Background: an optimization exercise with open tools, aiming at small area and a short achievable clock period. Do not read the settings as production practice. Function was checked by simulation only, so behaviour that the tests miss may differ from the original. Not every run is shown, and edits may drop behaviour that the tests do not exercise. Power is estimated from default activity; no workload was simulated.

==> run_1/layer_met1.png <==
Drawn at 2 px/um. Supply wires on this layer in gray.
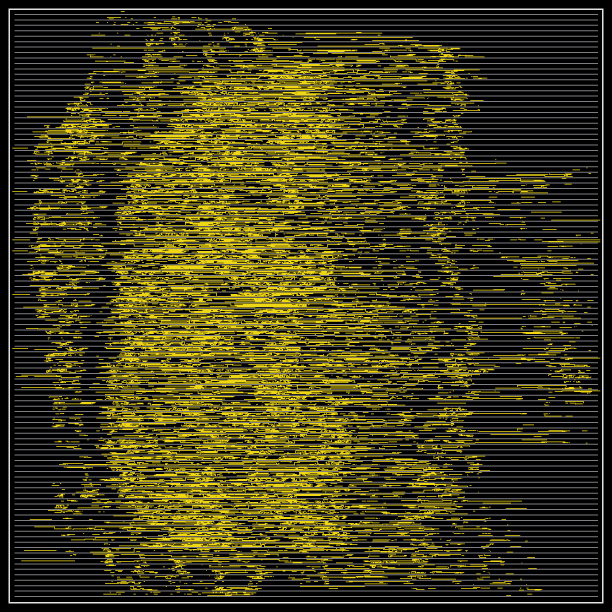
==> run_1/layer_met2.png <==
Drawn at 1.5 px/um.
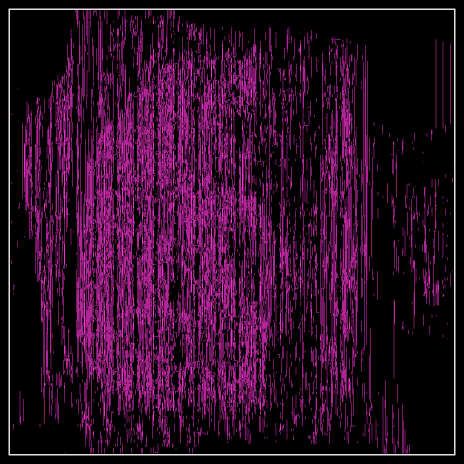
==> run_1/layer_met3.png <==
Drawn at 2 px/um.
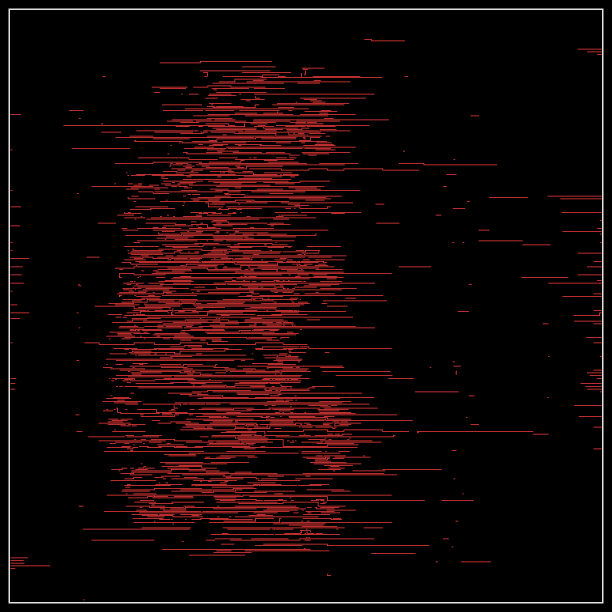
## flow/design.v

```verilog
module mult_unit (
    input  logic        clock,
    input  logic        reset,
    input  logic        start,
    input  logic [31:0] rs1,
    input  logic [31:0] rs2,
    input  logic [2:0]  func,
    input  logic [5:0]  dest_tag_in,
    input  logic        cdb_taken,
    input  logic        branch_mispredict,
    output logic [5:0]  dest_tag_out,
    output logic [31:0] result,
    output logic        done,
    output logic        full
);
    mult u_mult (
        .clock             (clock),
        .reset             (reset),
        .start             (start),
        .rs1               (rs1),
        .rs2               (rs2),
        .func              (func),
        .dest_tag_in       (dest_tag_in),
        .cdb_taken         (cdb_taken),
        .branch_mispredict (branch_mispredict),
        .dest_tag_out      (dest_tag_out),
        .result            (result),
        .done              (done),
        .full              (full)
    );
endmodule

`timescale 1ns/100ps
typedef logic [31:0] DATA;
typedef enum logic [2:0] {
    M_MUL,
    M_MULH,
    M_MULHSU,
    M_MULHU
} MULT_FUNC;
module mult (
    input clock, reset, start,
    input DATA rs1, rs2,
    input MULT_FUNC func,
    input logic [6-1:0] dest_tag_in,
    input logic cdb_taken,
    input logic branch_mispredict,
    output logic [6-1:0] dest_tag_out,
    output DATA result,
    output logic done,
    output logic full
);
    logic [3:0] v, nv;
    logic [3:0] en;          
    logic [3:0] stay;        
    assign stay[3] = v[3];
    assign stay[2] = v[2] & v[3];
    assign stay[1] = v[1] & stay[2];
    assign stay[0] = v[0] & stay[1];
    assign en = {4{cdb_taken}} | ~stay;
    always_comb begin
        nv[0] = start | (~cdb_taken & stay[0]);
        nv[1] = v[0]  | (~cdb_taken & stay[1]);
        nv[2] = v[1]  | (~cdb_taken & stay[2]);
        nv[3] = v[2]  | (~cdb_taken & stay[3]);
    end
    assign full = ~cdb_taken & (start | stay[0]) & (v[0] | stay[1])
                & (v[1] | stay[2]) & (v[2] | v[3]);
    always_ff @(posedge clock) begin
        if (reset || branch_mispredict) v <= '0;
        else                            v <= nv;
    end
    assign done = v[3];
    logic [31:0] a;
    logic        sa, hi;
    logic [34:0] t;
    logic [10:0] s1, s2, s3, s4, neg;
    logic [6-1:0] tag0, tag1, tag2, tag3;
    logic        sai, sbi;
    logic [35:0] yy;
    logic [34:0] xin;
    logic [10:0] s1_in, s2_in, s3_in, s4_in, neg_in;
    logic [2:0]  mag [11];
    assign sai = rs1[31] & ((func == M_MUL) | (func == M_MULH) | (func == M_MULHSU));
    assign sbi = rs2[31] & ((func == M_MUL) | (func == M_MULH));
    assign xin = {sai, sai, sai, rs1};
    assign yy  = {sbi, sbi, sbi, rs2, 1'b0};
    always_comb begin
        for (int j = 0; j < 11; j++) begin
            mag[j] = {1'b0, yy[3*j+2], 1'b0} + {2'b0, yy[3*j+1]} + {2'b0, yy[3*j]};
            if (yy[3*j+3]) mag[j] = 3'd4 - mag[j];
            s1_in[j] = (mag[j] == 3'd1);
            s2_in[j] = (mag[j] == 3'd2);
            s3_in[j] = (mag[j] == 3'd3);
            s4_in[j] = (mag[j] == 3'd4);
            neg_in[j] = yy[3*j+3];
        end
    end
    always_ff @(posedge clock) begin
        if (en[0]) begin
            a    <= rs1;
            sa   <= sai;
            t    <= xin + {xin[33:0], 1'b0};
            s1   <= s1_in;
            s2   <= s2_in;
            s3   <= s3_in;
            s4   <= s4_in;
            neg  <= neg_in;
            hi   <= (func != M_MUL);
            tag0 <= dest_tag_in;
        end
    end
    logic [63:0] ra, rb;
    tree8 u_tree (.x({sa, a}), .t(t), .s1(s1), .s2(s2), .s3(s3), .s4(s4), .neg(neg), .ra(ra), .rb(rb));
    logic [63:0] ua, ub;
    logic        hi1;
    always_ff @(posedge clock) begin
        if (en[1]) begin
            ua   <= ra;
            ub   <= rb;
            hi1  <= hi;
            tag1 <= tag0;
        end
    end
    logic [63:0] sum2;
    logic [31:0] res2, res3;
    add64bk u_add (.a(ua), .b(ub), .ci(1'b0), .s(sum2));
    always_ff @(posedge clock) begin
        if (en[2]) begin
            res2 <= hi1 ? sum2[63:32] : sum2[31:0];
            tag2 <= tag1;
        end
        if (en[3]) begin
            res3 <= res2;
            tag3 <= tag2;
        end
    end
    assign result = res3;
    assign dest_tag_out = tag3;
endmodule
module tree8 (input [32:0] x, input [34:0] t, input [10:0] s1, input [10:0] s2,
    input [10:0] s3, input [10:0] s4, input [10:0] neg,
    output [63:0] ra, output [63:0] rb);
    wire [36:0] xe = {{2{x[32]}}, x, 2'b00};   
    wire pp0_0 = ((s1[0] & xe[2]) | (s2[0] & xe[1]) | (s3[0] & t[0]) | (s4[0] & xe[0])) ^ neg[0];
    wire pp0_1 = ((s1[0] & xe[3]) | (s2[0] & xe[2]) | (s3[0] & t[1]) | (s4[0] & xe[1])) ^ neg[0];
    wire pp0_2 = ((s1[0] & xe[4]) | (s2[0] & xe[3]) | (s3[0] & t[2]) | (s4[0] & xe[2])) ^ neg[0];
    wire pp0_3 = ((s1[0] & xe[5]) | (s2[0] & xe[4]) | (s3[0] & t[3]) | (s4[0] & xe[3])) ^ neg[0];
    wire pp0_4 = ((s1[0] & xe[6]) | (s2[0] & xe[5]) | (s3[0] & t[4]) | (s4[0] & xe[4])) ^ neg[0];
    wire pp0_5 = ((s1[0] & xe[7]) | (s2[0] & xe[6]) | (s3[0] & t[5]) | (s4[0] & xe[5])) ^ neg[0];
    wire pp0_6 = ((s1[0] & xe[8]) | (s2[0] & xe[7]) | (s3[0] & t[6]) | (s4[0] & xe[6])) ^ neg[0];
    wire pp0_7 = ((s1[0] & xe[9]) | (s2[0] & xe[8]) | (s3[0] & t[7]) | (s4[0] & xe[7])) ^ neg[0];
    wire pp0_8 = ((s1[0] & xe[10]) | (s2[0] & xe[9]) | (s3[0] & t[8]) | (s4[0] & xe[8])) ^ neg[0];
    wire pp0_9 = ((s1[0] & xe[11]) | (s2[0] & xe[10]) | (s3[0] & t[9]) | (s4[0] & xe[9])) ^ neg[0];
    wire pp0_10 = ((s1[0] & xe[12]) | (s2[0] & xe[11]) | (s3[0] & t[10]) | (s4[0] & xe[10])) ^ neg[0];
    wire pp0_11 = ((s1[0] & xe[13]) | (s2[0] & xe[12]) | (s3[0] & t[11]) | (s4[0] & xe[11])) ^ neg[0];
    wire pp0_12 = ((s1[0] & xe[14]) | (s2[0] & xe[13]) | (s3[0] & t[12]) | (s4[0] & xe[12])) ^ neg[0];
    wire pp0_13 = ((s1[0] & xe[15]) | (s2[0] & xe[14]) | (s3[0] & t[13]) | (s4[0] & xe[13])) ^ neg[0];
    wire pp0_14 = ((s1[0] & xe[16]) | (s2[0] & xe[15]) | (s3[0] & t[14]) | (s4[0] & xe[14])) ^ neg[0];
    wire pp0_15 = ((s1[0] & xe[17]) | (s2[0] & xe[16]) | (s3[0] & t[15]) | (s4[0] & xe[15])) ^ neg[0];
    wire pp0_16 = ((s1[0] & xe[18]) | (s2[0] & xe[17]) | (s3[0] & t[16]) | (s4[0] & xe[16])) ^ neg[0];
    wire pp0_17 = ((s1[0] & xe[19]) | (s2[0] & xe[18]) | (s3[0] & t[17]) | (s4[0] & xe[17])) ^ neg[0];
    wire pp0_18 = ((s1[0] & xe[20]) | (s2[0] & xe[19]) | (s3[0] & t[18]) | (s4[0] & xe[18])) ^ neg[0];
    wire pp0_19 = ((s1[0] & xe[21]) | (s2[0] & xe[20]) | (s3[0] & t[19]) | (s4[0] & xe[19])) ^ neg[0];
    wire pp0_20 = ((s1[0] & xe[22]) | (s2[0] & xe[21]) | (s3[0] & t[20]) | (s4[0] & xe[20])) ^ neg[0];
    wire pp0_21 = ((s1[0] & xe[23]) | (s2[0] & xe[22]) | (s3[0] & t[21]) | (s4[0] & xe[21])) ^ neg[0];
    wire pp0_22 = ((s1[0] & xe[24]) | (s2[0] & xe[23]) | (s3[0] & t[22]) | (s4[0] & xe[22])) ^ neg[0];
    wire pp0_23 = ((s1[0] & xe[25]) | (s2[0] & xe[24]) | (s3[0] & t[23]) | (s4[0] & xe[23])) ^ neg[0];
    wire pp0_24 = ((s1[0] & xe[26]) | (s2[0] & xe[25]) | (s3[0] & t[24]) | (s4[0] & xe[24])) ^ neg[0];
    wire pp0_25 = ((s1[0] & xe[27]) | (s2[0] & xe[26]) | (s3[0] & t[25]) | (s4[0] & xe[25])) ^ neg[0];
    wire pp0_26 = ((s1[0] & xe[28]) | (s2[0] & xe[27]) | (s3[0] & t[26]) | (s4[0] & xe[26])) ^ neg[0];
    wire pp0_27 = ((s1[0] & xe[29]) | (s2[0] & xe[28]) | (s3[0] & t[27]) | (s4[0] & xe[27])) ^ neg[0];
    wire pp0_28 = ((s1[0] & xe[30]) | (s2[0] & xe[29]) | (s3[0] & t[28]) | (s4[0] & xe[28])) ^ neg[0];
    wire pp0_29 = ((s1[0] & xe[31]) | (s2[0] & xe[30]) | (s3[0] & t[29]) | (s4[0] & xe[29])) ^ neg[0];
    wire pp0_30 = ((s1[0] & xe[32]) | (s2[0] & xe[31]) | (s3[0] & t[30]) | (s4[0] & xe[30])) ^ neg[0];
    wire pp0_31 = ((s1[0] & xe[33]) | (s2[0] & xe[32]) | (s3[0] & t[31]) | (s4[0] & xe[31])) ^ neg[0];
    wire pp0_32 = ((s1[0] & xe[34]) | (s2[0] & xe[33]) | (s3[0] & t[32]) | (s4[0] & xe[32])) ^ neg[0];
    wire pp0_33 = ((s1[0] & xe[35]) | (s2[0] & xe[34]) | (s3[0] & t[33]) | (s4[0] & xe[33])) ^ neg[0];
    wire pp0_34 = ~(((s1[0] & xe[36]) | (s2[0] & xe[35]) | (s3[0] & t[34]) | (s4[0] & xe[34])) ^ neg[0]);
    wire pp1_0 = ((s1[1] & xe[2]) | (s2[1] & xe[1]) | (s3[1] & t[0]) | (s4[1] & xe[0])) ^ neg[1];
    wire pp1_1 = ((s1[1] & xe[3]) | (s2[1] & xe[2]) | (s3[1] & t[1]) | (s4[1] & xe[1])) ^ neg[1];
    wire pp1_2 = ((s1[1] & xe[4]) | (s2[1] & xe[3]) | (s3[1] & t[2]) | (s4[1] & xe[2])) ^ neg[1];
    wire pp1_3 = ((s1[1] & xe[5]) | (s2[1] & xe[4]) | (s3[1] & t[3]) | (s4[1] & xe[3])) ^ neg[1];
    wire pp1_4 = ((s1[1] & xe[6]) | (s2[1] & xe[5]) | (s3[1] & t[4]) | (s4[1] & xe[4])) ^ neg[1];
    wire pp1_5 = ((s1[1] & xe[7]) | (s2[1] & xe[6]) | (s3[1] & t[5]) | (s4[1] & xe[5])) ^ neg[1];
    wire pp1_6 = ((s1[1] & xe[8]) | (s2[1] & xe[7]) | (s3[1] & t[6]) | (s4[1] & xe[6])) ^ neg[1];
    wire pp1_7 = ((s1[1] & xe[9]) | (s2[1] & xe[8]) | (s3[1] & t[7]) | (s4[1] & xe[7])) ^ neg[1];
    wire pp1_8 = ((s1[1] & xe[10]) | (s2[1] & xe[9]) | (s3[1] & t[8]) | (s4[1] & xe[8])) ^ neg[1];
    wire pp1_9 = ((s1[1] & xe[11]) | (s2[1] & xe[10]) | (s3[1] & t[9]) | (s4[1] & xe[9])) ^ neg[1];
    wire pp1_10 = ((s1[1] & xe[12]) | (s2[1] & xe[11]) | (s3[1] & t[10]) | (s4[1] & xe[10])) ^ neg[1];
    wire pp1_11 = ((s1[1] & xe[13]) | (s2[1] & xe[12]) | (s3[1] & t[11]) | (s4[1] & xe[11])) ^ neg[1];
    wire pp1_12 = ((s1[1] & xe[14]) | (s2[1] & xe[13]) | (s3[1] & t[12]) | (s4[1] & xe[12])) ^ neg[1];
    wire pp1_13 = ((s1[1] & xe[15]) | (s2[1] & xe[14]) | (s3[1] & t[13]) | (s4[1] & xe[13])) ^ neg[1];
    wire pp1_14 = ((s1[1] & xe[16]) | (s2[1] & xe[15]) | (s3[1] & t[14]) | (s4[1] & xe[14])) ^ neg[1];
    wire pp1_15 = ((s1[1] & xe[17]) | (s2[1] & xe[16]) | (s3[1] & t[15]) | (s4[1] & xe[15])) ^ neg[1];
    wire pp1_16 = ((s1[1] & xe[18]) | (s2[1] & xe[17]) | (s3[1] & t[16]) | (s4[1] & xe[16])) ^ neg[1];
    wire pp1_17 = ((s1[1] & xe[19]) | (s2[1] & xe[18]) | (s3[1] & t[17]) | (s4[1] & xe[17])) ^ neg[1];
    wire pp1_18 = ((s1[1] & xe[20]) | (s2[1] & xe[19]) | (s3[1] & t[18]) | (s4[1] & xe[18])) ^ neg[1];
    wire pp1_19 = ((s1[1] & xe[21]) | (s2[1] & xe[20]) | (s3[1] & t[19]) | (s4[1] & xe[19])) ^ neg[1];
    wire pp1_20 = ((s1[1] & xe[22]) | (s2[1] & xe[21]) | (s3[1] & t[20]) | (s4[1] & xe[20])) ^ neg[1];
    wire pp1_21 = ((s1[1] & xe[23]) | (s2[1] & xe[22]) | (s3[1] & t[21]) | (s4[1] & xe[21])) ^ neg[1];
    wire pp1_22 = ((s1[1] & xe[24]) | (s2[1] & xe[23]) | (s3[1] & t[22]) | (s4[1] & xe[22])) ^ neg[1];
    wire pp1_23 = ((s1[1] & xe[25]) | (s2[1] & xe[24]) | (s3[1] & t[23]) | (s4[1] & xe[23])) ^ neg[1];
    wire pp1_24 = ((s1[1] & xe[26]) | (s2[1] & xe[25]) | (s3[1] & t[24]) | (s4[1] & xe[24])) ^ neg[1];
    wire pp1_25 = ((s1[1] & xe[27]) | (s2[1] & xe[26]) | (s3[1] & t[25]) | (s4[1] & xe[25])) ^ neg[1];
    wire pp1_26 = ((s1[1] & xe[28]) | (s2[1] & xe[27]) | (s3[1] & t[26]) | (s4[1] & xe[26])) ^ neg[1];
    wire pp1_27 = ((s1[1] & xe[29]) | (s2[1] & xe[28]) | (s3[1] & t[27]) | (s4[1] & xe[27])) ^ neg[1];
    wire pp1_28 = ((s1[1] & xe[30]) | (s2[1] & xe[29]) | (s3[1] & t[28]) | (s4[1] & xe[28])) ^ neg[1];
    wire pp1_29 = ((s1[1] & xe[31]) | (s2[1] & xe[30]) | (s3[1] & t[29]) | (s4[1] & xe[29])) ^ neg[1];
    wire pp1_30 = ((s1[1] & xe[32]) | (s2[1] & xe[31]) | (s3[1] & t[30]) | (s4[1] & xe[30])) ^ neg[1];
    wire pp1_31 = ((s1[1] & xe[33]) | (s2[1] & xe[32]) | (s3[1] & t[31]) | (s4[1] & xe[31])) ^ neg[1];
    wire pp1_32 = ((s1[1] & xe[34]) | (s2[1] & xe[33]) | (s3[1] & t[32]) | (s4[1] & xe[32])) ^ neg[1];
    wire pp1_33 = ((s1[1] & xe[35]) | (s2[1] & xe[34]) | (s3[1] & t[33]) | (s4[1] & xe[33])) ^ neg[1];
    wire pp1_34 = ~(((s1[1] & xe[36]) | (s2[1] & xe[35]) | (s3[1] & t[34]) | (s4[1] & xe[34])) ^ neg[1]);
    wire pp2_0 = ((s1[2] & xe[2]) | (s2[2] & xe[1]) | (s3[2] & t[0]) | (s4[2] & xe[0])) ^ neg[2];
    wire pp2_1 = ((s1[2] & xe[3]) | (s2[2] & xe[2]) | (s3[2] & t[1]) | (s4[2] & xe[1])) ^ neg[2];
    wire pp2_2 = ((s1[2] & xe[4]) | (s2[2] & xe[3]) | (s3[2] & t[2]) | (s4[2] & xe[2])) ^ neg[2];
    wire pp2_3 = ((s1[2] & xe[5]) | (s2[2] & xe[4]) | (s3[2] & t[3]) | (s4[2] & xe[3])) ^ neg[2];
    wire pp2_4 = ((s1[2] & xe[6]) | (s2[2] & xe[5]) | (s3[2] & t[4]) | (s4[2] & xe[4])) ^ neg[2];
    wire pp2_5 = ((s1[2] & xe[7]) | (s2[2] & xe[6]) | (s3[2] & t[5]) | (s4[2] & xe[5])) ^ neg[2];
    wire pp2_6 = ((s1[2] & xe[8]) | (s2[2] & xe[7]) | (s3[2] & t[6]) | (s4[2] & xe[6])) ^ neg[2];
    wire pp2_7 = ((s1[2] & xe[9]) | (s2[2] & xe[8]) | (s3[2] & t[7]) | (s4[2] & xe[7])) ^ neg[2];
    wire pp2_8 = ((s1[2] & xe[10]) | (s2[2] & xe[9]) | (s3[2] & t[8]) | (s4[2] & xe[8])) ^ neg[2];
    wire pp2_9 = ((s1[2] & xe[11]) | (s2[2] & xe[10]) | (s3[2] & t[9]) | (s4[2] & xe[9])) ^ neg[2];
    wire pp2_10 = ((s1[2] & xe[12]) | (s2[2] & xe[11]) | (s3[2] & t[10]) | (s4[2] & xe[10])) ^ neg[2];
    wire pp2_11 = ((s1[2] & xe[13]) | (s2[2] & xe[12]) | (s3[2] & t[11]) | (s4[2] & xe[11])) ^ neg[2];
    wire pp2_12 = ((s1[2] & xe[14]) | (s2[2] & xe[13]) | (s3[2] & t[12]) | (s4[2] & xe[12])) ^ neg[2];
    wire pp2_13 = ((s1[2] & xe[15]) | (s2[2] & xe[14]) | (s3[2] & t[13]) | (s4[2] & xe[13])) ^ neg[2];
    wire pp2_14 = ((s1[2] & xe[16]) | (s2[2] & xe[15]) | (s3[2] & t[14]) | (s4[2] & xe[14])) ^ neg[2];
    wire pp2_15 = ((s1[2] & xe[17]) | (s2[2] & xe[16]) | (s3[2] & t[15]) | (s4[2] & xe[15])) ^ neg[2];
    wire pp2_16 = ((s1[2] & xe[18]) | (s2[2] & xe[17]) | (s3[2] & t[16]) | (s4[2] & xe[16])) ^ neg[2];
    wire pp2_17 = ((s1[2] & xe[19]) | (s2[2] & xe[18]) | (s3[2] & t[17]) | (s4[2] & xe[17])) ^ neg[2];
    wire pp2_18 = ((s1[2] & xe[20]) | (s2[2] & xe[19]) | (s3[2] & t[18]) | (s4[2] & xe[18])) ^ neg[2];
    wire pp2_19 = ((s1[2] & xe[21]) | (s2[2] & xe[20]) | (s3[2] & t[19]) | (s4[2] & xe[19])) ^ neg[2];
    wire pp2_20 = ((s1[2] & xe[22]) | (s2[2] & xe[21]) | (s3[2] & t[20]) | (s4[2] & xe[20])) ^ neg[2];
    wire pp2_21 = ((s1[2] & xe[23]) | (s2[2] & xe[22]) | (s3[2] & t[21]) | (s4[2] & xe[21])) ^ neg[2];
    wire pp2_22 = ((s1[2] & xe[24]) | (s2[2] & xe[23]) | (s3[2] & t[22]) | (s4[2] & xe[22])) ^ neg[2];
    wire pp2_23 = ((s1[2] & xe[25]) | (s2[2] & xe[24]) | (s3[2] & t[23]) | (s4[2] & xe[23])) ^ neg[2];
    wire pp2_24 = ((s1[2] & xe[26]) | (s2[2] & xe[25]) | (s3[2] & t[24]) | (s4[2] & xe[24])) ^ neg[2];
    wire pp2_25 = ((s1[2] & xe[27]) | (s2[2] & xe[26]) | (s3[2] & t[25]) | (s4[2] & xe[25])) ^ neg[2];
    wire pp2_26 = ((s1[2] & xe[28]) | (s2[2] & xe[27]) | (s3[2] & t[26]) | (s4[2] & xe[26])) ^ neg[2];
    wire pp2_27 = ((s1[2] & xe[29]) | (s2[2] & xe[28]) | (s3[2] & t[27]) | (s4[2] & xe[27])) ^ neg[2];
    wire pp2_28 = ((s1[2] & xe[30]) | (s2[2] & xe[29]) | (s3[2] & t[28]) | (s4[2] & xe[28])) ^ neg[2];
    wire pp2_29 = ((s1[2] & xe[31]) | (s2[2] & xe[30]) | (s3[2] & t[29]) | (s4[2] & xe[29])) ^ neg[2];
    wire pp2_30 = ((s1[2] & xe[32]) | (s2[2] & xe[31]) | (s3[2] & t[30]) | (s4[2] & xe[30])) ^ neg[2];
    wire pp2_31 = ((s1[2] & xe[33]) | (s2[2] & xe[32]) | (s3[2] & t[31]) | (s4[2] & xe[31])) ^ neg[2];
    wire pp2_32 = ((s1[2] & xe[34]) | (s2[2] & xe[33]) | (s3[2] & t[32]) | (s4[2] & xe[32])) ^ neg[2];
    wire pp2_33 = ((s1[2] & xe[35]) | (s2[2] & xe[34]) | (s3[2] & t[33]) | (s4[2] & xe[33])) ^ neg[2];
    wire pp2_34 = ~(((s1[2] & xe[36]) | (s2[2] & xe[35]) | (s3[2] & t[34]) | (s4[2] & xe[34])) ^ neg[2]);
    wire pp3_0 = ((s1[3] & xe[2]) | (s2[3] & xe[1]) | (s3[3] & t[0]) | (s4[3] & xe[0])) ^ neg[3];
    wire pp3_1 = ((s1[3] & xe[3]) | (s2[3] & xe[2]) | (s3[3] & t[1]) | (s4[3] & xe[1])) ^ neg[3];
    wire pp3_2 = ((s1[3] & xe[4]) | (s2[3] & xe[3]) | (s3[3] & t[2]) | (s4[3] & xe[2])) ^ neg[3];
    wire pp3_3 = ((s1[3] & xe[5]) | (s2[3] & xe[4]) | (s3[3] & t[3]) | (s4[3] & xe[3])) ^ neg[3];
    wire pp3_4 = ((s1[3] & xe[6]) | (s2[3] & xe[5]) | (s3[3] & t[4]) | (s4[3] & xe[4])) ^ neg[3];
    wire pp3_5 = ((s1[3] & xe[7]) | (s2[3] & xe[6]) | (s3[3] & t[5]) | (s4[3] & xe[5])) ^ neg[3];
    wire pp3_6 = ((s1[3] & xe[8]) | (s2[3] & xe[7]) | (s3[3] & t[6]) | (s4[3] & xe[6])) ^ neg[3];
    wire pp3_7 = ((s1[3] & xe[9]) | (s2[3] & xe[8]) | (s3[3] & t[7]) | (s4[3] & xe[7])) ^ neg[3];
    wire pp3_8 = ((s1[3] & xe[10]) | (s2[3] & xe[9]) | (s3[3] & t[8]) | (s4[3] & xe[8])) ^ neg[3];
    wire pp3_9 = ((s1[3] & xe[11]) | (s2[3] & xe[10]) | (s3[3] & t[9]) | (s4[3] & xe[9])) ^ neg[3];
    wire pp3_10 = ((s1[3] & xe[12]) | (s2[3] & xe[11]) | (s3[3] & t[10]) | (s4[3] & xe[10])) ^ neg[3];
    wire pp3_11 = ((s1[3] & xe[13]) | (s2[3] & xe[12]) | (s3[3] & t[11]) | (s4[3] & xe[11])) ^ neg[3];
    wire pp3_12 = ((s1[3] & xe[14]) | (s2[3] & xe[13]) | (s3[3] & t[12]) | (s4[3] & xe[12])) ^ neg[3];
    wire pp3_13 = ((s1[3] & xe[15]) | (s2[3] & xe[14]) | (s3[3] & t[13]) | (s4[3] & xe[13])) ^ neg[3];
    wire pp3_14 = ((s1[3] & xe[16]) | (s2[3] & xe[15]) | (s3[3] & t[14]) | (s4[3] & xe[14])) ^ neg[3];
    wire pp3_15 = ((s1[3] & xe[17]) | (s2[3] & xe[16]) | (s3[3] & t[15]) | (s4[3] & xe[15])) ^ neg[3];
    wire pp3_16 = ((s1[3] & xe[18]) | (s2[3] & xe[17]) | (s3[3] & t[16]) | (s4[3] & xe[16])) ^ neg[3];
    wire pp3_17 = ((s1[3] & xe[19]) | (s2[3] & xe[18]) | (s3[3] & t[17]) | (s4[3] & xe[17])) ^ neg[3];
    wire pp3_18 = ((s1[3] & xe[20]) | (s2[3] & xe[19]) | (s3[3] & t[18]) | (s4[3] & xe[18])) ^ neg[3];
    wire pp3_19 = ((s1[3] & xe[21]) | (s2[3] & xe[20]) | (s3[3] & t[19]) | (s4[3] & xe[19])) ^ neg[3];
    wire pp3_20 = ((s1[3] & xe[22]) | (s2[3] & xe[21]) | (s3[3] & t[20]) | (s4[3] & xe[20])) ^ neg[3];
    wire pp3_21 = ((s1[3] & xe[23]) | (s2[3] & xe[22]) | (s3[3] & t[21]) | (s4[3] & xe[21])) ^ neg[3];
    wire pp3_22 = ((s1[3] & xe[24]) | (s2[3] & xe[23]) | (s3[3] & t[22]) | (s4[3] & xe[22])) ^ neg[3];
    wire pp3_23 = ((s1[3] & xe[25]) | (s2[3] & xe[24]) | (s3[3] & t[23]) | (s4[3] & xe[23])) ^ neg[3];
    wire pp3_24 = ((s1[3] & xe[26]) | (s2[3] & xe[25]) | (s3[3] & t[24]) | (s4[3] & xe[24])) ^ neg[3];
    wire pp3_25 = ((s1[3] & xe[27]) | (s2[3] & xe[26]) | (s3[3] & t[25]) | (s4[3] & xe[25])) ^ neg[3];
    wire pp3_26 = ((s1[3] & xe[28]) | (s2[3] & xe[27]) | (s3[3] & t[26]) | (s4[3] & xe[26])) ^ neg[3];
    wire pp3_27 = ((s1[3] & xe[29]) | (s2[3] & xe[28]) | (s3[3] & t[27]) | (s4[3] & xe[27])) ^ neg[3];
    wire pp3_28 = ((s1[3] & xe[30]) | (s2[3] & xe[29]) | (s3[3] & t[28]) | (s4[3] & xe[28])) ^ neg[3];
    wire pp3_29 = ((s1[3] & xe[31]) | (s2[3] & xe[30]) | (s3[3] & t[29]) | (s4[3] & xe[29])) ^ neg[3];
    wire pp3_30 = ((s1[3] & xe[32]) | (s2[3] & xe[31]) | (s3[3] & t[30]) | (s4[3] & xe[30])) ^ neg[3];
    wire pp3_31 = ((s1[3] & xe[33]) | (s2[3] & xe[32]) | (s3[3] & t[31]) | (s4[3] & xe[31])) ^ neg[3];
    wire pp3_32 = ((s1[3] & xe[34]) | (s2[3] & xe[33]) | (s3[3] & t[32]) | (s4[3] & xe[32])) ^ neg[3];
    wire pp3_33 = ((s1[3] & xe[35]) | (s2[3] & xe[34]) | (s3[3] & t[33]) | (s4[3] & xe[33])) ^ neg[3];
    wire pp3_34 = ~(((s1[3] & xe[36]) | (s2[3] & xe[35]) | (s3[3] & t[34]) | (s4[3] & xe[34])) ^ neg[3]);
    wire pp4_0 = ((s1[4] & xe[2]) | (s2[4] & xe[1]) | (s3[4] & t[0]) | (s4[4] & xe[0])) ^ neg[4];
    wire pp4_1 = ((s1[4] & xe[3]) | (s2[4] & xe[2]) | (s3[4] & t[1]) | (s4[4] & xe[1])) ^ neg[4];
    wire pp4_2 = ((s1[4] & xe[4]) | (s2[4] & xe[3]) | (s3[4] & t[2]) | (s4[4] & xe[2])) ^ neg[4];
    wire pp4_3 = ((s1[4] & xe[5]) | (s2[4] & xe[4]) | (s3[4] & t[3]) | (s4[4] & xe[3])) ^ neg[4];
    wire pp4_4 = ((s1[4] & xe[6]) | (s2[4] & xe[5]) | (s3[4] & t[4]) | (s4[4] & xe[4])) ^ neg[4];
    wire pp4_5 = ((s1[4] & xe[7]) | (s2[4] & xe[6]) | (s3[4] & t[5]) | (s4[4] & xe[5])) ^ neg[4];
    wire pp4_6 = ((s1[4] & xe[8]) | (s2[4] & xe[7]) | (s3[4] & t[6]) | (s4[4] & xe[6])) ^ neg[4];
    wire pp4_7 = ((s1[4] & xe[9]) | (s2[4] & xe[8]) | (s3[4] & t[7]) | (s4[4] & xe[7])) ^ neg[4];
    wire pp4_8 = ((s1[4] & xe[10]) | (s2[4] & xe[9]) | (s3[4] & t[8]) | (s4[4] & xe[8])) ^ neg[4];
    wire pp4_9 = ((s1[4] & xe[11]) | (s2[4] & xe[10]) | (s3[4] & t[9]) | (s4[4] & xe[9])) ^ neg[4];
    wire pp4_10 = ((s1[4] & xe[12]) | (s2[4] & xe[11]) | (s3[4] & t[10]) | (s4[4] & xe[10])) ^ neg[4];
    wire pp4_11 = ((s1[4] & xe[13]) | (s2[4] & xe[12]) | (s3[4] & t[11]) | (s4[4] & xe[11])) ^ neg[4];
    wire pp4_12 = ((s1[4] & xe[14]) | (s2[4] & xe[13]) | (s3[4] & t[12]) | (s4[4] & xe[12])) ^ neg[4];
    wire pp4_13 = ((s1[4] & xe[15]) | (s2[4] & xe[14]) | (s3[4] & t[13]) | (s4[4] & xe[13])) ^ neg[4];
    wire pp4_14 = ((s1[4] & xe[16]) | (s2[4] & xe[15]) | (s3[4] & t[14]) | (s4[4] & xe[14])) ^ neg[4];
    wire pp4_15 = ((s1[4] & xe[17]) | (s2[4] & xe[16]) | (s3[4] & t[15]) | (s4[4] & xe[15])) ^ neg[4];
    wire pp4_16 = ((s1[4] & xe[18]) | (s2[4] & xe[17]) | (s3[4] & t[16]) | (s4[4] & xe[16])) ^ neg[4];
    wire pp4_17 = ((s1[4] & xe[19]) | (s2[4] & xe[18]) | (s3[4] & t[17]) | (s4[4] & xe[17])) ^ neg[4];
    wire pp4_18 = ((s1[4] & xe[20]) | (s2[4] & xe[19]) | (s3[4] & t[18]) | (s4[4] & xe[18])) ^ neg[4];
    wire pp4_19 = ((s1[4] & xe[21]) | (s2[4] & xe[20]) | (s3[4] & t[19]) | (s4[4] & xe[19])) ^ neg[4];
    wire pp4_20 = ((s1[4] & xe[22]) | (s2[4] & xe[21]) | (s3[4] & t[20]) | (s4[4] & xe[20])) ^ neg[4];
    wire pp4_21 = ((s1[4] & xe[23]) | (s2[4] & xe[22]) | (s3[4] & t[21]) | (s4[4] & xe[21])) ^ neg[4];
    wire pp4_22 = ((s1[4] & xe[24]) | (s2[4] & xe[23]) | (s3[4] & t[22]) | (s4[4] & xe[22])) ^ neg[4];
    wire pp4_23 = ((s1[4] & xe[25]) | (s2[4] & xe[24]) | (s3[4] & t[23]) | (s4[4] & xe[23])) ^ neg[4];
    wire pp4_24 = ((s1[4] & xe[26]) | (s2[4] & xe[25]) | (s3[4] & t[24]) | (s4[4] & xe[24])) ^ neg[4];
    wire pp4_25 = ((s1[4] & xe[27]) | (s2[4] & xe[26]) | (s3[4] & t[25]) | (s4[4] & xe[25])) ^ neg[4];
    wire pp4_26 = ((s1[4] & xe[28]) | (s2[4] & xe[27]) | (s3[4] & t[26]) | (s4[4] & xe[26])) ^ neg[4];
    wire pp4_27 = ((s1[4] & xe[29]) | (s2[4] & xe[28]) | (s3[4] & t[27]) | (s4[4] & xe[27])) ^ neg[4];
    wire pp4_28 = ((s1[4] & xe[30]) | (s2[4] & xe[29]) | (s3[4] & t[28]) | (s4[4] & xe[28])) ^ neg[4];
    wire pp4_29 = ((s1[4] & xe[31]) | (s2[4] & xe[30]) | (s3[4] & t[29]) | (s4[4] & xe[29])) ^ neg[4];
    wire pp4_30 = ((s1[4] & xe[32]) | (s2[4] & xe[31]) | (s3[4] & t[30]) | (s4[4] & xe[30])) ^ neg[4];
    wire pp4_31 = ((s1[4] & xe[33]) | (s2[4] & xe[32]) | (s3[4] & t[31]) | (s4[4] & xe[31])) ^ neg[4];
    wire pp4_32 = ((s1[4] & xe[34]) | (s2[4] & xe[33]) | (s3[4] & t[32]) | (s4[4] & xe[32])) ^ neg[4];
    wire pp4_33 = ((s1[4] & xe[35]) | (s2[4] & xe[34]) | (s3[4] & t[33]) | (s4[4] & xe[33])) ^ neg[4];
    wire pp4_34 = ~(((s1[4] & xe[36]) | (s2[4] & xe[35]) | (s3[4] & t[34]) | (s4[4] & xe[34])) ^ neg[4]);
    wire pp5_0 = ((s1[5] & xe[2]) | (s2[5] & xe[1]) | (s3[5] & t[0]) | (s4[5] & xe[0])) ^ neg[5];
    wire pp5_1 = ((s1[5] & xe[3]) | (s2[5] & xe[2]) | (s3[5] & t[1]) | (s4[5] & xe[1])) ^ neg[5];
    wire pp5_2 = ((s1[5] & xe[4]) | (s2[5] & xe[3]) | (s3[5] & t[2]) | (s4[5] & xe[2])) ^ neg[5];
    wire pp5_3 = ((s1[5] & xe[5]) | (s2[5] & xe[4]) | (s3[5] & t[3]) | (s4[5] & xe[3])) ^ neg[5];
    wire pp5_4 = ((s1[5] & xe[6]) | (s2[5] & xe[5]) | (s3[5] & t[4]) | (s4[5] & xe[4])) ^ neg[5];
    wire pp5_5 = ((s1[5] & xe[7]) | (s2[5] & xe[6]) | (s3[5] & t[5]) | (s4[5] & xe[5])) ^ neg[5];
    wire pp5_6 = ((s1[5] & xe[8]) | (s2[5] & xe[7]) | (s3[5] & t[6]) | (s4[5] & xe[6])) ^ neg[5];
    wire pp5_7 = ((s1[5] & xe[9]) | (s2[5] & xe[8]) | (s3[5] & t[7]) | (s4[5] & xe[7])) ^ neg[5];
    wire pp5_8 = ((s1[5] & xe[10]) | (s2[5] & xe[9]) | (s3[5] & t[8]) | (s4[5] & xe[8])) ^ neg[5];
    wire pp5_9 = ((s1[5] & xe[11]) | (s2[5] & xe[10]) | (s3[5] & t[9]) | (s4[5] & xe[9])) ^ neg[5];
    wire pp5_10 = ((s1[5] & xe[12]) | (s2[5] & xe[11]) | (s3[5] & t[10]) | (s4[5] & xe[10])) ^ neg[5];
    wire pp5_11 = ((s1[5] & xe[13]) | (s2[5] & xe[12]) | (s3[5] & t[11]) | (s4[5] & xe[11])) ^ neg[5];
    wire pp5_12 = ((s1[5] & xe[14]) | (s2[5] & xe[13]) | (s3[5] & t[12]) | (s4[5] & xe[12])) ^ neg[5];
    wire pp5_13 = ((s1[5] & xe[15]) | (s2[5] & xe[14]) | (s3[5] & t[13]) | (s4[5] & xe[13])) ^ neg[5];
    wire pp5_14 = ((s1[5] & xe[16]) | (s2[5] & xe[15]) | (s3[5] & t[14]) | (s4[5] & xe[14])) ^ neg[5];
    wire pp5_15 = ((s1[5] & xe[17]) | (s2[5] & xe[16]) | (s3[5] & t[15]) | (s4[5] & xe[15])) ^ neg[5];
    wire pp5_16 = ((s1[5] & xe[18]) | (s2[5] & xe[17]) | (s3[5] & t[16]) | (s4[5] & xe[16])) ^ neg[5];
    wire pp5_17 = ((s1[5] & xe[19]) | (s2[5] & xe[18]) | (s3[5] & t[17]) | (s4[5] & xe[17])) ^ neg[5];
    wire pp5_18 = ((s1[5] & xe[20]) | (s2[5] & xe[19]) | (s3[5] & t[18]) | (s4[5] & xe[18])) ^ neg[5];
    wire pp5_19 = ((s1[5] & xe[21]) | (s2[5] & xe[20]) | (s3[5] & t[19]) | (s4[5] & xe[19])) ^ neg[5];
    wire pp5_20 = ((s1[5] & xe[22]) | (s2[5] & xe[21]) | (s3[5] & t[20]) | (s4[5] & xe[20])) ^ neg[5];
    wire pp5_21 = ((s1[5] & xe[23]) | (s2[5] & xe[22]) | (s3[5] & t[21]) | (s4[5] & xe[21])) ^ neg[5];
    wire pp5_22 = ((s1[5] & xe[24]) | (s2[5] & xe[23]) | (s3[5] & t[22]) | (s4[5] & xe[22])) ^ neg[5];
    wire pp5_23 = ((s1[5] & xe[25]) | (s2[5] & xe[24]) | (s3[5] & t[23]) | (s4[5] & xe[23])) ^ neg[5];
    wire pp5_24 = ((s1[5] & xe[26]) | (s2[5] & xe[25]) | (s3[5] & t[24]) | (s4[5] & xe[24])) ^ neg[5];
    wire pp5_25 = ((s1[5] & xe[27]) | (s2[5] & xe[26]) | (s3[5] & t[25]) | (s4[5] & xe[25])) ^ neg[5];
    wire pp5_26 = ((s1[5] & xe[28]) | (s2[5] & xe[27]) | (s3[5] & t[26]) | (s4[5] & xe[26])) ^ neg[5];
    wire pp5_27 = ((s1[5] & xe[29]) | (s2[5] & xe[28]) | (s3[5] & t[27]) | (s4[5] & xe[27])) ^ neg[5];
    wire pp5_28 = ((s1[5] & xe[30]) | (s2[5] & xe[29]) | (s3[5] & t[28]) | (s4[5] & xe[28])) ^ neg[5];
    wire pp5_29 = ((s1[5] & xe[31]) | (s2[5] & xe[30]) | (s3[5] & t[29]) | (s4[5] & xe[29])) ^ neg[5];
    wire pp5_30 = ((s1[5] & xe[32]) | (s2[5] & xe[31]) | (s3[5] & t[30]) | (s4[5] & xe[30])) ^ neg[5];
    wire pp5_31 = ((s1[5] & xe[33]) | (s2[5] & xe[32]) | (s3[5] & t[31]) | (s4[5] & xe[31])) ^ neg[5];
    wire pp5_32 = ((s1[5] & xe[34]) | (s2[5] & xe[33]) | (s3[5] & t[32]) | (s4[5] & xe[32])) ^ neg[5];
    wire pp5_33 = ((s1[5] & xe[35]) | (s2[5] & xe[34]) | (s3[5] & t[33]) | (s4[5] & xe[33])) ^ neg[5];
    wire pp5_34 = ~(((s1[5] & xe[36]) | (s2[5] & xe[35]) | (s3[5] & t[34]) | (s4[5] & xe[34])) ^ neg[5]);
    wire pp6_0 = ((s1[6] & xe[2]) | (s2[6] & xe[1]) | (s3[6] & t[0]) | (s4[6] & xe[0])) ^ neg[6];
    wire pp6_1 = ((s1[6] & xe[3]) | (s2[6] & xe[2]) | (s3[6] & t[1]) | (s4[6] & xe[1])) ^ neg[6];
    wire pp6_2 = ((s1[6] & xe[4]) | (s2[6] & xe[3]) | (s3[6] & t[2]) | (s4[6] & xe[2])) ^ neg[6];
    wire pp6_3 = ((s1[6] & xe[5]) | (s2[6] & xe[4]) | (s3[6] & t[3]) | (s4[6] & xe[3])) ^ neg[6];
    wire pp6_4 = ((s1[6] & xe[6]) | (s2[6] & xe[5]) | (s3[6] & t[4]) | (s4[6] & xe[4])) ^ neg[6];
    wire pp6_5 = ((s1[6] & xe[7]) | (s2[6] & xe[6]) | (s3[6] & t[5]) | (s4[6] & xe[5])) ^ neg[6];
    wire pp6_6 = ((s1[6] & xe[8]) | (s2[6] & xe[7]) | (s3[6] & t[6]) | (s4[6] & xe[6])) ^ neg[6];
    wire pp6_7 = ((s1[6] & xe[9]) | (s2[6] & xe[8]) | (s3[6] & t[7]) | (s4[6] & xe[7])) ^ neg[6];
    wire pp6_8 = ((s1[6] & xe[10]) | (s2[6] & xe[9]) | (s3[6] & t[8]) | (s4[6] & xe[8])) ^ neg[6];
    wire pp6_9 = ((s1[6] & xe[11]) | (s2[6] & xe[10]) | (s3[6] & t[9]) | (s4[6] & xe[9])) ^ neg[6];
    wire pp6_10 = ((s1[6] & xe[12]) | (s2[6] & xe[11]) | (s3[6] & t[10]) | (s4[6] & xe[10])) ^ neg[6];
    wire pp6_11 = ((s1[6] & xe[13]) | (s2[6] & xe[12]) | (s3[6] & t[11]) | (s4[6] & xe[11])) ^ neg[6];
    wire pp6_12 = ((s1[6] & xe[14]) | (s2[6] & xe[13]) | (s3[6] & t[12]) | (s4[6] & xe[12])) ^ neg[6];
    wire pp6_13 = ((s1[6] & xe[15]) | (s2[6] & xe[14]) | (s3[6] & t[13]) | (s4[6] & xe[13])) ^ neg[6];
    wire pp6_14 = ((s1[6] & xe[16]) | (s2[6] & xe[15]) | (s3[6] & t[14]) | (s4[6] & xe[14])) ^ neg[6];
    wire pp6_15 = ((s1[6] & xe[17]) | (s2[6] & xe[16]) | (s3[6] & t[15]) | (s4[6] & xe[15])) ^ neg[6];
    wire pp6_16 = ((s1[6] & xe[18]) | (s2[6] & xe[17]) | (s3[6] & t[16]) | (s4[6] & xe[16])) ^ neg[6];
    wire pp6_17 = ((s1[6] & xe[19]) | (s2[6] & xe[18]) | (s3[6] & t[17]) | (s4[6] & xe[17])) ^ neg[6];
    wire pp6_18 = ((s1[6] & xe[20]) | (s2[6] & xe[19]) | (s3[6] & t[18]) | (s4[6] & xe[18])) ^ neg[6];
    wire pp6_19 = ((s1[6] & xe[21]) | (s2[6] & xe[20]) | (s3[6] & t[19]) | (s4[6] & xe[19])) ^ neg[6];
    wire pp6_20 = ((s1[6] & xe[22]) | (s2[6] & xe[21]) | (s3[6] & t[20]) | (s4[6] & xe[20])) ^ neg[6];
    wire pp6_21 = ((s1[6] & xe[23]) | (s2[6] & xe[22]) | (s3[6] & t[21]) | (s4[6] & xe[21])) ^ neg[6];
    wire pp6_22 = ((s1[6] & xe[24]) | (s2[6] & xe[23]) | (s3[6] & t[22]) | (s4[6] & xe[22])) ^ neg[6];
    wire pp6_23 = ((s1[6] & xe[25]) | (s2[6] & xe[24]) | (s3[6] & t[23]) | (s4[6] & xe[23])) ^ neg[6];
    wire pp6_24 = ((s1[6] & xe[26]) | (s2[6] & xe[25]) | (s3[6] & t[24]) | (s4[6] & xe[24])) ^ neg[6];
    wire pp6_25 = ((s1[6] & xe[27]) | (s2[6] & xe[26]) | (s3[6] & t[25]) | (s4[6] & xe[25])) ^ neg[6];
    wire pp6_26 = ((s1[6] & xe[28]) | (s2[6] & xe[27]) | (s3[6] & t[26]) | (s4[6] & xe[26])) ^ neg[6];
    wire pp6_27 = ((s1[6] & xe[29]) | (s2[6] & xe[28]) | (s3[6] & t[27]) | (s4[6] & xe[27])) ^ neg[6];
    wire pp6_28 = ((s1[6] & xe[30]) | (s2[6] & xe[29]) | (s3[6] & t[28]) | (s4[6] & xe[28])) ^ neg[6];
    wire pp6_29 = ((s1[6] & xe[31]) | (s2[6] & xe[30]) | (s3[6] & t[29]) | (s4[6] & xe[29])) ^ neg[6];
    wire pp6_30 = ((s1[6] & xe[32]) | (s2[6] & xe[31]) | (s3[6] & t[30]) | (s4[6] & xe[30])) ^ neg[6];
    wire pp6_31 = ((s1[6] & xe[33]) | (s2[6] & xe[32]) | (s3[6] & t[31]) | (s4[6] & xe[31])) ^ neg[6];
    wire pp6_32 = ((s1[6] & xe[34]) | (s2[6] & xe[33]) | (s3[6] & t[32]) | (s4[6] & xe[32])) ^ neg[6];
    wire pp6_33 = ((s1[6] & xe[35]) | (s2[6] & xe[34]) | (s3[6] & t[33]) | (s4[6] & xe[33])) ^ neg[6];
    wire pp6_34 = ~(((s1[6] & xe[36]) | (s2[6] & xe[35]) | (s3[6] & t[34]) | (s4[6] & xe[34])) ^ neg[6]);
    wire pp7_0 = ((s1[7] & xe[2]) | (s2[7] & xe[1]) | (s3[7] & t[0]) | (s4[7] & xe[0])) ^ neg[7];
    wire pp7_1 = ((s1[7] & xe[3]) | (s2[7] & xe[2]) | (s3[7] & t[1]) | (s4[7] & xe[1])) ^ neg[7];
    wire pp7_2 = ((s1[7] & xe[4]) | (s2[7] & xe[3]) | (s3[7] & t[2]) | (s4[7] & xe[2])) ^ neg[7];
    wire pp7_3 = ((s1[7] & xe[5]) | (s2[7] & xe[4]) | (s3[7] & t[3]) | (s4[7] & xe[3])) ^ neg[7];
    wire pp7_4 = ((s1[7] & xe[6]) | (s2[7] & xe[5]) | (s3[7] & t[4]) | (s4[7] & xe[4])) ^ neg[7];
    wire pp7_5 = ((s1[7] & xe[7]) | (s2[7] & xe[6]) | (s3[7] & t[5]) | (s4[7] & xe[5])) ^ neg[7];
    wire pp7_6 = ((s1[7] & xe[8]) | (s2[7] & xe[7]) | (s3[7] & t[6]) | (s4[7] & xe[6])) ^ neg[7];
    wire pp7_7 = ((s1[7] & xe[9]) | (s2[7] & xe[8]) | (s3[7] & t[7]) | (s4[7] & xe[7])) ^ neg[7];
    wire pp7_8 = ((s1[7] & xe[10]) | (s2[7] & xe[9]) | (s3[7] & t[8]) | (s4[7] & xe[8])) ^ neg[7];
    wire pp7_9 = ((s1[7] & xe[11]) | (s2[7] & xe[10]) | (s3[7] & t[9]) | (s4[7] & xe[9])) ^ neg[7];
    wire pp7_10 = ((s1[7] & xe[12]) | (s2[7] & xe[11]) | (s3[7] & t[10]) | (s4[7] & xe[10])) ^ neg[7];
    wire pp7_11 = ((s1[7] & xe[13]) | (s2[7] & xe[12]) | (s3[7] & t[11]) | (s4[7] & xe[11])) ^ neg[7];
    wire pp7_12 = ((s1[7] & xe[14]) | (s2[7] & xe[13]) | (s3[7] & t[12]) | (s4[7] & xe[12])) ^ neg[7];
    wire pp7_13 = ((s1[7] & xe[15]) | (s2[7] & xe[14]) | (s3[7] & t[13]) | (s4[7] & xe[13])) ^ neg[7];
    wire pp7_14 = ((s1[7] & xe[16]) | (s2[7] & xe[15]) | (s3[7] & t[14]) | (s4[7] & xe[14])) ^ neg[7];
    wire pp7_15 = ((s1[7] & xe[17]) | (s2[7] & xe[16]) | (s3[7] & t[15]) | (s4[7] & xe[15])) ^ neg[7];
    wire pp7_16 = ((s1[7] & xe[18]) | (s2[7] & xe[17]) | (s3[7] & t[16]) | (s4[7] & xe[16])) ^ neg[7];
    wire pp7_17 = ((s1[7] & xe[19]) | (s2[7] & xe[18]) | (s3[7] & t[17]) | (s4[7] & xe[17])) ^ neg[7];
    wire pp7_18 = ((s1[7] & xe[20]) | (s2[7] & xe[19]) | (s3[7] & t[18]) | (s4[7] & xe[18])) ^ neg[7];
    wire pp7_19 = ((s1[7] & xe[21]) | (s2[7] & xe[20]) | (s3[7] & t[19]) | (s4[7] & xe[19])) ^ neg[7];
    wire pp7_20 = ((s1[7] & xe[22]) | (s2[7] & xe[21]) | (s3[7] & t[20]) | (s4[7] & xe[20])) ^ neg[7];
    wire pp7_21 = ((s1[7] & xe[23]) | (s2[7] & xe[22]) | (s3[7] & t[21]) | (s4[7] & xe[21])) ^ neg[7];
    wire pp7_22 = ((s1[7] & xe[24]) | (s2[7] & xe[23]) | (s3[7] & t[22]) | (s4[7] & xe[22])) ^ neg[7];
    wire pp7_23 = ((s1[7] & xe[25]) | (s2[7] & xe[24]) | (s3[7] & t[23]) | (s4[7] & xe[23])) ^ neg[7];
    wire pp7_24 = ((s1[7] & xe[26]) | (s2[7] & xe[25]) | (s3[7] & t[24]) | (s4[7] & xe[24])) ^ neg[7];
    wire pp7_25 = ((s1[7] & xe[27]) | (s2[7] & xe[26]) | (s3[7] & t[25]) | (s4[7] & xe[25])) ^ neg[7];
    wire pp7_26 = ((s1[7] & xe[28]) | (s2[7] & xe[27]) | (s3[7] & t[26]) | (s4[7] & xe[26])) ^ neg[7];
    wire pp7_27 = ((s1[7] & xe[29]) | (s2[7] & xe[28]) | (s3[7] & t[27]) | (s4[7] & xe[27])) ^ neg[7];
    wire pp7_28 = ((s1[7] & xe[30]) | (s2[7] & xe[29]) | (s3[7] & t[28]) | (s4[7] & xe[28])) ^ neg[7];
    wire pp7_29 = ((s1[7] & xe[31]) | (s2[7] & xe[30]) | (s3[7] & t[29]) | (s4[7] & xe[29])) ^ neg[7];
    wire pp7_30 = ((s1[7] & xe[32]) | (s2[7] & xe[31]) | (s3[7] & t[30]) | (s4[7] & xe[30])) ^ neg[7];
    wire pp7_31 = ((s1[7] & xe[33]) | (s2[7] & xe[32]) | (s3[7] & t[31]) | (s4[7] & xe[31])) ^ neg[7];
    wire pp7_32 = ((s1[7] & xe[34]) | (s2[7] & xe[33]) | (s3[7] & t[32]) | (s4[7] & xe[32])) ^ neg[7];
    wire pp7_33 = ((s1[7] & xe[35]) | (s2[7] & xe[34]) | (s3[7] & t[33]) | (s4[7] & xe[33])) ^ neg[7];
    wire pp7_34 = ~(((s1[7] & xe[36]) | (s2[7] & xe[35]) | (s3[7] & t[34]) | (s4[7] & xe[34])) ^ neg[7]);
    wire pp8_0 = ((s1[8] & xe[2]) | (s2[8] & xe[1]) | (s3[8] & t[0]) | (s4[8] & xe[0])) ^ neg[8];
    wire pp8_1 = ((s1[8] & xe[3]) | (s2[8] & xe[2]) | (s3[8] & t[1]) | (s4[8] & xe[1])) ^ neg[8];
    wire pp8_2 = ((s1[8] & xe[4]) | (s2[8] & xe[3]) | (s3[8] & t[2]) | (s4[8] & xe[2])) ^ neg[8];
    wire pp8_3 = ((s1[8] & xe[5]) | (s2[8] & xe[4]) | (s3[8] & t[3]) | (s4[8] & xe[3])) ^ neg[8];
    wire pp8_4 = ((s1[8] & xe[6]) | (s2[8] & xe[5]) | (s3[8] & t[4]) | (s4[8] & xe[4])) ^ neg[8];
    wire pp8_5 = ((s1[8] & xe[7]) | (s2[8] & xe[6]) | (s3[8] & t[5]) | (s4[8] & xe[5])) ^ neg[8];
    wire pp8_6 = ((s1[8] & xe[8]) | (s2[8] & xe[7]) | (s3[8] & t[6]) | (s4[8] & xe[6])) ^ neg[8];
    wire pp8_7 = ((s1[8] & xe[9]) | (s2[8] & xe[8]) | (s3[8] & t[7]) | (s4[8] & xe[7])) ^ neg[8];
    wire pp8_8 = ((s1[8] & xe[10]) | (s2[8] & xe[9]) | (s3[8] & t[8]) | (s4[8] & xe[8])) ^ neg[8];
    wire pp8_9 = ((s1[8] & xe[11]) | (s2[8] & xe[10]) | (s3[8] & t[9]) | (s4[8] & xe[9])) ^ neg[8];
    wire pp8_10 = ((s1[8] & xe[12]) | (s2[8] & xe[11]) | (s3[8] & t[10]) | (s4[8] & xe[10])) ^ neg[8];
    wire pp8_11 = ((s1[8] & xe[13]) | (s2[8] & xe[12]) | (s3[8] & t[11]) | (s4[8] & xe[11])) ^ neg[8];
    wire pp8_12 = ((s1[8] & xe[14]) | (s2[8] & xe[13]) | (s3[8] & t[12]) | (s4[8] & xe[12])) ^ neg[8];
    wire pp8_13 = ((s1[8] & xe[15]) | (s2[8] & xe[14]) | (s3[8] & t[13]) | (s4[8] & xe[13])) ^ neg[8];
    wire pp8_14 = ((s1[8] & xe[16]) | (s2[8] & xe[15]) | (s3[8] & t[14]) | (s4[8] & xe[14])) ^ neg[8];
    wire pp8_15 = ((s1[8] & xe[17]) | (s2[8] & xe[16]) | (s3[8] & t[15]) | (s4[8] & xe[15])) ^ neg[8];
    wire pp8_16 = ((s1[8] & xe[18]) | (s2[8] & xe[17]) | (s3[8] & t[16]) | (s4[8] & xe[16])) ^ neg[8];
    wire pp8_17 = ((s1[8] & xe[19]) | (s2[8] & xe[18]) | (s3[8] & t[17]) | (s4[8] & xe[17])) ^ neg[8];
    wire pp8_18 = ((s1[8] & xe[20]) | (s2[8] & xe[19]) | (s3[8] & t[18]) | (s4[8] & xe[18])) ^ neg[8];
    wire pp8_19 = ((s1[8] & xe[21]) | (s2[8] & xe[20]) | (s3[8] & t[19]) | (s4[8] & xe[19])) ^ neg[8];
    wire pp8_20 = ((s1[8] & xe[22]) | (s2[8] & xe[21]) | (s3[8] & t[20]) | (s4[8] & xe[20])) ^ neg[8];
    wire pp8_21 = ((s1[8] & xe[23]) | (s2[8] & xe[22]) | (s3[8] & t[21]) | (s4[8] & xe[21])) ^ neg[8];
    wire pp8_22 = ((s1[8] & xe[24]) | (s2[8] & xe[23]) | (s3[8] & t[22]) | (s4[8] & xe[22])) ^ neg[8];
    wire pp8_23 = ((s1[8] & xe[25]) | (s2[8] & xe[24]) | (s3[8] & t[23]) | (s4[8] & xe[23])) ^ neg[8];
    wire pp8_24 = ((s1[8] & xe[26]) | (s2[8] & xe[25]) | (s3[8] & t[24]) | (s4[8] & xe[24])) ^ neg[8];
    wire pp8_25 = ((s1[8] & xe[27]) | (s2[8] & xe[26]) | (s3[8] & t[25]) | (s4[8] & xe[25])) ^ neg[8];
    wire pp8_26 = ((s1[8] & xe[28]) | (s2[8] & xe[27]) | (s3[8] & t[26]) | (s4[8] & xe[26])) ^ neg[8];
    wire pp8_27 = ((s1[8] & xe[29]) | (s2[8] & xe[28]) | (s3[8] & t[27]) | (s4[8] & xe[27])) ^ neg[8];
    wire pp8_28 = ((s1[8] & xe[30]) | (s2[8] & xe[29]) | (s3[8] & t[28]) | (s4[8] & xe[28])) ^ neg[8];
    wire pp8_29 = ((s1[8] & xe[31]) | (s2[8] & xe[30]) | (s3[8] & t[29]) | (s4[8] & xe[29])) ^ neg[8];
    wire pp8_30 = ((s1[8] & xe[32]) | (s2[8] & xe[31]) | (s3[8] & t[30]) | (s4[8] & xe[30])) ^ neg[8];
    wire pp8_31 = ((s1[8] & xe[33]) | (s2[8] & xe[32]) | (s3[8] & t[31]) | (s4[8] & xe[31])) ^ neg[8];
    wire pp8_32 = ((s1[8] & xe[34]) | (s2[8] & xe[33]) | (s3[8] & t[32]) | (s4[8] & xe[32])) ^ neg[8];
    wire pp8_33 = ((s1[8] & xe[35]) | (s2[8] & xe[34]) | (s3[8] & t[33]) | (s4[8] & xe[33])) ^ neg[8];
    wire pp8_34 = ~(((s1[8] & xe[36]) | (s2[8] & xe[35]) | (s3[8] & t[34]) | (s4[8] & xe[34])) ^ neg[8]);
    wire pp9_0 = ((s1[9] & xe[2]) | (s2[9] & xe[1]) | (s3[9] & t[0]) | (s4[9] & xe[0])) ^ neg[9];
    wire pp9_1 = ((s1[9] & xe[3]) | (s2[9] & xe[2]) | (s3[9] & t[1]) | (s4[9] & xe[1])) ^ neg[9];
    wire pp9_2 = ((s1[9] & xe[4]) | (s2[9] & xe[3]) | (s3[9] & t[2]) | (s4[9] & xe[2])) ^ neg[9];
    wire pp9_3 = ((s1[9] & xe[5]) | (s2[9] & xe[4]) | (s3[9] & t[3]) | (s4[9] & xe[3])) ^ neg[9];
    wire pp9_4 = ((s1[9] & xe[6]) | (s2[9] & xe[5]) | (s3[9] & t[4]) | (s4[9] & xe[4])) ^ neg[9];
    wire pp9_5 = ((s1[9] & xe[7]) | (s2[9] & xe[6]) | (s3[9] & t[5]) | (s4[9] & xe[5])) ^ neg[9];
    wire pp9_6 = ((s1[9] & xe[8]) | (s2[9] & xe[7]) | (s3[9] & t[6]) | (s4[9] & xe[6])) ^ neg[9];
    wire pp9_7 = ((s1[9] & xe[9]) | (s2[9] & xe[8]) | (s3[9] & t[7]) | (s4[9] & xe[7])) ^ neg[9];
    wire pp9_8 = ((s1[9] & xe[10]) | (s2[9] & xe[9]) | (s3[9] & t[8]) | (s4[9] & xe[8])) ^ neg[9];
    wire pp9_9 = ((s1[9] & xe[11]) | (s2[9] & xe[10]) | (s3[9] & t[9]) | (s4[9] & xe[9])) ^ neg[9];
    wire pp9_10 = ((s1[9] & xe[12]) | (s2[9] & xe[11]) | (s3[9] & t[10]) | (s4[9] & xe[10])) ^ neg[9];
    wire pp9_11 = ((s1[9] & xe[13]) | (s2[9] & xe[12]) | (s3[9] & t[11]) | (s4[9] & xe[11])) ^ neg[9];
    wire pp9_12 = ((s1[9] & xe[14]) | (s2[9] & xe[13]) | (s3[9] & t[12]) | (s4[9] & xe[12])) ^ neg[9];
    wire pp9_13 = ((s1[9] & xe[15]) | (s2[9] & xe[14]) | (s3[9] & t[13]) | (s4[9] & xe[13])) ^ neg[9];
    wire pp9_14 = ((s1[9] & xe[16]) | (s2[9] & xe[15]) | (s3[9] & t[14]) | (s4[9] & xe[14])) ^ neg[9];
    wire pp9_15 = ((s1[9] & xe[17]) | (s2[9] & xe[16]) | (s3[9] & t[15]) | (s4[9] & xe[15])) ^ neg[9];
    wire pp9_16 = ((s1[9] & xe[18]) | (s2[9] & xe[17]) | (s3[9] & t[16]) | (s4[9] & xe[16])) ^ neg[9];
    wire pp9_17 = ((s1[9] & xe[19]) | (s2[9] & xe[18]) | (s3[9] & t[17]) | (s4[9] & xe[17])) ^ neg[9];
    wire pp9_18 = ((s1[9] & xe[20]) | (s2[9] & xe[19]) | (s3[9] & t[18]) | (s4[9] & xe[18])) ^ neg[9];
    wire pp9_19 = ((s1[9] & xe[21]) | (s2[9] & xe[20]) | (s3[9] & t[19]) | (s4[9] & xe[19])) ^ neg[9];
    wire pp9_20 = ((s1[9] & xe[22]) | (s2[9] & xe[21]) | (s3[9] & t[20]) | (s4[9] & xe[20])) ^ neg[9];
    wire pp9_21 = ((s1[9] & xe[23]) | (s2[9] & xe[22]) | (s3[9] & t[21]) | (s4[9] & xe[21])) ^ neg[9];
    wire pp9_22 = ((s1[9] & xe[24]) | (s2[9] & xe[23]) | (s3[9] & t[22]) | (s4[9] & xe[22])) ^ neg[9];
    wire pp9_23 = ((s1[9] & xe[25]) | (s2[9] & xe[24]) | (s3[9] & t[23]) | (s4[9] & xe[23])) ^ neg[9];
    wire pp9_24 = ((s1[9] & xe[26]) | (s2[9] & xe[25]) | (s3[9] & t[24]) | (s4[9] & xe[24])) ^ neg[9];
    wire pp9_25 = ((s1[9] & xe[27]) | (s2[9] & xe[26]) | (s3[9] & t[25]) | (s4[9] & xe[25])) ^ neg[9];
    wire pp9_26 = ((s1[9] & xe[28]) | (s2[9] & xe[27]) | (s3[9] & t[26]) | (s4[9] & xe[26])) ^ neg[9];
    wire pp9_27 = ((s1[9] & xe[29]) | (s2[9] & xe[28]) | (s3[9] & t[27]) | (s4[9] & xe[27])) ^ neg[9];
    wire pp9_28 = ((s1[9] & xe[30]) | (s2[9] & xe[29]) | (s3[9] & t[28]) | (s4[9] & xe[28])) ^ neg[9];
    wire pp9_29 = ((s1[9] & xe[31]) | (s2[9] & xe[30]) | (s3[9] & t[29]) | (s4[9] & xe[29])) ^ neg[9];
    wire pp9_30 = ((s1[9] & xe[32]) | (s2[9] & xe[31]) | (s3[9] & t[30]) | (s4[9] & xe[30])) ^ neg[9];
    wire pp9_31 = ((s1[9] & xe[33]) | (s2[9] & xe[32]) | (s3[9] & t[31]) | (s4[9] & xe[31])) ^ neg[9];
    wire pp9_32 = ((s1[9] & xe[34]) | (s2[9] & xe[33]) | (s3[9] & t[32]) | (s4[9] & xe[32])) ^ neg[9];
    wire pp9_33 = ((s1[9] & xe[35]) | (s2[9] & xe[34]) | (s3[9] & t[33]) | (s4[9] & xe[33])) ^ neg[9];
    wire pp9_34 = ~(((s1[9] & xe[36]) | (s2[9] & xe[35]) | (s3[9] & t[34]) | (s4[9] & xe[34])) ^ neg[9]);
    wire pp10_0 = ((s1[10] & xe[2]) | (s2[10] & xe[1]) | (s3[10] & t[0]) | (s4[10] & xe[0])) ^ neg[10];
    wire pp10_1 = ((s1[10] & xe[3]) | (s2[10] & xe[2]) | (s3[10] & t[1]) | (s4[10] & xe[1])) ^ neg[10];
    wire pp10_2 = ((s1[10] & xe[4]) | (s2[10] & xe[3]) | (s3[10] & t[2]) | (s4[10] & xe[2])) ^ neg[10];
    wire pp10_3 = ((s1[10] & xe[5]) | (s2[10] & xe[4]) | (s3[10] & t[3]) | (s4[10] & xe[3])) ^ neg[10];
    wire pp10_4 = ((s1[10] & xe[6]) | (s2[10] & xe[5]) | (s3[10] & t[4]) | (s4[10] & xe[4])) ^ neg[10];
    wire pp10_5 = ((s1[10] & xe[7]) | (s2[10] & xe[6]) | (s3[10] & t[5]) | (s4[10] & xe[5])) ^ neg[10];
    wire pp10_6 = ((s1[10] & xe[8]) | (s2[10] & xe[7]) | (s3[10] & t[6]) | (s4[10] & xe[6])) ^ neg[10];
    wire pp10_7 = ((s1[10] & xe[9]) | (s2[10] & xe[8]) | (s3[10] & t[7]) | (s4[10] & xe[7])) ^ neg[10];
    wire pp10_8 = ((s1[10] & xe[10]) | (s2[10] & xe[9]) | (s3[10] & t[8]) | (s4[10] & xe[8])) ^ neg[10];
    wire pp10_9 = ((s1[10] & xe[11]) | (s2[10] & xe[10]) | (s3[10] & t[9]) | (s4[10] & xe[9])) ^ neg[10];
    wire pp10_10 = ((s1[10] & xe[12]) | (s2[10] & xe[11]) | (s3[10] & t[10]) | (s4[10] & xe[10])) ^ neg[10];
    wire pp10_11 = ((s1[10] & xe[13]) | (s2[10] & xe[12]) | (s3[10] & t[11]) | (s4[10] & xe[11])) ^ neg[10];
    wire pp10_12 = ((s1[10] & xe[14]) | (s2[10] & xe[13]) | (s3[10] & t[12]) | (s4[10] & xe[12])) ^ neg[10];
    wire pp10_13 = ((s1[10] & xe[15]) | (s2[10] & xe[14]) | (s3[10] & t[13]) | (s4[10] & xe[13])) ^ neg[10];
    wire pp10_14 = ((s1[10] & xe[16]) | (s2[10] & xe[15]) | (s3[10] & t[14]) | (s4[10] & xe[14])) ^ neg[10];
    wire pp10_15 = ((s1[10] & xe[17]) | (s2[10] & xe[16]) | (s3[10] & t[15]) | (s4[10] & xe[15])) ^ neg[10];
    wire pp10_16 = ((s1[10] & xe[18]) | (s2[10] & xe[17]) | (s3[10] & t[16]) | (s4[10] & xe[16])) ^ neg[10];
    wire pp10_17 = ((s1[10] & xe[19]) | (s2[10] & xe[18]) | (s3[10] & t[17]) | (s4[10] & xe[17])) ^ neg[10];
    wire pp10_18 = ((s1[10] & xe[20]) | (s2[10] & xe[19]) | (s3[10] & t[18]) | (s4[10] & xe[18])) ^ neg[10];
    wire pp10_19 = ((s1[10] & xe[21]) | (s2[10] & xe[20]) | (s3[10] & t[19]) | (s4[10] & xe[19])) ^ neg[10];
    wire pp10_20 = ((s1[10] & xe[22]) | (s2[10] & xe[21]) | (s3[10] & t[20]) | (s4[10] & xe[20])) ^ neg[10];
    wire pp10_21 = ((s1[10] & xe[23]) | (s2[10] & xe[22]) | (s3[10] & t[21]) | (s4[10] & xe[21])) ^ neg[10];
    wire pp10_22 = ((s1[10] & xe[24]) | (s2[10] & xe[23]) | (s3[10] & t[22]) | (s4[10] & xe[22])) ^ neg[10];
    wire pp10_23 = ((s1[10] & xe[25]) | (s2[10] & xe[24]) | (s3[10] & t[23]) | (s4[10] & xe[23])) ^ neg[10];
    wire pp10_24 = ((s1[10] & xe[26]) | (s2[10] & xe[25]) | (s3[10] & t[24]) | (s4[10] & xe[24])) ^ neg[10];
    wire pp10_25 = ((s1[10] & xe[27]) | (s2[10] & xe[26]) | (s3[10] & t[25]) | (s4[10] & xe[25])) ^ neg[10];
    wire pp10_26 = ((s1[10] & xe[28]) | (s2[10] & xe[27]) | (s3[10] & t[26]) | (s4[10] & xe[26])) ^ neg[10];
    wire pp10_27 = ((s1[10] & xe[29]) | (s2[10] & xe[28]) | (s3[10] & t[27]) | (s4[10] & xe[27])) ^ neg[10];
    wire pp10_28 = ((s1[10] & xe[30]) | (s2[10] & xe[29]) | (s3[10] & t[28]) | (s4[10] & xe[28])) ^ neg[10];
    wire pp10_29 = ((s1[10] & xe[31]) | (s2[10] & xe[30]) | (s3[10] & t[29]) | (s4[10] & xe[29])) ^ neg[10];
    wire pp10_30 = ((s1[10] & xe[32]) | (s2[10] & xe[31]) | (s3[10] & t[30]) | (s4[10] & xe[30])) ^ neg[10];
    wire pp10_31 = ((s1[10] & xe[33]) | (s2[10] & xe[32]) | (s3[10] & t[31]) | (s4[10] & xe[31])) ^ neg[10];
    wire pp10_32 = ((s1[10] & xe[34]) | (s2[10] & xe[33]) | (s3[10] & t[32]) | (s4[10] & xe[32])) ^ neg[10];
    wire pp10_33 = ((s1[10] & xe[35]) | (s2[10] & xe[34]) | (s3[10] & t[33]) | (s4[10] & xe[33])) ^ neg[10];
    wire fs1 = neg[8] ^ pp0_24;
    wire fc2 = neg[8] & pp0_24;
    wire fs3 = pp0_25 ^ pp1_22;
    wire fc4 = pp0_25 & pp1_22;
    wire fs5 = pp0_26 ^ pp1_23;
    wire fc6 = pp0_26 & pp1_23;
    wire fs7 = neg[9] ^ pp0_27 ^ pp1_24;
    wire fc8 = (neg[9] & pp0_27) | (neg[9] & pp1_24) | (pp0_27 & pp1_24);
    wire fs9 = pp2_21 ^ pp3_18;
    wire fc10 = pp2_21 & pp3_18;
    wire fs11 = pp0_28 ^ pp1_25 ^ pp2_22;
    wire fc12 = (pp0_28 & pp1_25) | (pp0_28 & pp2_22) | (pp1_25 & pp2_22);
    wire fs13 = pp3_19 ^ pp4_16;
    wire fc14 = pp3_19 & pp4_16;
    wire fs15 = pp0_29 ^ pp1_26 ^ pp2_23;
    wire fc16 = (pp0_29 & pp1_26) | (pp0_29 & pp2_23) | (pp1_26 & pp2_23);
    wire fs17 = pp3_20 ^ pp4_17;
    wire fc18 = pp3_20 & pp4_17;
    wire fs19 = neg[10] ^ pp0_30 ^ pp1_27;
    wire fc20 = (neg[10] & pp0_30) | (neg[10] & pp1_27) | (pp0_30 & pp1_27);
    wire fs21 = pp2_24 ^ pp3_21 ^ pp4_18;
    wire fc22 = (pp2_24 & pp3_21) | (pp2_24 & pp4_18) | (pp3_21 & pp4_18);
    wire fs23 = pp5_15 ^ pp6_12;
    wire fc24 = pp5_15 & pp6_12;
    wire fs25 = pp0_31 ^ pp1_28 ^ pp2_25;
    wire fc26 = (pp0_31 & pp1_28) | (pp0_31 & pp2_25) | (pp1_28 & pp2_25);
    wire fs27 = pp3_22 ^ pp4_19 ^ pp5_16;
    wire fc28 = (pp3_22 & pp4_19) | (pp3_22 & pp5_16) | (pp4_19 & pp5_16);
    wire fs29 = pp6_13 ^ pp7_10;
    wire fc30 = pp6_13 & pp7_10;
    wire fs31 = pp0_32 ^ pp1_29 ^ pp2_26;
    wire fc32 = (pp0_32 & pp1_29) | (pp0_32 & pp2_26) | (pp1_29 & pp2_26);
    wire fs33 = pp3_23 ^ pp4_20 ^ pp5_17;
    wire fc34 = (pp3_23 & pp4_20) | (pp3_23 & pp5_17) | (pp4_20 & pp5_17);
    wire fs35 = pp6_14 ^ pp7_11;
    wire fc36 = pp6_14 & pp7_11;
    wire fs37 = pp0_33 ^ pp1_30 ^ pp2_27;
    wire fc38 = (pp0_33 & pp1_30) | (pp0_33 & pp2_27) | (pp1_30 & pp2_27);
    wire fs39 = pp3_24 ^ pp4_21 ^ pp5_18;
    wire fc40 = (pp3_24 & pp4_21) | (pp3_24 & pp5_18) | (pp4_21 & pp5_18);
    wire fs41 = pp6_15 ^ pp7_12;
    wire fc42 = pp6_15 & pp7_12;
    wire fs43 = 1'b1 ^ pp0_34 ^ pp1_31;
    wire fc44 = (1'b1 & pp0_34) | (1'b1 & pp1_31) | (pp0_34 & pp1_31);
    wire fs45 = pp2_28 ^ pp3_25 ^ pp4_22;
    wire fc46 = (pp2_28 & pp3_25) | (pp2_28 & pp4_22) | (pp3_25 & pp4_22);
    wire fs47 = pp5_19 ^ pp6_16 ^ pp7_13;
    wire fc48 = (pp5_19 & pp6_16) | (pp5_19 & pp7_13) | (pp6_16 & pp7_13);
    wire fs49 = 1'b1 ^ pp1_32 ^ pp2_29;
    wire fc50 = (1'b1 & pp1_32) | (1'b1 & pp2_29) | (pp1_32 & pp2_29);
    wire fs51 = pp3_26 ^ pp4_23 ^ pp5_20;
    wire fc52 = (pp3_26 & pp4_23) | (pp3_26 & pp5_20) | (pp4_23 & pp5_20);
    wire fs53 = pp6_17 ^ pp7_14;
    wire fc54 = pp6_17 & pp7_14;
    wire fs55 = 1'b1 ^ pp1_33 ^ pp2_30;
    wire fc56 = (1'b1 & pp1_33) | (1'b1 & pp2_30) | (pp1_33 & pp2_30);
    wire fs57 = pp3_27 ^ pp4_24 ^ pp5_21;
    wire fc58 = (pp3_27 & pp4_24) | (pp3_27 & pp5_21) | (pp4_24 & pp5_21);
    wire fs59 = pp6_18 ^ pp7_15;
    wire fc60 = pp6_18 & pp7_15;
    wire fs61 = pp1_34 ^ pp2_31 ^ pp3_28;
    wire fc62 = (pp1_34 & pp2_31) | (pp1_34 & pp3_28) | (pp2_31 & pp3_28);
    wire fs63 = pp4_25 ^ pp5_22 ^ pp6_19;
    wire fc64 = (pp4_25 & pp5_22) | (pp4_25 & pp6_19) | (pp5_22 & pp6_19);
    wire fs65 = 1'b1 ^ pp2_32 ^ pp3_29;
    wire fc66 = (1'b1 & pp2_32) | (1'b1 & pp3_29) | (pp2_32 & pp3_29);
    wire fs67 = pp4_26 ^ pp5_23;
    wire fc68 = pp4_26 & pp5_23;
    wire fs69 = 1'b1 ^ pp2_33 ^ pp3_30;
    wire fc70 = (1'b1 & pp2_33) | (1'b1 & pp3_30) | (pp2_33 & pp3_30);
    wire fs71 = pp4_27 ^ pp5_24;
    wire fc72 = pp4_27 & pp5_24;
    wire fs73 = pp2_34 ^ pp3_31 ^ pp4_28;
    wire fc74 = (pp2_34 & pp3_31) | (pp2_34 & pp4_28) | (pp3_31 & pp4_28);
    wire fs75 = 1'b1 ^ pp3_32;
    wire fc76 = 1'b1 & pp3_32;
    wire fs77 = 1'b1 ^ pp3_33;
    wire fc78 = 1'b1 & pp3_33;
    wire fs79 = neg[5] ^ pp0_15;
    wire fc80 = neg[5] & pp0_15;
    wire fs81 = pp0_16 ^ pp1_13;
    wire fc82 = pp0_16 & pp1_13;
    wire fs83 = pp0_17 ^ pp1_14;
    wire fc84 = pp0_17 & pp1_14;
    wire fs85 = neg[6] ^ pp0_18 ^ pp1_15;
    wire fc86 = (neg[6] & pp0_18) | (neg[6] & pp1_15) | (pp0_18 & pp1_15);
    wire fs87 = pp2_12 ^ pp3_9;
    wire fc88 = pp2_12 & pp3_9;
    wire fs89 = pp0_19 ^ pp1_16 ^ pp2_13;
    wire fc90 = (pp0_19 & pp1_16) | (pp0_19 & pp2_13) | (pp1_16 & pp2_13);
    wire fs91 = pp3_10 ^ pp4_7;
    wire fc92 = pp3_10 & pp4_7;
    wire fs93 = pp0_20 ^ pp1_17 ^ pp2_14;
    wire fc94 = (pp0_20 & pp1_17) | (pp0_20 & pp2_14) | (pp1_17 & pp2_14);
    wire fs95 = pp3_11 ^ pp4_8;
    wire fc96 = pp3_11 & pp4_8;
    wire fs97 = neg[7] ^ pp0_21 ^ pp1_18;
    wire fc98 = (neg[7] & pp0_21) | (neg[7] & pp1_18) | (pp0_21 & pp1_18);
    wire fs99 = pp2_15 ^ pp3_12 ^ pp4_9;
    wire fc100 = (pp2_15 & pp3_12) | (pp2_15 & pp4_9) | (pp3_12 & pp4_9);
    wire fs101 = pp5_6 ^ pp6_3;
    wire fc102 = pp5_6 & pp6_3;
    wire fs103 = pp0_22 ^ pp1_19 ^ pp2_16;
    wire fc104 = (pp0_22 & pp1_19) | (pp0_22 & pp2_16) | (pp1_19 & pp2_16);
    wire fs105 = pp3_13 ^ pp4_10 ^ pp5_7;
    wire fc106 = (pp3_13 & pp4_10) | (pp3_13 & pp5_7) | (pp4_10 & pp5_7);
    wire fs107 = pp6_4 ^ pp7_1;
    wire fc108 = pp6_4 & pp7_1;
    wire fs109 = pp0_23 ^ pp1_20 ^ pp2_17;
    wire fc110 = (pp0_23 & pp1_20) | (pp0_23 & pp2_17) | (pp1_20 & pp2_17);
    wire fs111 = pp3_14 ^ pp4_11 ^ pp5_8;
    wire fc112 = (pp3_14 & pp4_11) | (pp3_14 & pp5_8) | (pp4_11 & pp5_8);
    wire fs113 = pp6_5 ^ pp7_2;
    wire fc114 = pp6_5 & pp7_2;
    wire fs115 = pp1_21 ^ pp2_18 ^ pp3_15;
    wire fc116 = (pp1_21 & pp2_18) | (pp1_21 & pp3_15) | (pp2_18 & pp3_15);
    wire fs117 = pp4_12 ^ pp5_9 ^ pp6_6;
    wire fc118 = (pp4_12 & pp5_9) | (pp4_12 & pp6_6) | (pp5_9 & pp6_6);
    wire fs119 = pp7_3 ^ pp8_0 ^ fs1;
    wire fc120 = (pp7_3 & pp8_0) | (pp7_3 & fs1) | (pp8_0 & fs1);
    wire fs121 = pp2_19 ^ pp3_16 ^ pp4_13;
    wire fc122 = (pp2_19 & pp3_16) | (pp2_19 & pp4_13) | (pp3_16 & pp4_13);
    wire fs123 = pp5_10 ^ pp6_7 ^ pp7_4;
    wire fc124 = (pp5_10 & pp6_7) | (pp5_10 & pp7_4) | (pp6_7 & pp7_4);
    wire fs125 = pp8_1 ^ fc2 ^ fs3;
    wire fc126 = (pp8_1 & fc2) | (pp8_1 & fs3) | (fc2 & fs3);
    wire fs127 = pp2_20 ^ pp3_17 ^ pp4_14;
    wire fc128 = (pp2_20 & pp3_17) | (pp2_20 & pp4_14) | (pp3_17 & pp4_14);
    wire fs129 = pp5_11 ^ pp6_8 ^ pp7_5;
    wire fc130 = (pp5_11 & pp6_8) | (pp5_11 & pp7_5) | (pp6_8 & pp7_5);
    wire fs131 = pp8_2 ^ fc4 ^ fs5;
    wire fc132 = (pp8_2 & fc4) | (pp8_2 & fs5) | (fc4 & fs5);
    wire fs133 = pp4_15 ^ pp5_12 ^ pp6_9;
    wire fc134 = (pp4_15 & pp5_12) | (pp4_15 & pp6_9) | (pp5_12 & pp6_9);
    wire fs135 = pp7_6 ^ pp8_3 ^ pp9_0;
    wire fc136 = (pp7_6 & pp8_3) | (pp7_6 & pp9_0) | (pp8_3 & pp9_0);
    wire fs137 = fc6 ^ fs9 ^ fs7;
    wire fc138 = (fc6 & fs9) | (fc6 & fs7) | (fs9 & fs7);
    wire fs139 = pp5_13 ^ pp6_10 ^ pp7_7;
    wire fc140 = (pp5_13 & pp6_10) | (pp5_13 & pp7_7) | (pp6_10 & pp7_7);
    wire fs141 = pp8_4 ^ pp9_1 ^ fc10;
    wire fc142 = (pp8_4 & pp9_1) | (pp8_4 & fc10) | (pp9_1 & fc10);
    wire fs143 = fs13 ^ fc8 ^ fs11;
    wire fc144 = (fs13 & fc8) | (fs13 & fs11) | (fc8 & fs11);
    wire fs145 = pp5_14 ^ pp6_11 ^ pp7_8;
    wire fc146 = (pp5_14 & pp6_11) | (pp5_14 & pp7_8) | (pp6_11 & pp7_8);
    wire fs147 = pp8_5 ^ pp9_2 ^ fc14;
    wire fc148 = (pp8_5 & pp9_2) | (pp8_5 & fc14) | (pp9_2 & fc14);
    wire fs149 = fs17 ^ fc12 ^ fs15;
    wire fc150 = (fs17 & fc12) | (fs17 & fs15) | (fc12 & fs15);
    wire fs151 = pp7_9 ^ pp8_6 ^ pp9_3;
    wire fc152 = (pp7_9 & pp8_6) | (pp7_9 & pp9_3) | (pp8_6 & pp9_3);
    wire fs153 = pp10_0 ^ fc18 ^ fs23;
    wire fc154 = (pp10_0 & fc18) | (pp10_0 & fs23) | (fc18 & fs23);
    wire fs155 = fc16 ^ fs19 ^ fs21;
    wire fc156 = (fc16 & fs19) | (fc16 & fs21) | (fs19 & fs21);
    wire fs157 = pp8_7 ^ pp9_4 ^ pp10_1;
    wire fc158 = (pp8_7 & pp9_4) | (pp8_7 & pp10_1) | (pp9_4 & pp10_1);
    wire fs159 = fc24 ^ fs29 ^ fc20;
    wire fc160 = (fc24 & fs29) | (fc24 & fc20) | (fs29 & fc20);
    wire fs161 = fc22 ^ fs25 ^ fs27;
    wire fc162 = (fc22 & fs25) | (fc22 & fs27) | (fs25 & fs27);
    wire fs163 = pp8_8 ^ pp9_5 ^ pp10_2;
    wire fc164 = (pp8_8 & pp9_5) | (pp8_8 & pp10_2) | (pp9_5 & pp10_2);
    wire fs165 = fc30 ^ fs35 ^ fc26;
    wire fc166 = (fc30 & fs35) | (fc30 & fc26) | (fs35 & fc26);
    wire fs167 = fc28 ^ fs31 ^ fs33;
    wire fc168 = (fc28 & fs31) | (fc28 & fs33) | (fs31 & fs33);
    wire fs169 = pp8_9 ^ pp9_6 ^ pp10_3;
    wire fc170 = (pp8_9 & pp9_6) | (pp8_9 & pp10_3) | (pp9_6 & pp10_3);
    wire fs171 = fc36 ^ fs41 ^ fc32;
    wire fc172 = (fc36 & fs41) | (fc36 & fc32) | (fs41 & fc32);
    wire fs173 = fc34 ^ fs37 ^ fs39;
    wire fc174 = (fc34 & fs37) | (fc34 & fs39) | (fs37 & fs39);
    wire fs175 = pp8_10 ^ pp9_7 ^ pp10_4;
    wire fc176 = (pp8_10 & pp9_7) | (pp8_10 & pp10_4) | (pp9_7 & pp10_4);
    wire fs177 = fc42 ^ fc38 ^ fc40;
    wire fc178 = (fc42 & fc38) | (fc42 & fc40) | (fc38 & fc40);
    wire fs179 = fs43 ^ fs45 ^ fs47;
    wire fc180 = (fs43 & fs45) | (fs43 & fs47) | (fs45 & fs47);
    wire fs181 = pp8_11 ^ pp9_8 ^ pp10_5;
    wire fc182 = (pp8_11 & pp9_8) | (pp8_11 & pp10_5) | (pp9_8 & pp10_5);
    wire fs183 = fs53 ^ fc44 ^ fc46;
    wire fc184 = (fs53 & fc44) | (fs53 & fc46) | (fc44 & fc46);
    wire fs185 = fc48 ^ fs49 ^ fs51;
    wire fc186 = (fc48 & fs49) | (fc48 & fs51) | (fs49 & fs51);
    wire fs187 = pp8_12 ^ pp9_9 ^ pp10_6;
    wire fc188 = (pp8_12 & pp9_9) | (pp8_12 & pp10_6) | (pp9_9 & pp10_6);
    wire fs189 = fc54 ^ fs59 ^ fc50;
    wire fc190 = (fc54 & fs59) | (fc54 & fc50) | (fs59 & fc50);
    wire fs191 = fc52 ^ fs55 ^ fs57;
    wire fc192 = (fc52 & fs55) | (fc52 & fs57) | (fs55 & fs57);
    wire fs193 = pp7_16 ^ pp8_13 ^ pp9_10;
    wire fc194 = (pp7_16 & pp8_13) | (pp7_16 & pp9_10) | (pp8_13 & pp9_10);
    wire fs195 = pp10_7 ^ fc60 ^ fc56;
    wire fc196 = (pp10_7 & fc60) | (pp10_7 & fc56) | (fc60 & fc56);
    wire fs197 = fc58 ^ fs61 ^ fs63;
    wire fc198 = (fc58 & fs61) | (fc58 & fs63) | (fs61 & fs63);
    wire fs199 = pp6_20 ^ pp7_17 ^ pp8_14;
    wire fc200 = (pp6_20 & pp7_17) | (pp6_20 & pp8_14) | (pp7_17 & pp8_14);
    wire fs201 = pp9_11 ^ pp10_8 ^ fs67;
    wire fc202 = (pp9_11 & pp10_8) | (pp9_11 & fs67) | (pp10_8 & fs67);
    wire fs203 = fc62 ^ fc64 ^ fs65;
    wire fc204 = (fc62 & fc64) | (fc62 & fs65) | (fc64 & fs65);
    wire fs205 = pp6_21 ^ pp7_18 ^ pp8_15;
    wire fc206 = (pp6_21 & pp7_18) | (pp6_21 & pp8_15) | (pp7_18 & pp8_15);
    wire fs207 = pp9_12 ^ pp10_9 ^ fc68;
    wire fc208 = (pp9_12 & pp10_9) | (pp9_12 & fc68) | (pp10_9 & fc68);
    wire fs209 = fs71 ^ fc66 ^ fs69;
    wire fc210 = (fs71 & fc66) | (fs71 & fs69) | (fc66 & fs69);
    wire fs211 = pp5_25 ^ pp6_22 ^ pp7_19;
    wire fc212 = (pp5_25 & pp6_22) | (pp5_25 & pp7_19) | (pp6_22 & pp7_19);
    wire fs213 = pp8_16 ^ pp9_13 ^ pp10_10;
    wire fc214 = (pp8_16 & pp9_13) | (pp8_16 & pp10_10) | (pp9_13 & pp10_10);
    wire fs215 = fc72 ^ fc70 ^ fs73;
    wire fc216 = (fc72 & fc70) | (fc72 & fs73) | (fc70 & fs73);
    wire fs217 = pp4_29 ^ pp5_26 ^ pp6_23;
    wire fc218 = (pp4_29 & pp5_26) | (pp4_29 & pp6_23) | (pp5_26 & pp6_23);
    wire fs219 = pp7_20 ^ pp8_17 ^ pp9_14;
    wire fc220 = (pp7_20 & pp8_17) | (pp7_20 & pp9_14) | (pp8_17 & pp9_14);
    wire fs221 = pp10_11 ^ fs75 ^ fc74;
    wire fc222 = (pp10_11 & fs75) | (pp10_11 & fc74) | (fs75 & fc74);
    wire fs223 = pp4_30 ^ pp5_27 ^ pp6_24;
    wire fc224 = (pp4_30 & pp5_27) | (pp4_30 & pp6_24) | (pp5_27 & pp6_24);
    wire fs225 = pp7_21 ^ pp8_18 ^ pp9_15;
    wire fc226 = (pp7_21 & pp8_18) | (pp7_21 & pp9_15) | (pp8_18 & pp9_15);
    wire fs227 = pp10_12 ^ fc76 ^ fs77;
    wire fc228 = (pp10_12 & fc76) | (pp10_12 & fs77) | (fc76 & fs77);
    wire fs229 = pp3_34 ^ pp4_31 ^ pp5_28;
    wire fc230 = (pp3_34 & pp4_31) | (pp3_34 & pp5_28) | (pp4_31 & pp5_28);
    wire fs231 = pp6_25 ^ pp7_22 ^ pp8_19;
    wire fc232 = (pp6_25 & pp7_22) | (pp6_25 & pp8_19) | (pp7_22 & pp8_19);
    wire fs233 = pp9_16 ^ pp10_13 ^ fc78;
    wire fc234 = (pp9_16 & pp10_13) | (pp9_16 & fc78) | (pp10_13 & fc78);
    wire fs235 = 1'b1 ^ pp4_32 ^ pp5_29;
    wire fc236 = (1'b1 & pp4_32) | (1'b1 & pp5_29) | (pp4_32 & pp5_29);
    wire fs237 = pp6_26 ^ pp7_23 ^ pp8_20;
    wire fc238 = (pp6_26 & pp7_23) | (pp6_26 & pp8_20) | (pp7_23 & pp8_20);
    wire fs239 = pp9_17 ^ pp10_14;
    wire fc240 = pp9_17 & pp10_14;
    wire fs241 = 1'b1 ^ pp4_33 ^ pp5_30;
    wire fc242 = (1'b1 & pp4_33) | (1'b1 & pp5_30) | (pp4_33 & pp5_30);
    wire fs243 = pp6_27 ^ pp7_24 ^ pp8_21;
    wire fc244 = (pp6_27 & pp7_24) | (pp6_27 & pp8_21) | (pp7_24 & pp8_21);
    wire fs245 = pp9_18 ^ pp10_15;
    wire fc246 = pp9_18 & pp10_15;
    wire fs247 = pp4_34 ^ pp5_31 ^ pp6_28;
    wire fc248 = (pp4_34 & pp5_31) | (pp4_34 & pp6_28) | (pp5_31 & pp6_28);
    wire fs249 = pp7_25 ^ pp8_22 ^ pp9_19;
    wire fc250 = (pp7_25 & pp8_22) | (pp7_25 & pp9_19) | (pp8_22 & pp9_19);
    wire fs251 = 1'b1 ^ pp5_32 ^ pp6_29;
    wire fc252 = (1'b1 & pp5_32) | (1'b1 & pp6_29) | (pp5_32 & pp6_29);
    wire fs253 = pp7_26 ^ pp8_23;
    wire fc254 = pp7_26 & pp8_23;
    wire fs255 = 1'b1 ^ pp5_33 ^ pp6_30;
    wire fc256 = (1'b1 & pp5_33) | (1'b1 & pp6_30) | (pp5_33 & pp6_30);
    wire fs257 = pp7_27 ^ pp8_24;
    wire fc258 = pp7_27 & pp8_24;
    wire fs259 = pp5_34 ^ pp6_31 ^ pp7_28;
    wire fc260 = (pp5_34 & pp6_31) | (pp5_34 & pp7_28) | (pp6_31 & pp7_28);
    wire fs261 = 1'b1 ^ pp6_32;
    wire fc262 = 1'b1 & pp6_32;
    wire fs263 = 1'b1 ^ pp6_33;
    wire fc264 = 1'b1 & pp6_33;
    wire fs265 = neg[3] ^ pp0_9;
    wire fc266 = neg[3] & pp0_9;
    wire fs267 = pp0_10 ^ pp1_7;
    wire fc268 = pp0_10 & pp1_7;
    wire fs269 = pp0_11 ^ pp1_8;
    wire fc270 = pp0_11 & pp1_8;
    wire fs271 = neg[4] ^ pp0_12 ^ pp1_9;
    wire fc272 = (neg[4] & pp0_12) | (neg[4] & pp1_9) | (pp0_12 & pp1_9);
    wire fs273 = pp2_6 ^ pp3_3;
    wire fc274 = pp2_6 & pp3_3;
    wire fs275 = pp0_13 ^ pp1_10 ^ pp2_7;
    wire fc276 = (pp0_13 & pp1_10) | (pp0_13 & pp2_7) | (pp1_10 & pp2_7);
    wire fs277 = pp3_4 ^ pp4_1;
    wire fc278 = pp3_4 & pp4_1;
    wire fs279 = pp0_14 ^ pp1_11 ^ pp2_8;
    wire fc280 = (pp0_14 & pp1_11) | (pp0_14 & pp2_8) | (pp1_11 & pp2_8);
    wire fs281 = pp3_5 ^ pp4_2;
    wire fc282 = pp3_5 & pp4_2;
    wire fs283 = pp1_12 ^ pp2_9 ^ pp3_6;
    wire fc284 = (pp1_12 & pp2_9) | (pp1_12 & pp3_6) | (pp2_9 & pp3_6);
    wire fs285 = pp4_3 ^ pp5_0 ^ fs79;
    wire fc286 = (pp4_3 & pp5_0) | (pp4_3 & fs79) | (pp5_0 & fs79);
    wire fs287 = pp2_10 ^ pp3_7 ^ pp4_4;
    wire fc288 = (pp2_10 & pp3_7) | (pp2_10 & pp4_4) | (pp3_7 & pp4_4);
    wire fs289 = pp5_1 ^ fc80 ^ fs81;
    wire fc290 = (pp5_1 & fc80) | (pp5_1 & fs81) | (fc80 & fs81);
    wire fs291 = pp2_11 ^ pp3_8 ^ pp4_5;
    wire fc292 = (pp2_11 & pp3_8) | (pp2_11 & pp4_5) | (pp3_8 & pp4_5);
    wire fs293 = pp5_2 ^ fc82 ^ fs83;
    wire fc294 = (pp5_2 & fc82) | (pp5_2 & fs83) | (fc82 & fs83);
    wire fs295 = pp4_6 ^ pp5_3 ^ pp6_0;
    wire fc296 = (pp4_6 & pp5_3) | (pp4_6 & pp6_0) | (pp5_3 & pp6_0);
    wire fs297 = fc84 ^ fs87 ^ fs85;
    wire fc298 = (fc84 & fs87) | (fc84 & fs85) | (fs87 & fs85);
    wire fs299 = pp5_4 ^ pp6_1 ^ fc88;
    wire fc300 = (pp5_4 & pp6_1) | (pp5_4 & fc88) | (pp6_1 & fc88);
    wire fs301 = fs91 ^ fc86 ^ fs89;
    wire fc302 = (fs91 & fc86) | (fs91 & fs89) | (fc86 & fs89);
    wire fs303 = pp5_5 ^ pp6_2 ^ fc92;
    wire fc304 = (pp5_5 & pp6_2) | (pp5_5 & fc92) | (pp6_2 & fc92);
    wire fs305 = fs95 ^ fc90 ^ fs93;
    wire fc306 = (fs95 & fc90) | (fs95 & fs93) | (fc90 & fs93);
    wire fs307 = pp7_0 ^ fc96 ^ fs101;
    wire fc308 = (pp7_0 & fc96) | (pp7_0 & fs101) | (fc96 & fs101);
    wire fs309 = fc94 ^ fs97 ^ fs99;
    wire fc310 = (fc94 & fs97) | (fc94 & fs99) | (fs97 & fs99);
    wire fs311 = fc102 ^ fs107 ^ fc98;
    wire fc312 = (fc102 & fs107) | (fc102 & fc98) | (fs107 & fc98);
    wire fs313 = fc100 ^ fs103 ^ fs105;
    wire fc314 = (fc100 & fs103) | (fc100 & fs105) | (fs103 & fs105);
    wire fs315 = fc108 ^ fs113 ^ fc104;
    wire fc316 = (fc108 & fs113) | (fc108 & fc104) | (fs113 & fc104);
    wire fs317 = fc106 ^ fs109 ^ fs111;
    wire fc318 = (fc106 & fs109) | (fc106 & fs111) | (fs109 & fs111);
    wire fs319 = fc114 ^ fc110 ^ fc112;
    wire fc320 = (fc114 & fc110) | (fc114 & fc112) | (fc110 & fc112);
    wire fs321 = fs115 ^ fs117 ^ fs119;
    wire fc322 = (fs115 & fs117) | (fs115 & fs119) | (fs117 & fs119);
    wire fs323 = fc116 ^ fc118 ^ fs121;
    wire fc324 = (fc116 & fc118) | (fc116 & fs121) | (fc118 & fs121);
    wire fs325 = fs123 ^ fc120 ^ fs125;
    wire fc326 = (fs123 & fc120) | (fs123 & fs125) | (fc120 & fs125);
    wire fs327 = fc122 ^ fc124 ^ fs127;
    wire fc328 = (fc122 & fc124) | (fc122 & fs127) | (fc124 & fs127);
    wire fs329 = fs129 ^ fc126 ^ fs131;
    wire fc330 = (fs129 & fc126) | (fs129 & fs131) | (fc126 & fs131);
    wire fs331 = fc128 ^ fc130 ^ fs133;
    wire fc332 = (fc128 & fc130) | (fc128 & fs133) | (fc130 & fs133);
    wire fs333 = fs135 ^ fc132 ^ fs137;
    wire fc334 = (fs135 & fc132) | (fs135 & fs137) | (fc132 & fs137);
    wire fs335 = fc134 ^ fc136 ^ fs139;
    wire fc336 = (fc134 & fc136) | (fc134 & fs139) | (fc136 & fs139);
    wire fs337 = fs141 ^ fc138 ^ fs143;
    wire fc338 = (fs141 & fc138) | (fs141 & fs143) | (fc138 & fs143);
    wire fs339 = fc140 ^ fs145 ^ fc142;
    wire fc340 = (fc140 & fs145) | (fc140 & fc142) | (fs145 & fc142);
    wire fs341 = fs147 ^ fc144 ^ fs149;
    wire fc342 = (fs147 & fc144) | (fs147 & fs149) | (fc144 & fs149);
    wire fs343 = fc146 ^ fs151 ^ fc148;
    wire fc344 = (fc146 & fs151) | (fc146 & fc148) | (fs151 & fc148);
    wire fs345 = fs153 ^ fc150 ^ fs155;
    wire fc346 = (fs153 & fc150) | (fs153 & fs155) | (fc150 & fs155);
    wire fs347 = fc152 ^ fs157 ^ fc154;
    wire fc348 = (fc152 & fs157) | (fc152 & fc154) | (fs157 & fc154);
    wire fs349 = fc156 ^ fs159 ^ fs161;
    wire fc350 = (fc156 & fs159) | (fc156 & fs161) | (fs159 & fs161);
    wire fs351 = fc158 ^ fs163 ^ fc160;
    wire fc352 = (fc158 & fs163) | (fc158 & fc160) | (fs163 & fc160);
    wire fs353 = fc162 ^ fs165 ^ fs167;
    wire fc354 = (fc162 & fs165) | (fc162 & fs167) | (fs165 & fs167);
    wire fs355 = fc164 ^ fs169 ^ fc166;
    wire fc356 = (fc164 & fs169) | (fc164 & fc166) | (fs169 & fc166);
    wire fs357 = fc168 ^ fs171 ^ fs173;
    wire fc358 = (fc168 & fs171) | (fc168 & fs173) | (fs171 & fs173);
    wire fs359 = fc170 ^ fs175 ^ fc172;
    wire fc360 = (fc170 & fs175) | (fc170 & fc172) | (fs175 & fc172);
    wire fs361 = fc174 ^ fs177 ^ fs179;
    wire fc362 = (fc174 & fs177) | (fc174 & fs179) | (fs177 & fs179);
    wire fs363 = fc176 ^ fs181 ^ fc178;
    wire fc364 = (fc176 & fs181) | (fc176 & fc178) | (fs181 & fc178);
    wire fs365 = fc180 ^ fs183 ^ fs185;
    wire fc366 = (fc180 & fs183) | (fc180 & fs185) | (fs183 & fs185);
    wire fs367 = fc182 ^ fs187 ^ fc184;
    wire fc368 = (fc182 & fs187) | (fc182 & fc184) | (fs187 & fc184);
    wire fs369 = fc186 ^ fs189 ^ fs191;
    wire fc370 = (fc186 & fs189) | (fc186 & fs191) | (fs189 & fs191);
    wire fs371 = fc188 ^ fs193 ^ fc190;
    wire fc372 = (fc188 & fs193) | (fc188 & fc190) | (fs193 & fc190);
    wire fs373 = fc192 ^ fs195 ^ fs197;
    wire fc374 = (fc192 & fs195) | (fc192 & fs197) | (fs195 & fs197);
    wire fs375 = fc194 ^ fs199 ^ fc196;
    wire fc376 = (fc194 & fs199) | (fc194 & fc196) | (fs199 & fc196);
    wire fs377 = fs201 ^ fc198 ^ fs203;
    wire fc378 = (fs201 & fc198) | (fs201 & fs203) | (fc198 & fs203);
    wire fs379 = fc200 ^ fs205 ^ fc202;
    wire fc380 = (fc200 & fs205) | (fc200 & fc202) | (fs205 & fc202);
    wire fs381 = fs207 ^ fc204 ^ fs209;
    wire fc382 = (fs207 & fc204) | (fs207 & fs209) | (fc204 & fs209);
    wire fs383 = fc206 ^ fs211 ^ fs213;
    wire fc384 = (fc206 & fs211) | (fc206 & fs213) | (fs211 & fs213);
    wire fs385 = fc208 ^ fc210 ^ fs215;
    wire fc386 = (fc208 & fc210) | (fc208 & fs215) | (fc210 & fs215);
    wire fs387 = fc212 ^ fc214 ^ fs217;
    wire fc388 = (fc212 & fc214) | (fc212 & fs217) | (fc214 & fs217);
    wire fs389 = fs219 ^ fc216 ^ fs221;
    wire fc390 = (fs219 & fc216) | (fs219 & fs221) | (fc216 & fs221);
    wire fs391 = fc218 ^ fc220 ^ fs223;
    wire fc392 = (fc218 & fc220) | (fc218 & fs223) | (fc220 & fs223);
    wire fs393 = fs225 ^ fc222 ^ fs227;
    wire fc394 = (fs225 & fc222) | (fs225 & fs227) | (fc222 & fs227);
    wire fs395 = fc224 ^ fc226 ^ fs229;
    wire fc396 = (fc224 & fc226) | (fc224 & fs229) | (fc226 & fs229);
    wire fs397 = fs231 ^ fc228 ^ fs233;
    wire fc398 = (fs231 & fc228) | (fs231 & fs233) | (fc228 & fs233);
    wire fs399 = fs239 ^ fc230 ^ fc232;
    wire fc400 = (fs239 & fc230) | (fs239 & fc232) | (fc230 & fc232);
    wire fs401 = fs235 ^ fs237 ^ fc234;
    wire fc402 = (fs235 & fs237) | (fs235 & fc234) | (fs237 & fc234);
    wire fs403 = fc240 ^ fs245 ^ fc236;
    wire fc404 = (fc240 & fs245) | (fc240 & fc236) | (fs245 & fc236);
    wire fs405 = fc238 ^ fs241 ^ fs243;
    wire fc406 = (fc238 & fs241) | (fc238 & fs243) | (fs241 & fs243);
    wire fs407 = pp10_16 ^ fc246 ^ fc242;
    wire fc408 = (pp10_16 & fc246) | (pp10_16 & fc242) | (fc246 & fc242);
    wire fs409 = fc244 ^ fs247 ^ fs249;
    wire fc410 = (fc244 & fs247) | (fc244 & fs249) | (fs247 & fs249);
    wire fs411 = pp9_20 ^ pp10_17 ^ fs253;
    wire fc412 = (pp9_20 & pp10_17) | (pp9_20 & fs253) | (pp10_17 & fs253);
    wire fs413 = fc248 ^ fc250 ^ fs251;
    wire fc414 = (fc248 & fc250) | (fc248 & fs251) | (fc250 & fs251);
    wire fs415 = pp9_21 ^ pp10_18 ^ fc254;
    wire fc416 = (pp9_21 & pp10_18) | (pp9_21 & fc254) | (pp10_18 & fc254);
    wire fs417 = fs257 ^ fc252 ^ fs255;
    wire fc418 = (fs257 & fc252) | (fs257 & fs255) | (fc252 & fs255);
    wire fs419 = pp8_25 ^ pp9_22 ^ pp10_19;
    wire fc420 = (pp8_25 & pp9_22) | (pp8_25 & pp10_19) | (pp9_22 & pp10_19);
    wire fs421 = fc258 ^ fc256 ^ fs259;
    wire fc422 = (fc258 & fc256) | (fc258 & fs259) | (fc256 & fs259);
    wire fs423 = pp7_29 ^ pp8_26 ^ pp9_23;
    wire fc424 = (pp7_29 & pp8_26) | (pp7_29 & pp9_23) | (pp8_26 & pp9_23);
    wire fs425 = pp10_20 ^ fs261 ^ fc260;
    wire fc426 = (pp10_20 & fs261) | (pp10_20 & fc260) | (fs261 & fc260);
    wire fs427 = pp7_30 ^ pp8_27 ^ pp9_24;
    wire fc428 = (pp7_30 & pp8_27) | (pp7_30 & pp9_24) | (pp8_27 & pp9_24);
    wire fs429 = pp10_21 ^ fc262 ^ fs263;
    wire fc430 = (pp10_21 & fc262) | (pp10_21 & fs263) | (fc262 & fs263);
    wire fs431 = pp6_34 ^ pp7_31 ^ pp8_28;
    wire fc432 = (pp6_34 & pp7_31) | (pp6_34 & pp8_28) | (pp7_31 & pp8_28);
    wire fs433 = pp9_25 ^ pp10_22 ^ fc264;
    wire fc434 = (pp9_25 & pp10_22) | (pp9_25 & fc264) | (pp10_22 & fc264);
    wire fs435 = 1'b1 ^ pp7_32 ^ pp8_29;
    wire fc436 = (1'b1 & pp7_32) | (1'b1 & pp8_29) | (pp7_32 & pp8_29);
    wire fs437 = pp9_26 ^ pp10_23;
    wire fc438 = pp9_26 & pp10_23;
    wire fs439 = 1'b1 ^ pp7_33 ^ pp8_30;
    wire fc440 = (1'b1 & pp7_33) | (1'b1 & pp8_30) | (pp7_33 & pp8_30);
    wire fs441 = pp9_27 ^ pp10_24;
    wire fc442 = pp9_27 & pp10_24;
    wire fs443 = pp7_34 ^ pp8_31 ^ pp9_28;
    wire fc444 = (pp7_34 & pp8_31) | (pp7_34 & pp9_28) | (pp8_31 & pp9_28);
    wire fs445 = 1'b1 ^ pp8_32;
    wire fc446 = 1'b1 & pp8_32;
    wire fs447 = 1'b1 ^ pp8_33;
    wire fc448 = 1'b1 & pp8_33;
    wire fs449 = neg[2] ^ pp0_6;
    wire fc450 = neg[2] & pp0_6;
    wire fs451 = pp0_7 ^ pp1_4;
    wire fc452 = pp0_7 & pp1_4;
    wire fs453 = pp0_8 ^ pp1_5;
    wire fc454 = pp0_8 & pp1_5;
    wire fs455 = pp1_6 ^ pp2_3 ^ pp3_0;
    wire fc456 = (pp1_6 & pp2_3) | (pp1_6 & pp3_0) | (pp2_3 & pp3_0);
    wire fs457 = pp2_4 ^ pp3_1 ^ fc266;
    wire fc458 = (pp2_4 & pp3_1) | (pp2_4 & fc266) | (pp3_1 & fc266);
    wire fs459 = pp2_5 ^ pp3_2 ^ fc268;
    wire fc460 = (pp2_5 & pp3_2) | (pp2_5 & fc268) | (pp3_2 & fc268);
    wire fs461 = pp4_0 ^ fc270 ^ fs273;
    wire fc462 = (pp4_0 & fc270) | (pp4_0 & fs273) | (fc270 & fs273);
    wire fs463 = fc274 ^ fs277 ^ fc272;
    wire fc464 = (fc274 & fs277) | (fc274 & fc272) | (fs277 & fc272);
    wire fs465 = fc278 ^ fs281 ^ fc276;
    wire fc466 = (fc278 & fs281) | (fc278 & fc276) | (fs281 & fc276);
    wire fs467 = fc282 ^ fc280 ^ fs283;
    wire fc468 = (fc282 & fc280) | (fc282 & fs283) | (fc280 & fs283);
    wire fs469 = fc284 ^ fs287 ^ fc286;
    wire fc470 = (fc284 & fs287) | (fc284 & fc286) | (fs287 & fc286);
    wire fs471 = fc288 ^ fs291 ^ fc290;
    wire fc472 = (fc288 & fs291) | (fc288 & fc290) | (fs291 & fc290);
    wire fs473 = fc292 ^ fs295 ^ fc294;
    wire fc474 = (fc292 & fs295) | (fc292 & fc294) | (fs295 & fc294);
    wire fs475 = fc296 ^ fs299 ^ fc298;
    wire fc476 = (fc296 & fs299) | (fc296 & fc298) | (fs299 & fc298);
    wire fs477 = fc300 ^ fs303 ^ fc302;
    wire fc478 = (fc300 & fs303) | (fc300 & fc302) | (fs303 & fc302);
    wire fs479 = fc304 ^ fs307 ^ fc306;
    wire fc480 = (fc304 & fs307) | (fc304 & fc306) | (fs307 & fc306);
    wire fs481 = fc308 ^ fc310 ^ fs311;
    wire fc482 = (fc308 & fc310) | (fc308 & fs311) | (fc310 & fs311);
    wire fs483 = fc312 ^ fc314 ^ fs315;
    wire fc484 = (fc312 & fc314) | (fc312 & fs315) | (fc314 & fs315);
    wire fs485 = fc316 ^ fc318 ^ fs319;
    wire fc486 = (fc316 & fc318) | (fc316 & fs319) | (fc318 & fs319);
    wire fs487 = fc320 ^ fs323 ^ fc322;
    wire fc488 = (fc320 & fs323) | (fc320 & fc322) | (fs323 & fc322);
    wire fs489 = fc324 ^ fs327 ^ fc326;
    wire fc490 = (fc324 & fs327) | (fc324 & fc326) | (fs327 & fc326);
    wire fs491 = fc328 ^ fs331 ^ fc330;
    wire fc492 = (fc328 & fs331) | (fc328 & fc330) | (fs331 & fc330);
    wire fs493 = fc332 ^ fs335 ^ fc334;
    wire fc494 = (fc332 & fs335) | (fc332 & fc334) | (fs335 & fc334);
    wire fs495 = fc336 ^ fs339 ^ fc338;
    wire fc496 = (fc336 & fs339) | (fc336 & fc338) | (fs339 & fc338);
    wire fs497 = fc340 ^ fs343 ^ fc342;
    wire fc498 = (fc340 & fs343) | (fc340 & fc342) | (fs343 & fc342);
    wire fs499 = fc344 ^ fs347 ^ fc346;
    wire fc500 = (fc344 & fs347) | (fc344 & fc346) | (fs347 & fc346);
    wire fs501 = fc348 ^ fs351 ^ fc350;
    wire fc502 = (fc348 & fs351) | (fc348 & fc350) | (fs351 & fc350);
    wire fs503 = fc352 ^ fs355 ^ fc354;
    wire fc504 = (fc352 & fs355) | (fc352 & fc354) | (fs355 & fc354);
    wire fs505 = fc356 ^ fs359 ^ fc358;
    wire fc506 = (fc356 & fs359) | (fc356 & fc358) | (fs359 & fc358);
    wire fs507 = fc360 ^ fs363 ^ fc362;
    wire fc508 = (fc360 & fs363) | (fc360 & fc362) | (fs363 & fc362);
    wire fs509 = fc364 ^ fs367 ^ fc366;
    wire fc510 = (fc364 & fs367) | (fc364 & fc366) | (fs367 & fc366);
    wire fs511 = fc368 ^ fs371 ^ fc370;
    wire fc512 = (fc368 & fs371) | (fc368 & fc370) | (fs371 & fc370);
    wire fs513 = fc372 ^ fs375 ^ fc374;
    wire fc514 = (fc372 & fs375) | (fc372 & fc374) | (fs375 & fc374);
    wire fs515 = fc376 ^ fs379 ^ fc378;
    wire fc516 = (fc376 & fs379) | (fc376 & fc378) | (fs379 & fc378);
    wire fs517 = fc380 ^ fs383 ^ fc382;
    wire fc518 = (fc380 & fs383) | (fc380 & fc382) | (fs383 & fc382);
    wire fs519 = fc384 ^ fs387 ^ fc386;
    wire fc520 = (fc384 & fs387) | (fc384 & fc386) | (fs387 & fc386);
    wire fs521 = fc388 ^ fs391 ^ fc390;
    wire fc522 = (fc388 & fs391) | (fc388 & fc390) | (fs391 & fc390);
    wire fs523 = fc392 ^ fs395 ^ fc394;
    wire fc524 = (fc392 & fs395) | (fc392 & fc394) | (fs395 & fc394);
    wire fs525 = fc396 ^ fs399 ^ fc398;
    wire fc526 = (fc396 & fs399) | (fc396 & fc398) | (fs399 & fc398);
    wire fs527 = fc400 ^ fs403 ^ fc402;
    wire fc528 = (fc400 & fs403) | (fc400 & fc402) | (fs403 & fc402);
    wire fs529 = fc404 ^ fc406 ^ fs407;
    wire fc530 = (fc404 & fc406) | (fc404 & fs407) | (fc406 & fs407);
    wire fs531 = fc408 ^ fs411 ^ fc410;
    wire fc532 = (fc408 & fs411) | (fc408 & fc410) | (fs411 & fc410);
    wire fs533 = fc412 ^ fs415 ^ fc414;
    wire fc534 = (fc412 & fs415) | (fc412 & fc414) | (fs415 & fc414);
    wire fs535 = fs419 ^ fc416 ^ fc418;
    wire fc536 = (fs419 & fc416) | (fs419 & fc418) | (fc416 & fc418);
    wire fs537 = fc420 ^ fs423 ^ fc422;
    wire fc538 = (fc420 & fs423) | (fc420 & fc422) | (fs423 & fc422);
    wire fs539 = fc424 ^ fs427 ^ fc426;
    wire fc540 = (fc424 & fs427) | (fc424 & fc426) | (fs427 & fc426);
    wire fs541 = fc428 ^ fs431 ^ fc430;
    wire fc542 = (fc428 & fs431) | (fc428 & fc430) | (fs431 & fc430);
    wire fs543 = fs437 ^ fc432 ^ fs435;
    wire fc544 = (fs437 & fc432) | (fs437 & fs435) | (fc432 & fs435);
    wire fs545 = fc438 ^ fs441 ^ fc436;
    wire fc546 = (fc438 & fs441) | (fc438 & fc436) | (fs441 & fc436);
    wire fs547 = pp10_25 ^ fc442 ^ fc440;
    wire fc548 = (pp10_25 & fc442) | (pp10_25 & fc440) | (fc442 & fc440);
    wire fs549 = pp9_29 ^ pp10_26 ^ fs445;
    wire fc550 = (pp9_29 & pp10_26) | (pp9_29 & fs445) | (pp10_26 & fs445);
    wire fs551 = pp9_30 ^ pp10_27 ^ fc446;
    wire fc552 = (pp9_30 & pp10_27) | (pp9_30 & fc446) | (pp10_27 & fc446);
    wire fs553 = pp8_34 ^ pp9_31 ^ pp10_28;
    wire fc554 = (pp8_34 & pp9_31) | (pp8_34 & pp10_28) | (pp9_31 & pp10_28);
    wire fs555 = 1'b1 ^ pp9_32;
    wire fc556 = 1'b1 & pp9_32;
    wire fs557 = 1'b1 ^ pp9_33;
    wire fc558 = 1'b1 & pp9_33;
    wire fs559 = neg[1] ^ pp0_3;
    wire fc560 = neg[1] & pp0_3;
    wire fs561 = pp0_4 ^ pp1_1;
    wire fc562 = pp0_4 & pp1_1;
    wire fs563 = pp0_5 ^ pp1_2;
    wire fc564 = pp0_5 & pp1_2;
    wire fs565 = pp1_3 ^ pp2_0 ^ fs449;
    wire fc566 = (pp1_3 & pp2_0) | (pp1_3 & fs449) | (pp2_0 & fs449);
    wire fs567 = pp2_1 ^ fc450 ^ fs451;
    wire fc568 = (pp2_1 & fc450) | (pp2_1 & fs451) | (fc450 & fs451);
    wire fs569 = pp2_2 ^ fc452 ^ fs453;
    wire fc570 = (pp2_2 & fc452) | (pp2_2 & fs453) | (fc452 & fs453);
    wire fs571 = fc454 ^ fs265 ^ fs455;
    wire fc572 = (fc454 & fs265) | (fc454 & fs455) | (fs265 & fs455);
    wire fs573 = fs267 ^ fc456 ^ fs457;
    wire fc574 = (fs267 & fc456) | (fs267 & fs457) | (fc456 & fs457);
    wire fs575 = fs269 ^ fc458 ^ fs459;
    wire fc576 = (fs269 & fc458) | (fs269 & fs459) | (fc458 & fs459);
    wire fs577 = fs271 ^ fc460 ^ fs461;
    wire fc578 = (fs271 & fc460) | (fs271 & fs461) | (fc460 & fs461);
    wire fs579 = fs275 ^ fc462 ^ fs463;
    wire fc580 = (fs275 & fc462) | (fs275 & fs463) | (fc462 & fs463);
    wire fs581 = fs279 ^ fc464 ^ fs465;
    wire fc582 = (fs279 & fc464) | (fs279 & fs465) | (fc464 & fs465);
    wire fs583 = fc466 ^ fs285 ^ fs467;
    wire fc584 = (fc466 & fs285) | (fc466 & fs467) | (fs285 & fs467);
    wire fs585 = fs289 ^ fc468 ^ fs469;
    wire fc586 = (fs289 & fc468) | (fs289 & fs469) | (fc468 & fs469);
    wire fs587 = fs293 ^ fc470 ^ fs471;
    wire fc588 = (fs293 & fc470) | (fs293 & fs471) | (fc470 & fs471);
    wire fs589 = fs297 ^ fc472 ^ fs473;
    wire fc590 = (fs297 & fc472) | (fs297 & fs473) | (fc472 & fs473);
    wire fs591 = fs301 ^ fc474 ^ fs475;
    wire fc592 = (fs301 & fc474) | (fs301 & fs475) | (fc474 & fs475);
    wire fs593 = fs305 ^ fc476 ^ fs477;
    wire fc594 = (fs305 & fc476) | (fs305 & fs477) | (fc476 & fs477);
    wire fs595 = fs309 ^ fc478 ^ fs479;
    wire fc596 = (fs309 & fc478) | (fs309 & fs479) | (fc478 & fs479);
    wire fs597 = fs313 ^ fc480 ^ fs481;
    wire fc598 = (fs313 & fc480) | (fs313 & fs481) | (fc480 & fs481);
    wire fs599 = fs317 ^ fc482 ^ fs483;
    wire fc600 = (fs317 & fc482) | (fs317 & fs483) | (fc482 & fs483);
    wire fs601 = fc484 ^ fs321 ^ fs485;
    wire fc602 = (fc484 & fs321) | (fc484 & fs485) | (fs321 & fs485);
    wire fs603 = fc486 ^ fs325 ^ fs487;
    wire fc604 = (fc486 & fs325) | (fc486 & fs487) | (fs325 & fs487);
    wire fs605 = fs329 ^ fc488 ^ fs489;
    wire fc606 = (fs329 & fc488) | (fs329 & fs489) | (fc488 & fs489);
    wire fs607 = fs333 ^ fc490 ^ fs491;
    wire fc608 = (fs333 & fc490) | (fs333 & fs491) | (fc490 & fs491);
    wire fs609 = fs337 ^ fc492 ^ fs493;
    wire fc610 = (fs337 & fc492) | (fs337 & fs493) | (fc492 & fs493);
    wire fs611 = fs341 ^ fc494 ^ fs495;
    wire fc612 = (fs341 & fc494) | (fs341 & fs495) | (fc494 & fs495);
    wire fs613 = fs345 ^ fc496 ^ fs497;
    wire fc614 = (fs345 & fc496) | (fs345 & fs497) | (fc496 & fs497);
    wire fs615 = fs349 ^ fc498 ^ fs499;
    wire fc616 = (fs349 & fc498) | (fs349 & fs499) | (fc498 & fs499);
    wire fs617 = fs353 ^ fc500 ^ fs501;
    wire fc618 = (fs353 & fc500) | (fs353 & fs501) | (fc500 & fs501);
    wire fs619 = fs357 ^ fc502 ^ fs503;
    wire fc620 = (fs357 & fc502) | (fs357 & fs503) | (fc502 & fs503);
    wire fs621 = fs361 ^ fc504 ^ fs505;
    wire fc622 = (fs361 & fc504) | (fs361 & fs505) | (fc504 & fs505);
    wire fs623 = fs365 ^ fc506 ^ fs507;
    wire fc624 = (fs365 & fc506) | (fs365 & fs507) | (fc506 & fs507);
    wire fs625 = fs369 ^ fc508 ^ fs509;
    wire fc626 = (fs369 & fc508) | (fs369 & fs509) | (fc508 & fs509);
    wire fs627 = fs373 ^ fc510 ^ fs511;
    wire fc628 = (fs373 & fc510) | (fs373 & fs511) | (fc510 & fs511);
    wire fs629 = fs377 ^ fc512 ^ fs513;
    wire fc630 = (fs377 & fc512) | (fs377 & fs513) | (fc512 & fs513);
    wire fs631 = fs381 ^ fc514 ^ fs515;
    wire fc632 = (fs381 & fc514) | (fs381 & fs515) | (fc514 & fs515);
    wire fs633 = fs385 ^ fc516 ^ fs517;
    wire fc634 = (fs385 & fc516) | (fs385 & fs517) | (fc516 & fs517);
    wire fs635 = fs389 ^ fc518 ^ fs519;
    wire fc636 = (fs389 & fc518) | (fs389 & fs519) | (fc518 & fs519);
    wire fs637 = fs393 ^ fc520 ^ fs521;
    wire fc638 = (fs393 & fc520) | (fs393 & fs521) | (fc520 & fs521);
    wire fs639 = fs397 ^ fc522 ^ fs523;
    wire fc640 = (fs397 & fc522) | (fs397 & fs523) | (fc522 & fs523);
    wire fs641 = fs401 ^ fc524 ^ fs525;
    wire fc642 = (fs401 & fc524) | (fs401 & fs525) | (fc524 & fs525);
    wire fs643 = fs405 ^ fc526 ^ fs527;
    wire fc644 = (fs405 & fc526) | (fs405 & fs527) | (fc526 & fs527);
    wire fs645 = fs409 ^ fc528 ^ fs529;
    wire fc646 = (fs409 & fc528) | (fs409 & fs529) | (fc528 & fs529);
    wire fs647 = fs413 ^ fc530 ^ fs531;
    wire fc648 = (fs413 & fc530) | (fs413 & fs531) | (fc530 & fs531);
    wire fs649 = fs417 ^ fc532 ^ fs533;
    wire fc650 = (fs417 & fc532) | (fs417 & fs533) | (fc532 & fs533);
    wire fs651 = fs421 ^ fc534 ^ fs535;
    wire fc652 = (fs421 & fc534) | (fs421 & fs535) | (fc534 & fs535);
    wire fs653 = fs425 ^ fc536 ^ fs537;
    wire fc654 = (fs425 & fc536) | (fs425 & fs537) | (fc536 & fs537);
    wire fs655 = fs429 ^ fc538 ^ fs539;
    wire fc656 = (fs429 & fc538) | (fs429 & fs539) | (fc538 & fs539);
    wire fs657 = fs433 ^ fc540 ^ fs541;
    wire fc658 = (fs433 & fc540) | (fs433 & fs541) | (fc540 & fs541);
    wire fs659 = fc434 ^ fc542 ^ fs543;
    wire fc660 = (fc434 & fc542) | (fc434 & fs543) | (fc542 & fs543);
    wire fs661 = fs439 ^ fc544 ^ fs545;
    wire fc662 = (fs439 & fc544) | (fs439 & fs545) | (fc544 & fs545);
    wire fs663 = fs443 ^ fc546 ^ fs547;
    wire fc664 = (fs443 & fc546) | (fs443 & fs547) | (fc546 & fs547);
    wire fs665 = fc444 ^ fc548 ^ fs549;
    wire fc666 = (fc444 & fc548) | (fc444 & fs549) | (fc548 & fs549);
    wire fs667 = fs447 ^ fc550 ^ fs551;
    wire fc668 = (fs447 & fc550) | (fs447 & fs551) | (fc550 & fs551);
    wire fs669 = fc448 ^ fs553 ^ fc552;
    wire fc670 = (fc448 & fs553) | (fc448 & fc552) | (fs553 & fc552);
    wire fs671 = pp10_29 ^ fs555 ^ fc554;
    wire fc672 = (pp10_29 & fs555) | (pp10_29 & fc554) | (fs555 & fc554);
    wire fs673 = pp10_30 ^ fc556 ^ fs557;
    wire fc674 = (pp10_30 & fc556) | (pp10_30 & fs557) | (fc556 & fs557);
    wire fs675 = pp9_34 ^ pp10_31 ^ fc558;
    wire fc676 = (pp9_34 & pp10_31) | (pp9_34 & fc558) | (pp10_31 & fc558);
    wire fs677 = 1'b1 ^ pp10_32;
    wire fc678 = 1'b1 & pp10_32;
    wire fs679 = 1'b1 ^ pp10_33;
    wire fc680 = 1'b1 & pp10_33;
    assign ra = {fc678, fs677, fc674, fc672, fs671, fc668, fc666, fc664, fc662, fc660, fc658, fc656, fc654, fc652, fc650, fc648, fc646, fc644, fc642, fc640, fc638, fc636, fc634, fc632, fc630, fc628, fc626, fc624, fc622, fc620, fc618, fc616, fc614, fc612, fc610, fc608, fc606, fc604, fc602, fc600, fc598, fc596, fc594, fc592, fc590, fc588, fc586, fc584, fc582, fc580, fc578, fc576, fc574, fc572, fc570, fc568, fc566, fc564, fc562, fc560, pp1_0, pp0_2, pp0_1, neg[0]};
    assign rb = {fs679, fc676, fs675, fs673, fc670, fs669, fs667, fs665, fs663, fs661, fs659, fs657, fs655, fs653, fs651, fs649, fs647, fs645, fs643, fs641, fs639, fs637, fs635, fs633, fs631, fs629, fs627, fs625, fs623, fs621, fs619, fs617, fs615, fs613, fs611, fs609, fs607, fs605, fs603, fs601, fs599, fs597, fs595, fs593, fs591, fs589, fs587, fs585, fs583, fs581, fs579, fs577, fs575, fs573, fs571, fs569, fs567, fs565, fs563, fs561, fs559, 1'b0, 1'b0, pp0_0};
endmodule
module add64bk (input [63:0] a, input [63:0] b, input ci, output [63:0] s);
    wire [63:0] p = a ^ b;
    wire [63:0] g = a & b;
    wire gg1 = g[0] | (p[0] & ci);
    wire pp1 = p[0] & 1'b0;
    wire gg2 = g[2] | (p[2] & g[1]);
    wire pp2 = p[2] & p[1];
    wire gg3 = g[4] | (p[4] & g[3]);
    wire pp3 = p[4] & p[3];
    wire gg4 = g[6] | (p[6] & g[5]);
    wire pp4 = p[6] & p[5];
    wire gg5 = g[8] | (p[8] & g[7]);
    wire pp5 = p[8] & p[7];
    wire gg6 = g[10] | (p[10] & g[9]);
    wire pp6 = p[10] & p[9];
    wire gg7 = g[12] | (p[12] & g[11]);
    wire pp7 = p[12] & p[11];
    wire gg8 = g[14] | (p[14] & g[13]);
    wire pp8 = p[14] & p[13];
    wire gg9 = g[16] | (p[16] & g[15]);
    wire pp9 = p[16] & p[15];
    wire gg10 = g[18] | (p[18] & g[17]);
    wire pp10 = p[18] & p[17];
    wire gg11 = g[20] | (p[20] & g[19]);
    wire pp11 = p[20] & p[19];
    wire gg12 = g[22] | (p[22] & g[21]);
    wire pp12 = p[22] & p[21];
    wire gg13 = g[24] | (p[24] & g[23]);
    wire pp13 = p[24] & p[23];
    wire gg14 = g[26] | (p[26] & g[25]);
    wire pp14 = p[26] & p[25];
    wire gg15 = g[28] | (p[28] & g[27]);
    wire pp15 = p[28] & p[27];
    wire gg16 = g[30] | (p[30] & g[29]);
    wire pp16 = p[30] & p[29];
    wire gg17 = g[32] | (p[32] & g[31]);
    wire pp17 = p[32] & p[31];
    wire gg18 = g[34] | (p[34] & g[33]);
    wire pp18 = p[34] & p[33];
    wire gg19 = g[36] | (p[36] & g[35]);
    wire pp19 = p[36] & p[35];
    wire gg20 = g[38] | (p[38] & g[37]);
    wire pp20 = p[38] & p[37];
    wire gg21 = g[40] | (p[40] & g[39]);
    wire pp21 = p[40] & p[39];
    wire gg22 = g[42] | (p[42] & g[41]);
    wire pp22 = p[42] & p[41];
    wire gg23 = g[44] | (p[44] & g[43]);
    wire pp23 = p[44] & p[43];
    wire gg24 = g[46] | (p[46] & g[45]);
    wire pp24 = p[46] & p[45];
    wire gg25 = g[48] | (p[48] & g[47]);
    wire pp25 = p[48] & p[47];
    wire gg26 = g[50] | (p[50] & g[49]);
    wire pp26 = p[50] & p[49];
    wire gg27 = g[52] | (p[52] & g[51]);
    wire pp27 = p[52] & p[51];
    wire gg28 = g[54] | (p[54] & g[53]);
    wire pp28 = p[54] & p[53];
    wire gg29 = g[56] | (p[56] & g[55]);
    wire pp29 = p[56] & p[55];
    wire gg30 = g[58] | (p[58] & g[57]);
    wire pp30 = p[58] & p[57];
    wire gg31 = g[60] | (p[60] & g[59]);
    wire pp31 = p[60] & p[59];
    wire gg32 = g[62] | (p[62] & g[61]);
    wire pp32 = p[62] & p[61];
    wire gg33 = gg2 | (pp2 & gg1);
    wire pp33 = pp2 & pp1;
    wire gg34 = gg4 | (pp4 & gg3);
    wire pp34 = pp4 & pp3;
    wire gg35 = gg6 | (pp6 & gg5);
    wire pp35 = pp6 & pp5;
    wire gg36 = gg8 | (pp8 & gg7);
    wire pp36 = pp8 & pp7;
    wire gg37 = gg10 | (pp10 & gg9);
    wire pp37 = pp10 & pp9;
    wire gg38 = gg12 | (pp12 & gg11);
    wire pp38 = pp12 & pp11;
    wire gg39 = gg14 | (pp14 & gg13);
    wire pp39 = pp14 & pp13;
    wire gg40 = gg16 | (pp16 & gg15);
    wire pp40 = pp16 & pp15;
    wire gg41 = gg18 | (pp18 & gg17);
    wire pp41 = pp18 & pp17;
    wire gg42 = gg20 | (pp20 & gg19);
    wire pp42 = pp20 & pp19;
    wire gg43 = gg22 | (pp22 & gg21);
    wire pp43 = pp22 & pp21;
    wire gg44 = gg24 | (pp24 & gg23);
    wire pp44 = pp24 & pp23;
    wire gg45 = gg26 | (pp26 & gg25);
    wire pp45 = pp26 & pp25;
    wire gg46 = gg28 | (pp28 & gg27);
    wire pp46 = pp28 & pp27;
    wire gg47 = gg30 | (pp30 & gg29);
    wire pp47 = pp30 & pp29;
    wire gg48 = gg32 | (pp32 & gg31);
    wire pp48 = pp32 & pp31;
    wire gg49 = gg34 | (pp34 & gg33);
    wire pp49 = pp34 & pp33;
    wire gg50 = gg36 | (pp36 & gg35);
    wire pp50 = pp36 & pp35;
    wire gg51 = gg38 | (pp38 & gg37);
    wire pp51 = pp38 & pp37;
    wire gg52 = gg40 | (pp40 & gg39);
    wire pp52 = pp40 & pp39;
    wire gg53 = gg42 | (pp42 & gg41);
    wire pp53 = pp42 & pp41;
    wire gg54 = gg44 | (pp44 & gg43);
    wire pp54 = pp44 & pp43;
    wire gg55 = gg46 | (pp46 & gg45);
    wire pp55 = pp46 & pp45;
    wire gg56 = gg48 | (pp48 & gg47);
    wire pp56 = pp48 & pp47;
    wire gg57 = gg50 | (pp50 & gg49);
    wire pp57 = pp50 & pp49;
    wire gg58 = gg52 | (pp52 & gg51);
    wire pp58 = pp52 & pp51;
    wire gg59 = gg54 | (pp54 & gg53);
    wire pp59 = pp54 & pp53;
    wire gg60 = gg56 | (pp56 & gg55);
    wire pp60 = pp56 & pp55;
    wire gg61 = gg58 | (pp58 & gg57);
    wire pp61 = pp58 & pp57;
    wire gg62 = gg60 | (pp60 & gg59);
    wire pp62 = pp60 & pp59;
    wire gg63 = gg62 | (pp62 & gg61);
    wire pp63 = pp62 & pp61;
    wire gg64 = gg59 | (pp59 & gg61);
    wire pp64 = pp59 & pp61;
    wire gg65 = gg51 | (pp51 & gg57);
    wire pp65 = pp51 & pp57;
    wire gg66 = gg53 | (pp53 & gg61);
    wire pp66 = pp53 & pp61;
    wire gg67 = gg55 | (pp55 & gg64);
    wire pp67 = pp55 & pp64;
    wire gg68 = gg35 | (pp35 & gg49);
    wire pp68 = pp35 & pp49;
    wire gg69 = gg37 | (pp37 & gg57);
    wire pp69 = pp37 & pp57;
    wire gg70 = gg39 | (pp39 & gg65);
    wire pp70 = pp39 & pp65;
    wire gg71 = gg41 | (pp41 & gg61);
    wire pp71 = pp41 & pp61;
    wire gg72 = gg43 | (pp43 & gg66);
    wire pp72 = pp43 & pp66;
    wire gg73 = gg45 | (pp45 & gg64);
    wire pp73 = pp45 & pp64;
    wire gg74 = gg47 | (pp47 & gg67);
    wire pp74 = pp47 & pp67;
    wire gg75 = gg3 | (pp3 & gg33);
    wire pp75 = pp3 & pp33;
    wire gg76 = gg5 | (pp5 & gg49);
    wire pp76 = pp5 & pp49;
    wire gg77 = gg7 | (pp7 & gg68);
    wire pp77 = pp7 & pp68;
    wire gg78 = gg9 | (pp9 & gg57);
    wire pp78 = pp9 & pp57;
    wire gg79 = gg11 | (pp11 & gg69);
    wire pp79 = pp11 & pp69;
    wire gg80 = gg13 | (pp13 & gg65);
    wire pp80 = pp13 & pp65;
    wire gg81 = gg15 | (pp15 & gg70);
    wire pp81 = pp15 & pp70;
    wire gg82 = gg17 | (pp17 & gg61);
    wire pp82 = pp17 & pp61;
    wire gg83 = gg19 | (pp19 & gg71);
    wire pp83 = pp19 & pp71;
    wire gg84 = gg21 | (pp21 & gg66);
    wire pp84 = pp21 & pp66;
    wire gg85 = gg23 | (pp23 & gg72);
    wire pp85 = pp23 & pp72;
    wire gg86 = gg25 | (pp25 & gg64);
    wire pp86 = pp25 & pp64;
    wire gg87 = gg27 | (pp27 & gg73);
    wire pp87 = pp27 & pp73;
    wire gg88 = gg29 | (pp29 & gg67);
    wire pp88 = pp29 & pp67;
    wire gg89 = gg31 | (pp31 & gg74);
    wire pp89 = pp31 & pp74;
    wire gg90 = g[1] | (p[1] & gg1);
    wire pp90 = p[1] & pp1;
    wire gg91 = g[3] | (p[3] & gg33);
    wire pp91 = p[3] & pp33;
    wire gg92 = g[5] | (p[5] & gg75);
    wire pp92 = p[5] & pp75;
    wire gg93 = g[7] | (p[7] & gg49);
    wire pp93 = p[7] & pp49;
    wire gg94 = g[9] | (p[9] & gg76);
    wire pp94 = p[9] & pp76;
    wire gg95 = g[11] | (p[11] & gg68);
    wire pp95 = p[11] & pp68;
    wire gg96 = g[13] | (p[13] & gg77);
    wire pp96 = p[13] & pp77;
    wire gg97 = g[15] | (p[15] & gg57);
    wire pp97 = p[15] & pp57;
    wire gg98 = g[17] | (p[17] & gg78);
    wire pp98 = p[17] & pp78;
    wire gg99 = g[19] | (p[19] & gg69);
    wire pp99 = p[19] & pp69;
    wire gg100 = g[21] | (p[21] & gg79);
    wire pp100 = p[21] & pp79;
    wire gg101 = g[23] | (p[23] & gg65);
    wire pp101 = p[23] & pp65;
    wire gg102 = g[25] | (p[25] & gg80);
    wire pp102 = p[25] & pp80;
    wire gg103 = g[27] | (p[27] & gg70);
    wire pp103 = p[27] & pp70;
    wire gg104 = g[29] | (p[29] & gg81);
    wire pp104 = p[29] & pp81;
    wire gg105 = g[31] | (p[31] & gg61);
    wire pp105 = p[31] & pp61;
    wire gg106 = g[33] | (p[33] & gg82);
    wire pp106 = p[33] & pp82;
    wire gg107 = g[35] | (p[35] & gg71);
    wire pp107 = p[35] & pp71;
    wire gg108 = g[37] | (p[37] & gg83);
    wire pp108 = p[37] & pp83;
    wire gg109 = g[39] | (p[39] & gg66);
    wire pp109 = p[39] & pp66;
    wire gg110 = g[41] | (p[41] & gg84);
    wire pp110 = p[41] & pp84;
    wire gg111 = g[43] | (p[43] & gg72);
    wire pp111 = p[43] & pp72;
    wire gg112 = g[45] | (p[45] & gg85);
    wire pp112 = p[45] & pp85;
    wire gg113 = g[47] | (p[47] & gg64);
    wire pp113 = p[47] & pp64;
    wire gg114 = g[49] | (p[49] & gg86);
    wire pp114 = p[49] & pp86;
    wire gg115 = g[51] | (p[51] & gg73);
    wire pp115 = p[51] & pp73;
    wire gg116 = g[53] | (p[53] & gg87);
    wire pp116 = p[53] & pp87;
    wire gg117 = g[55] | (p[55] & gg67);
    wire pp117 = p[55] & pp67;
    wire gg118 = g[57] | (p[57] & gg88);
    wire pp118 = p[57] & pp88;
    wire gg119 = g[59] | (p[59] & gg74);
    wire pp119 = p[59] & pp74;
    wire gg120 = g[61] | (p[61] & gg89);
    wire pp120 = p[61] & pp89;
    wire gg121 = g[63] | (p[63] & gg63);
    wire pp121 = p[63] & pp63;
    assign s[0] = p[0] ^ ci;
    assign s[1] = p[1] ^ gg1;
    assign s[2] = p[2] ^ gg90;
    assign s[3] = p[3] ^ gg33;
    assign s[4] = p[4] ^ gg91;
    assign s[5] = p[5] ^ gg75;
    assign s[6] = p[6] ^ gg92;
    assign s[7] = p[7] ^ gg49;
    assign s[8] = p[8] ^ gg93;
    assign s[9] = p[9] ^ gg76;
    assign s[10] = p[10] ^ gg94;
    assign s[11] = p[11] ^ gg68;
    assign s[12] = p[12] ^ gg95;
    assign s[13] = p[13] ^ gg77;
    assign s[14] = p[14] ^ gg96;
    assign s[15] = p[15] ^ gg57;
    assign s[16] = p[16] ^ gg97;
    assign s[17] = p[17] ^ gg78;
    assign s[18] = p[18] ^ gg98;
    assign s[19] = p[19] ^ gg69;
    assign s[20] = p[20] ^ gg99;
    assign s[21] = p[21] ^ gg79;
    assign s[22] = p[22] ^ gg100;
    assign s[23] = p[23] ^ gg65;
    assign s[24] = p[24] ^ gg101;
    assign s[25] = p[25] ^ gg80;
    assign s[26] = p[26] ^ gg102;
    assign s[27] = p[27] ^ gg70;
    assign s[28] = p[28] ^ gg103;
    assign s[29] = p[29] ^ gg81;
    assign s[30] = p[30] ^ gg104;
    assign s[31] = p[31] ^ gg61;
    assign s[32] = p[32] ^ gg105;
    assign s[33] = p[33] ^ gg82;
    assign s[34] = p[34] ^ gg106;
    assign s[35] = p[35] ^ gg71;
    assign s[36] = p[36] ^ gg107;
    assign s[37] = p[37] ^ gg83;
    assign s[38] = p[38] ^ gg108;
    assign s[39] = p[39] ^ gg66;
    assign s[40] = p[40] ^ gg109;
    assign s[41] = p[41] ^ gg84;
    assign s[42] = p[42] ^ gg110;
    assign s[43] = p[43] ^ gg72;
    assign s[44] = p[44] ^ gg111;
    assign s[45] = p[45] ^ gg85;
    assign s[46] = p[46] ^ gg112;
    assign s[47] = p[47] ^ gg64;
    assign s[48] = p[48] ^ gg113;
    assign s[49] = p[49] ^ gg86;
    assign s[50] = p[50] ^ gg114;
    assign s[51] = p[51] ^ gg73;
    assign s[52] = p[52] ^ gg115;
    assign s[53] = p[53] ^ gg87;
    assign s[54] = p[54] ^ gg116;
    assign s[55] = p[55] ^ gg67;
    assign s[56] = p[56] ^ gg117;
    assign s[57] = p[57] ^ gg88;
    assign s[58] = p[58] ^ gg118;
    assign s[59] = p[59] ^ gg74;
    assign s[60] = p[60] ^ gg119;
    assign s[61] = p[61] ^ gg89;
    assign s[62] = p[62] ^ gg120;
    assign s[63] = p[63] ^ gg63;
endmodule
```

## flow/run.sh

```bash
#!/bin/bash
# synth_recipe.tcl (not shown) runs the flow's synth.tcl, then flattens the netlist and writes it again
# the make line also repeats each setting of config.mk as NAME=value (left out here)
make -C /OpenROAD-flow-scripts/flow DESIGN_CONFIG=/design/flow/config.mk WORK_HOME=/design/flow/orfs CLKGATE_MAP_FILE= SYNTH_SCRIPT=/design/flow/synth_recipe.tcl finish
```

## flow/config.mk

```make
export PLATFORM = sky130hd
export DESIGN_NAME = mult_unit
export DESIGN_NICKNAME = mult_unit
export VERILOG_FILES = /design/flow/design.v
export SDC_FILE = /design/flow/constraint.sdc
export NUM_CORES = 4
export LEC_CHECK = 0
export ABC_AREA = 1
export CAP_MARGIN = 20
export CORE_MARGIN = 2
export CORE_UTILIZATION = 40
export CTS_BUF_LIST = sky130_fd_sc_hd__clkbuf_4 sky130_fd_sc_hd__clkbuf_8
export PLACE_DENSITY = 0.6
export SETUP_SLACK_MARGIN = 5
export SLEW_MARGIN = 60
export TNS_END_PERCENT = 0
```

## flow/constraint.sdc

```tcl
create_clock -name core_clock -period 9.5 [get_ports {clock}]
set_input_delay 1.9000 -clock core_clock [delete_from_list [all_inputs] [get_ports {clock}]]
set_output_delay 1.9000 -clock core_clock [all_outputs]
set_load 0.01 [all_outputs]
```

==> flow_summary.json, run 1 <==
{
  "run_status": "finished clean",
  "synth_top_area_share_pct": 29.7,
  "place.port_buffers": 117,
  "met2_usage_in_global_routing_pct": 43.5,
  "yosysWarningCount": 2,
  "worst-endpoint-required_ps": 9890,
  "critPathLaunchType": "flip-flop",
  "crit_slowest_cell": "sky130_fd_sc_hd__fa_1",
  "die_w_um": 296,
  "multi_input_area_share_pct": 54.3,
  "synth.net_count": 4026,
  "cap_violations": 0,
  "first_element_of_the_critical_path": "u_mult.a[25]",
  "grt_pass1_wl_mm": 191,
  "worst-slew-pin-transition_ps": 695,
  "rsz0062_at_grt": "yes",
  "timing.final.hold_violations": 0,
  "rows": 107,
  "grt.total_usage_pct": 29.5,
  "clock_network_latency_to_the_later_pin_of_the_worst_skew_pair_ps": 690,
  "critical-path-top-delay-family": "adder cells",
  "nNonClkBuffers": 286,
  "grt_use_met1_pct": 37.3,
  "hold_buffers": 0,
  "clkPwrFrac_pct": 9.9,
  "power_leader": "combinational cells",
  "timing.critical_path.slowest_cell_delay_ps": 610,
  "number_of_vias_after_detailed_routing": 29088,
  "syn2layout_area_growth_pct": 12.7,
  "post_synth_instance_area_mm2": 0.0341,
  "postSynthAreaPerCell_um2": 9.85,
  "fp.dieArea_mm2": 0.0876,
  "largest_register_ffs": 64,
  "fraction_of_area_in_clock_buffers_and_inverters_pct": 3.11,
  "critical_hold_path_startpoint": "u_mult.res2[27]",
  "non_clock_buffer_area_fraction_pct": 6.76,
  "switching_share_pct": 48.4,
  "cp_endpoint_kind": "flip-flop",
  "dp_worst_setup_slack_ps": 4310,
  "inverters_excl_clock": 557,
  "routed-wl-met3_mm": 19.1,
  "totalNegativeSetupSlack_ps": 0,
  "p_per_area_mw_per_mm2": 363,
  "mostFrequentLayoutCell": "sky130_fd_sc_hd__inv_1",
  "synth_seq_cells": 341,
  "cts_tree": "built",
  "setup_slack_ps": 4970,
  "synthCells": 3463,
  "detail_route.drc_violations": 0,
  "placeableCoreArea_mm2": 0.0849,
  "area.share.sequential_pct": 26.6,
  "antenna_left": 0,
  "ctsHtreeMaxLevel": 2,
  "synth-seq-area-share_pct": 29.9,
  "finalHoldWorstSlack_ps": 410,
  "reg_top3": "u_mult.ua (64), u_mult.ub (62), u_mult.t (35)",
  "registers.top_by_ff_count": "u_mult.ua",
  "finalCritPeriodShare_pct": 47.7,
  "finalCoreUtilization_pct": 45.3,
  "async_reset_ff_share_pct": 0,
  "clock_buffer_count": 70,
  "synth.top_cells.by_count": "sky130_fd_sc_hd__inv_1, sky130_fd_sc_hd__xor2_1, sky130_fd_sc_hd__a221oi_1",
  "die_h_um": 296,
  "power.clock.total_mw": 1.38,
  "power_sequential_mw": 3.16,
  "timing.final.max_slew_violations": 0,
  "critical_path.most_common_cell": "sky130_fd_sc_hd__fa_1",
  "p_leak_nw": 16.0,
  "final_net_count": 4043,
  "stdcell_area_mm2": 0.0384,
  "initial_core_util_pct": 40.2,
  "synth_xor_xnor_area_share_pct": 11.7,
  "synth_top_flop_cell": "sky130_fd_sc_hd__edfxtp_1",
  "worst_clock_skew_ps": 42.8,
  "totalWireLength_mm": 130,
  "detailedRoute.firstIterationViolations": 4130,
  "layout_min_cycle_time_ps": 4530,
  "synth-compound-area-share_pct": 18.7,
  "final_estimated_routing_congestion_in_global_placement": 1.04,
  "number_of_global_route_vias_before_repair": 28380,
  "cp.depth": 14,
  "grtUsageMet3_pct": 11.7,
  "top_cell_category": "multi-input combinational cells",
  "final-setup-viol-count": 0,
  "globalRoute.busiestLayer": "met2",
  "worst-path-max-fanout": 13,
  "n_antenna_cell": 2,
  "synth_most_common_cell": "sky130_fd_sc_hd__inv_1",
  "max-clock-path-buffers": 3,
  "synth-edff-count": 337,
  "worstSetupPathType": "reg -> reg",
  "overflow": 0,
  "critPathBufInv": 6,
  "hold_path_class": "reg -> reg",
  "worst_r2r_path_depth": 14,
  "synth_top_area_cell": "sky130_fd_sc_hd__edfxtp_1",
  "numCtsBuffers": 57,
  "dpl.hpwl_mm": 94.0,
  "crit-reg2reg-launch": "u_mult.a[25]",
  "met1_wirelength_mm": 48.3
}
Notes on layer_met1.png above:
longest straight run: 66.7 um
wire length on this layer: 48.3 mm
nets with wire on the layer: 3796

Notes on layer_met2.png above:
wire length on this layer: 52.9 mm
share of all routed wire: 41%

Notes on layer_met3.png above:
share of all routed wire: 15%
longest straight run: 120 um
nets with wire on the layer: 541
wire length on this layer: 19100 um

==> run_1/layer_met4.png <==
Drawn at 1 px/um. Supply wires on this layer in gray.
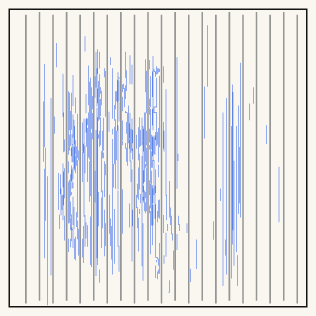

==> run 1 -> run 2 <==
==> flow/flow/run.sh (new file) <==
#!/bin/bash
# The standard layout, with the port buffers made of sky130_fd_sc_hd__buf_2
# cells (every input and output port still gets its own buffer).
set -euo pipefail
export BUFFER_PORTS_ARGS="-buffer_cell sky130_fd_sc_hd__buf_2"
bash standard.sh > standard.log 2>&1
==> flow/standard.sh (new file) <==
#!/bin/bash
# synth_recipe.tcl (not shown) runs the flow's synth.tcl, then flattens the netlist and writes it again
# the make line also repeats each setting of config.mk as NAME=value (left out here)
make -C /OpenROAD-flow-scripts/flow DESIGN_CONFIG=/design/flow/config.mk WORK_HOME=/design/flow/orfs CLKGATE_MAP_FILE= SYNTH_SCRIPT=/design/flow/synth_recipe.tcl "${@:-finish}"
--- a/flow/config.mk
+++ b/flow/config.mk
@@ -12,5 +12,5 @@
 export CTS_BUF_LIST = sky130_fd_sc_hd__clkbuf_4 sky130_fd_sc_hd__clkbuf_8
 export PLACE_DENSITY = 0.6
 export SETUP_SLACK_MARGIN = 5
-export SLEW_MARGIN = 60
+export SLEW_MARGIN = 20
 export TNS_END_PERCENT = 0
removed: flow/run.sh
==> run_2/layer_met4.png <==
Drawn at 1 px/um. Supply wires on this layer in gray.
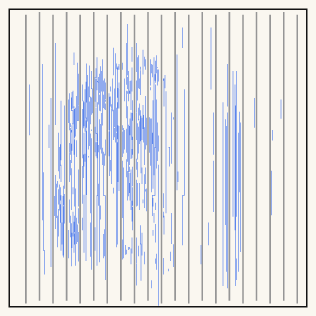
nets with wire on the layer: 200
share of all routed wire: 8.4%
longest straight run: 184 um
main direction: vertical
wire length on this layer: 11200 um

==> run_2/layer_met3.png <==
Drawn at 2 px/um.
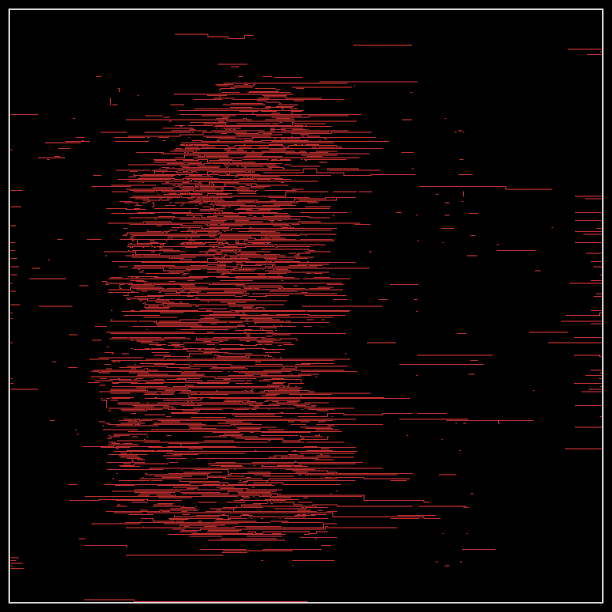
longest straight run: 118 um
nets with wire on the layer: 515

==> run 2 against run 1 <==
  * Worst setup slack worse by 54 ps
  * First-iteration DRC count is 8.1% higher
  * Combinational power is 2.6% lower
  * Sequential share of layout area is 0.69 points higher
  * Global-route usage is 0.68 points higher
  * Still clean on timing, DRC and antenna
  * Routed wire length is 3.0% higher
  * Utilization is 1.1 points lower
  * Largest cell class unchanged
  * Synthesized cell count stayed put
  * Clock-buffer cell count is 1 lower
  * Via count is 0.88% higher
==> flow_summary.json, run 2 <==
{
  "run_status": "finished clean",
  "syn2layout_area_growth_pct": 9.80,
  "power.clock.total_mw": 1.46,
  "critical-path-top-delay-family": "adder cells",
  "rows": 107,
  "crit-reg2reg-launch": "u_mult.neg[2]",
  "detailedRoute.firstIterationViolations": 4463,
  "synth_top_area_cell": "sky130_fd_sc_hd__edfxtp_1",
  "first_element_of_the_critical_path": "u_mult.neg[2]",
  "worst_clock_skew_ps": 55.2,
  "max-clock-path-buffers": 3,
  "fraction_of_area_in_clock_buffers_and_inverters_pct": 3.36,
  "arrival_ps": 4990,
  "synth-seq-area-share_pct": 29.9,
  "detail_route.drc_violations": 0,
  "crit_slowest_cell": "sky130_fd_sc_hd__fa_1",
  "critical_hold_path_startpoint": "u_mult.res2[13]",
  "worst-endpoint-required_ps": 9900,
  "critical_path.most_common_cell": "sky130_fd_sc_hd__fa_1",
  "critPathBufInv": 3,
  "rsz0062_at_grt": "yes",
  "synth_seq_cells": 341,
  "clock_buffer_count": 69,
  "grt_use_met1_pct": 37.7,
  "non_clock_buffer_area_fraction_pct": 4.38,
  "routed-wl-met3_mm": 20.3,
  "synth_xor_xnor_area_share_pct": 11.7,
  "ctsHtreeMaxLevel": 2,
  "finalHoldWorstSlack_ps": 410,
  "globalRoute.busiestLayer": "met2",
  "grtUsageMet3_pct": 13.5,
  "final_net_count": 4023,
  "timing.final.hold_violations": 0,
  "synthCells": 3463,
  "synth_top_flop_cell": "sky130_fd_sc_hd__edfxtp_1",
  "critPathLaunchType": "flip-flop",
  "worst_r2r_path_depth": 9,
  "die_h_um": 296,
  "initial_core_util_pct": 40.2,
  "inverters_excl_clock": 573,
  "totalWireLength_mm": 134,
  "n_antenna_cell": 3,
  "cp.depth": 9,
  "cap_violations": 0,
  "stdcell_area_mm2": 0.0374,
  "synth-edff-count": 337,
  "numCtsBuffers": 57,
  "final-setup-viol-count": 0,
  "number_of_vias_after_detailed_routing": 29344,
  "dpl.hpwl_mm": 92.3,
  "setup_slack_ps": 4910,
  "area.share.sequential_pct": 27.2,
  "timing.final.max_slew_violations": 0,
  "hold_buffers": 0,
  "final_estimated_routing_congestion_in_global_placement": 1.01,
  "postSynthAreaPerCell_um2": 9.85,
  "met1_wirelength_mm": 49.3,
  "finalCritPeriodShare_pct": 48.3,
  "registers.top_by_ff_count": "u_mult.ua",
  "switching_share_pct": 48.9,
  "reg_top3": "u_mult.ua (64), u_mult.ub (62), u_mult.t (35)",
  "mostFrequentLayoutCell": "sky130_fd_sc_hd__inv_1",
  "power_leader": "combinational cells",
  "dp_worst_setup_slack_ps": 4400,
  "met2_usage_in_global_routing_pct": 43.0,
  "synth.net_count": 4026,
  "yosysWarningCount": 2,
  "antenna_left": 0,
  "worstSetupPathType": "reg -> reg",
  "worst-slew-pin-transition_ps": 1090,
  "p_leak_nw": 15.6,
  "hold_path_class": "reg -> reg",
  "top_cell_category": "multi-input combinational cells",
  "async_reset_ff_share_pct": 0,
  "clock_network_latency_to_the_later_pin_of_the_worst_skew_pair_ps": 700,
  "place.port_buffers": 117,
  "p_per_area_mw_per_mm2": 370,
  "multi_input_area_share_pct": 55.1,
  "synth_top_area_share_pct": 29.7
}
==> run_2/layer_met2.png <==
Drawn at 1.5 px/um.
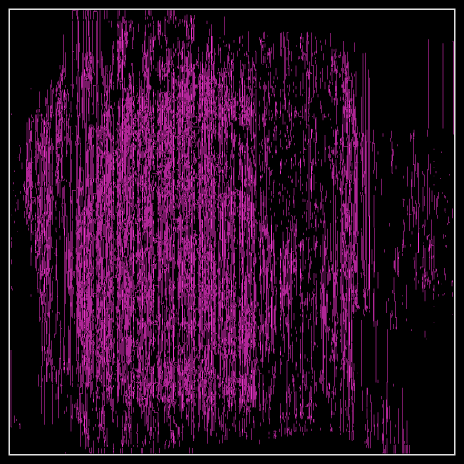
nets with wire on the layer: 3200
share of all routed wire: 40%
longest straight run: 172 um
wire length on this layer: 53.1 mm
main direction: vertical

==> run_2/clocks.png <==
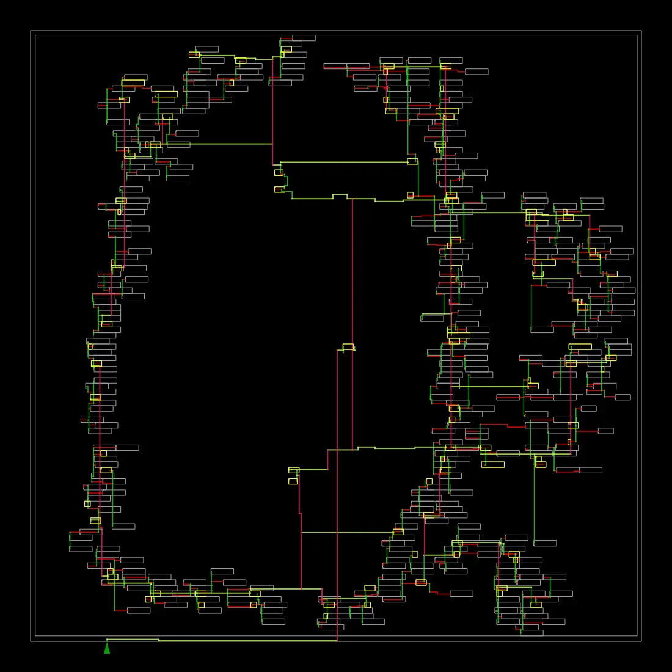

==> run 2 -> run 3 <==
--- a/flow/config.mk
+++ b/flow/config.mk
@@ -10,7 +10,7 @@
 export CORE_MARGIN = 2
 export CORE_UTILIZATION = 40
 export CTS_BUF_LIST = sky130_fd_sc_hd__clkbuf_4 sky130_fd_sc_hd__clkbuf_8
-export PLACE_DENSITY = 0.6
+export PLACE_DENSITY = 0.65
 export SETUP_SLACK_MARGIN = 5
 export SLEW_MARGIN = 20
 export TNS_END_PERCENT = 0
==> run_3/clocks.png <==
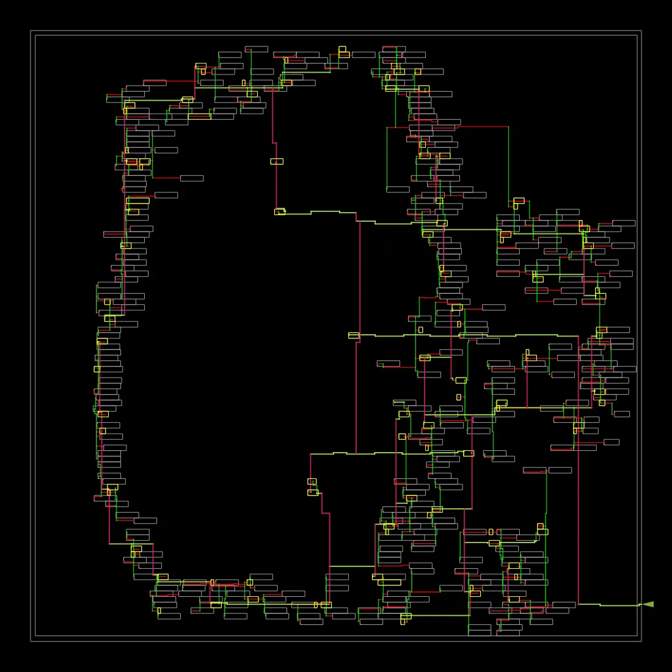
sequential cell count of the final layout: 341
# clock sinks: 341
total of clock buffers placed in the layout: 66
clock network latency to the later pin of the worst-skew pair: 700 ps
Setup Skew: 71.2 ps

==> run_3/layer_met2.png <==
Drawn at 1.5 px/um.
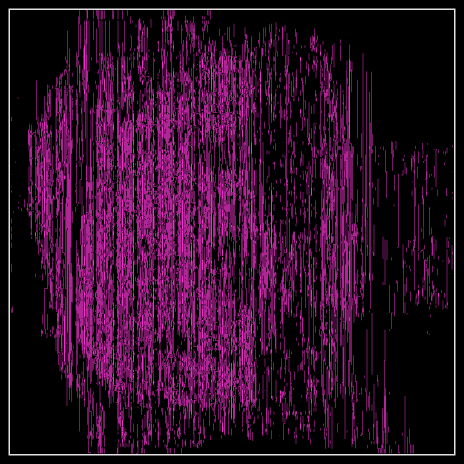
main direction: vertical
wire length on this layer: 53.9 mm
nets with wire on the layer: 3166
share of all routed wire: 41%

==> run_3/layer_met4.png <==
Drawn at 1 px/um. Supply wires on this layer in gray.
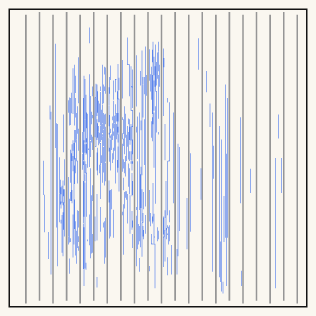
share of all routed wire: 7.8%
main direction: vertical
longest straight run: 163 um

==> run 3 against run 2 <==
  * Worst setup slack lost 270 ps
  * Utilization down 0.47 points
  * Global-route usage fell by 0.42 points
  * Sequential cell count is the same
  * Highest routed layer unchanged
==> flow_summary.json, run 3 <==
{
  "hold_buffers": 0,
  "arrival_ps": 5270,
  "synthCells": 3463,
  "layout_min_cycle_time_ps": 4860,
  "cp_endpoint_kind": "flip-flop",
  "rsz0062_at_grt": "yes",
  "worst-endpoint-required_ps": 9910,
  "number_of_vias_after_detailed_routing": 29093,
  "setup_slack_ps": 4640,
  "reg_top3": "u_mult.ua (64), u_mult.ub (62), u_mult.t (35)",
  "cp.depth": 10,
  "worst-path-max-fanout": 13,
  "grtUsageMet3_pct": 14.1,
  "stdcell_area_mm2": 0.0371,
  "async_reset_ff_share_pct": 0,
  "p_per_area_mw_per_mm2": 371,
  "met2_usage_in_global_routing_pct": 43.5,
  "dp_worst_setup_slack_ps": 4670,
  "timing.final.max_slew_violations": 0,
  "critical_path.reg2reg.endpoint": "u_mult.ub[23]",
  "n_antenna_cell": 4,
  "power.clock.total_mw": 1.33,
  "routed-wl-met3_mm": 20.4,
  "grt_max_degree": 135,
  "nNonClkBuffers": 234,
  "worst_ir_drop_vdd_v": 0.000175,
  "p_leak_nw": 15.5,
  "rows": 107,
  "final_net_count": 4000,
  "max-clock-path-buffers": 3,
  "non_clock_buffer_area_fraction_pct": 3.95,
  "synth-seq-area-share_pct": 29.9,
  "totalNegativeSetupSlack_ps": 0,
  "registers.top_by_ff_count": "u_mult.ua",
  "totalWireLength_mm": 132,
  "run_status": "finished clean",
  "ctsHtreeMaxLevel": 2,
  "clkPwrFrac_pct": 9.7,
  "synth.net_count": 4026,
  "fraction_of_area_in_clock_buffers_and_inverters_pct": 3.07,
  "synth_top_area_share_pct": 29.7,
  "top_cell_category": "multi-input combinational cells",
  "overflow": 0,
  "globalRoute.busiestLayer": "met2",
  "worstSetupPathType": "reg -> reg",
  "cts_tree": "built",
  "first_element_of_the_critical_path": "u_mult.a[13]",
  "power_sequential_mw": 3.25,
  "multi_input_area_share_pct": 55.6,
  "die_h_um": 296,
  "synth-edff-count": 337,
  "post_synth_instance_area_mm2": 0.0341,
  "synth.top_cells.by_count": "sky130_fd_sc_hd__inv_1, sky130_fd_sc_hd__xor2_1, sky130_fd_sc_hd__a221oi_1",
  "cap_violations": 0,
  "number_of_global_route_vias_before_repair": 28642,
  "numCtsBuffers": 57,
  "fp.dieArea_mm2": 0.0876,
  "placeableCoreArea_mm2": 0.0849,
  "area.share.sequential_pct": 27.5,
  "postSynthAreaPerCell_um2": 9.85,
  "finalCritPeriodShare_pct": 51.2,
  "critical_hold_path_startpoint": "u_mult.res2[24]",
  "inverters_excl_clock": 566,
  "crit_slowest_cell": "sky130_fd_sc_hd__clkinvlp_2",
  "yosysWarningCount": 2,
  "grt_pass1_wl_mm": 191,
  "crit-reg2reg-launch": "u_mult.a[13]",
  "synth-compound-area-share_pct": 18.7,
  "met1_wirelength_mm": 47.4,
  "critical-path-top-delay-family": "adder cells",
  "worst-slew-pin-transition_ps": 1130,
  "detail_route.drc_violations": 0,
  "die_w_um": 296,
  "finalCoreUtilization_pct": 43.7,
  "synth_top_area_cell": "sky130_fd_sc_hd__edfxtp_1",
  "syn2layout_area_growth_pct": 8.64,
  "grt.total_usage_pct": 29.8,
  "antenna_left": 0,
  "timing.final.hold_violations": 0,
  "met2RoutedLength_mm": 53.9,
  "critical_path.most_common_cell": "sky130_fd_sc_hd__fa_1",
  "critPathLaunchType": "flip-flop",
  "hold_path_class": "reg -> reg",
  "dpl.hpwl_mm": 91.1,
  "critPathBufInv": 3,
  "switching_share_pct": 49.6,
  "mostFrequentLayoutCell": "sky130_fd_sc_hd__inv_1",
  "timing.critical_path.slowest_cell_delay_ps": 940,
  "largest_register_ffs": 64,
  "final-setup-viol-count": 0,
  "initial_core_util_pct": 40.2,
  "worst_r2r_path_depth": 10,
  "synth_seq_cells": 341,
  "detailedRoute.firstIterationViolations": 4743
}
==> run_3/layer_met3.png <==
Drawn at 2 px/um.
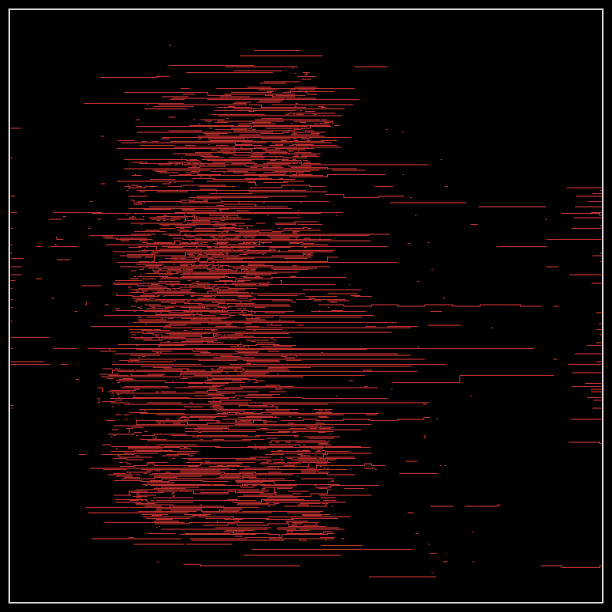

==> run 3 -> run 4 <==
--- a/flow/config.mk
+++ b/flow/config.mk
@@ -8,9 +8,9 @@
 export ABC_AREA = 1
 export CAP_MARGIN = 20
 export CORE_MARGIN = 2
-export CORE_UTILIZATION = 40
+export CORE_UTILIZATION = 45
 export CTS_BUF_LIST = sky130_fd_sc_hd__clkbuf_4 sky130_fd_sc_hd__clkbuf_8
-export PLACE_DENSITY = 0.65
+export PLACE_DENSITY = 0.6
 export SETUP_SLACK_MARGIN = 5
 export SLEW_MARGIN = 20
 export TNS_END_PERCENT = 0
==> run_4/layer_met3.png <==
Drawn at 2 px/um.
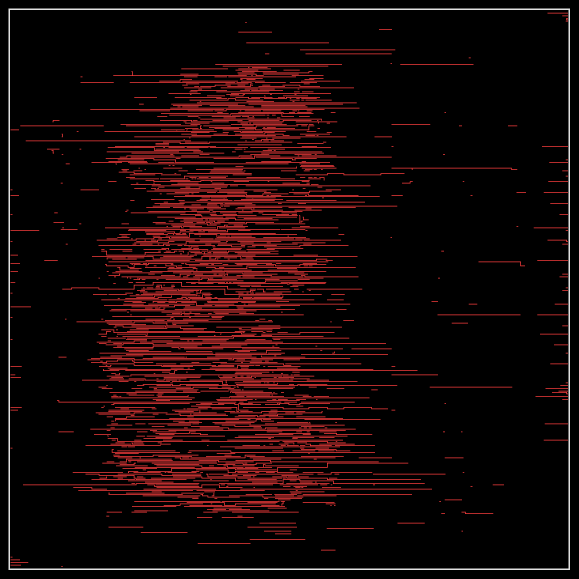
longest straight run: 110 um
share of all routed wire: 16%

==> run_4/clocks.png <==
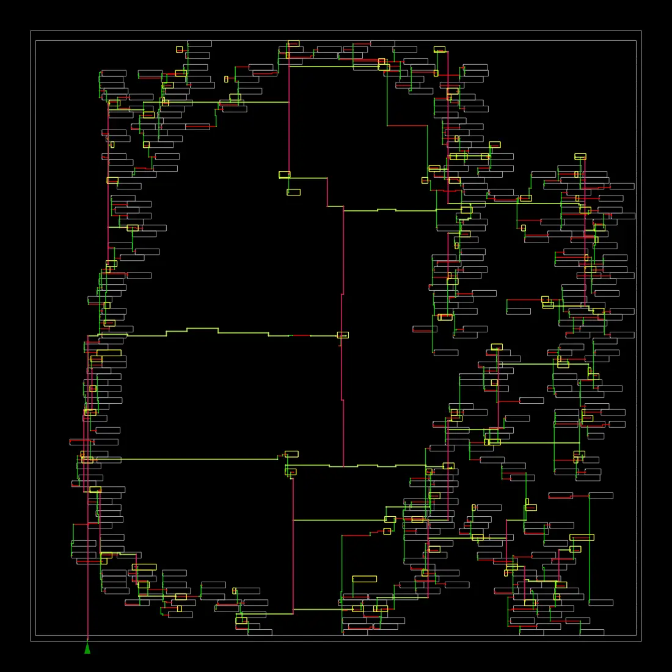
total of clock buffers placed in the layout: 71
clock network latency to the later pin of the worst-skew pair: 720 ps
Num CTS Buffers: 59
Clk. pwr: 1.39 mW
Setup Skew: 69.6 ps

==> run_4/layer_met1.png <==
Drawn at 2 px/um. Supply wires on this layer in gray.
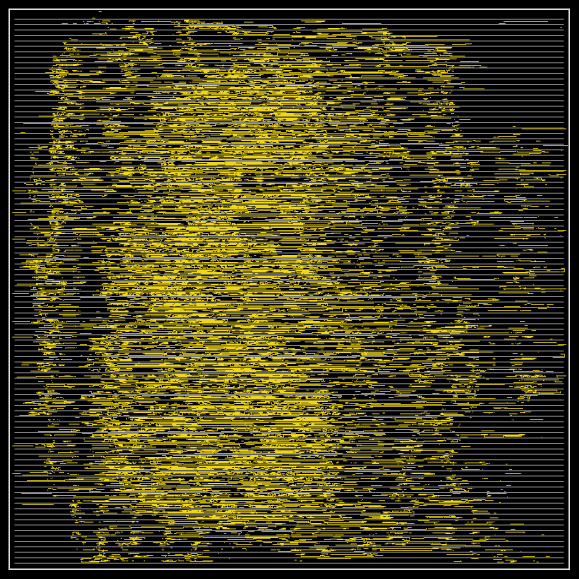
main direction: horizontal
share of all routed wire: 36%
nets with wire on the layer: 3756
wire length on this layer: 48.5 mm
longest straight run: 64.9 um

==> run 4 against run 3 <==
  * Fmax up 5.9%
  * Sequential cell count unchanged
  * Sequential power about the same
  * Cell area up 0.14%
  * Via count up 0.50%
  * Clock skew down 1.7 ps
  * Worst hold slack better by 3.1 ps
  * Sequential share of layout area about the same
  * Critical endpoint is now u_mult.ub[41]
  * Largest cell class unchanged
==> flow_summary.json, run 4 <==
{
  "synth-compound-area-share_pct": 18.7,
  "crit_slowest_cell": "sky130_fd_sc_hd__xor2_2",
  "ctsHtreeMaxLevel": 2,
  "overflow": 0,
  "worst-endpoint-required_ps": 9900,
  "timing.final.max_slew_violations": 0,
  "finalCritPeriodShare_pct": 48.3,
  "seq_cell_count": 341,
  "worst_r2r_path_depth": 9,
  "synth_xor_xnor_area_share_pct": 11.7,
  "cp_endpoint_kind": "flip-flop",
  "dpl.hpwl_mm": 90.5,
  "arrival_ps": 4990,
  "fraction_of_area_in_clock_buffers_and_inverters_pct": 3.25,
  "cp.depth": 9,
  "cts_tree": "built",
  "synth_top_area_share_pct": 29.7,
  "crit-reg2reg-launch": "u_mult.neg[2]",
  "non_clock_buffer_area_fraction_pct": 4.41,
  "critical_hold_path_startpoint": "u_mult.tag1[3]",
  "globalRoute.busiestLayer": "met2",
  "grt_max_degree": 135,
  "initial_core_util_pct": 45.7,
  "worstSetupPathType": "reg -> reg",
  "routed-wl-met3_mm": 21.2,
  "final_estimated_routing_congestion_in_global_placement": 1.03,
  "synth_top_flop_cell": "sky130_fd_sc_hd__edfxtp_1",
  "power_leader": "combinational cells",
  "setup_slack_ps": 4910,
  "switching_share_pct": 49.1,
  "run_status": "finished clean",
  "die_w_um": 279,
  "worst-slew-pin-transition_ps": 1190,
  "met2_usage_in_global_routing_pct": 48.1,
  "grtUsageMet3_pct": 16.8,
  "stdcell_area_mm2": 0.0371,
  "inverters_excl_clock": 566,
  "antenna_left": 0,
  "rsz0062_at_grt": "yes",
  "n_antenna_cell": 4,
  "grt_use_met1_pct": 41.6,
  "place.port_buffers": 117,
  "area.share.sequential_pct": 27.5,
  "number_of_global_route_vias_before_repair": 28742,
  "largest_register_ffs": 64,
  "mostFrequentLayoutCell": "sky130_fd_sc_hd__inv_1",
  "critical_path.reg2reg.endpoint": "u_mult.ub[41]",
  "critical-path-top-delay-family": "adder cells",
  "synth.net_count": 4026,
  "top_cell_category": "multi-input combinational cells",
  "critPathLaunchType": "flip-flop",
  "synth_seq_cells": 341,
  "fp.dieArea_mm2": 0.0780,
  "multi_input_area_share_pct": 55.6,
  "synth.top_cells.by_count": "sky130_fd_sc_hd__inv_1, sky130_fd_sc_hd__xor2_1, sky130_fd_sc_hd__a221oi_1",
  "clock_sinks": 341,
  "power_sequential_mw": 3.25
}
==> run_4/layer_met2.png <==
Drawn at 1.5 px/um.
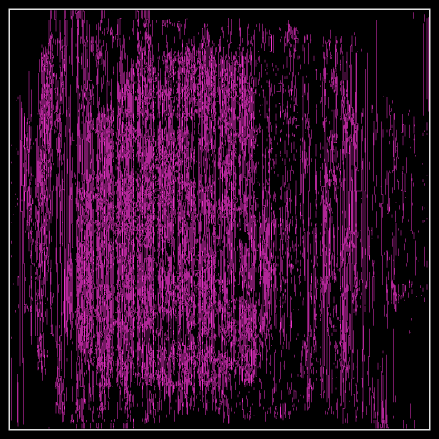

==> run 4 -> run 5 <==
==> flow/flow/run.sh (replaced) <==
#!/bin/bash
# The standard layout, with two changes:
#  - the port buffers are sky130_fd_sc_hd__buf_2 cells (every input and
#    output port still gets its own buffer);
#  - timing repair aims at 5 ns of setup slack from clock tree synthesis on,
#    but not during floorplanning (no sizing before placement).
set -euo pipefail
export BUFFER_PORTS_ARGS="-buffer_cell sky130_fd_sc_hd__buf_2"
SETUP_SLACK_MARGIN=0 bash standard.sh floorplan > standard_floorplan.log 2>&1
SETUP_SLACK_MARGIN=5 bash standard.sh > standard_finish.log 2>&1
--- a/flow/config.mk
+++ b/flow/config.mk
@@ -8,9 +8,8 @@
 export ABC_AREA = 1
 export CAP_MARGIN = 20
 export CORE_MARGIN = 2
-export CORE_UTILIZATION = 45
+export CORE_UTILIZATION = 40
 export CTS_BUF_LIST = sky130_fd_sc_hd__clkbuf_4 sky130_fd_sc_hd__clkbuf_8
 export PLACE_DENSITY = 0.6
-export SETUP_SLACK_MARGIN = 5
 export SLEW_MARGIN = 20
 export TNS_END_PERCENT = 0
==> run_5/layer_met2.png <==
Drawn at 1.5 px/um.
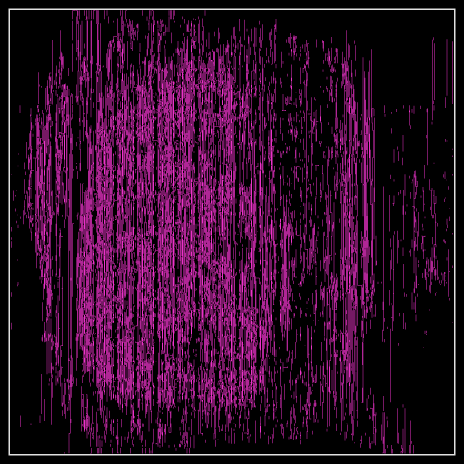
longest straight run: 180 um
main direction: vertical
wire length on this layer: 54.1 mm

==> run_5/layer_met3.png <==
Drawn at 2 px/um.
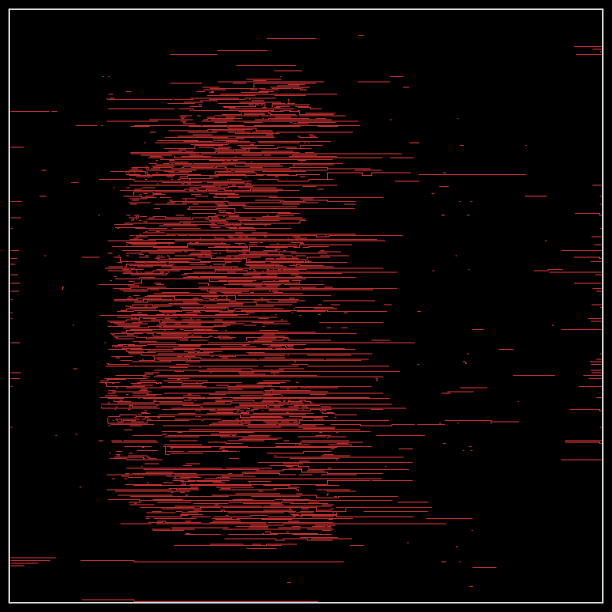
nets with wire on the layer: 497
share of all routed wire: 15%
main direction: horizontal
longest straight run: 115 um
wire length on this layer: 20.2 mm

==> run_5/layer_met4.png <==
Drawn at 1 px/um. Supply wires on this layer in gray.
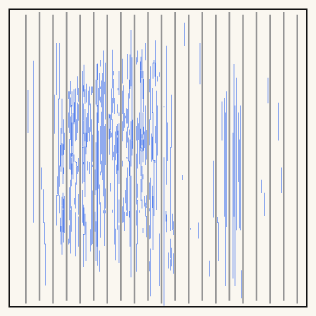
nets with wire on the layer: 181
longest straight run: 180 um
share of all routed wire: 7.5%
main direction: vertical
wire length on this layer: 10000 um

==> run 5 against run 4 <==
  * Non-clock buffer count down 1
  * Critical path depth up 5
  * Routed wire length up 0.34%
  * Total power about the same
  * First-iteration DRC count down 5.3%
  * Fmax up 0.35%
  * Global-route usage down 3.4 points
  * Combinational power about the same
  * Die area up 12%
==> flow_summary.json, run 5 <==
{
  "run_status": "finished clean",
  "mostFrequentLayoutCell": "sky130_fd_sc_hd__inv_1",
  "switching_share_pct": 48.9,
  "crit_slowest_cell": "sky130_fd_sc_hd__fa_2",
  "max-clock-path-buffers": 3,
  "registers.top_by_ff_count": "u_mult.ua",
  "totalNegativeSetupSlack_ps": 0,
  "layout_min_cycle_time_ps": 4570,
  "cp_endpoint_kind": "flip-flop",
  "non_clock_buffer_area_fraction_pct": 4.43,
  "grtUsageMet3_pct": 13.9,
  "largest_register_ffs": 64,
  "worst_r2r_path_depth": 14,
  "clock_buffer_count": 66,
  "critical-path-top-delay-family": "adder cells",
  "arrival_ps": 4980,
  "critPathBufInv": 6,
  "reg_top3": "u_mult.ua (64), u_mult.ub (62), u_mult.t (35)",
  "worst_ir_drop_vdd_v": 0.000191,
  "grt_pass1_wl_mm": 194,
  "die_h_um": 296,
  "fraction_of_area_in_clock_buffers_and_inverters_pct": 3.23,
  "totalWireLength_mm": 134,
  "post_synth_instance_area_mm2": 0.0341,
  "grt_use_met1_pct": 37.7,
  "grt.total_usage_pct": 30.3,
  "grt_max_degree": 74,
  "final_estimated_routing_congestion_in_global_placement": 1.02,
  "async_reset_ff_share_pct": 0,
  "finalHoldWorstSlack_ps": 415,
  "power_leader": "combinational cells",
  "fp.dieArea_mm2": 0.0876,
  "nNonClkBuffers": 250,
  "yosysWarningCount": 2,
  "critical_path.reg2reg.endpoint": "u_mult.ub[39]",
  "first_element_of_the_critical_path": "u_mult.a[31]",
  "inverters_excl_clock": 567,
  "ctsHtreeMaxLevel": 2,
  "clkPwrFrac_pct": 10.1,
  "top_cell_category": "multi-input combinational cells",
  "finalCoreUtilization_pct": 44.0,
  "antenna_left": 0,
  "dp_worst_setup_slack_ps": 4550,
  "synth_most_common_cell": "sky130_fd_sc_hd__inv_1",
  "synth_top_area_cell": "sky130_fd_sc_hd__edfxtp_1",
  "setup_slack_ps": 4930,
  "multi_input_area_share_pct": 55.3,
  "cap_violations": 0,
  "overflow": 0,
  "met2RoutedLength_mm": 54.1,
  "final-setup-viol-count": 0,
  "critical_path.most_common_cell": "sky130_fd_sc_hd__inv_1",
  "globalRoute.busiestLayer": "met2",
  "timing.critical_path.slowest_cell_delay_ps": 610,
  "synth.top_cells.by_count": "sky130_fd_sc_hd__inv_1, sky130_fd_sc_hd__xor2_1, sky130_fd_sc_hd__a221oi_1",
  "cts_tree": "built",
  "power_sequential_mw": 3.24,
  "critPathLaunchType": "flip-flop",
  "synth.net_count": 4026,
  "p_leak_nw": 15.6,
  "cp.depth": 14,
  "p_per_area_mw_per_mm2": 369,
  "number_of_global_route_vias_before_repair": 28568,
  "synth-edff-count": 337,
  "clock_sinks": 341,
  "finalCritPeriodShare_pct": 48.2,
  "power.clock.total_mw": 1.39
}
==> run_5/clocks.png <==
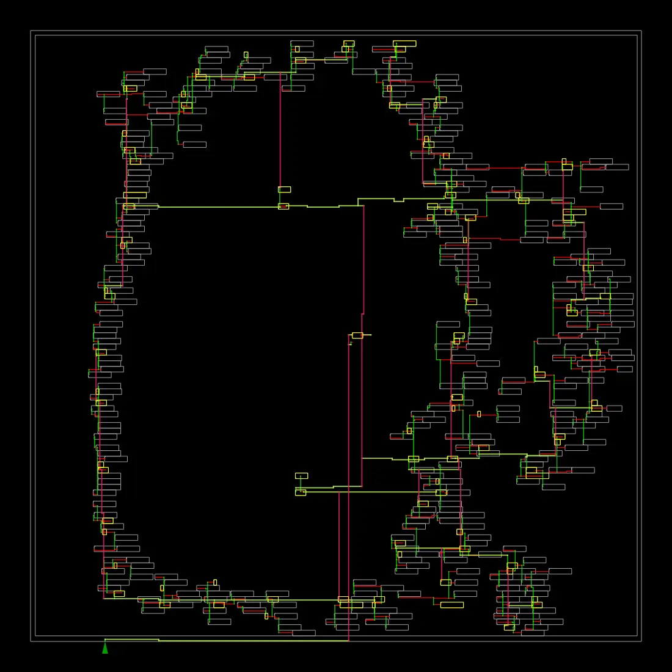

==> run 5 -> run 6 <==
--- a/flow/design.v
+++ b/flow/design.v
@@ -84,6 +84,8 @@
     assign sai = rs1[31] & ((func == M_MUL) | (func == M_MULH) | (func == M_MULHSU));
     assign sbi = rs2[31] & ((func == M_MUL) | (func == M_MULH));
     assign xin = {sai, sai, sai, rs1};
+    logic [34:0] t_in;
+    add35bk u_add3 (.a(xin), .b({xin[33:0], 1'b0}), .ci(1'b0), .s(t_in));
     assign yy  = {sbi, sbi, sbi, rs2, 1'b0};
     always_comb begin
         for (int j = 0; j < 11; j++) begin
@@ -100,7 +102,7 @@
         if (en[0]) begin
             a    <= rs1;
             sa   <= sai;
-            t    <= xin + {xin[33:0], 1'b0};
+            t    <= t_in;
             s1   <= s1_in;
             s2   <= s2_in;
             s3   <= s3_in;
@@ -1519,3 +1521,170 @@
     assign s[62] = p[62] ^ gg120;
     assign s[63] = p[63] ^ gg63;
 endmodule
+module add35bk (input [34:0] a, input [34:0] b, input ci, output [34:0] s);
+    wire [34:0] p = a ^ b;
+    wire [34:0] g = a & b;
+    wire gg1 = g[0] | (p[0] & ci);
+    wire pp1 = p[0] & 1'b0;
+    wire gg2 = g[2] | (p[2] & g[1]);
+    wire pp2 = p[2] & p[1];
+    wire gg3 = g[4] | (p[4] & g[3]);
+    wire pp3 = p[4] & p[3];
+    wire gg4 = g[6] | (p[6] & g[5]);
+    wire pp4 = p[6] & p[5];
+    wire gg5 = g[8] | (p[8] & g[7]);
+    wire pp5 = p[8] & p[7];
+    wire gg6 = g[10] | (p[10] & g[9]);
+    wire pp6 = p[10] & p[9];
+    wire gg7 = g[12] | (p[12] & g[11]);
+    wire pp7 = p[12] & p[11];
+    wire gg8 = g[14] | (p[14] & g[13]);
+    wire pp8 = p[14] & p[13];
+    wire gg9 = g[16] | (p[16] & g[15]);
+    wire pp9 = p[16] & p[15];
+    wire gg10 = g[18] | (p[18] & g[17]);
+    wire pp10 = p[18] & p[17];
+    wire gg11 = g[20] | (p[20] & g[19]);
+    wire pp11 = p[20] & p[19];
+    wire gg12 = g[22] | (p[22] & g[21]);
+    wire pp12 = p[22] & p[21];
+    wire gg13 = g[24] | (p[24] & g[23]);
+    wire pp13 = p[24] & p[23];
+    wire gg14 = g[26] | (p[26] & g[25]);
+    wire pp14 = p[26] & p[25];
+    wire gg15 = g[28] | (p[28] & g[27]);
+    wire pp15 = p[28] & p[27];
+    wire gg16 = g[30] | (p[30] & g[29]);
+    wire pp16 = p[30] & p[29];
+    wire gg17 = g[32] | (p[32] & g[31]);
+    wire pp17 = p[32] & p[31];
+    wire gg18 = g[34] | (p[34] & g[33]);
+    wire pp18 = p[34] & p[33];
+    wire gg19 = gg2 | (pp2 & gg1);
+    wire pp19 = pp2 & pp1;
+    wire gg20 = gg4 | (pp4 & gg3);
+    wire pp20 = pp4 & pp3;
+    wire gg21 = gg6 | (pp6 & gg5);
+    wire pp21 = pp6 & pp5;
+    wire gg22 = gg8 | (pp8 & gg7);
+    wire pp22 = pp8 & pp7;
+    wire gg23 = gg10 | (pp10 & gg9);
+    wire pp23 = pp10 & pp9;
+    wire gg24 = gg12 | (pp12 & gg11);
+    wire pp24 = pp12 & pp11;
+    wire gg25 = gg14 | (pp14 & gg13);
+    wire pp25 = pp14 & pp13;
+    wire gg26 = gg16 | (pp16 & gg15);
+    wire pp26 = pp16 & pp15;
+    wire gg27 = gg18 | (pp18 & gg17);
+    wire pp27 = pp18 & pp17;
+    wire gg28 = gg20 | (pp20 & gg19);
+    wire pp28 = pp20 & pp19;
+    wire gg29 = gg22 | (pp22 & gg21);
+    wire pp29 = pp22 & pp21;
+    wire gg30 = gg24 | (pp24 & gg23);
+    wire pp30 = pp24 & pp23;
+    wire gg31 = gg26 | (pp26 & gg25);
+    wire pp31 = pp26 & pp25;
+    wire gg32 = gg29 | (pp29 & gg28);
+    wire pp32 = pp29 & pp28;
+    wire gg33 = gg31 | (pp31 & gg30);
+    wire pp33 = pp31 & pp30;
+    wire gg34 = gg33 | (pp33 & gg32);
+    wire pp34 = pp33 & pp32;
+    wire gg35 = gg30 | (pp30 & gg32);
+    wire pp35 = pp30 & pp32;
+    wire gg36 = gg21 | (pp21 & gg28);
+    wire pp36 = pp21 & pp28;
+    wire gg37 = gg23 | (pp23 & gg32);
+    wire pp37 = pp23 & pp32;
+    wire gg38 = gg25 | (pp25 & gg35);
+    wire pp38 = pp25 & pp35;
+    wire gg39 = gg27 | (pp27 & gg34);
+    wire pp39 = pp27 & pp34;
+    wire gg40 = gg3 | (pp3 & gg19);
+    wire pp40 = pp3 & pp19;
+    wire gg41 = gg5 | (pp5 & gg28);
+    wire pp41 = pp5 & pp28;
+    wire gg42 = gg7 | (pp7 & gg36);
+    wire pp42 = pp7 & pp36;
+    wire gg43 = gg9 | (pp9 & gg32);
+    wire pp43 = pp9 & pp32;
+    wire gg44 = gg11 | (pp11 & gg37);
+    wire pp44 = pp11 & pp37;
+    wire gg45 = gg13 | (pp13 & gg35);
+    wire pp45 = pp13 & pp35;
+    wire gg46 = gg15 | (pp15 & gg38);
+    wire pp46 = pp15 & pp38;
+    wire gg47 = gg17 | (pp17 & gg34);
+    wire pp47 = pp17 & pp34;
+    wire gg48 = g[1] | (p[1] & gg1);
+    wire pp48 = p[1] & pp1;
+    wire gg49 = g[3] | (p[3] & gg19);
+    wire pp49 = p[3] & pp19;
+    wire gg50 = g[5] | (p[5] & gg40);
+    wire pp50 = p[5] & pp40;
+    wire gg51 = g[7] | (p[7] & gg28);
+    wire pp51 = p[7] & pp28;
+    wire gg52 = g[9] | (p[9] & gg41);
+    wire pp52 = p[9] & pp41;
+    wire gg53 = g[11] | (p[11] & gg36);
+    wire pp53 = p[11] & pp36;
+    wire gg54 = g[13] | (p[13] & gg42);
+    wire pp54 = p[13] & pp42;
+    wire gg55 = g[15] | (p[15] & gg32);
+    wire pp55 = p[15] & pp32;
+    wire gg56 = g[17] | (p[17] & gg43);
+    wire pp56 = p[17] & pp43;
+    wire gg57 = g[19] | (p[19] & gg37);
+    wire pp57 = p[19] & pp37;
+    wire gg58 = g[21] | (p[21] & gg44);
+    wire pp58 = p[21] & pp44;
+    wire gg59 = g[23] | (p[23] & gg35);
+    wire pp59 = p[23] & pp35;
+    wire gg60 = g[25] | (p[25] & gg45);
+    wire pp60 = p[25] & pp45;
+    wire gg61 = g[27] | (p[27] & gg38);
+    wire pp61 = p[27] & pp38;
+    wire gg62 = g[29] | (p[29] & gg46);
+    wire pp62 = p[29] & pp46;
+    wire gg63 = g[31] | (p[31] & gg34);
+    wire pp63 = p[31] & pp34;
+    wire gg64 = g[33] | (p[33] & gg47);
+    wire pp64 = p[33] & pp47;
+    assign s[0] = p[0] ^ ci;
+    assign s[1] = p[1] ^ gg1;
+    assign s[2] = p[2] ^ gg48;
+    assign s[3] = p[3] ^ gg19;
+    assign s[4] = p[4] ^ gg49;
+    assign s[5] = p[5] ^ gg40;
+    assign s[6] = p[6] ^ gg50;
+    assign s[7] = p[7] ^ gg28;
+    assign s[8] = p[8] ^ gg51;
+    assign s[9] = p[9] ^ gg41;
+    assign s[10] = p[10] ^ gg52;
+    assign s[11] = p[11] ^ gg36;
+    assign s[12] = p[12] ^ gg53;
+    assign s[13] = p[13] ^ gg42;
+    assign s[14] = p[14] ^ gg54;
+    assign s[15] = p[15] ^ gg32;
+    assign s[16] = p[16] ^ gg55;
+    assign s[17] = p[17] ^ gg43;
+    assign s[18] = p[18] ^ gg56;
+    assign s[19] = p[19] ^ gg37;
+    assign s[20] = p[20] ^ gg57;
+    assign s[21] = p[21] ^ gg44;
+    assign s[22] = p[22] ^ gg58;
+    assign s[23] = p[23] ^ gg35;
+    assign s[24] = p[24] ^ gg59;
+    assign s[25] = p[25] ^ gg45;
+    assign s[26] = p[26] ^ gg60;
+    assign s[27] = p[27] ^ gg38;
+    assign s[28] = p[28] ^ gg61;
+    assign s[29] = p[29] ^ gg46;
+    assign s[30] = p[30] ^ gg62;
+    assign s[31] = p[31] ^ gg34;
+    assign s[32] = p[32] ^ gg63;
+    assign s[33] = p[33] ^ gg47;
+    assign s[34] = p[34] ^ gg64;
+endmodule
==> flow/run.sh (new file) <==
#!/bin/bash
# synth_recipe.tcl (not shown) runs the flow's synth.tcl, then flattens the netlist and writes it again
# the make line also repeats each setting of config.mk as NAME=value (left out here)
make -C /OpenROAD-flow-scripts/flow DESIGN_CONFIG=/design/flow/config.mk WORK_HOME=/design/flow/orfs CLKGATE_MAP_FILE= SYNTH_SCRIPT=/design/flow/synth_recipe.tcl finish
--- a/flow/config.mk
+++ b/flow/config.mk
@@ -11,5 +11,6 @@
 export CORE_UTILIZATION = 40
 export CTS_BUF_LIST = sky130_fd_sc_hd__clkbuf_4 sky130_fd_sc_hd__clkbuf_8
 export PLACE_DENSITY = 0.6
+export SETUP_SLACK_MARGIN = 5
 export SLEW_MARGIN = 20
 export TNS_END_PERCENT = 0
removed: flow/flow/run.sh
removed: flow/standard.sh
==> run_6/clocks.png <==
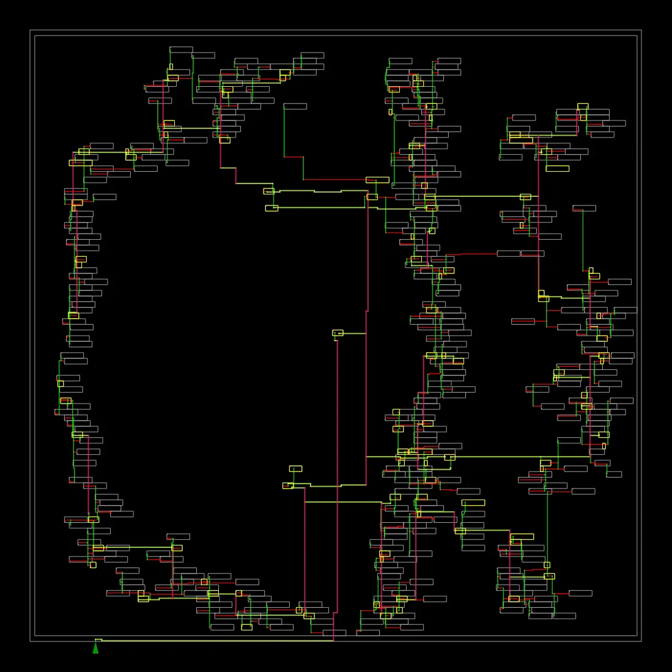
Setup Skew: 36.8 ps
clock network latency to the later pin of the worst-skew pair: 700 ps

==> run_6/layer_met1.png <==
Drawn at 2 px/um. Supply wires on this layer in gray.
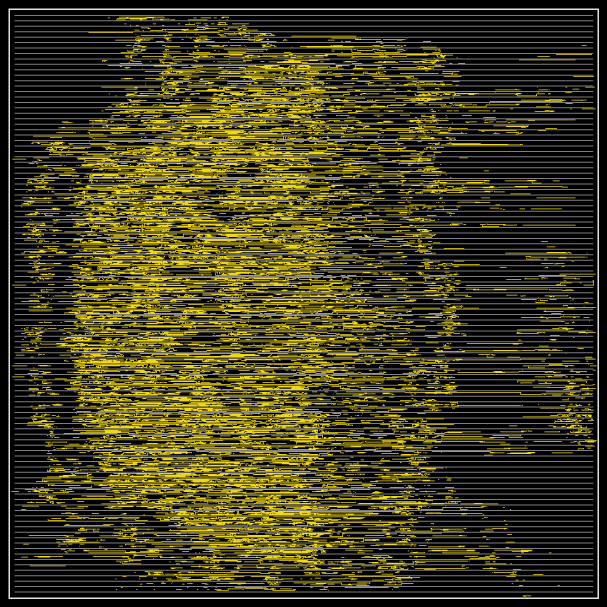
share of all routed wire: 37%
longest straight run: 65.3 um
nets with wire on the layer: 3654
wire length on this layer: 47.6 mm

==> run_6/layer_met3.png <==
Drawn at 2 px/um.
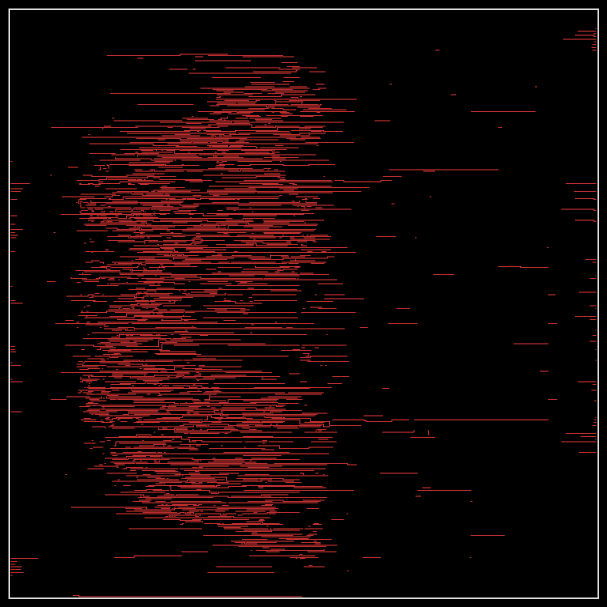
nets with wire on the layer: 546
share of all routed wire: 15%
main direction: horizontal
wire length on this layer: 19300 um
longest straight run: 111 um

==> run 6 against run 5 <==
  * Clock power is 6% higher
  * Worst setup slack worse by 170 ps
  * Fmax fell by 3.6%
  * First-iteration DRC count rose by 0.39%
  * Clock skew increased by 6.1 ps
  * Global-route usage fell by 1.1 points
  * Die area shrank 1.5%
  * Worst hold slack lost 9.0 ps
==> flow_summary.json, run 6 <==
{
  "top_cell_category": "multi-input combinational cells",
  "final-setup-viol-count": 0,
  "crit_slowest_cell": "sky130_fd_sc_hd__edfxtp_1",
  "inverters_excl_clock": 557,
  "nNonClkBuffers": 259,
  "multi_input_area_share_pct": 53.8,
  "dp_worst_setup_slack_ps": 4160,
  "arrival_ps": 5150,
  "grt_pass1_wl_mm": 186,
  "met2_usage_in_global_routing_pct": 41.6,
  "max-clock-path-buffers": 3,
  "power_leader": "combinational cells",
  "grt_max_degree": 69,
  "grtUsageMet3_pct": 11.4,
  "die_h_um": 294,
  "postSynthAreaPerCell_um2": 10.2,
  "worstSetupPathType": "reg -> reg",
  "totalWireLength_mm": 128,
  "n_antenna_cell": 1,
  "die_w_um": 294,
  "clock_sinks": 341,
  "final_estimated_routing_congestion_in_global_placement": 1.03,
  "timing.final.hold_violations": 0,
  "cap_violations": 0,
  "area.share.sequential_pct": 27.2,
  "critPathLaunchType": "flip-flop",
  "grt_use_met1_pct": 37.6,
  "dpl.hpwl_mm": 86.9,
  "worst_ir_drop_vdd_v": 0.000209,
  "critical_hold_path_startpoint": "u_mult.res2[8]",
  "fp.dieArea_mm2": 0.0863,
  "synth_seq_cells": 341,
  "clock_buffer_count": 76,
  "synthCells": 3305,
  "synth_xor_xnor_area_share_pct": 11.5,
  "hold_path_class": "reg -> reg",
  "hold_buffers": 0,
  "worst-slew-pin-transition_ps": 1180,
  "seq_cell_count": 341,
  "placeableCoreArea_mm2": 0.0834,
  "synth_top_flop_cell": "sky130_fd_sc_hd__edfxtp_1",
  "clkPwrFrac_pct": 10.7,
  "cts_tree": "built",
  "first_element_of_the_critical_path": "u_mult.a[9]",
  "timing.final.max_slew_violations": 0,
  "run_status": "finished clean",
  "registers.top_by_ff_count": "u_mult.ua",
  "place.port_buffers": 117,
  "p_leak_nw": 15.4,
  "synth.top_cells.by_count": "sky130_fd_sc_hd__inv_1, sky130_fd_sc_hd__xor2_1, sky130_fd_sc_hd__a221oi_1",
  "number_of_vias_after_detailed_routing": 28234,
  "non_clock_buffer_area_fraction_pct": 6.10,
  "critical-path-top-delay-family": "adder cells",
  "antenna_left": 0,
  "async_reset_ff_share_pct": 0,
  "met2RoutedLength_mm": 51.3,
  "routed-wl-met3_mm": 19.3,
  "switching_share_pct": 48.0,
  "detailedRoute.firstIterationViolations": 4685,
  "power.clock.total_mw": 1.48,
  "ctsHtreeMaxLevel": 2,
  "timing.critical_path.slowest_cell_delay_ps": 890,
  "fraction_of_area_in_clock_buffers_and_inverters_pct": 3.46,
  "finalCritPeriodShare_pct": 50.0,
  "critical_path.reg2reg.endpoint": "u_mult.ub[25]",
  "numCtsBuffers": 60,
  "totalNegativeSetupSlack_ps": 0,
  "p_per_area_mw_per_mm2": 370,
  "synth_top_area_share_pct": 30.1,
  "reg_top3": "u_mult.ua (64), u_mult.ub (62), u_mult.t (35)",
  "worst_r2r_path_depth": 11,
  "critical_path.most_common_cell": "sky130_fd_sc_hd__fa_1",
  "crit-reg2reg-launch": "u_mult.a[9]",
  "largest_register_ffs": 64,
  "overflow": 0,
  "initial_core_util_pct": 40.3,
  "finalHoldWorstSlack_ps": 406,
  "globalRoute.busiestLayer": "met2",
  "yosysWarningCount": 2,
  "synth-seq-area-share_pct": 30.4,
  "post_synth_instance_area_mm2": 0.0336,
  "worst-endpoint-required_ps": 9900
}
==> run_6/layer_met2.png <==
Drawn at 1.5 px/um.
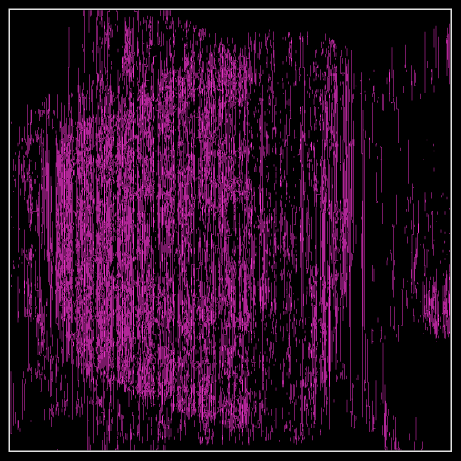

==> run 6 -> run 7 <==
==> flow/flow/run.sh (new file) <==
#!/bin/bash
# The standard layout, with the port buffers made of sky130_fd_sc_hd__buf_2
# cells (every input and output port still gets its own buffer).
set -euo pipefail
export BUFFER_PORTS_ARGS="-buffer_cell sky130_fd_sc_hd__buf_2"
bash standard.sh > standard.log 2>&1
==> flow/standard.sh (new file) <==
#!/bin/bash
# synth_recipe.tcl (not shown) runs the flow's synth.tcl, then flattens the netlist and writes it again
# the make line also repeats each setting of config.mk as NAME=value (left out here)
make -C /OpenROAD-flow-scripts/flow DESIGN_CONFIG=/design/flow/config.mk WORK_HOME=/design/flow/orfs CLKGATE_MAP_FILE= SYNTH_SCRIPT=/design/flow/synth_recipe.tcl "${@:-finish}"
removed: flow/run.sh
==> run_7/layer_met2.png <==
Drawn at 1.5 px/um.
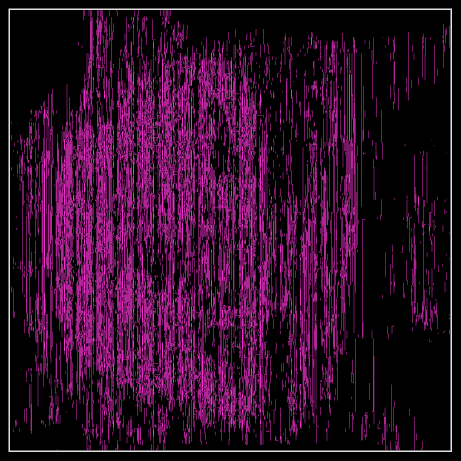
share of all routed wire: 40%
wire length on this layer: 53.5 mm

==> run_7/layer_met3.png <==
Drawn at 2 px/um.
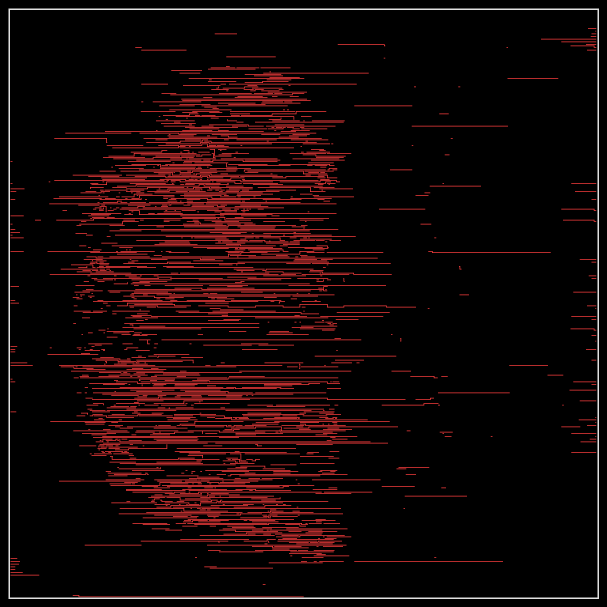
main direction: horizontal
share of all routed wire: 15%
longest straight run: 127 um

==> run 7 against run 6 <==
  * Worst setup slack gained 130 ps
  * Die area is the same
  * Area after synthesis is the same
  * Non-clock buffer count shrank 12
  * Cell area shrank 1.5%
  * Critical path type unchanged
  * Highest routed layer unchanged
==> flow_summary.json, run 7 <==
{
  "run_status": "finished clean",
  "critical_path.most_common_cell": "sky130_fd_sc_hd__fa_1",
  "worst_r2r_path_depth": 10,
  "place.port_buffers": 117,
  "first_element_of_the_critical_path": "u_mult.a[10]",
  "grt_use_met1_pct": 38.1,
  "mostFrequentLayoutCell": "sky130_fd_sc_hd__inv_1",
  "cts_tree": "built",
  "synth_top_flop_cell": "sky130_fd_sc_hd__edfxtp_1",
  "area.share.sequential_pct": 27.6,
  "synth_seq_cells": 341,
  "layout_min_cycle_time_ps": 4610,
  "synth-compound-area-share_pct": 18.2,
  "non_clock_buffer_area_fraction_pct": 4.44,
  "largest_register_ffs": 64,
  "routed-wl-met3_mm": 20.3,
  "registers.top_by_ff_count": "u_mult.ua",
  "die_h_um": 294,
  "totalWireLength_mm": 133,
  "crit_slowest_cell": "sky130_fd_sc_hd__edfxtp_1",
  "antenna_left": 0,
  "cp.depth": 10,
  "detail_route.drc_violations": 0,
  "syn2layout_area_growth_pct": 10.0,
  "crit-reg2reg-launch": "u_mult.a[10]",
  "synth_xor_xnor_area_share_pct": 11.5,
  "critPathBufInv": 3,
  "grtUsageMet3_pct": 13.4,
  "finalCoreUtilization_pct": 44.3,
  "fp.dieArea_mm2": 0.0863,
  "final-setup-viol-count": 0,
  "top_cell_category": "multi-input combinational cells",
  "p_per_area_mw_per_mm2": 373,
  "power_leader": "combinational cells",
  "hold_buffers": 0,
  "post_synth_instance_area_mm2": 0.0336,
  "timing.critical_path.slowest_cell_delay_ps": 820,
  "clock_network_latency_to_the_later_pin_of_the_worst_skew_pair_ps": 700,
  "power_sequential_mw": 3.25,
  "multi_input_area_share_pct": 54.7,
  "synth_top_area_cell": "sky130_fd_sc_hd__edfxtp_1",
  "detailedRoute.firstIterationViolations": 4921,
  "initial_core_util_pct": 40.3,
  "placeableCoreArea_mm2": 0.0834,
  "synth-seq-area-share_pct": 30.4,
  "yosysWarningCount": 2,
  "totalNegativeSetupSlack_ps": 0,
  "synth_most_common_cell": "sky130_fd_sc_hd__inv_1",
  "dpl.hpwl_mm": 89.2,
  "timing.final.hold_violations": 0,
  "cap_violations": 0,
  "synth.net_count": 3882,
  "inverters_excl_clock": 561,
  "grt_max_degree": 70,
  "reg_top3": "u_mult.ua (64), u_mult.ub (62), u_mult.t (35)",
  "worst-path-max-fanout": 13,
  "overflow": 0,
  "n_antenna_cell": 1,
  "die_w_um": 294,
  "timing.final.max_slew_violations": 0,
  "synth_top_area_share_pct": 30.1,
  "dp_worst_setup_slack_ps": 4560,
  "globalRoute.busiestLayer": "met2",
  "met2_usage_in_global_routing_pct": 43.4,
  "postSynthAreaPerCell_um2": 10.2,
  "hold_path_class": "reg -> reg"
}
==> run_7/clocks.png <==
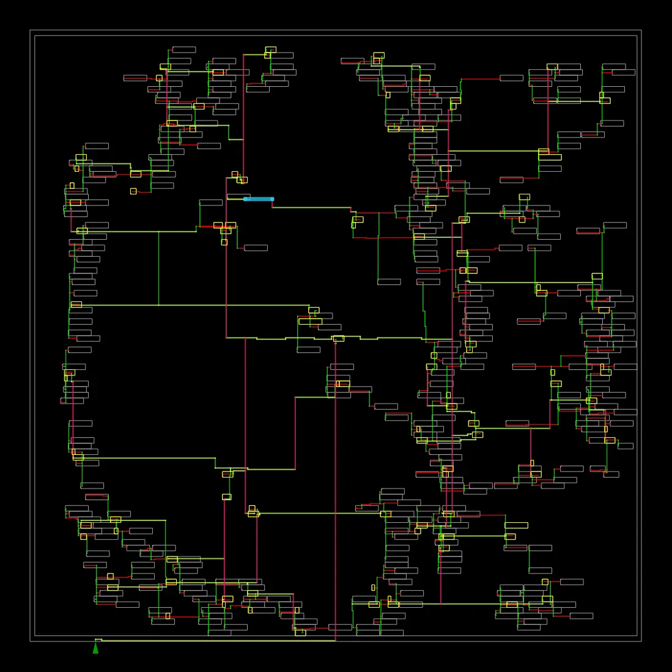
total of clock buffers placed in the layout: 83
Num CTS Buffers: 66
Clk. pwr: 1.52 mW

==> run_7/layer_met4.png <==
Drawn at 1 px/um. Supply wires on this layer in gray.
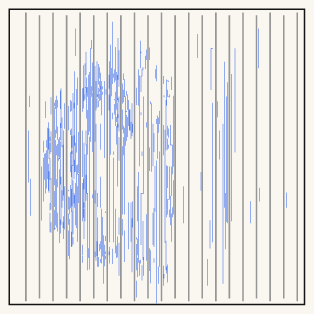

==> run 7 -> run 8 <==
==> flow/flow/run.sh (replaced) <==
#!/bin/bash
# The standard layout, with two changes:
#  - the port buffers are sky130_fd_sc_hd__buf_2 cells (every input and
#    output port still gets its own buffer);
#  - timing repair aims at 5 ns of setup slack from clock tree synthesis on,
#    but not during floorplanning (no sizing before placement).
set -euo pipefail
export BUFFER_PORTS_ARGS="-buffer_cell sky130_fd_sc_hd__buf_2"
SETUP_SLACK_MARGIN=0 bash standard.sh floorplan > standard_floorplan.log 2>&1
SETUP_SLACK_MARGIN=5 bash standard.sh > standard_finish.log 2>&1
--- a/flow/config.mk
+++ b/flow/config.mk
@@ -11,6 +11,5 @@
 export CORE_UTILIZATION = 40
 export CTS_BUF_LIST = sky130_fd_sc_hd__clkbuf_4 sky130_fd_sc_hd__clkbuf_8
 export PLACE_DENSITY = 0.6
-export SETUP_SLACK_MARGIN = 5
 export SLEW_MARGIN = 20
 export TNS_END_PERCENT = 0
==> run_8/layer_met4.png <==
Drawn at 1 px/um. Supply wires on this layer in gray.
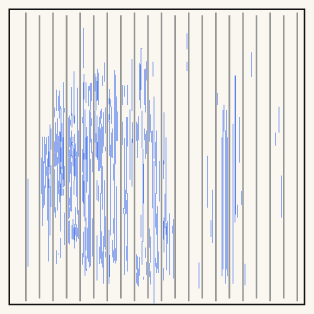
wire length on this layer: 9780 um
main direction: vertical
share of all routed wire: 7.5%
longest straight run: 190 um

==> run_8/clocks.png <==
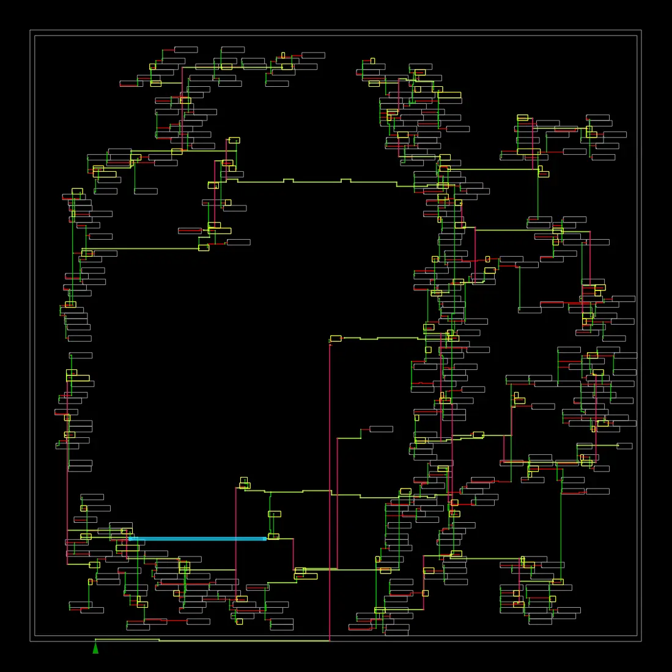
Clk. pwr: 1.60 mW
clock network latency to the later pin of the worst-skew pair: 710 ps
total of clock buffers placed in the layout: 82

==> run 8 against run 7 <==
  * Register-to-register slack lost 210 ps
  * Clock-buffer cell count decreased by 1
  * Still clean on timing, DRC and antenna
  * Critical endpoint is now u_mult.ub[23]
  * Non-clock buffer count fell by 21
  * Die area stayed put
  * Worst setup slack lost 210 ps
==> flow_summary.json, run 8 <==
{
  "run_status": "finished clean",
  "routed-wl-met3_mm": 19.2,
  "synth_xor_xnor_area_share_pct": 11.5,
  "grt_use_met1_pct": 38.9,
  "synth_most_common_cell": "sky130_fd_sc_hd__inv_1",
  "seq_cell_count": 341,
  "worst_ir_drop_vdd_v": 0.000188,
  "cts.reportedPaths.clkPinSlew_ps": 60,
  "worst-endpoint-required_ps": 9910,
  "grtUsageMet3_pct": 11.8,
  "timing.final.max_slew_violations": 0,
  "fraction_of_area_in_clock_buffers_and_inverters_pct": 3.82,
  "synth-compound-area-share_pct": 18.2,
  "rsz0062_at_grt": "yes",
  "synth_seq_cells": 341,
  "final_estimated_routing_congestion_in_global_placement": 0.995,
  "nNonClkBuffers": 226,
  "worstSetupPathType": "reg -> reg",
  "dpl.hpwl_mm": 90.0,
  "rows": 106,
  "placeableCoreArea_mm2": 0.0834,
  "multi_input_area_share_pct": 54.8,
  "overflow": 0,
  "critical_path.most_common_cell": "sky130_fd_sc_hd__fa_1",
  "grt.total_usage_pct": 29.6,
  "yosysWarningCount": 2,
  "place.port_buffers": 117,
  "stdcell_area_mm2": 0.0368,
  "syn2layout_area_growth_pct": 9.48,
  "largest_register_ffs": 64,
  "cp_endpoint_kind": "flip-flop",
  "grt_pass1_wl_mm": 187,
  "switching_share_pct": 48.4,
  "hold_path_class": "reg -> reg",
  "globalRoute.busiestLayer": "met2",
  "power_sequential_mw": 3.26,
  "worst-path-max-fanout": 13,
  "crit_slowest_cell": "sky130_fd_sc_hd__clkinvlp_2",
  "critical-path-top-delay-family": "adder cells",
  "synth_top_area_cell": "sky130_fd_sc_hd__edfxtp_1",
  "cts_tree": "built",
  "critPathBufInv": 2,
  "arrival_ps": 5230,
  "synth.top_cells.by_count": "sky130_fd_sc_hd__inv_1, sky130_fd_sc_hd__xor2_1, sky130_fd_sc_hd__a221oi_1",
  "met2_usage_in_global_routing_pct": 41.9,
  "registers.top_by_ff_count": "u_mult.ua",
  "finalCritPeriodShare_pct": 50.8,
  "die_h_um": 294,
  "post_synth_instance_area_mm2": 0.0336,
  "setup_slack_ps": 4670,
  "final_net_count": 3869,
  "grt_max_degree": 69,
  "p_leak_nw": 15.3,
  "synth-seq-area-share_pct": 30.4,
  "dp_worst_setup_slack_ps": 4660,
  "die_w_um": 294,
  "inverters_excl_clock": 557,
  "totalNegativeSetupSlack_ps": 0,
  "synth_top_flop_cell": "sky130_fd_sc_hd__edfxtp_1",
  "finalCoreUtilization_pct": 44.1,
  "post_cts_buffers": 10,
  "number_of_vias_after_detailed_routing": 28004,
  "final-setup-viol-count": 0,
  "number_of_global_route_vias_before_repair": 26760,
  "layout_min_cycle_time_ps": 4830,
  "synth-edff-count": 337,
  "met2RoutedLength_mm": 51.7,
  "synth_top_area_share_pct": 30.1,
  "antenna_left": 0,
  "worst_clock_skew_ps": 67.6,
  "cp.depth": 9,
  "async_reset_ff_share_pct": 0,
  "sequential_cell_area_mm2": 0.0102,
  "synth.net_count": 3882,
  "crit-reg2reg-launch": "u_mult.a[21]",
  "combPwrFrac_pct": 64.9,
  "ctsHtreeMaxLevel": 3,
  "worst_r2r_path_depth": 9,
  "critical_hold_path_startpoint": "u_mult.res2[31]",
  "p_per_area_mw_per_mm2": 377,
  "met1_wirelength_mm": 49.3,
  "maxUsedRoutingLayer": "met5",
  "place_inst": 4253,
  "critical_path.reg2reg.endpoint": "u_mult.ub[23]",
  "top_cell_category": "multi-input combinational cells",
  "max_clock_freq_mhz": 207,
  "timing.final.hold_violations": 0,
  "clock_sinks": 341,
  "non_clock_buffer_area_fraction_pct": 3.89,
  "area.share.sequential_pct": 27.7,
  "cap_violations": 0,
  "max-clock-path-buffers": 3,
  "hold_buffers": 0,
  "finalHoldWorstSlack_ps": 411,
  "timing.critical_path.slowest_cell_delay_ps": 840,
  "numCtsBuffers": 66,
  "detailedRoute.firstIterationViolations": 4655,
  "detail_route.drc_violations": 0,
  "postSynthAreaPerCell_um2": 10.2,
  "worst-slew-pin-transition_ps": 1160,
  "critPathLaunchType": "flip-flop",
  "totalWireLength_mm": 130
}
==> run_8/layer_met2.png <==
Drawn at 1.5 px/um.
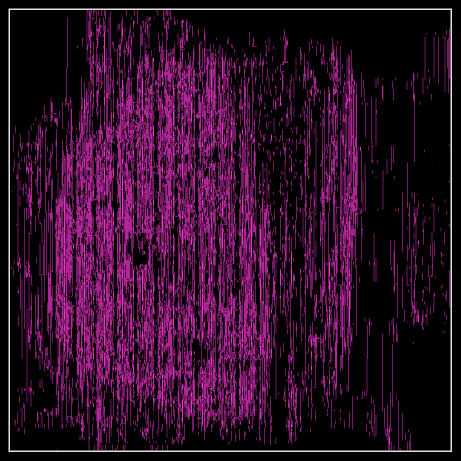
share of all routed wire: 40%
wire length on this layer: 51.7 mm
main direction: vertical
nets with wire on the layer: 3007


## Gallery

Metal 1.
Drawn at 2 px/um. Supply wires on this layer in gray.
shot_01.png
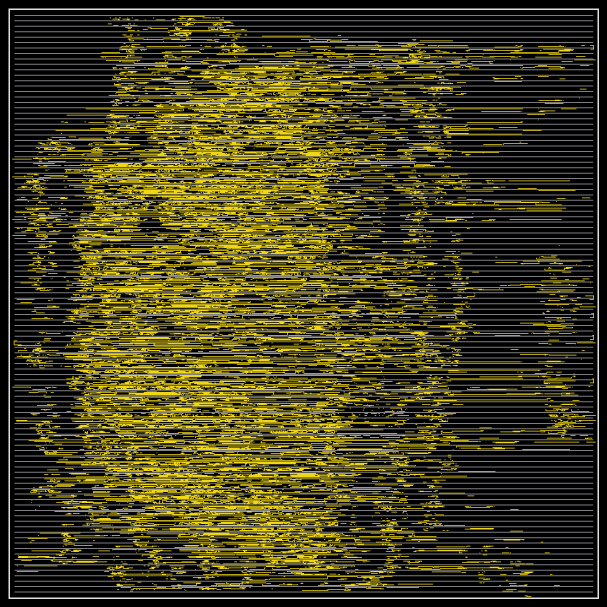
shot_02.png
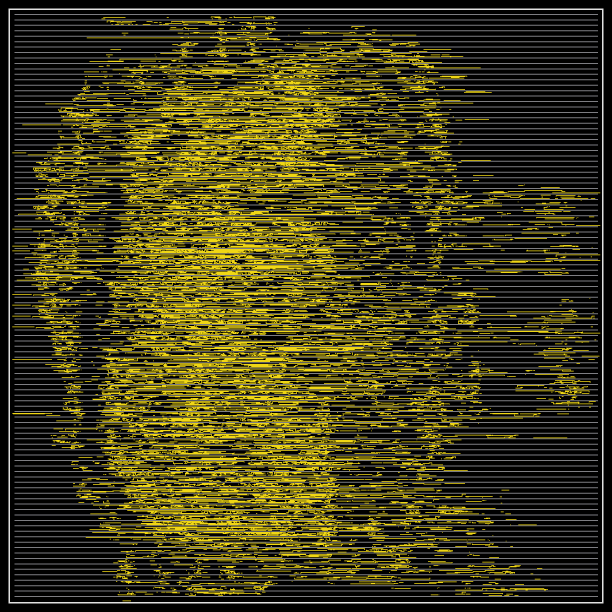
Run 3 is shot_02.png.
Run 7 is shot_01.png.

Key to shot_01.png:
main direction: horizontal
nets with wire on the layer: 3663
longest straight run: 92.9 um


==> notes/layouts.md <==
Pictures saved along the way, in no particular order.

Metal 1.
Drawn at 2 px/um. Supply wires on this layer in gray.
picture 1
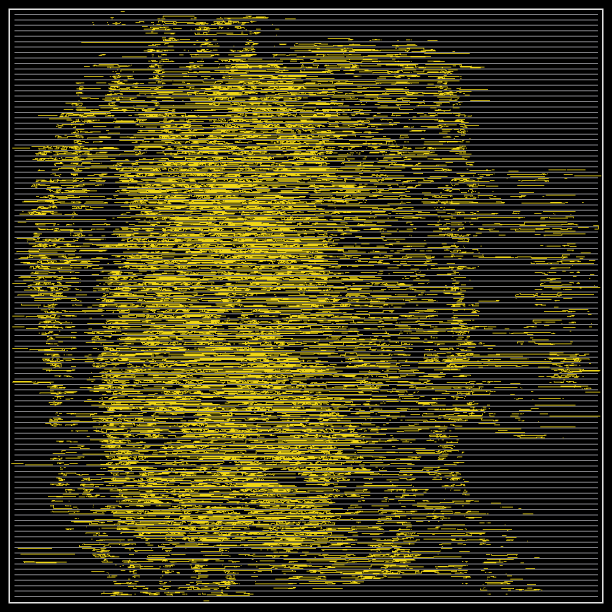
picture 2
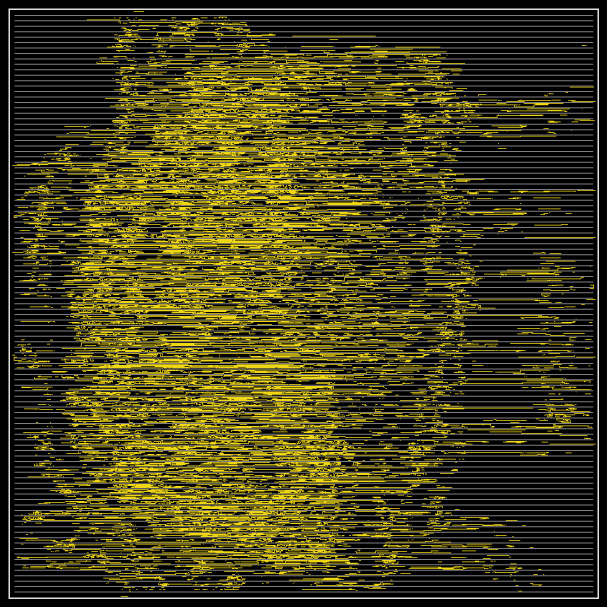
Picture 1 is run 2.
Picture 2 is run 8.

Key to picture 2:
nets with wire on the layer: 3612
longest straight run: 73.1 um
main direction: horizontal
wire length on this layer: 49.3 mm
share of all routed wire: 38%

==> re-timing with driven ports <==
No port has a modelled driver above. Below, the same layouts with a new extraction and two added sets of constraints.
Step 1 (the two cells are an assumption about what drives the block):
set clk [get_ports {clock}]
set_driving_cell -lib_cell sky130_fd_sc_hd__clkbuf_16 $clk
set_driving_cell -lib_cell sky130_fd_sc_hd__buf_2 [delete_from_list [all_inputs] $clk]
Step 2 times the ports against the registers' clock, not the clock port: input delays grow and output delays shrink by t, the midpoint of the rising clock arrivals with the driver on.
Three values: ideal ports, drivers, drivers and shift; two values: the first two.
run | shift t [ns] | setup WS [ns] | hold slack, ns | slew at the worst register clock pin (ns) | worst slew at a driven data input, ns
run 1 | 0.734 | 4.966 / 4.966 / 4.934 | 0.410 / 0.410 / 0.410 | 0.07 / 0.07 | 0.04
run 2 | 0.731 | 4.912 / 4.912 / 4.912 | 0.410 / 0.410 / 0.410 | 0.08 / 0.08 | 0.05
run 3 | 0.727 | 4.640 / 4.640 / 4.640 | 0.407 / 0.407 / 0.407 | 0.07 / 0.07 | 0.05
run 4 | 0.758 | 4.909 / 4.909 / 4.909 | 0.410 / 0.410 / 0.410 | 0.08 / 0.08 | 0.05
run 5 | 0.726 | 4.925 / 4.925 / 4.925 | 0.415 / 0.415 / 0.415 | 0.07 / 0.07 | 0.07
run 6 | 0.738 | 4.753 / 4.753 / 4.233 | 0.406 / 0.406 / 0.406 | 0.08 / 0.08 | 0.05
run 7 | 0.726 | 4.887 / 4.887 / 4.749 | 0.411 / 0.411 / 0.411 | 0.08 / 0.08 | 0.05
run 8 | 0.736 | 4.674 / 4.674 / 4.674 | 0.411 / 0.411 / 0.411 | 0.09 / 0.09 | 0.06
After both steps every run listed still meets setup and hold. For run 6, which loses most, drivers alone change the setup slack by 0.000 ns; drivers and shift together by -0.520 ns.
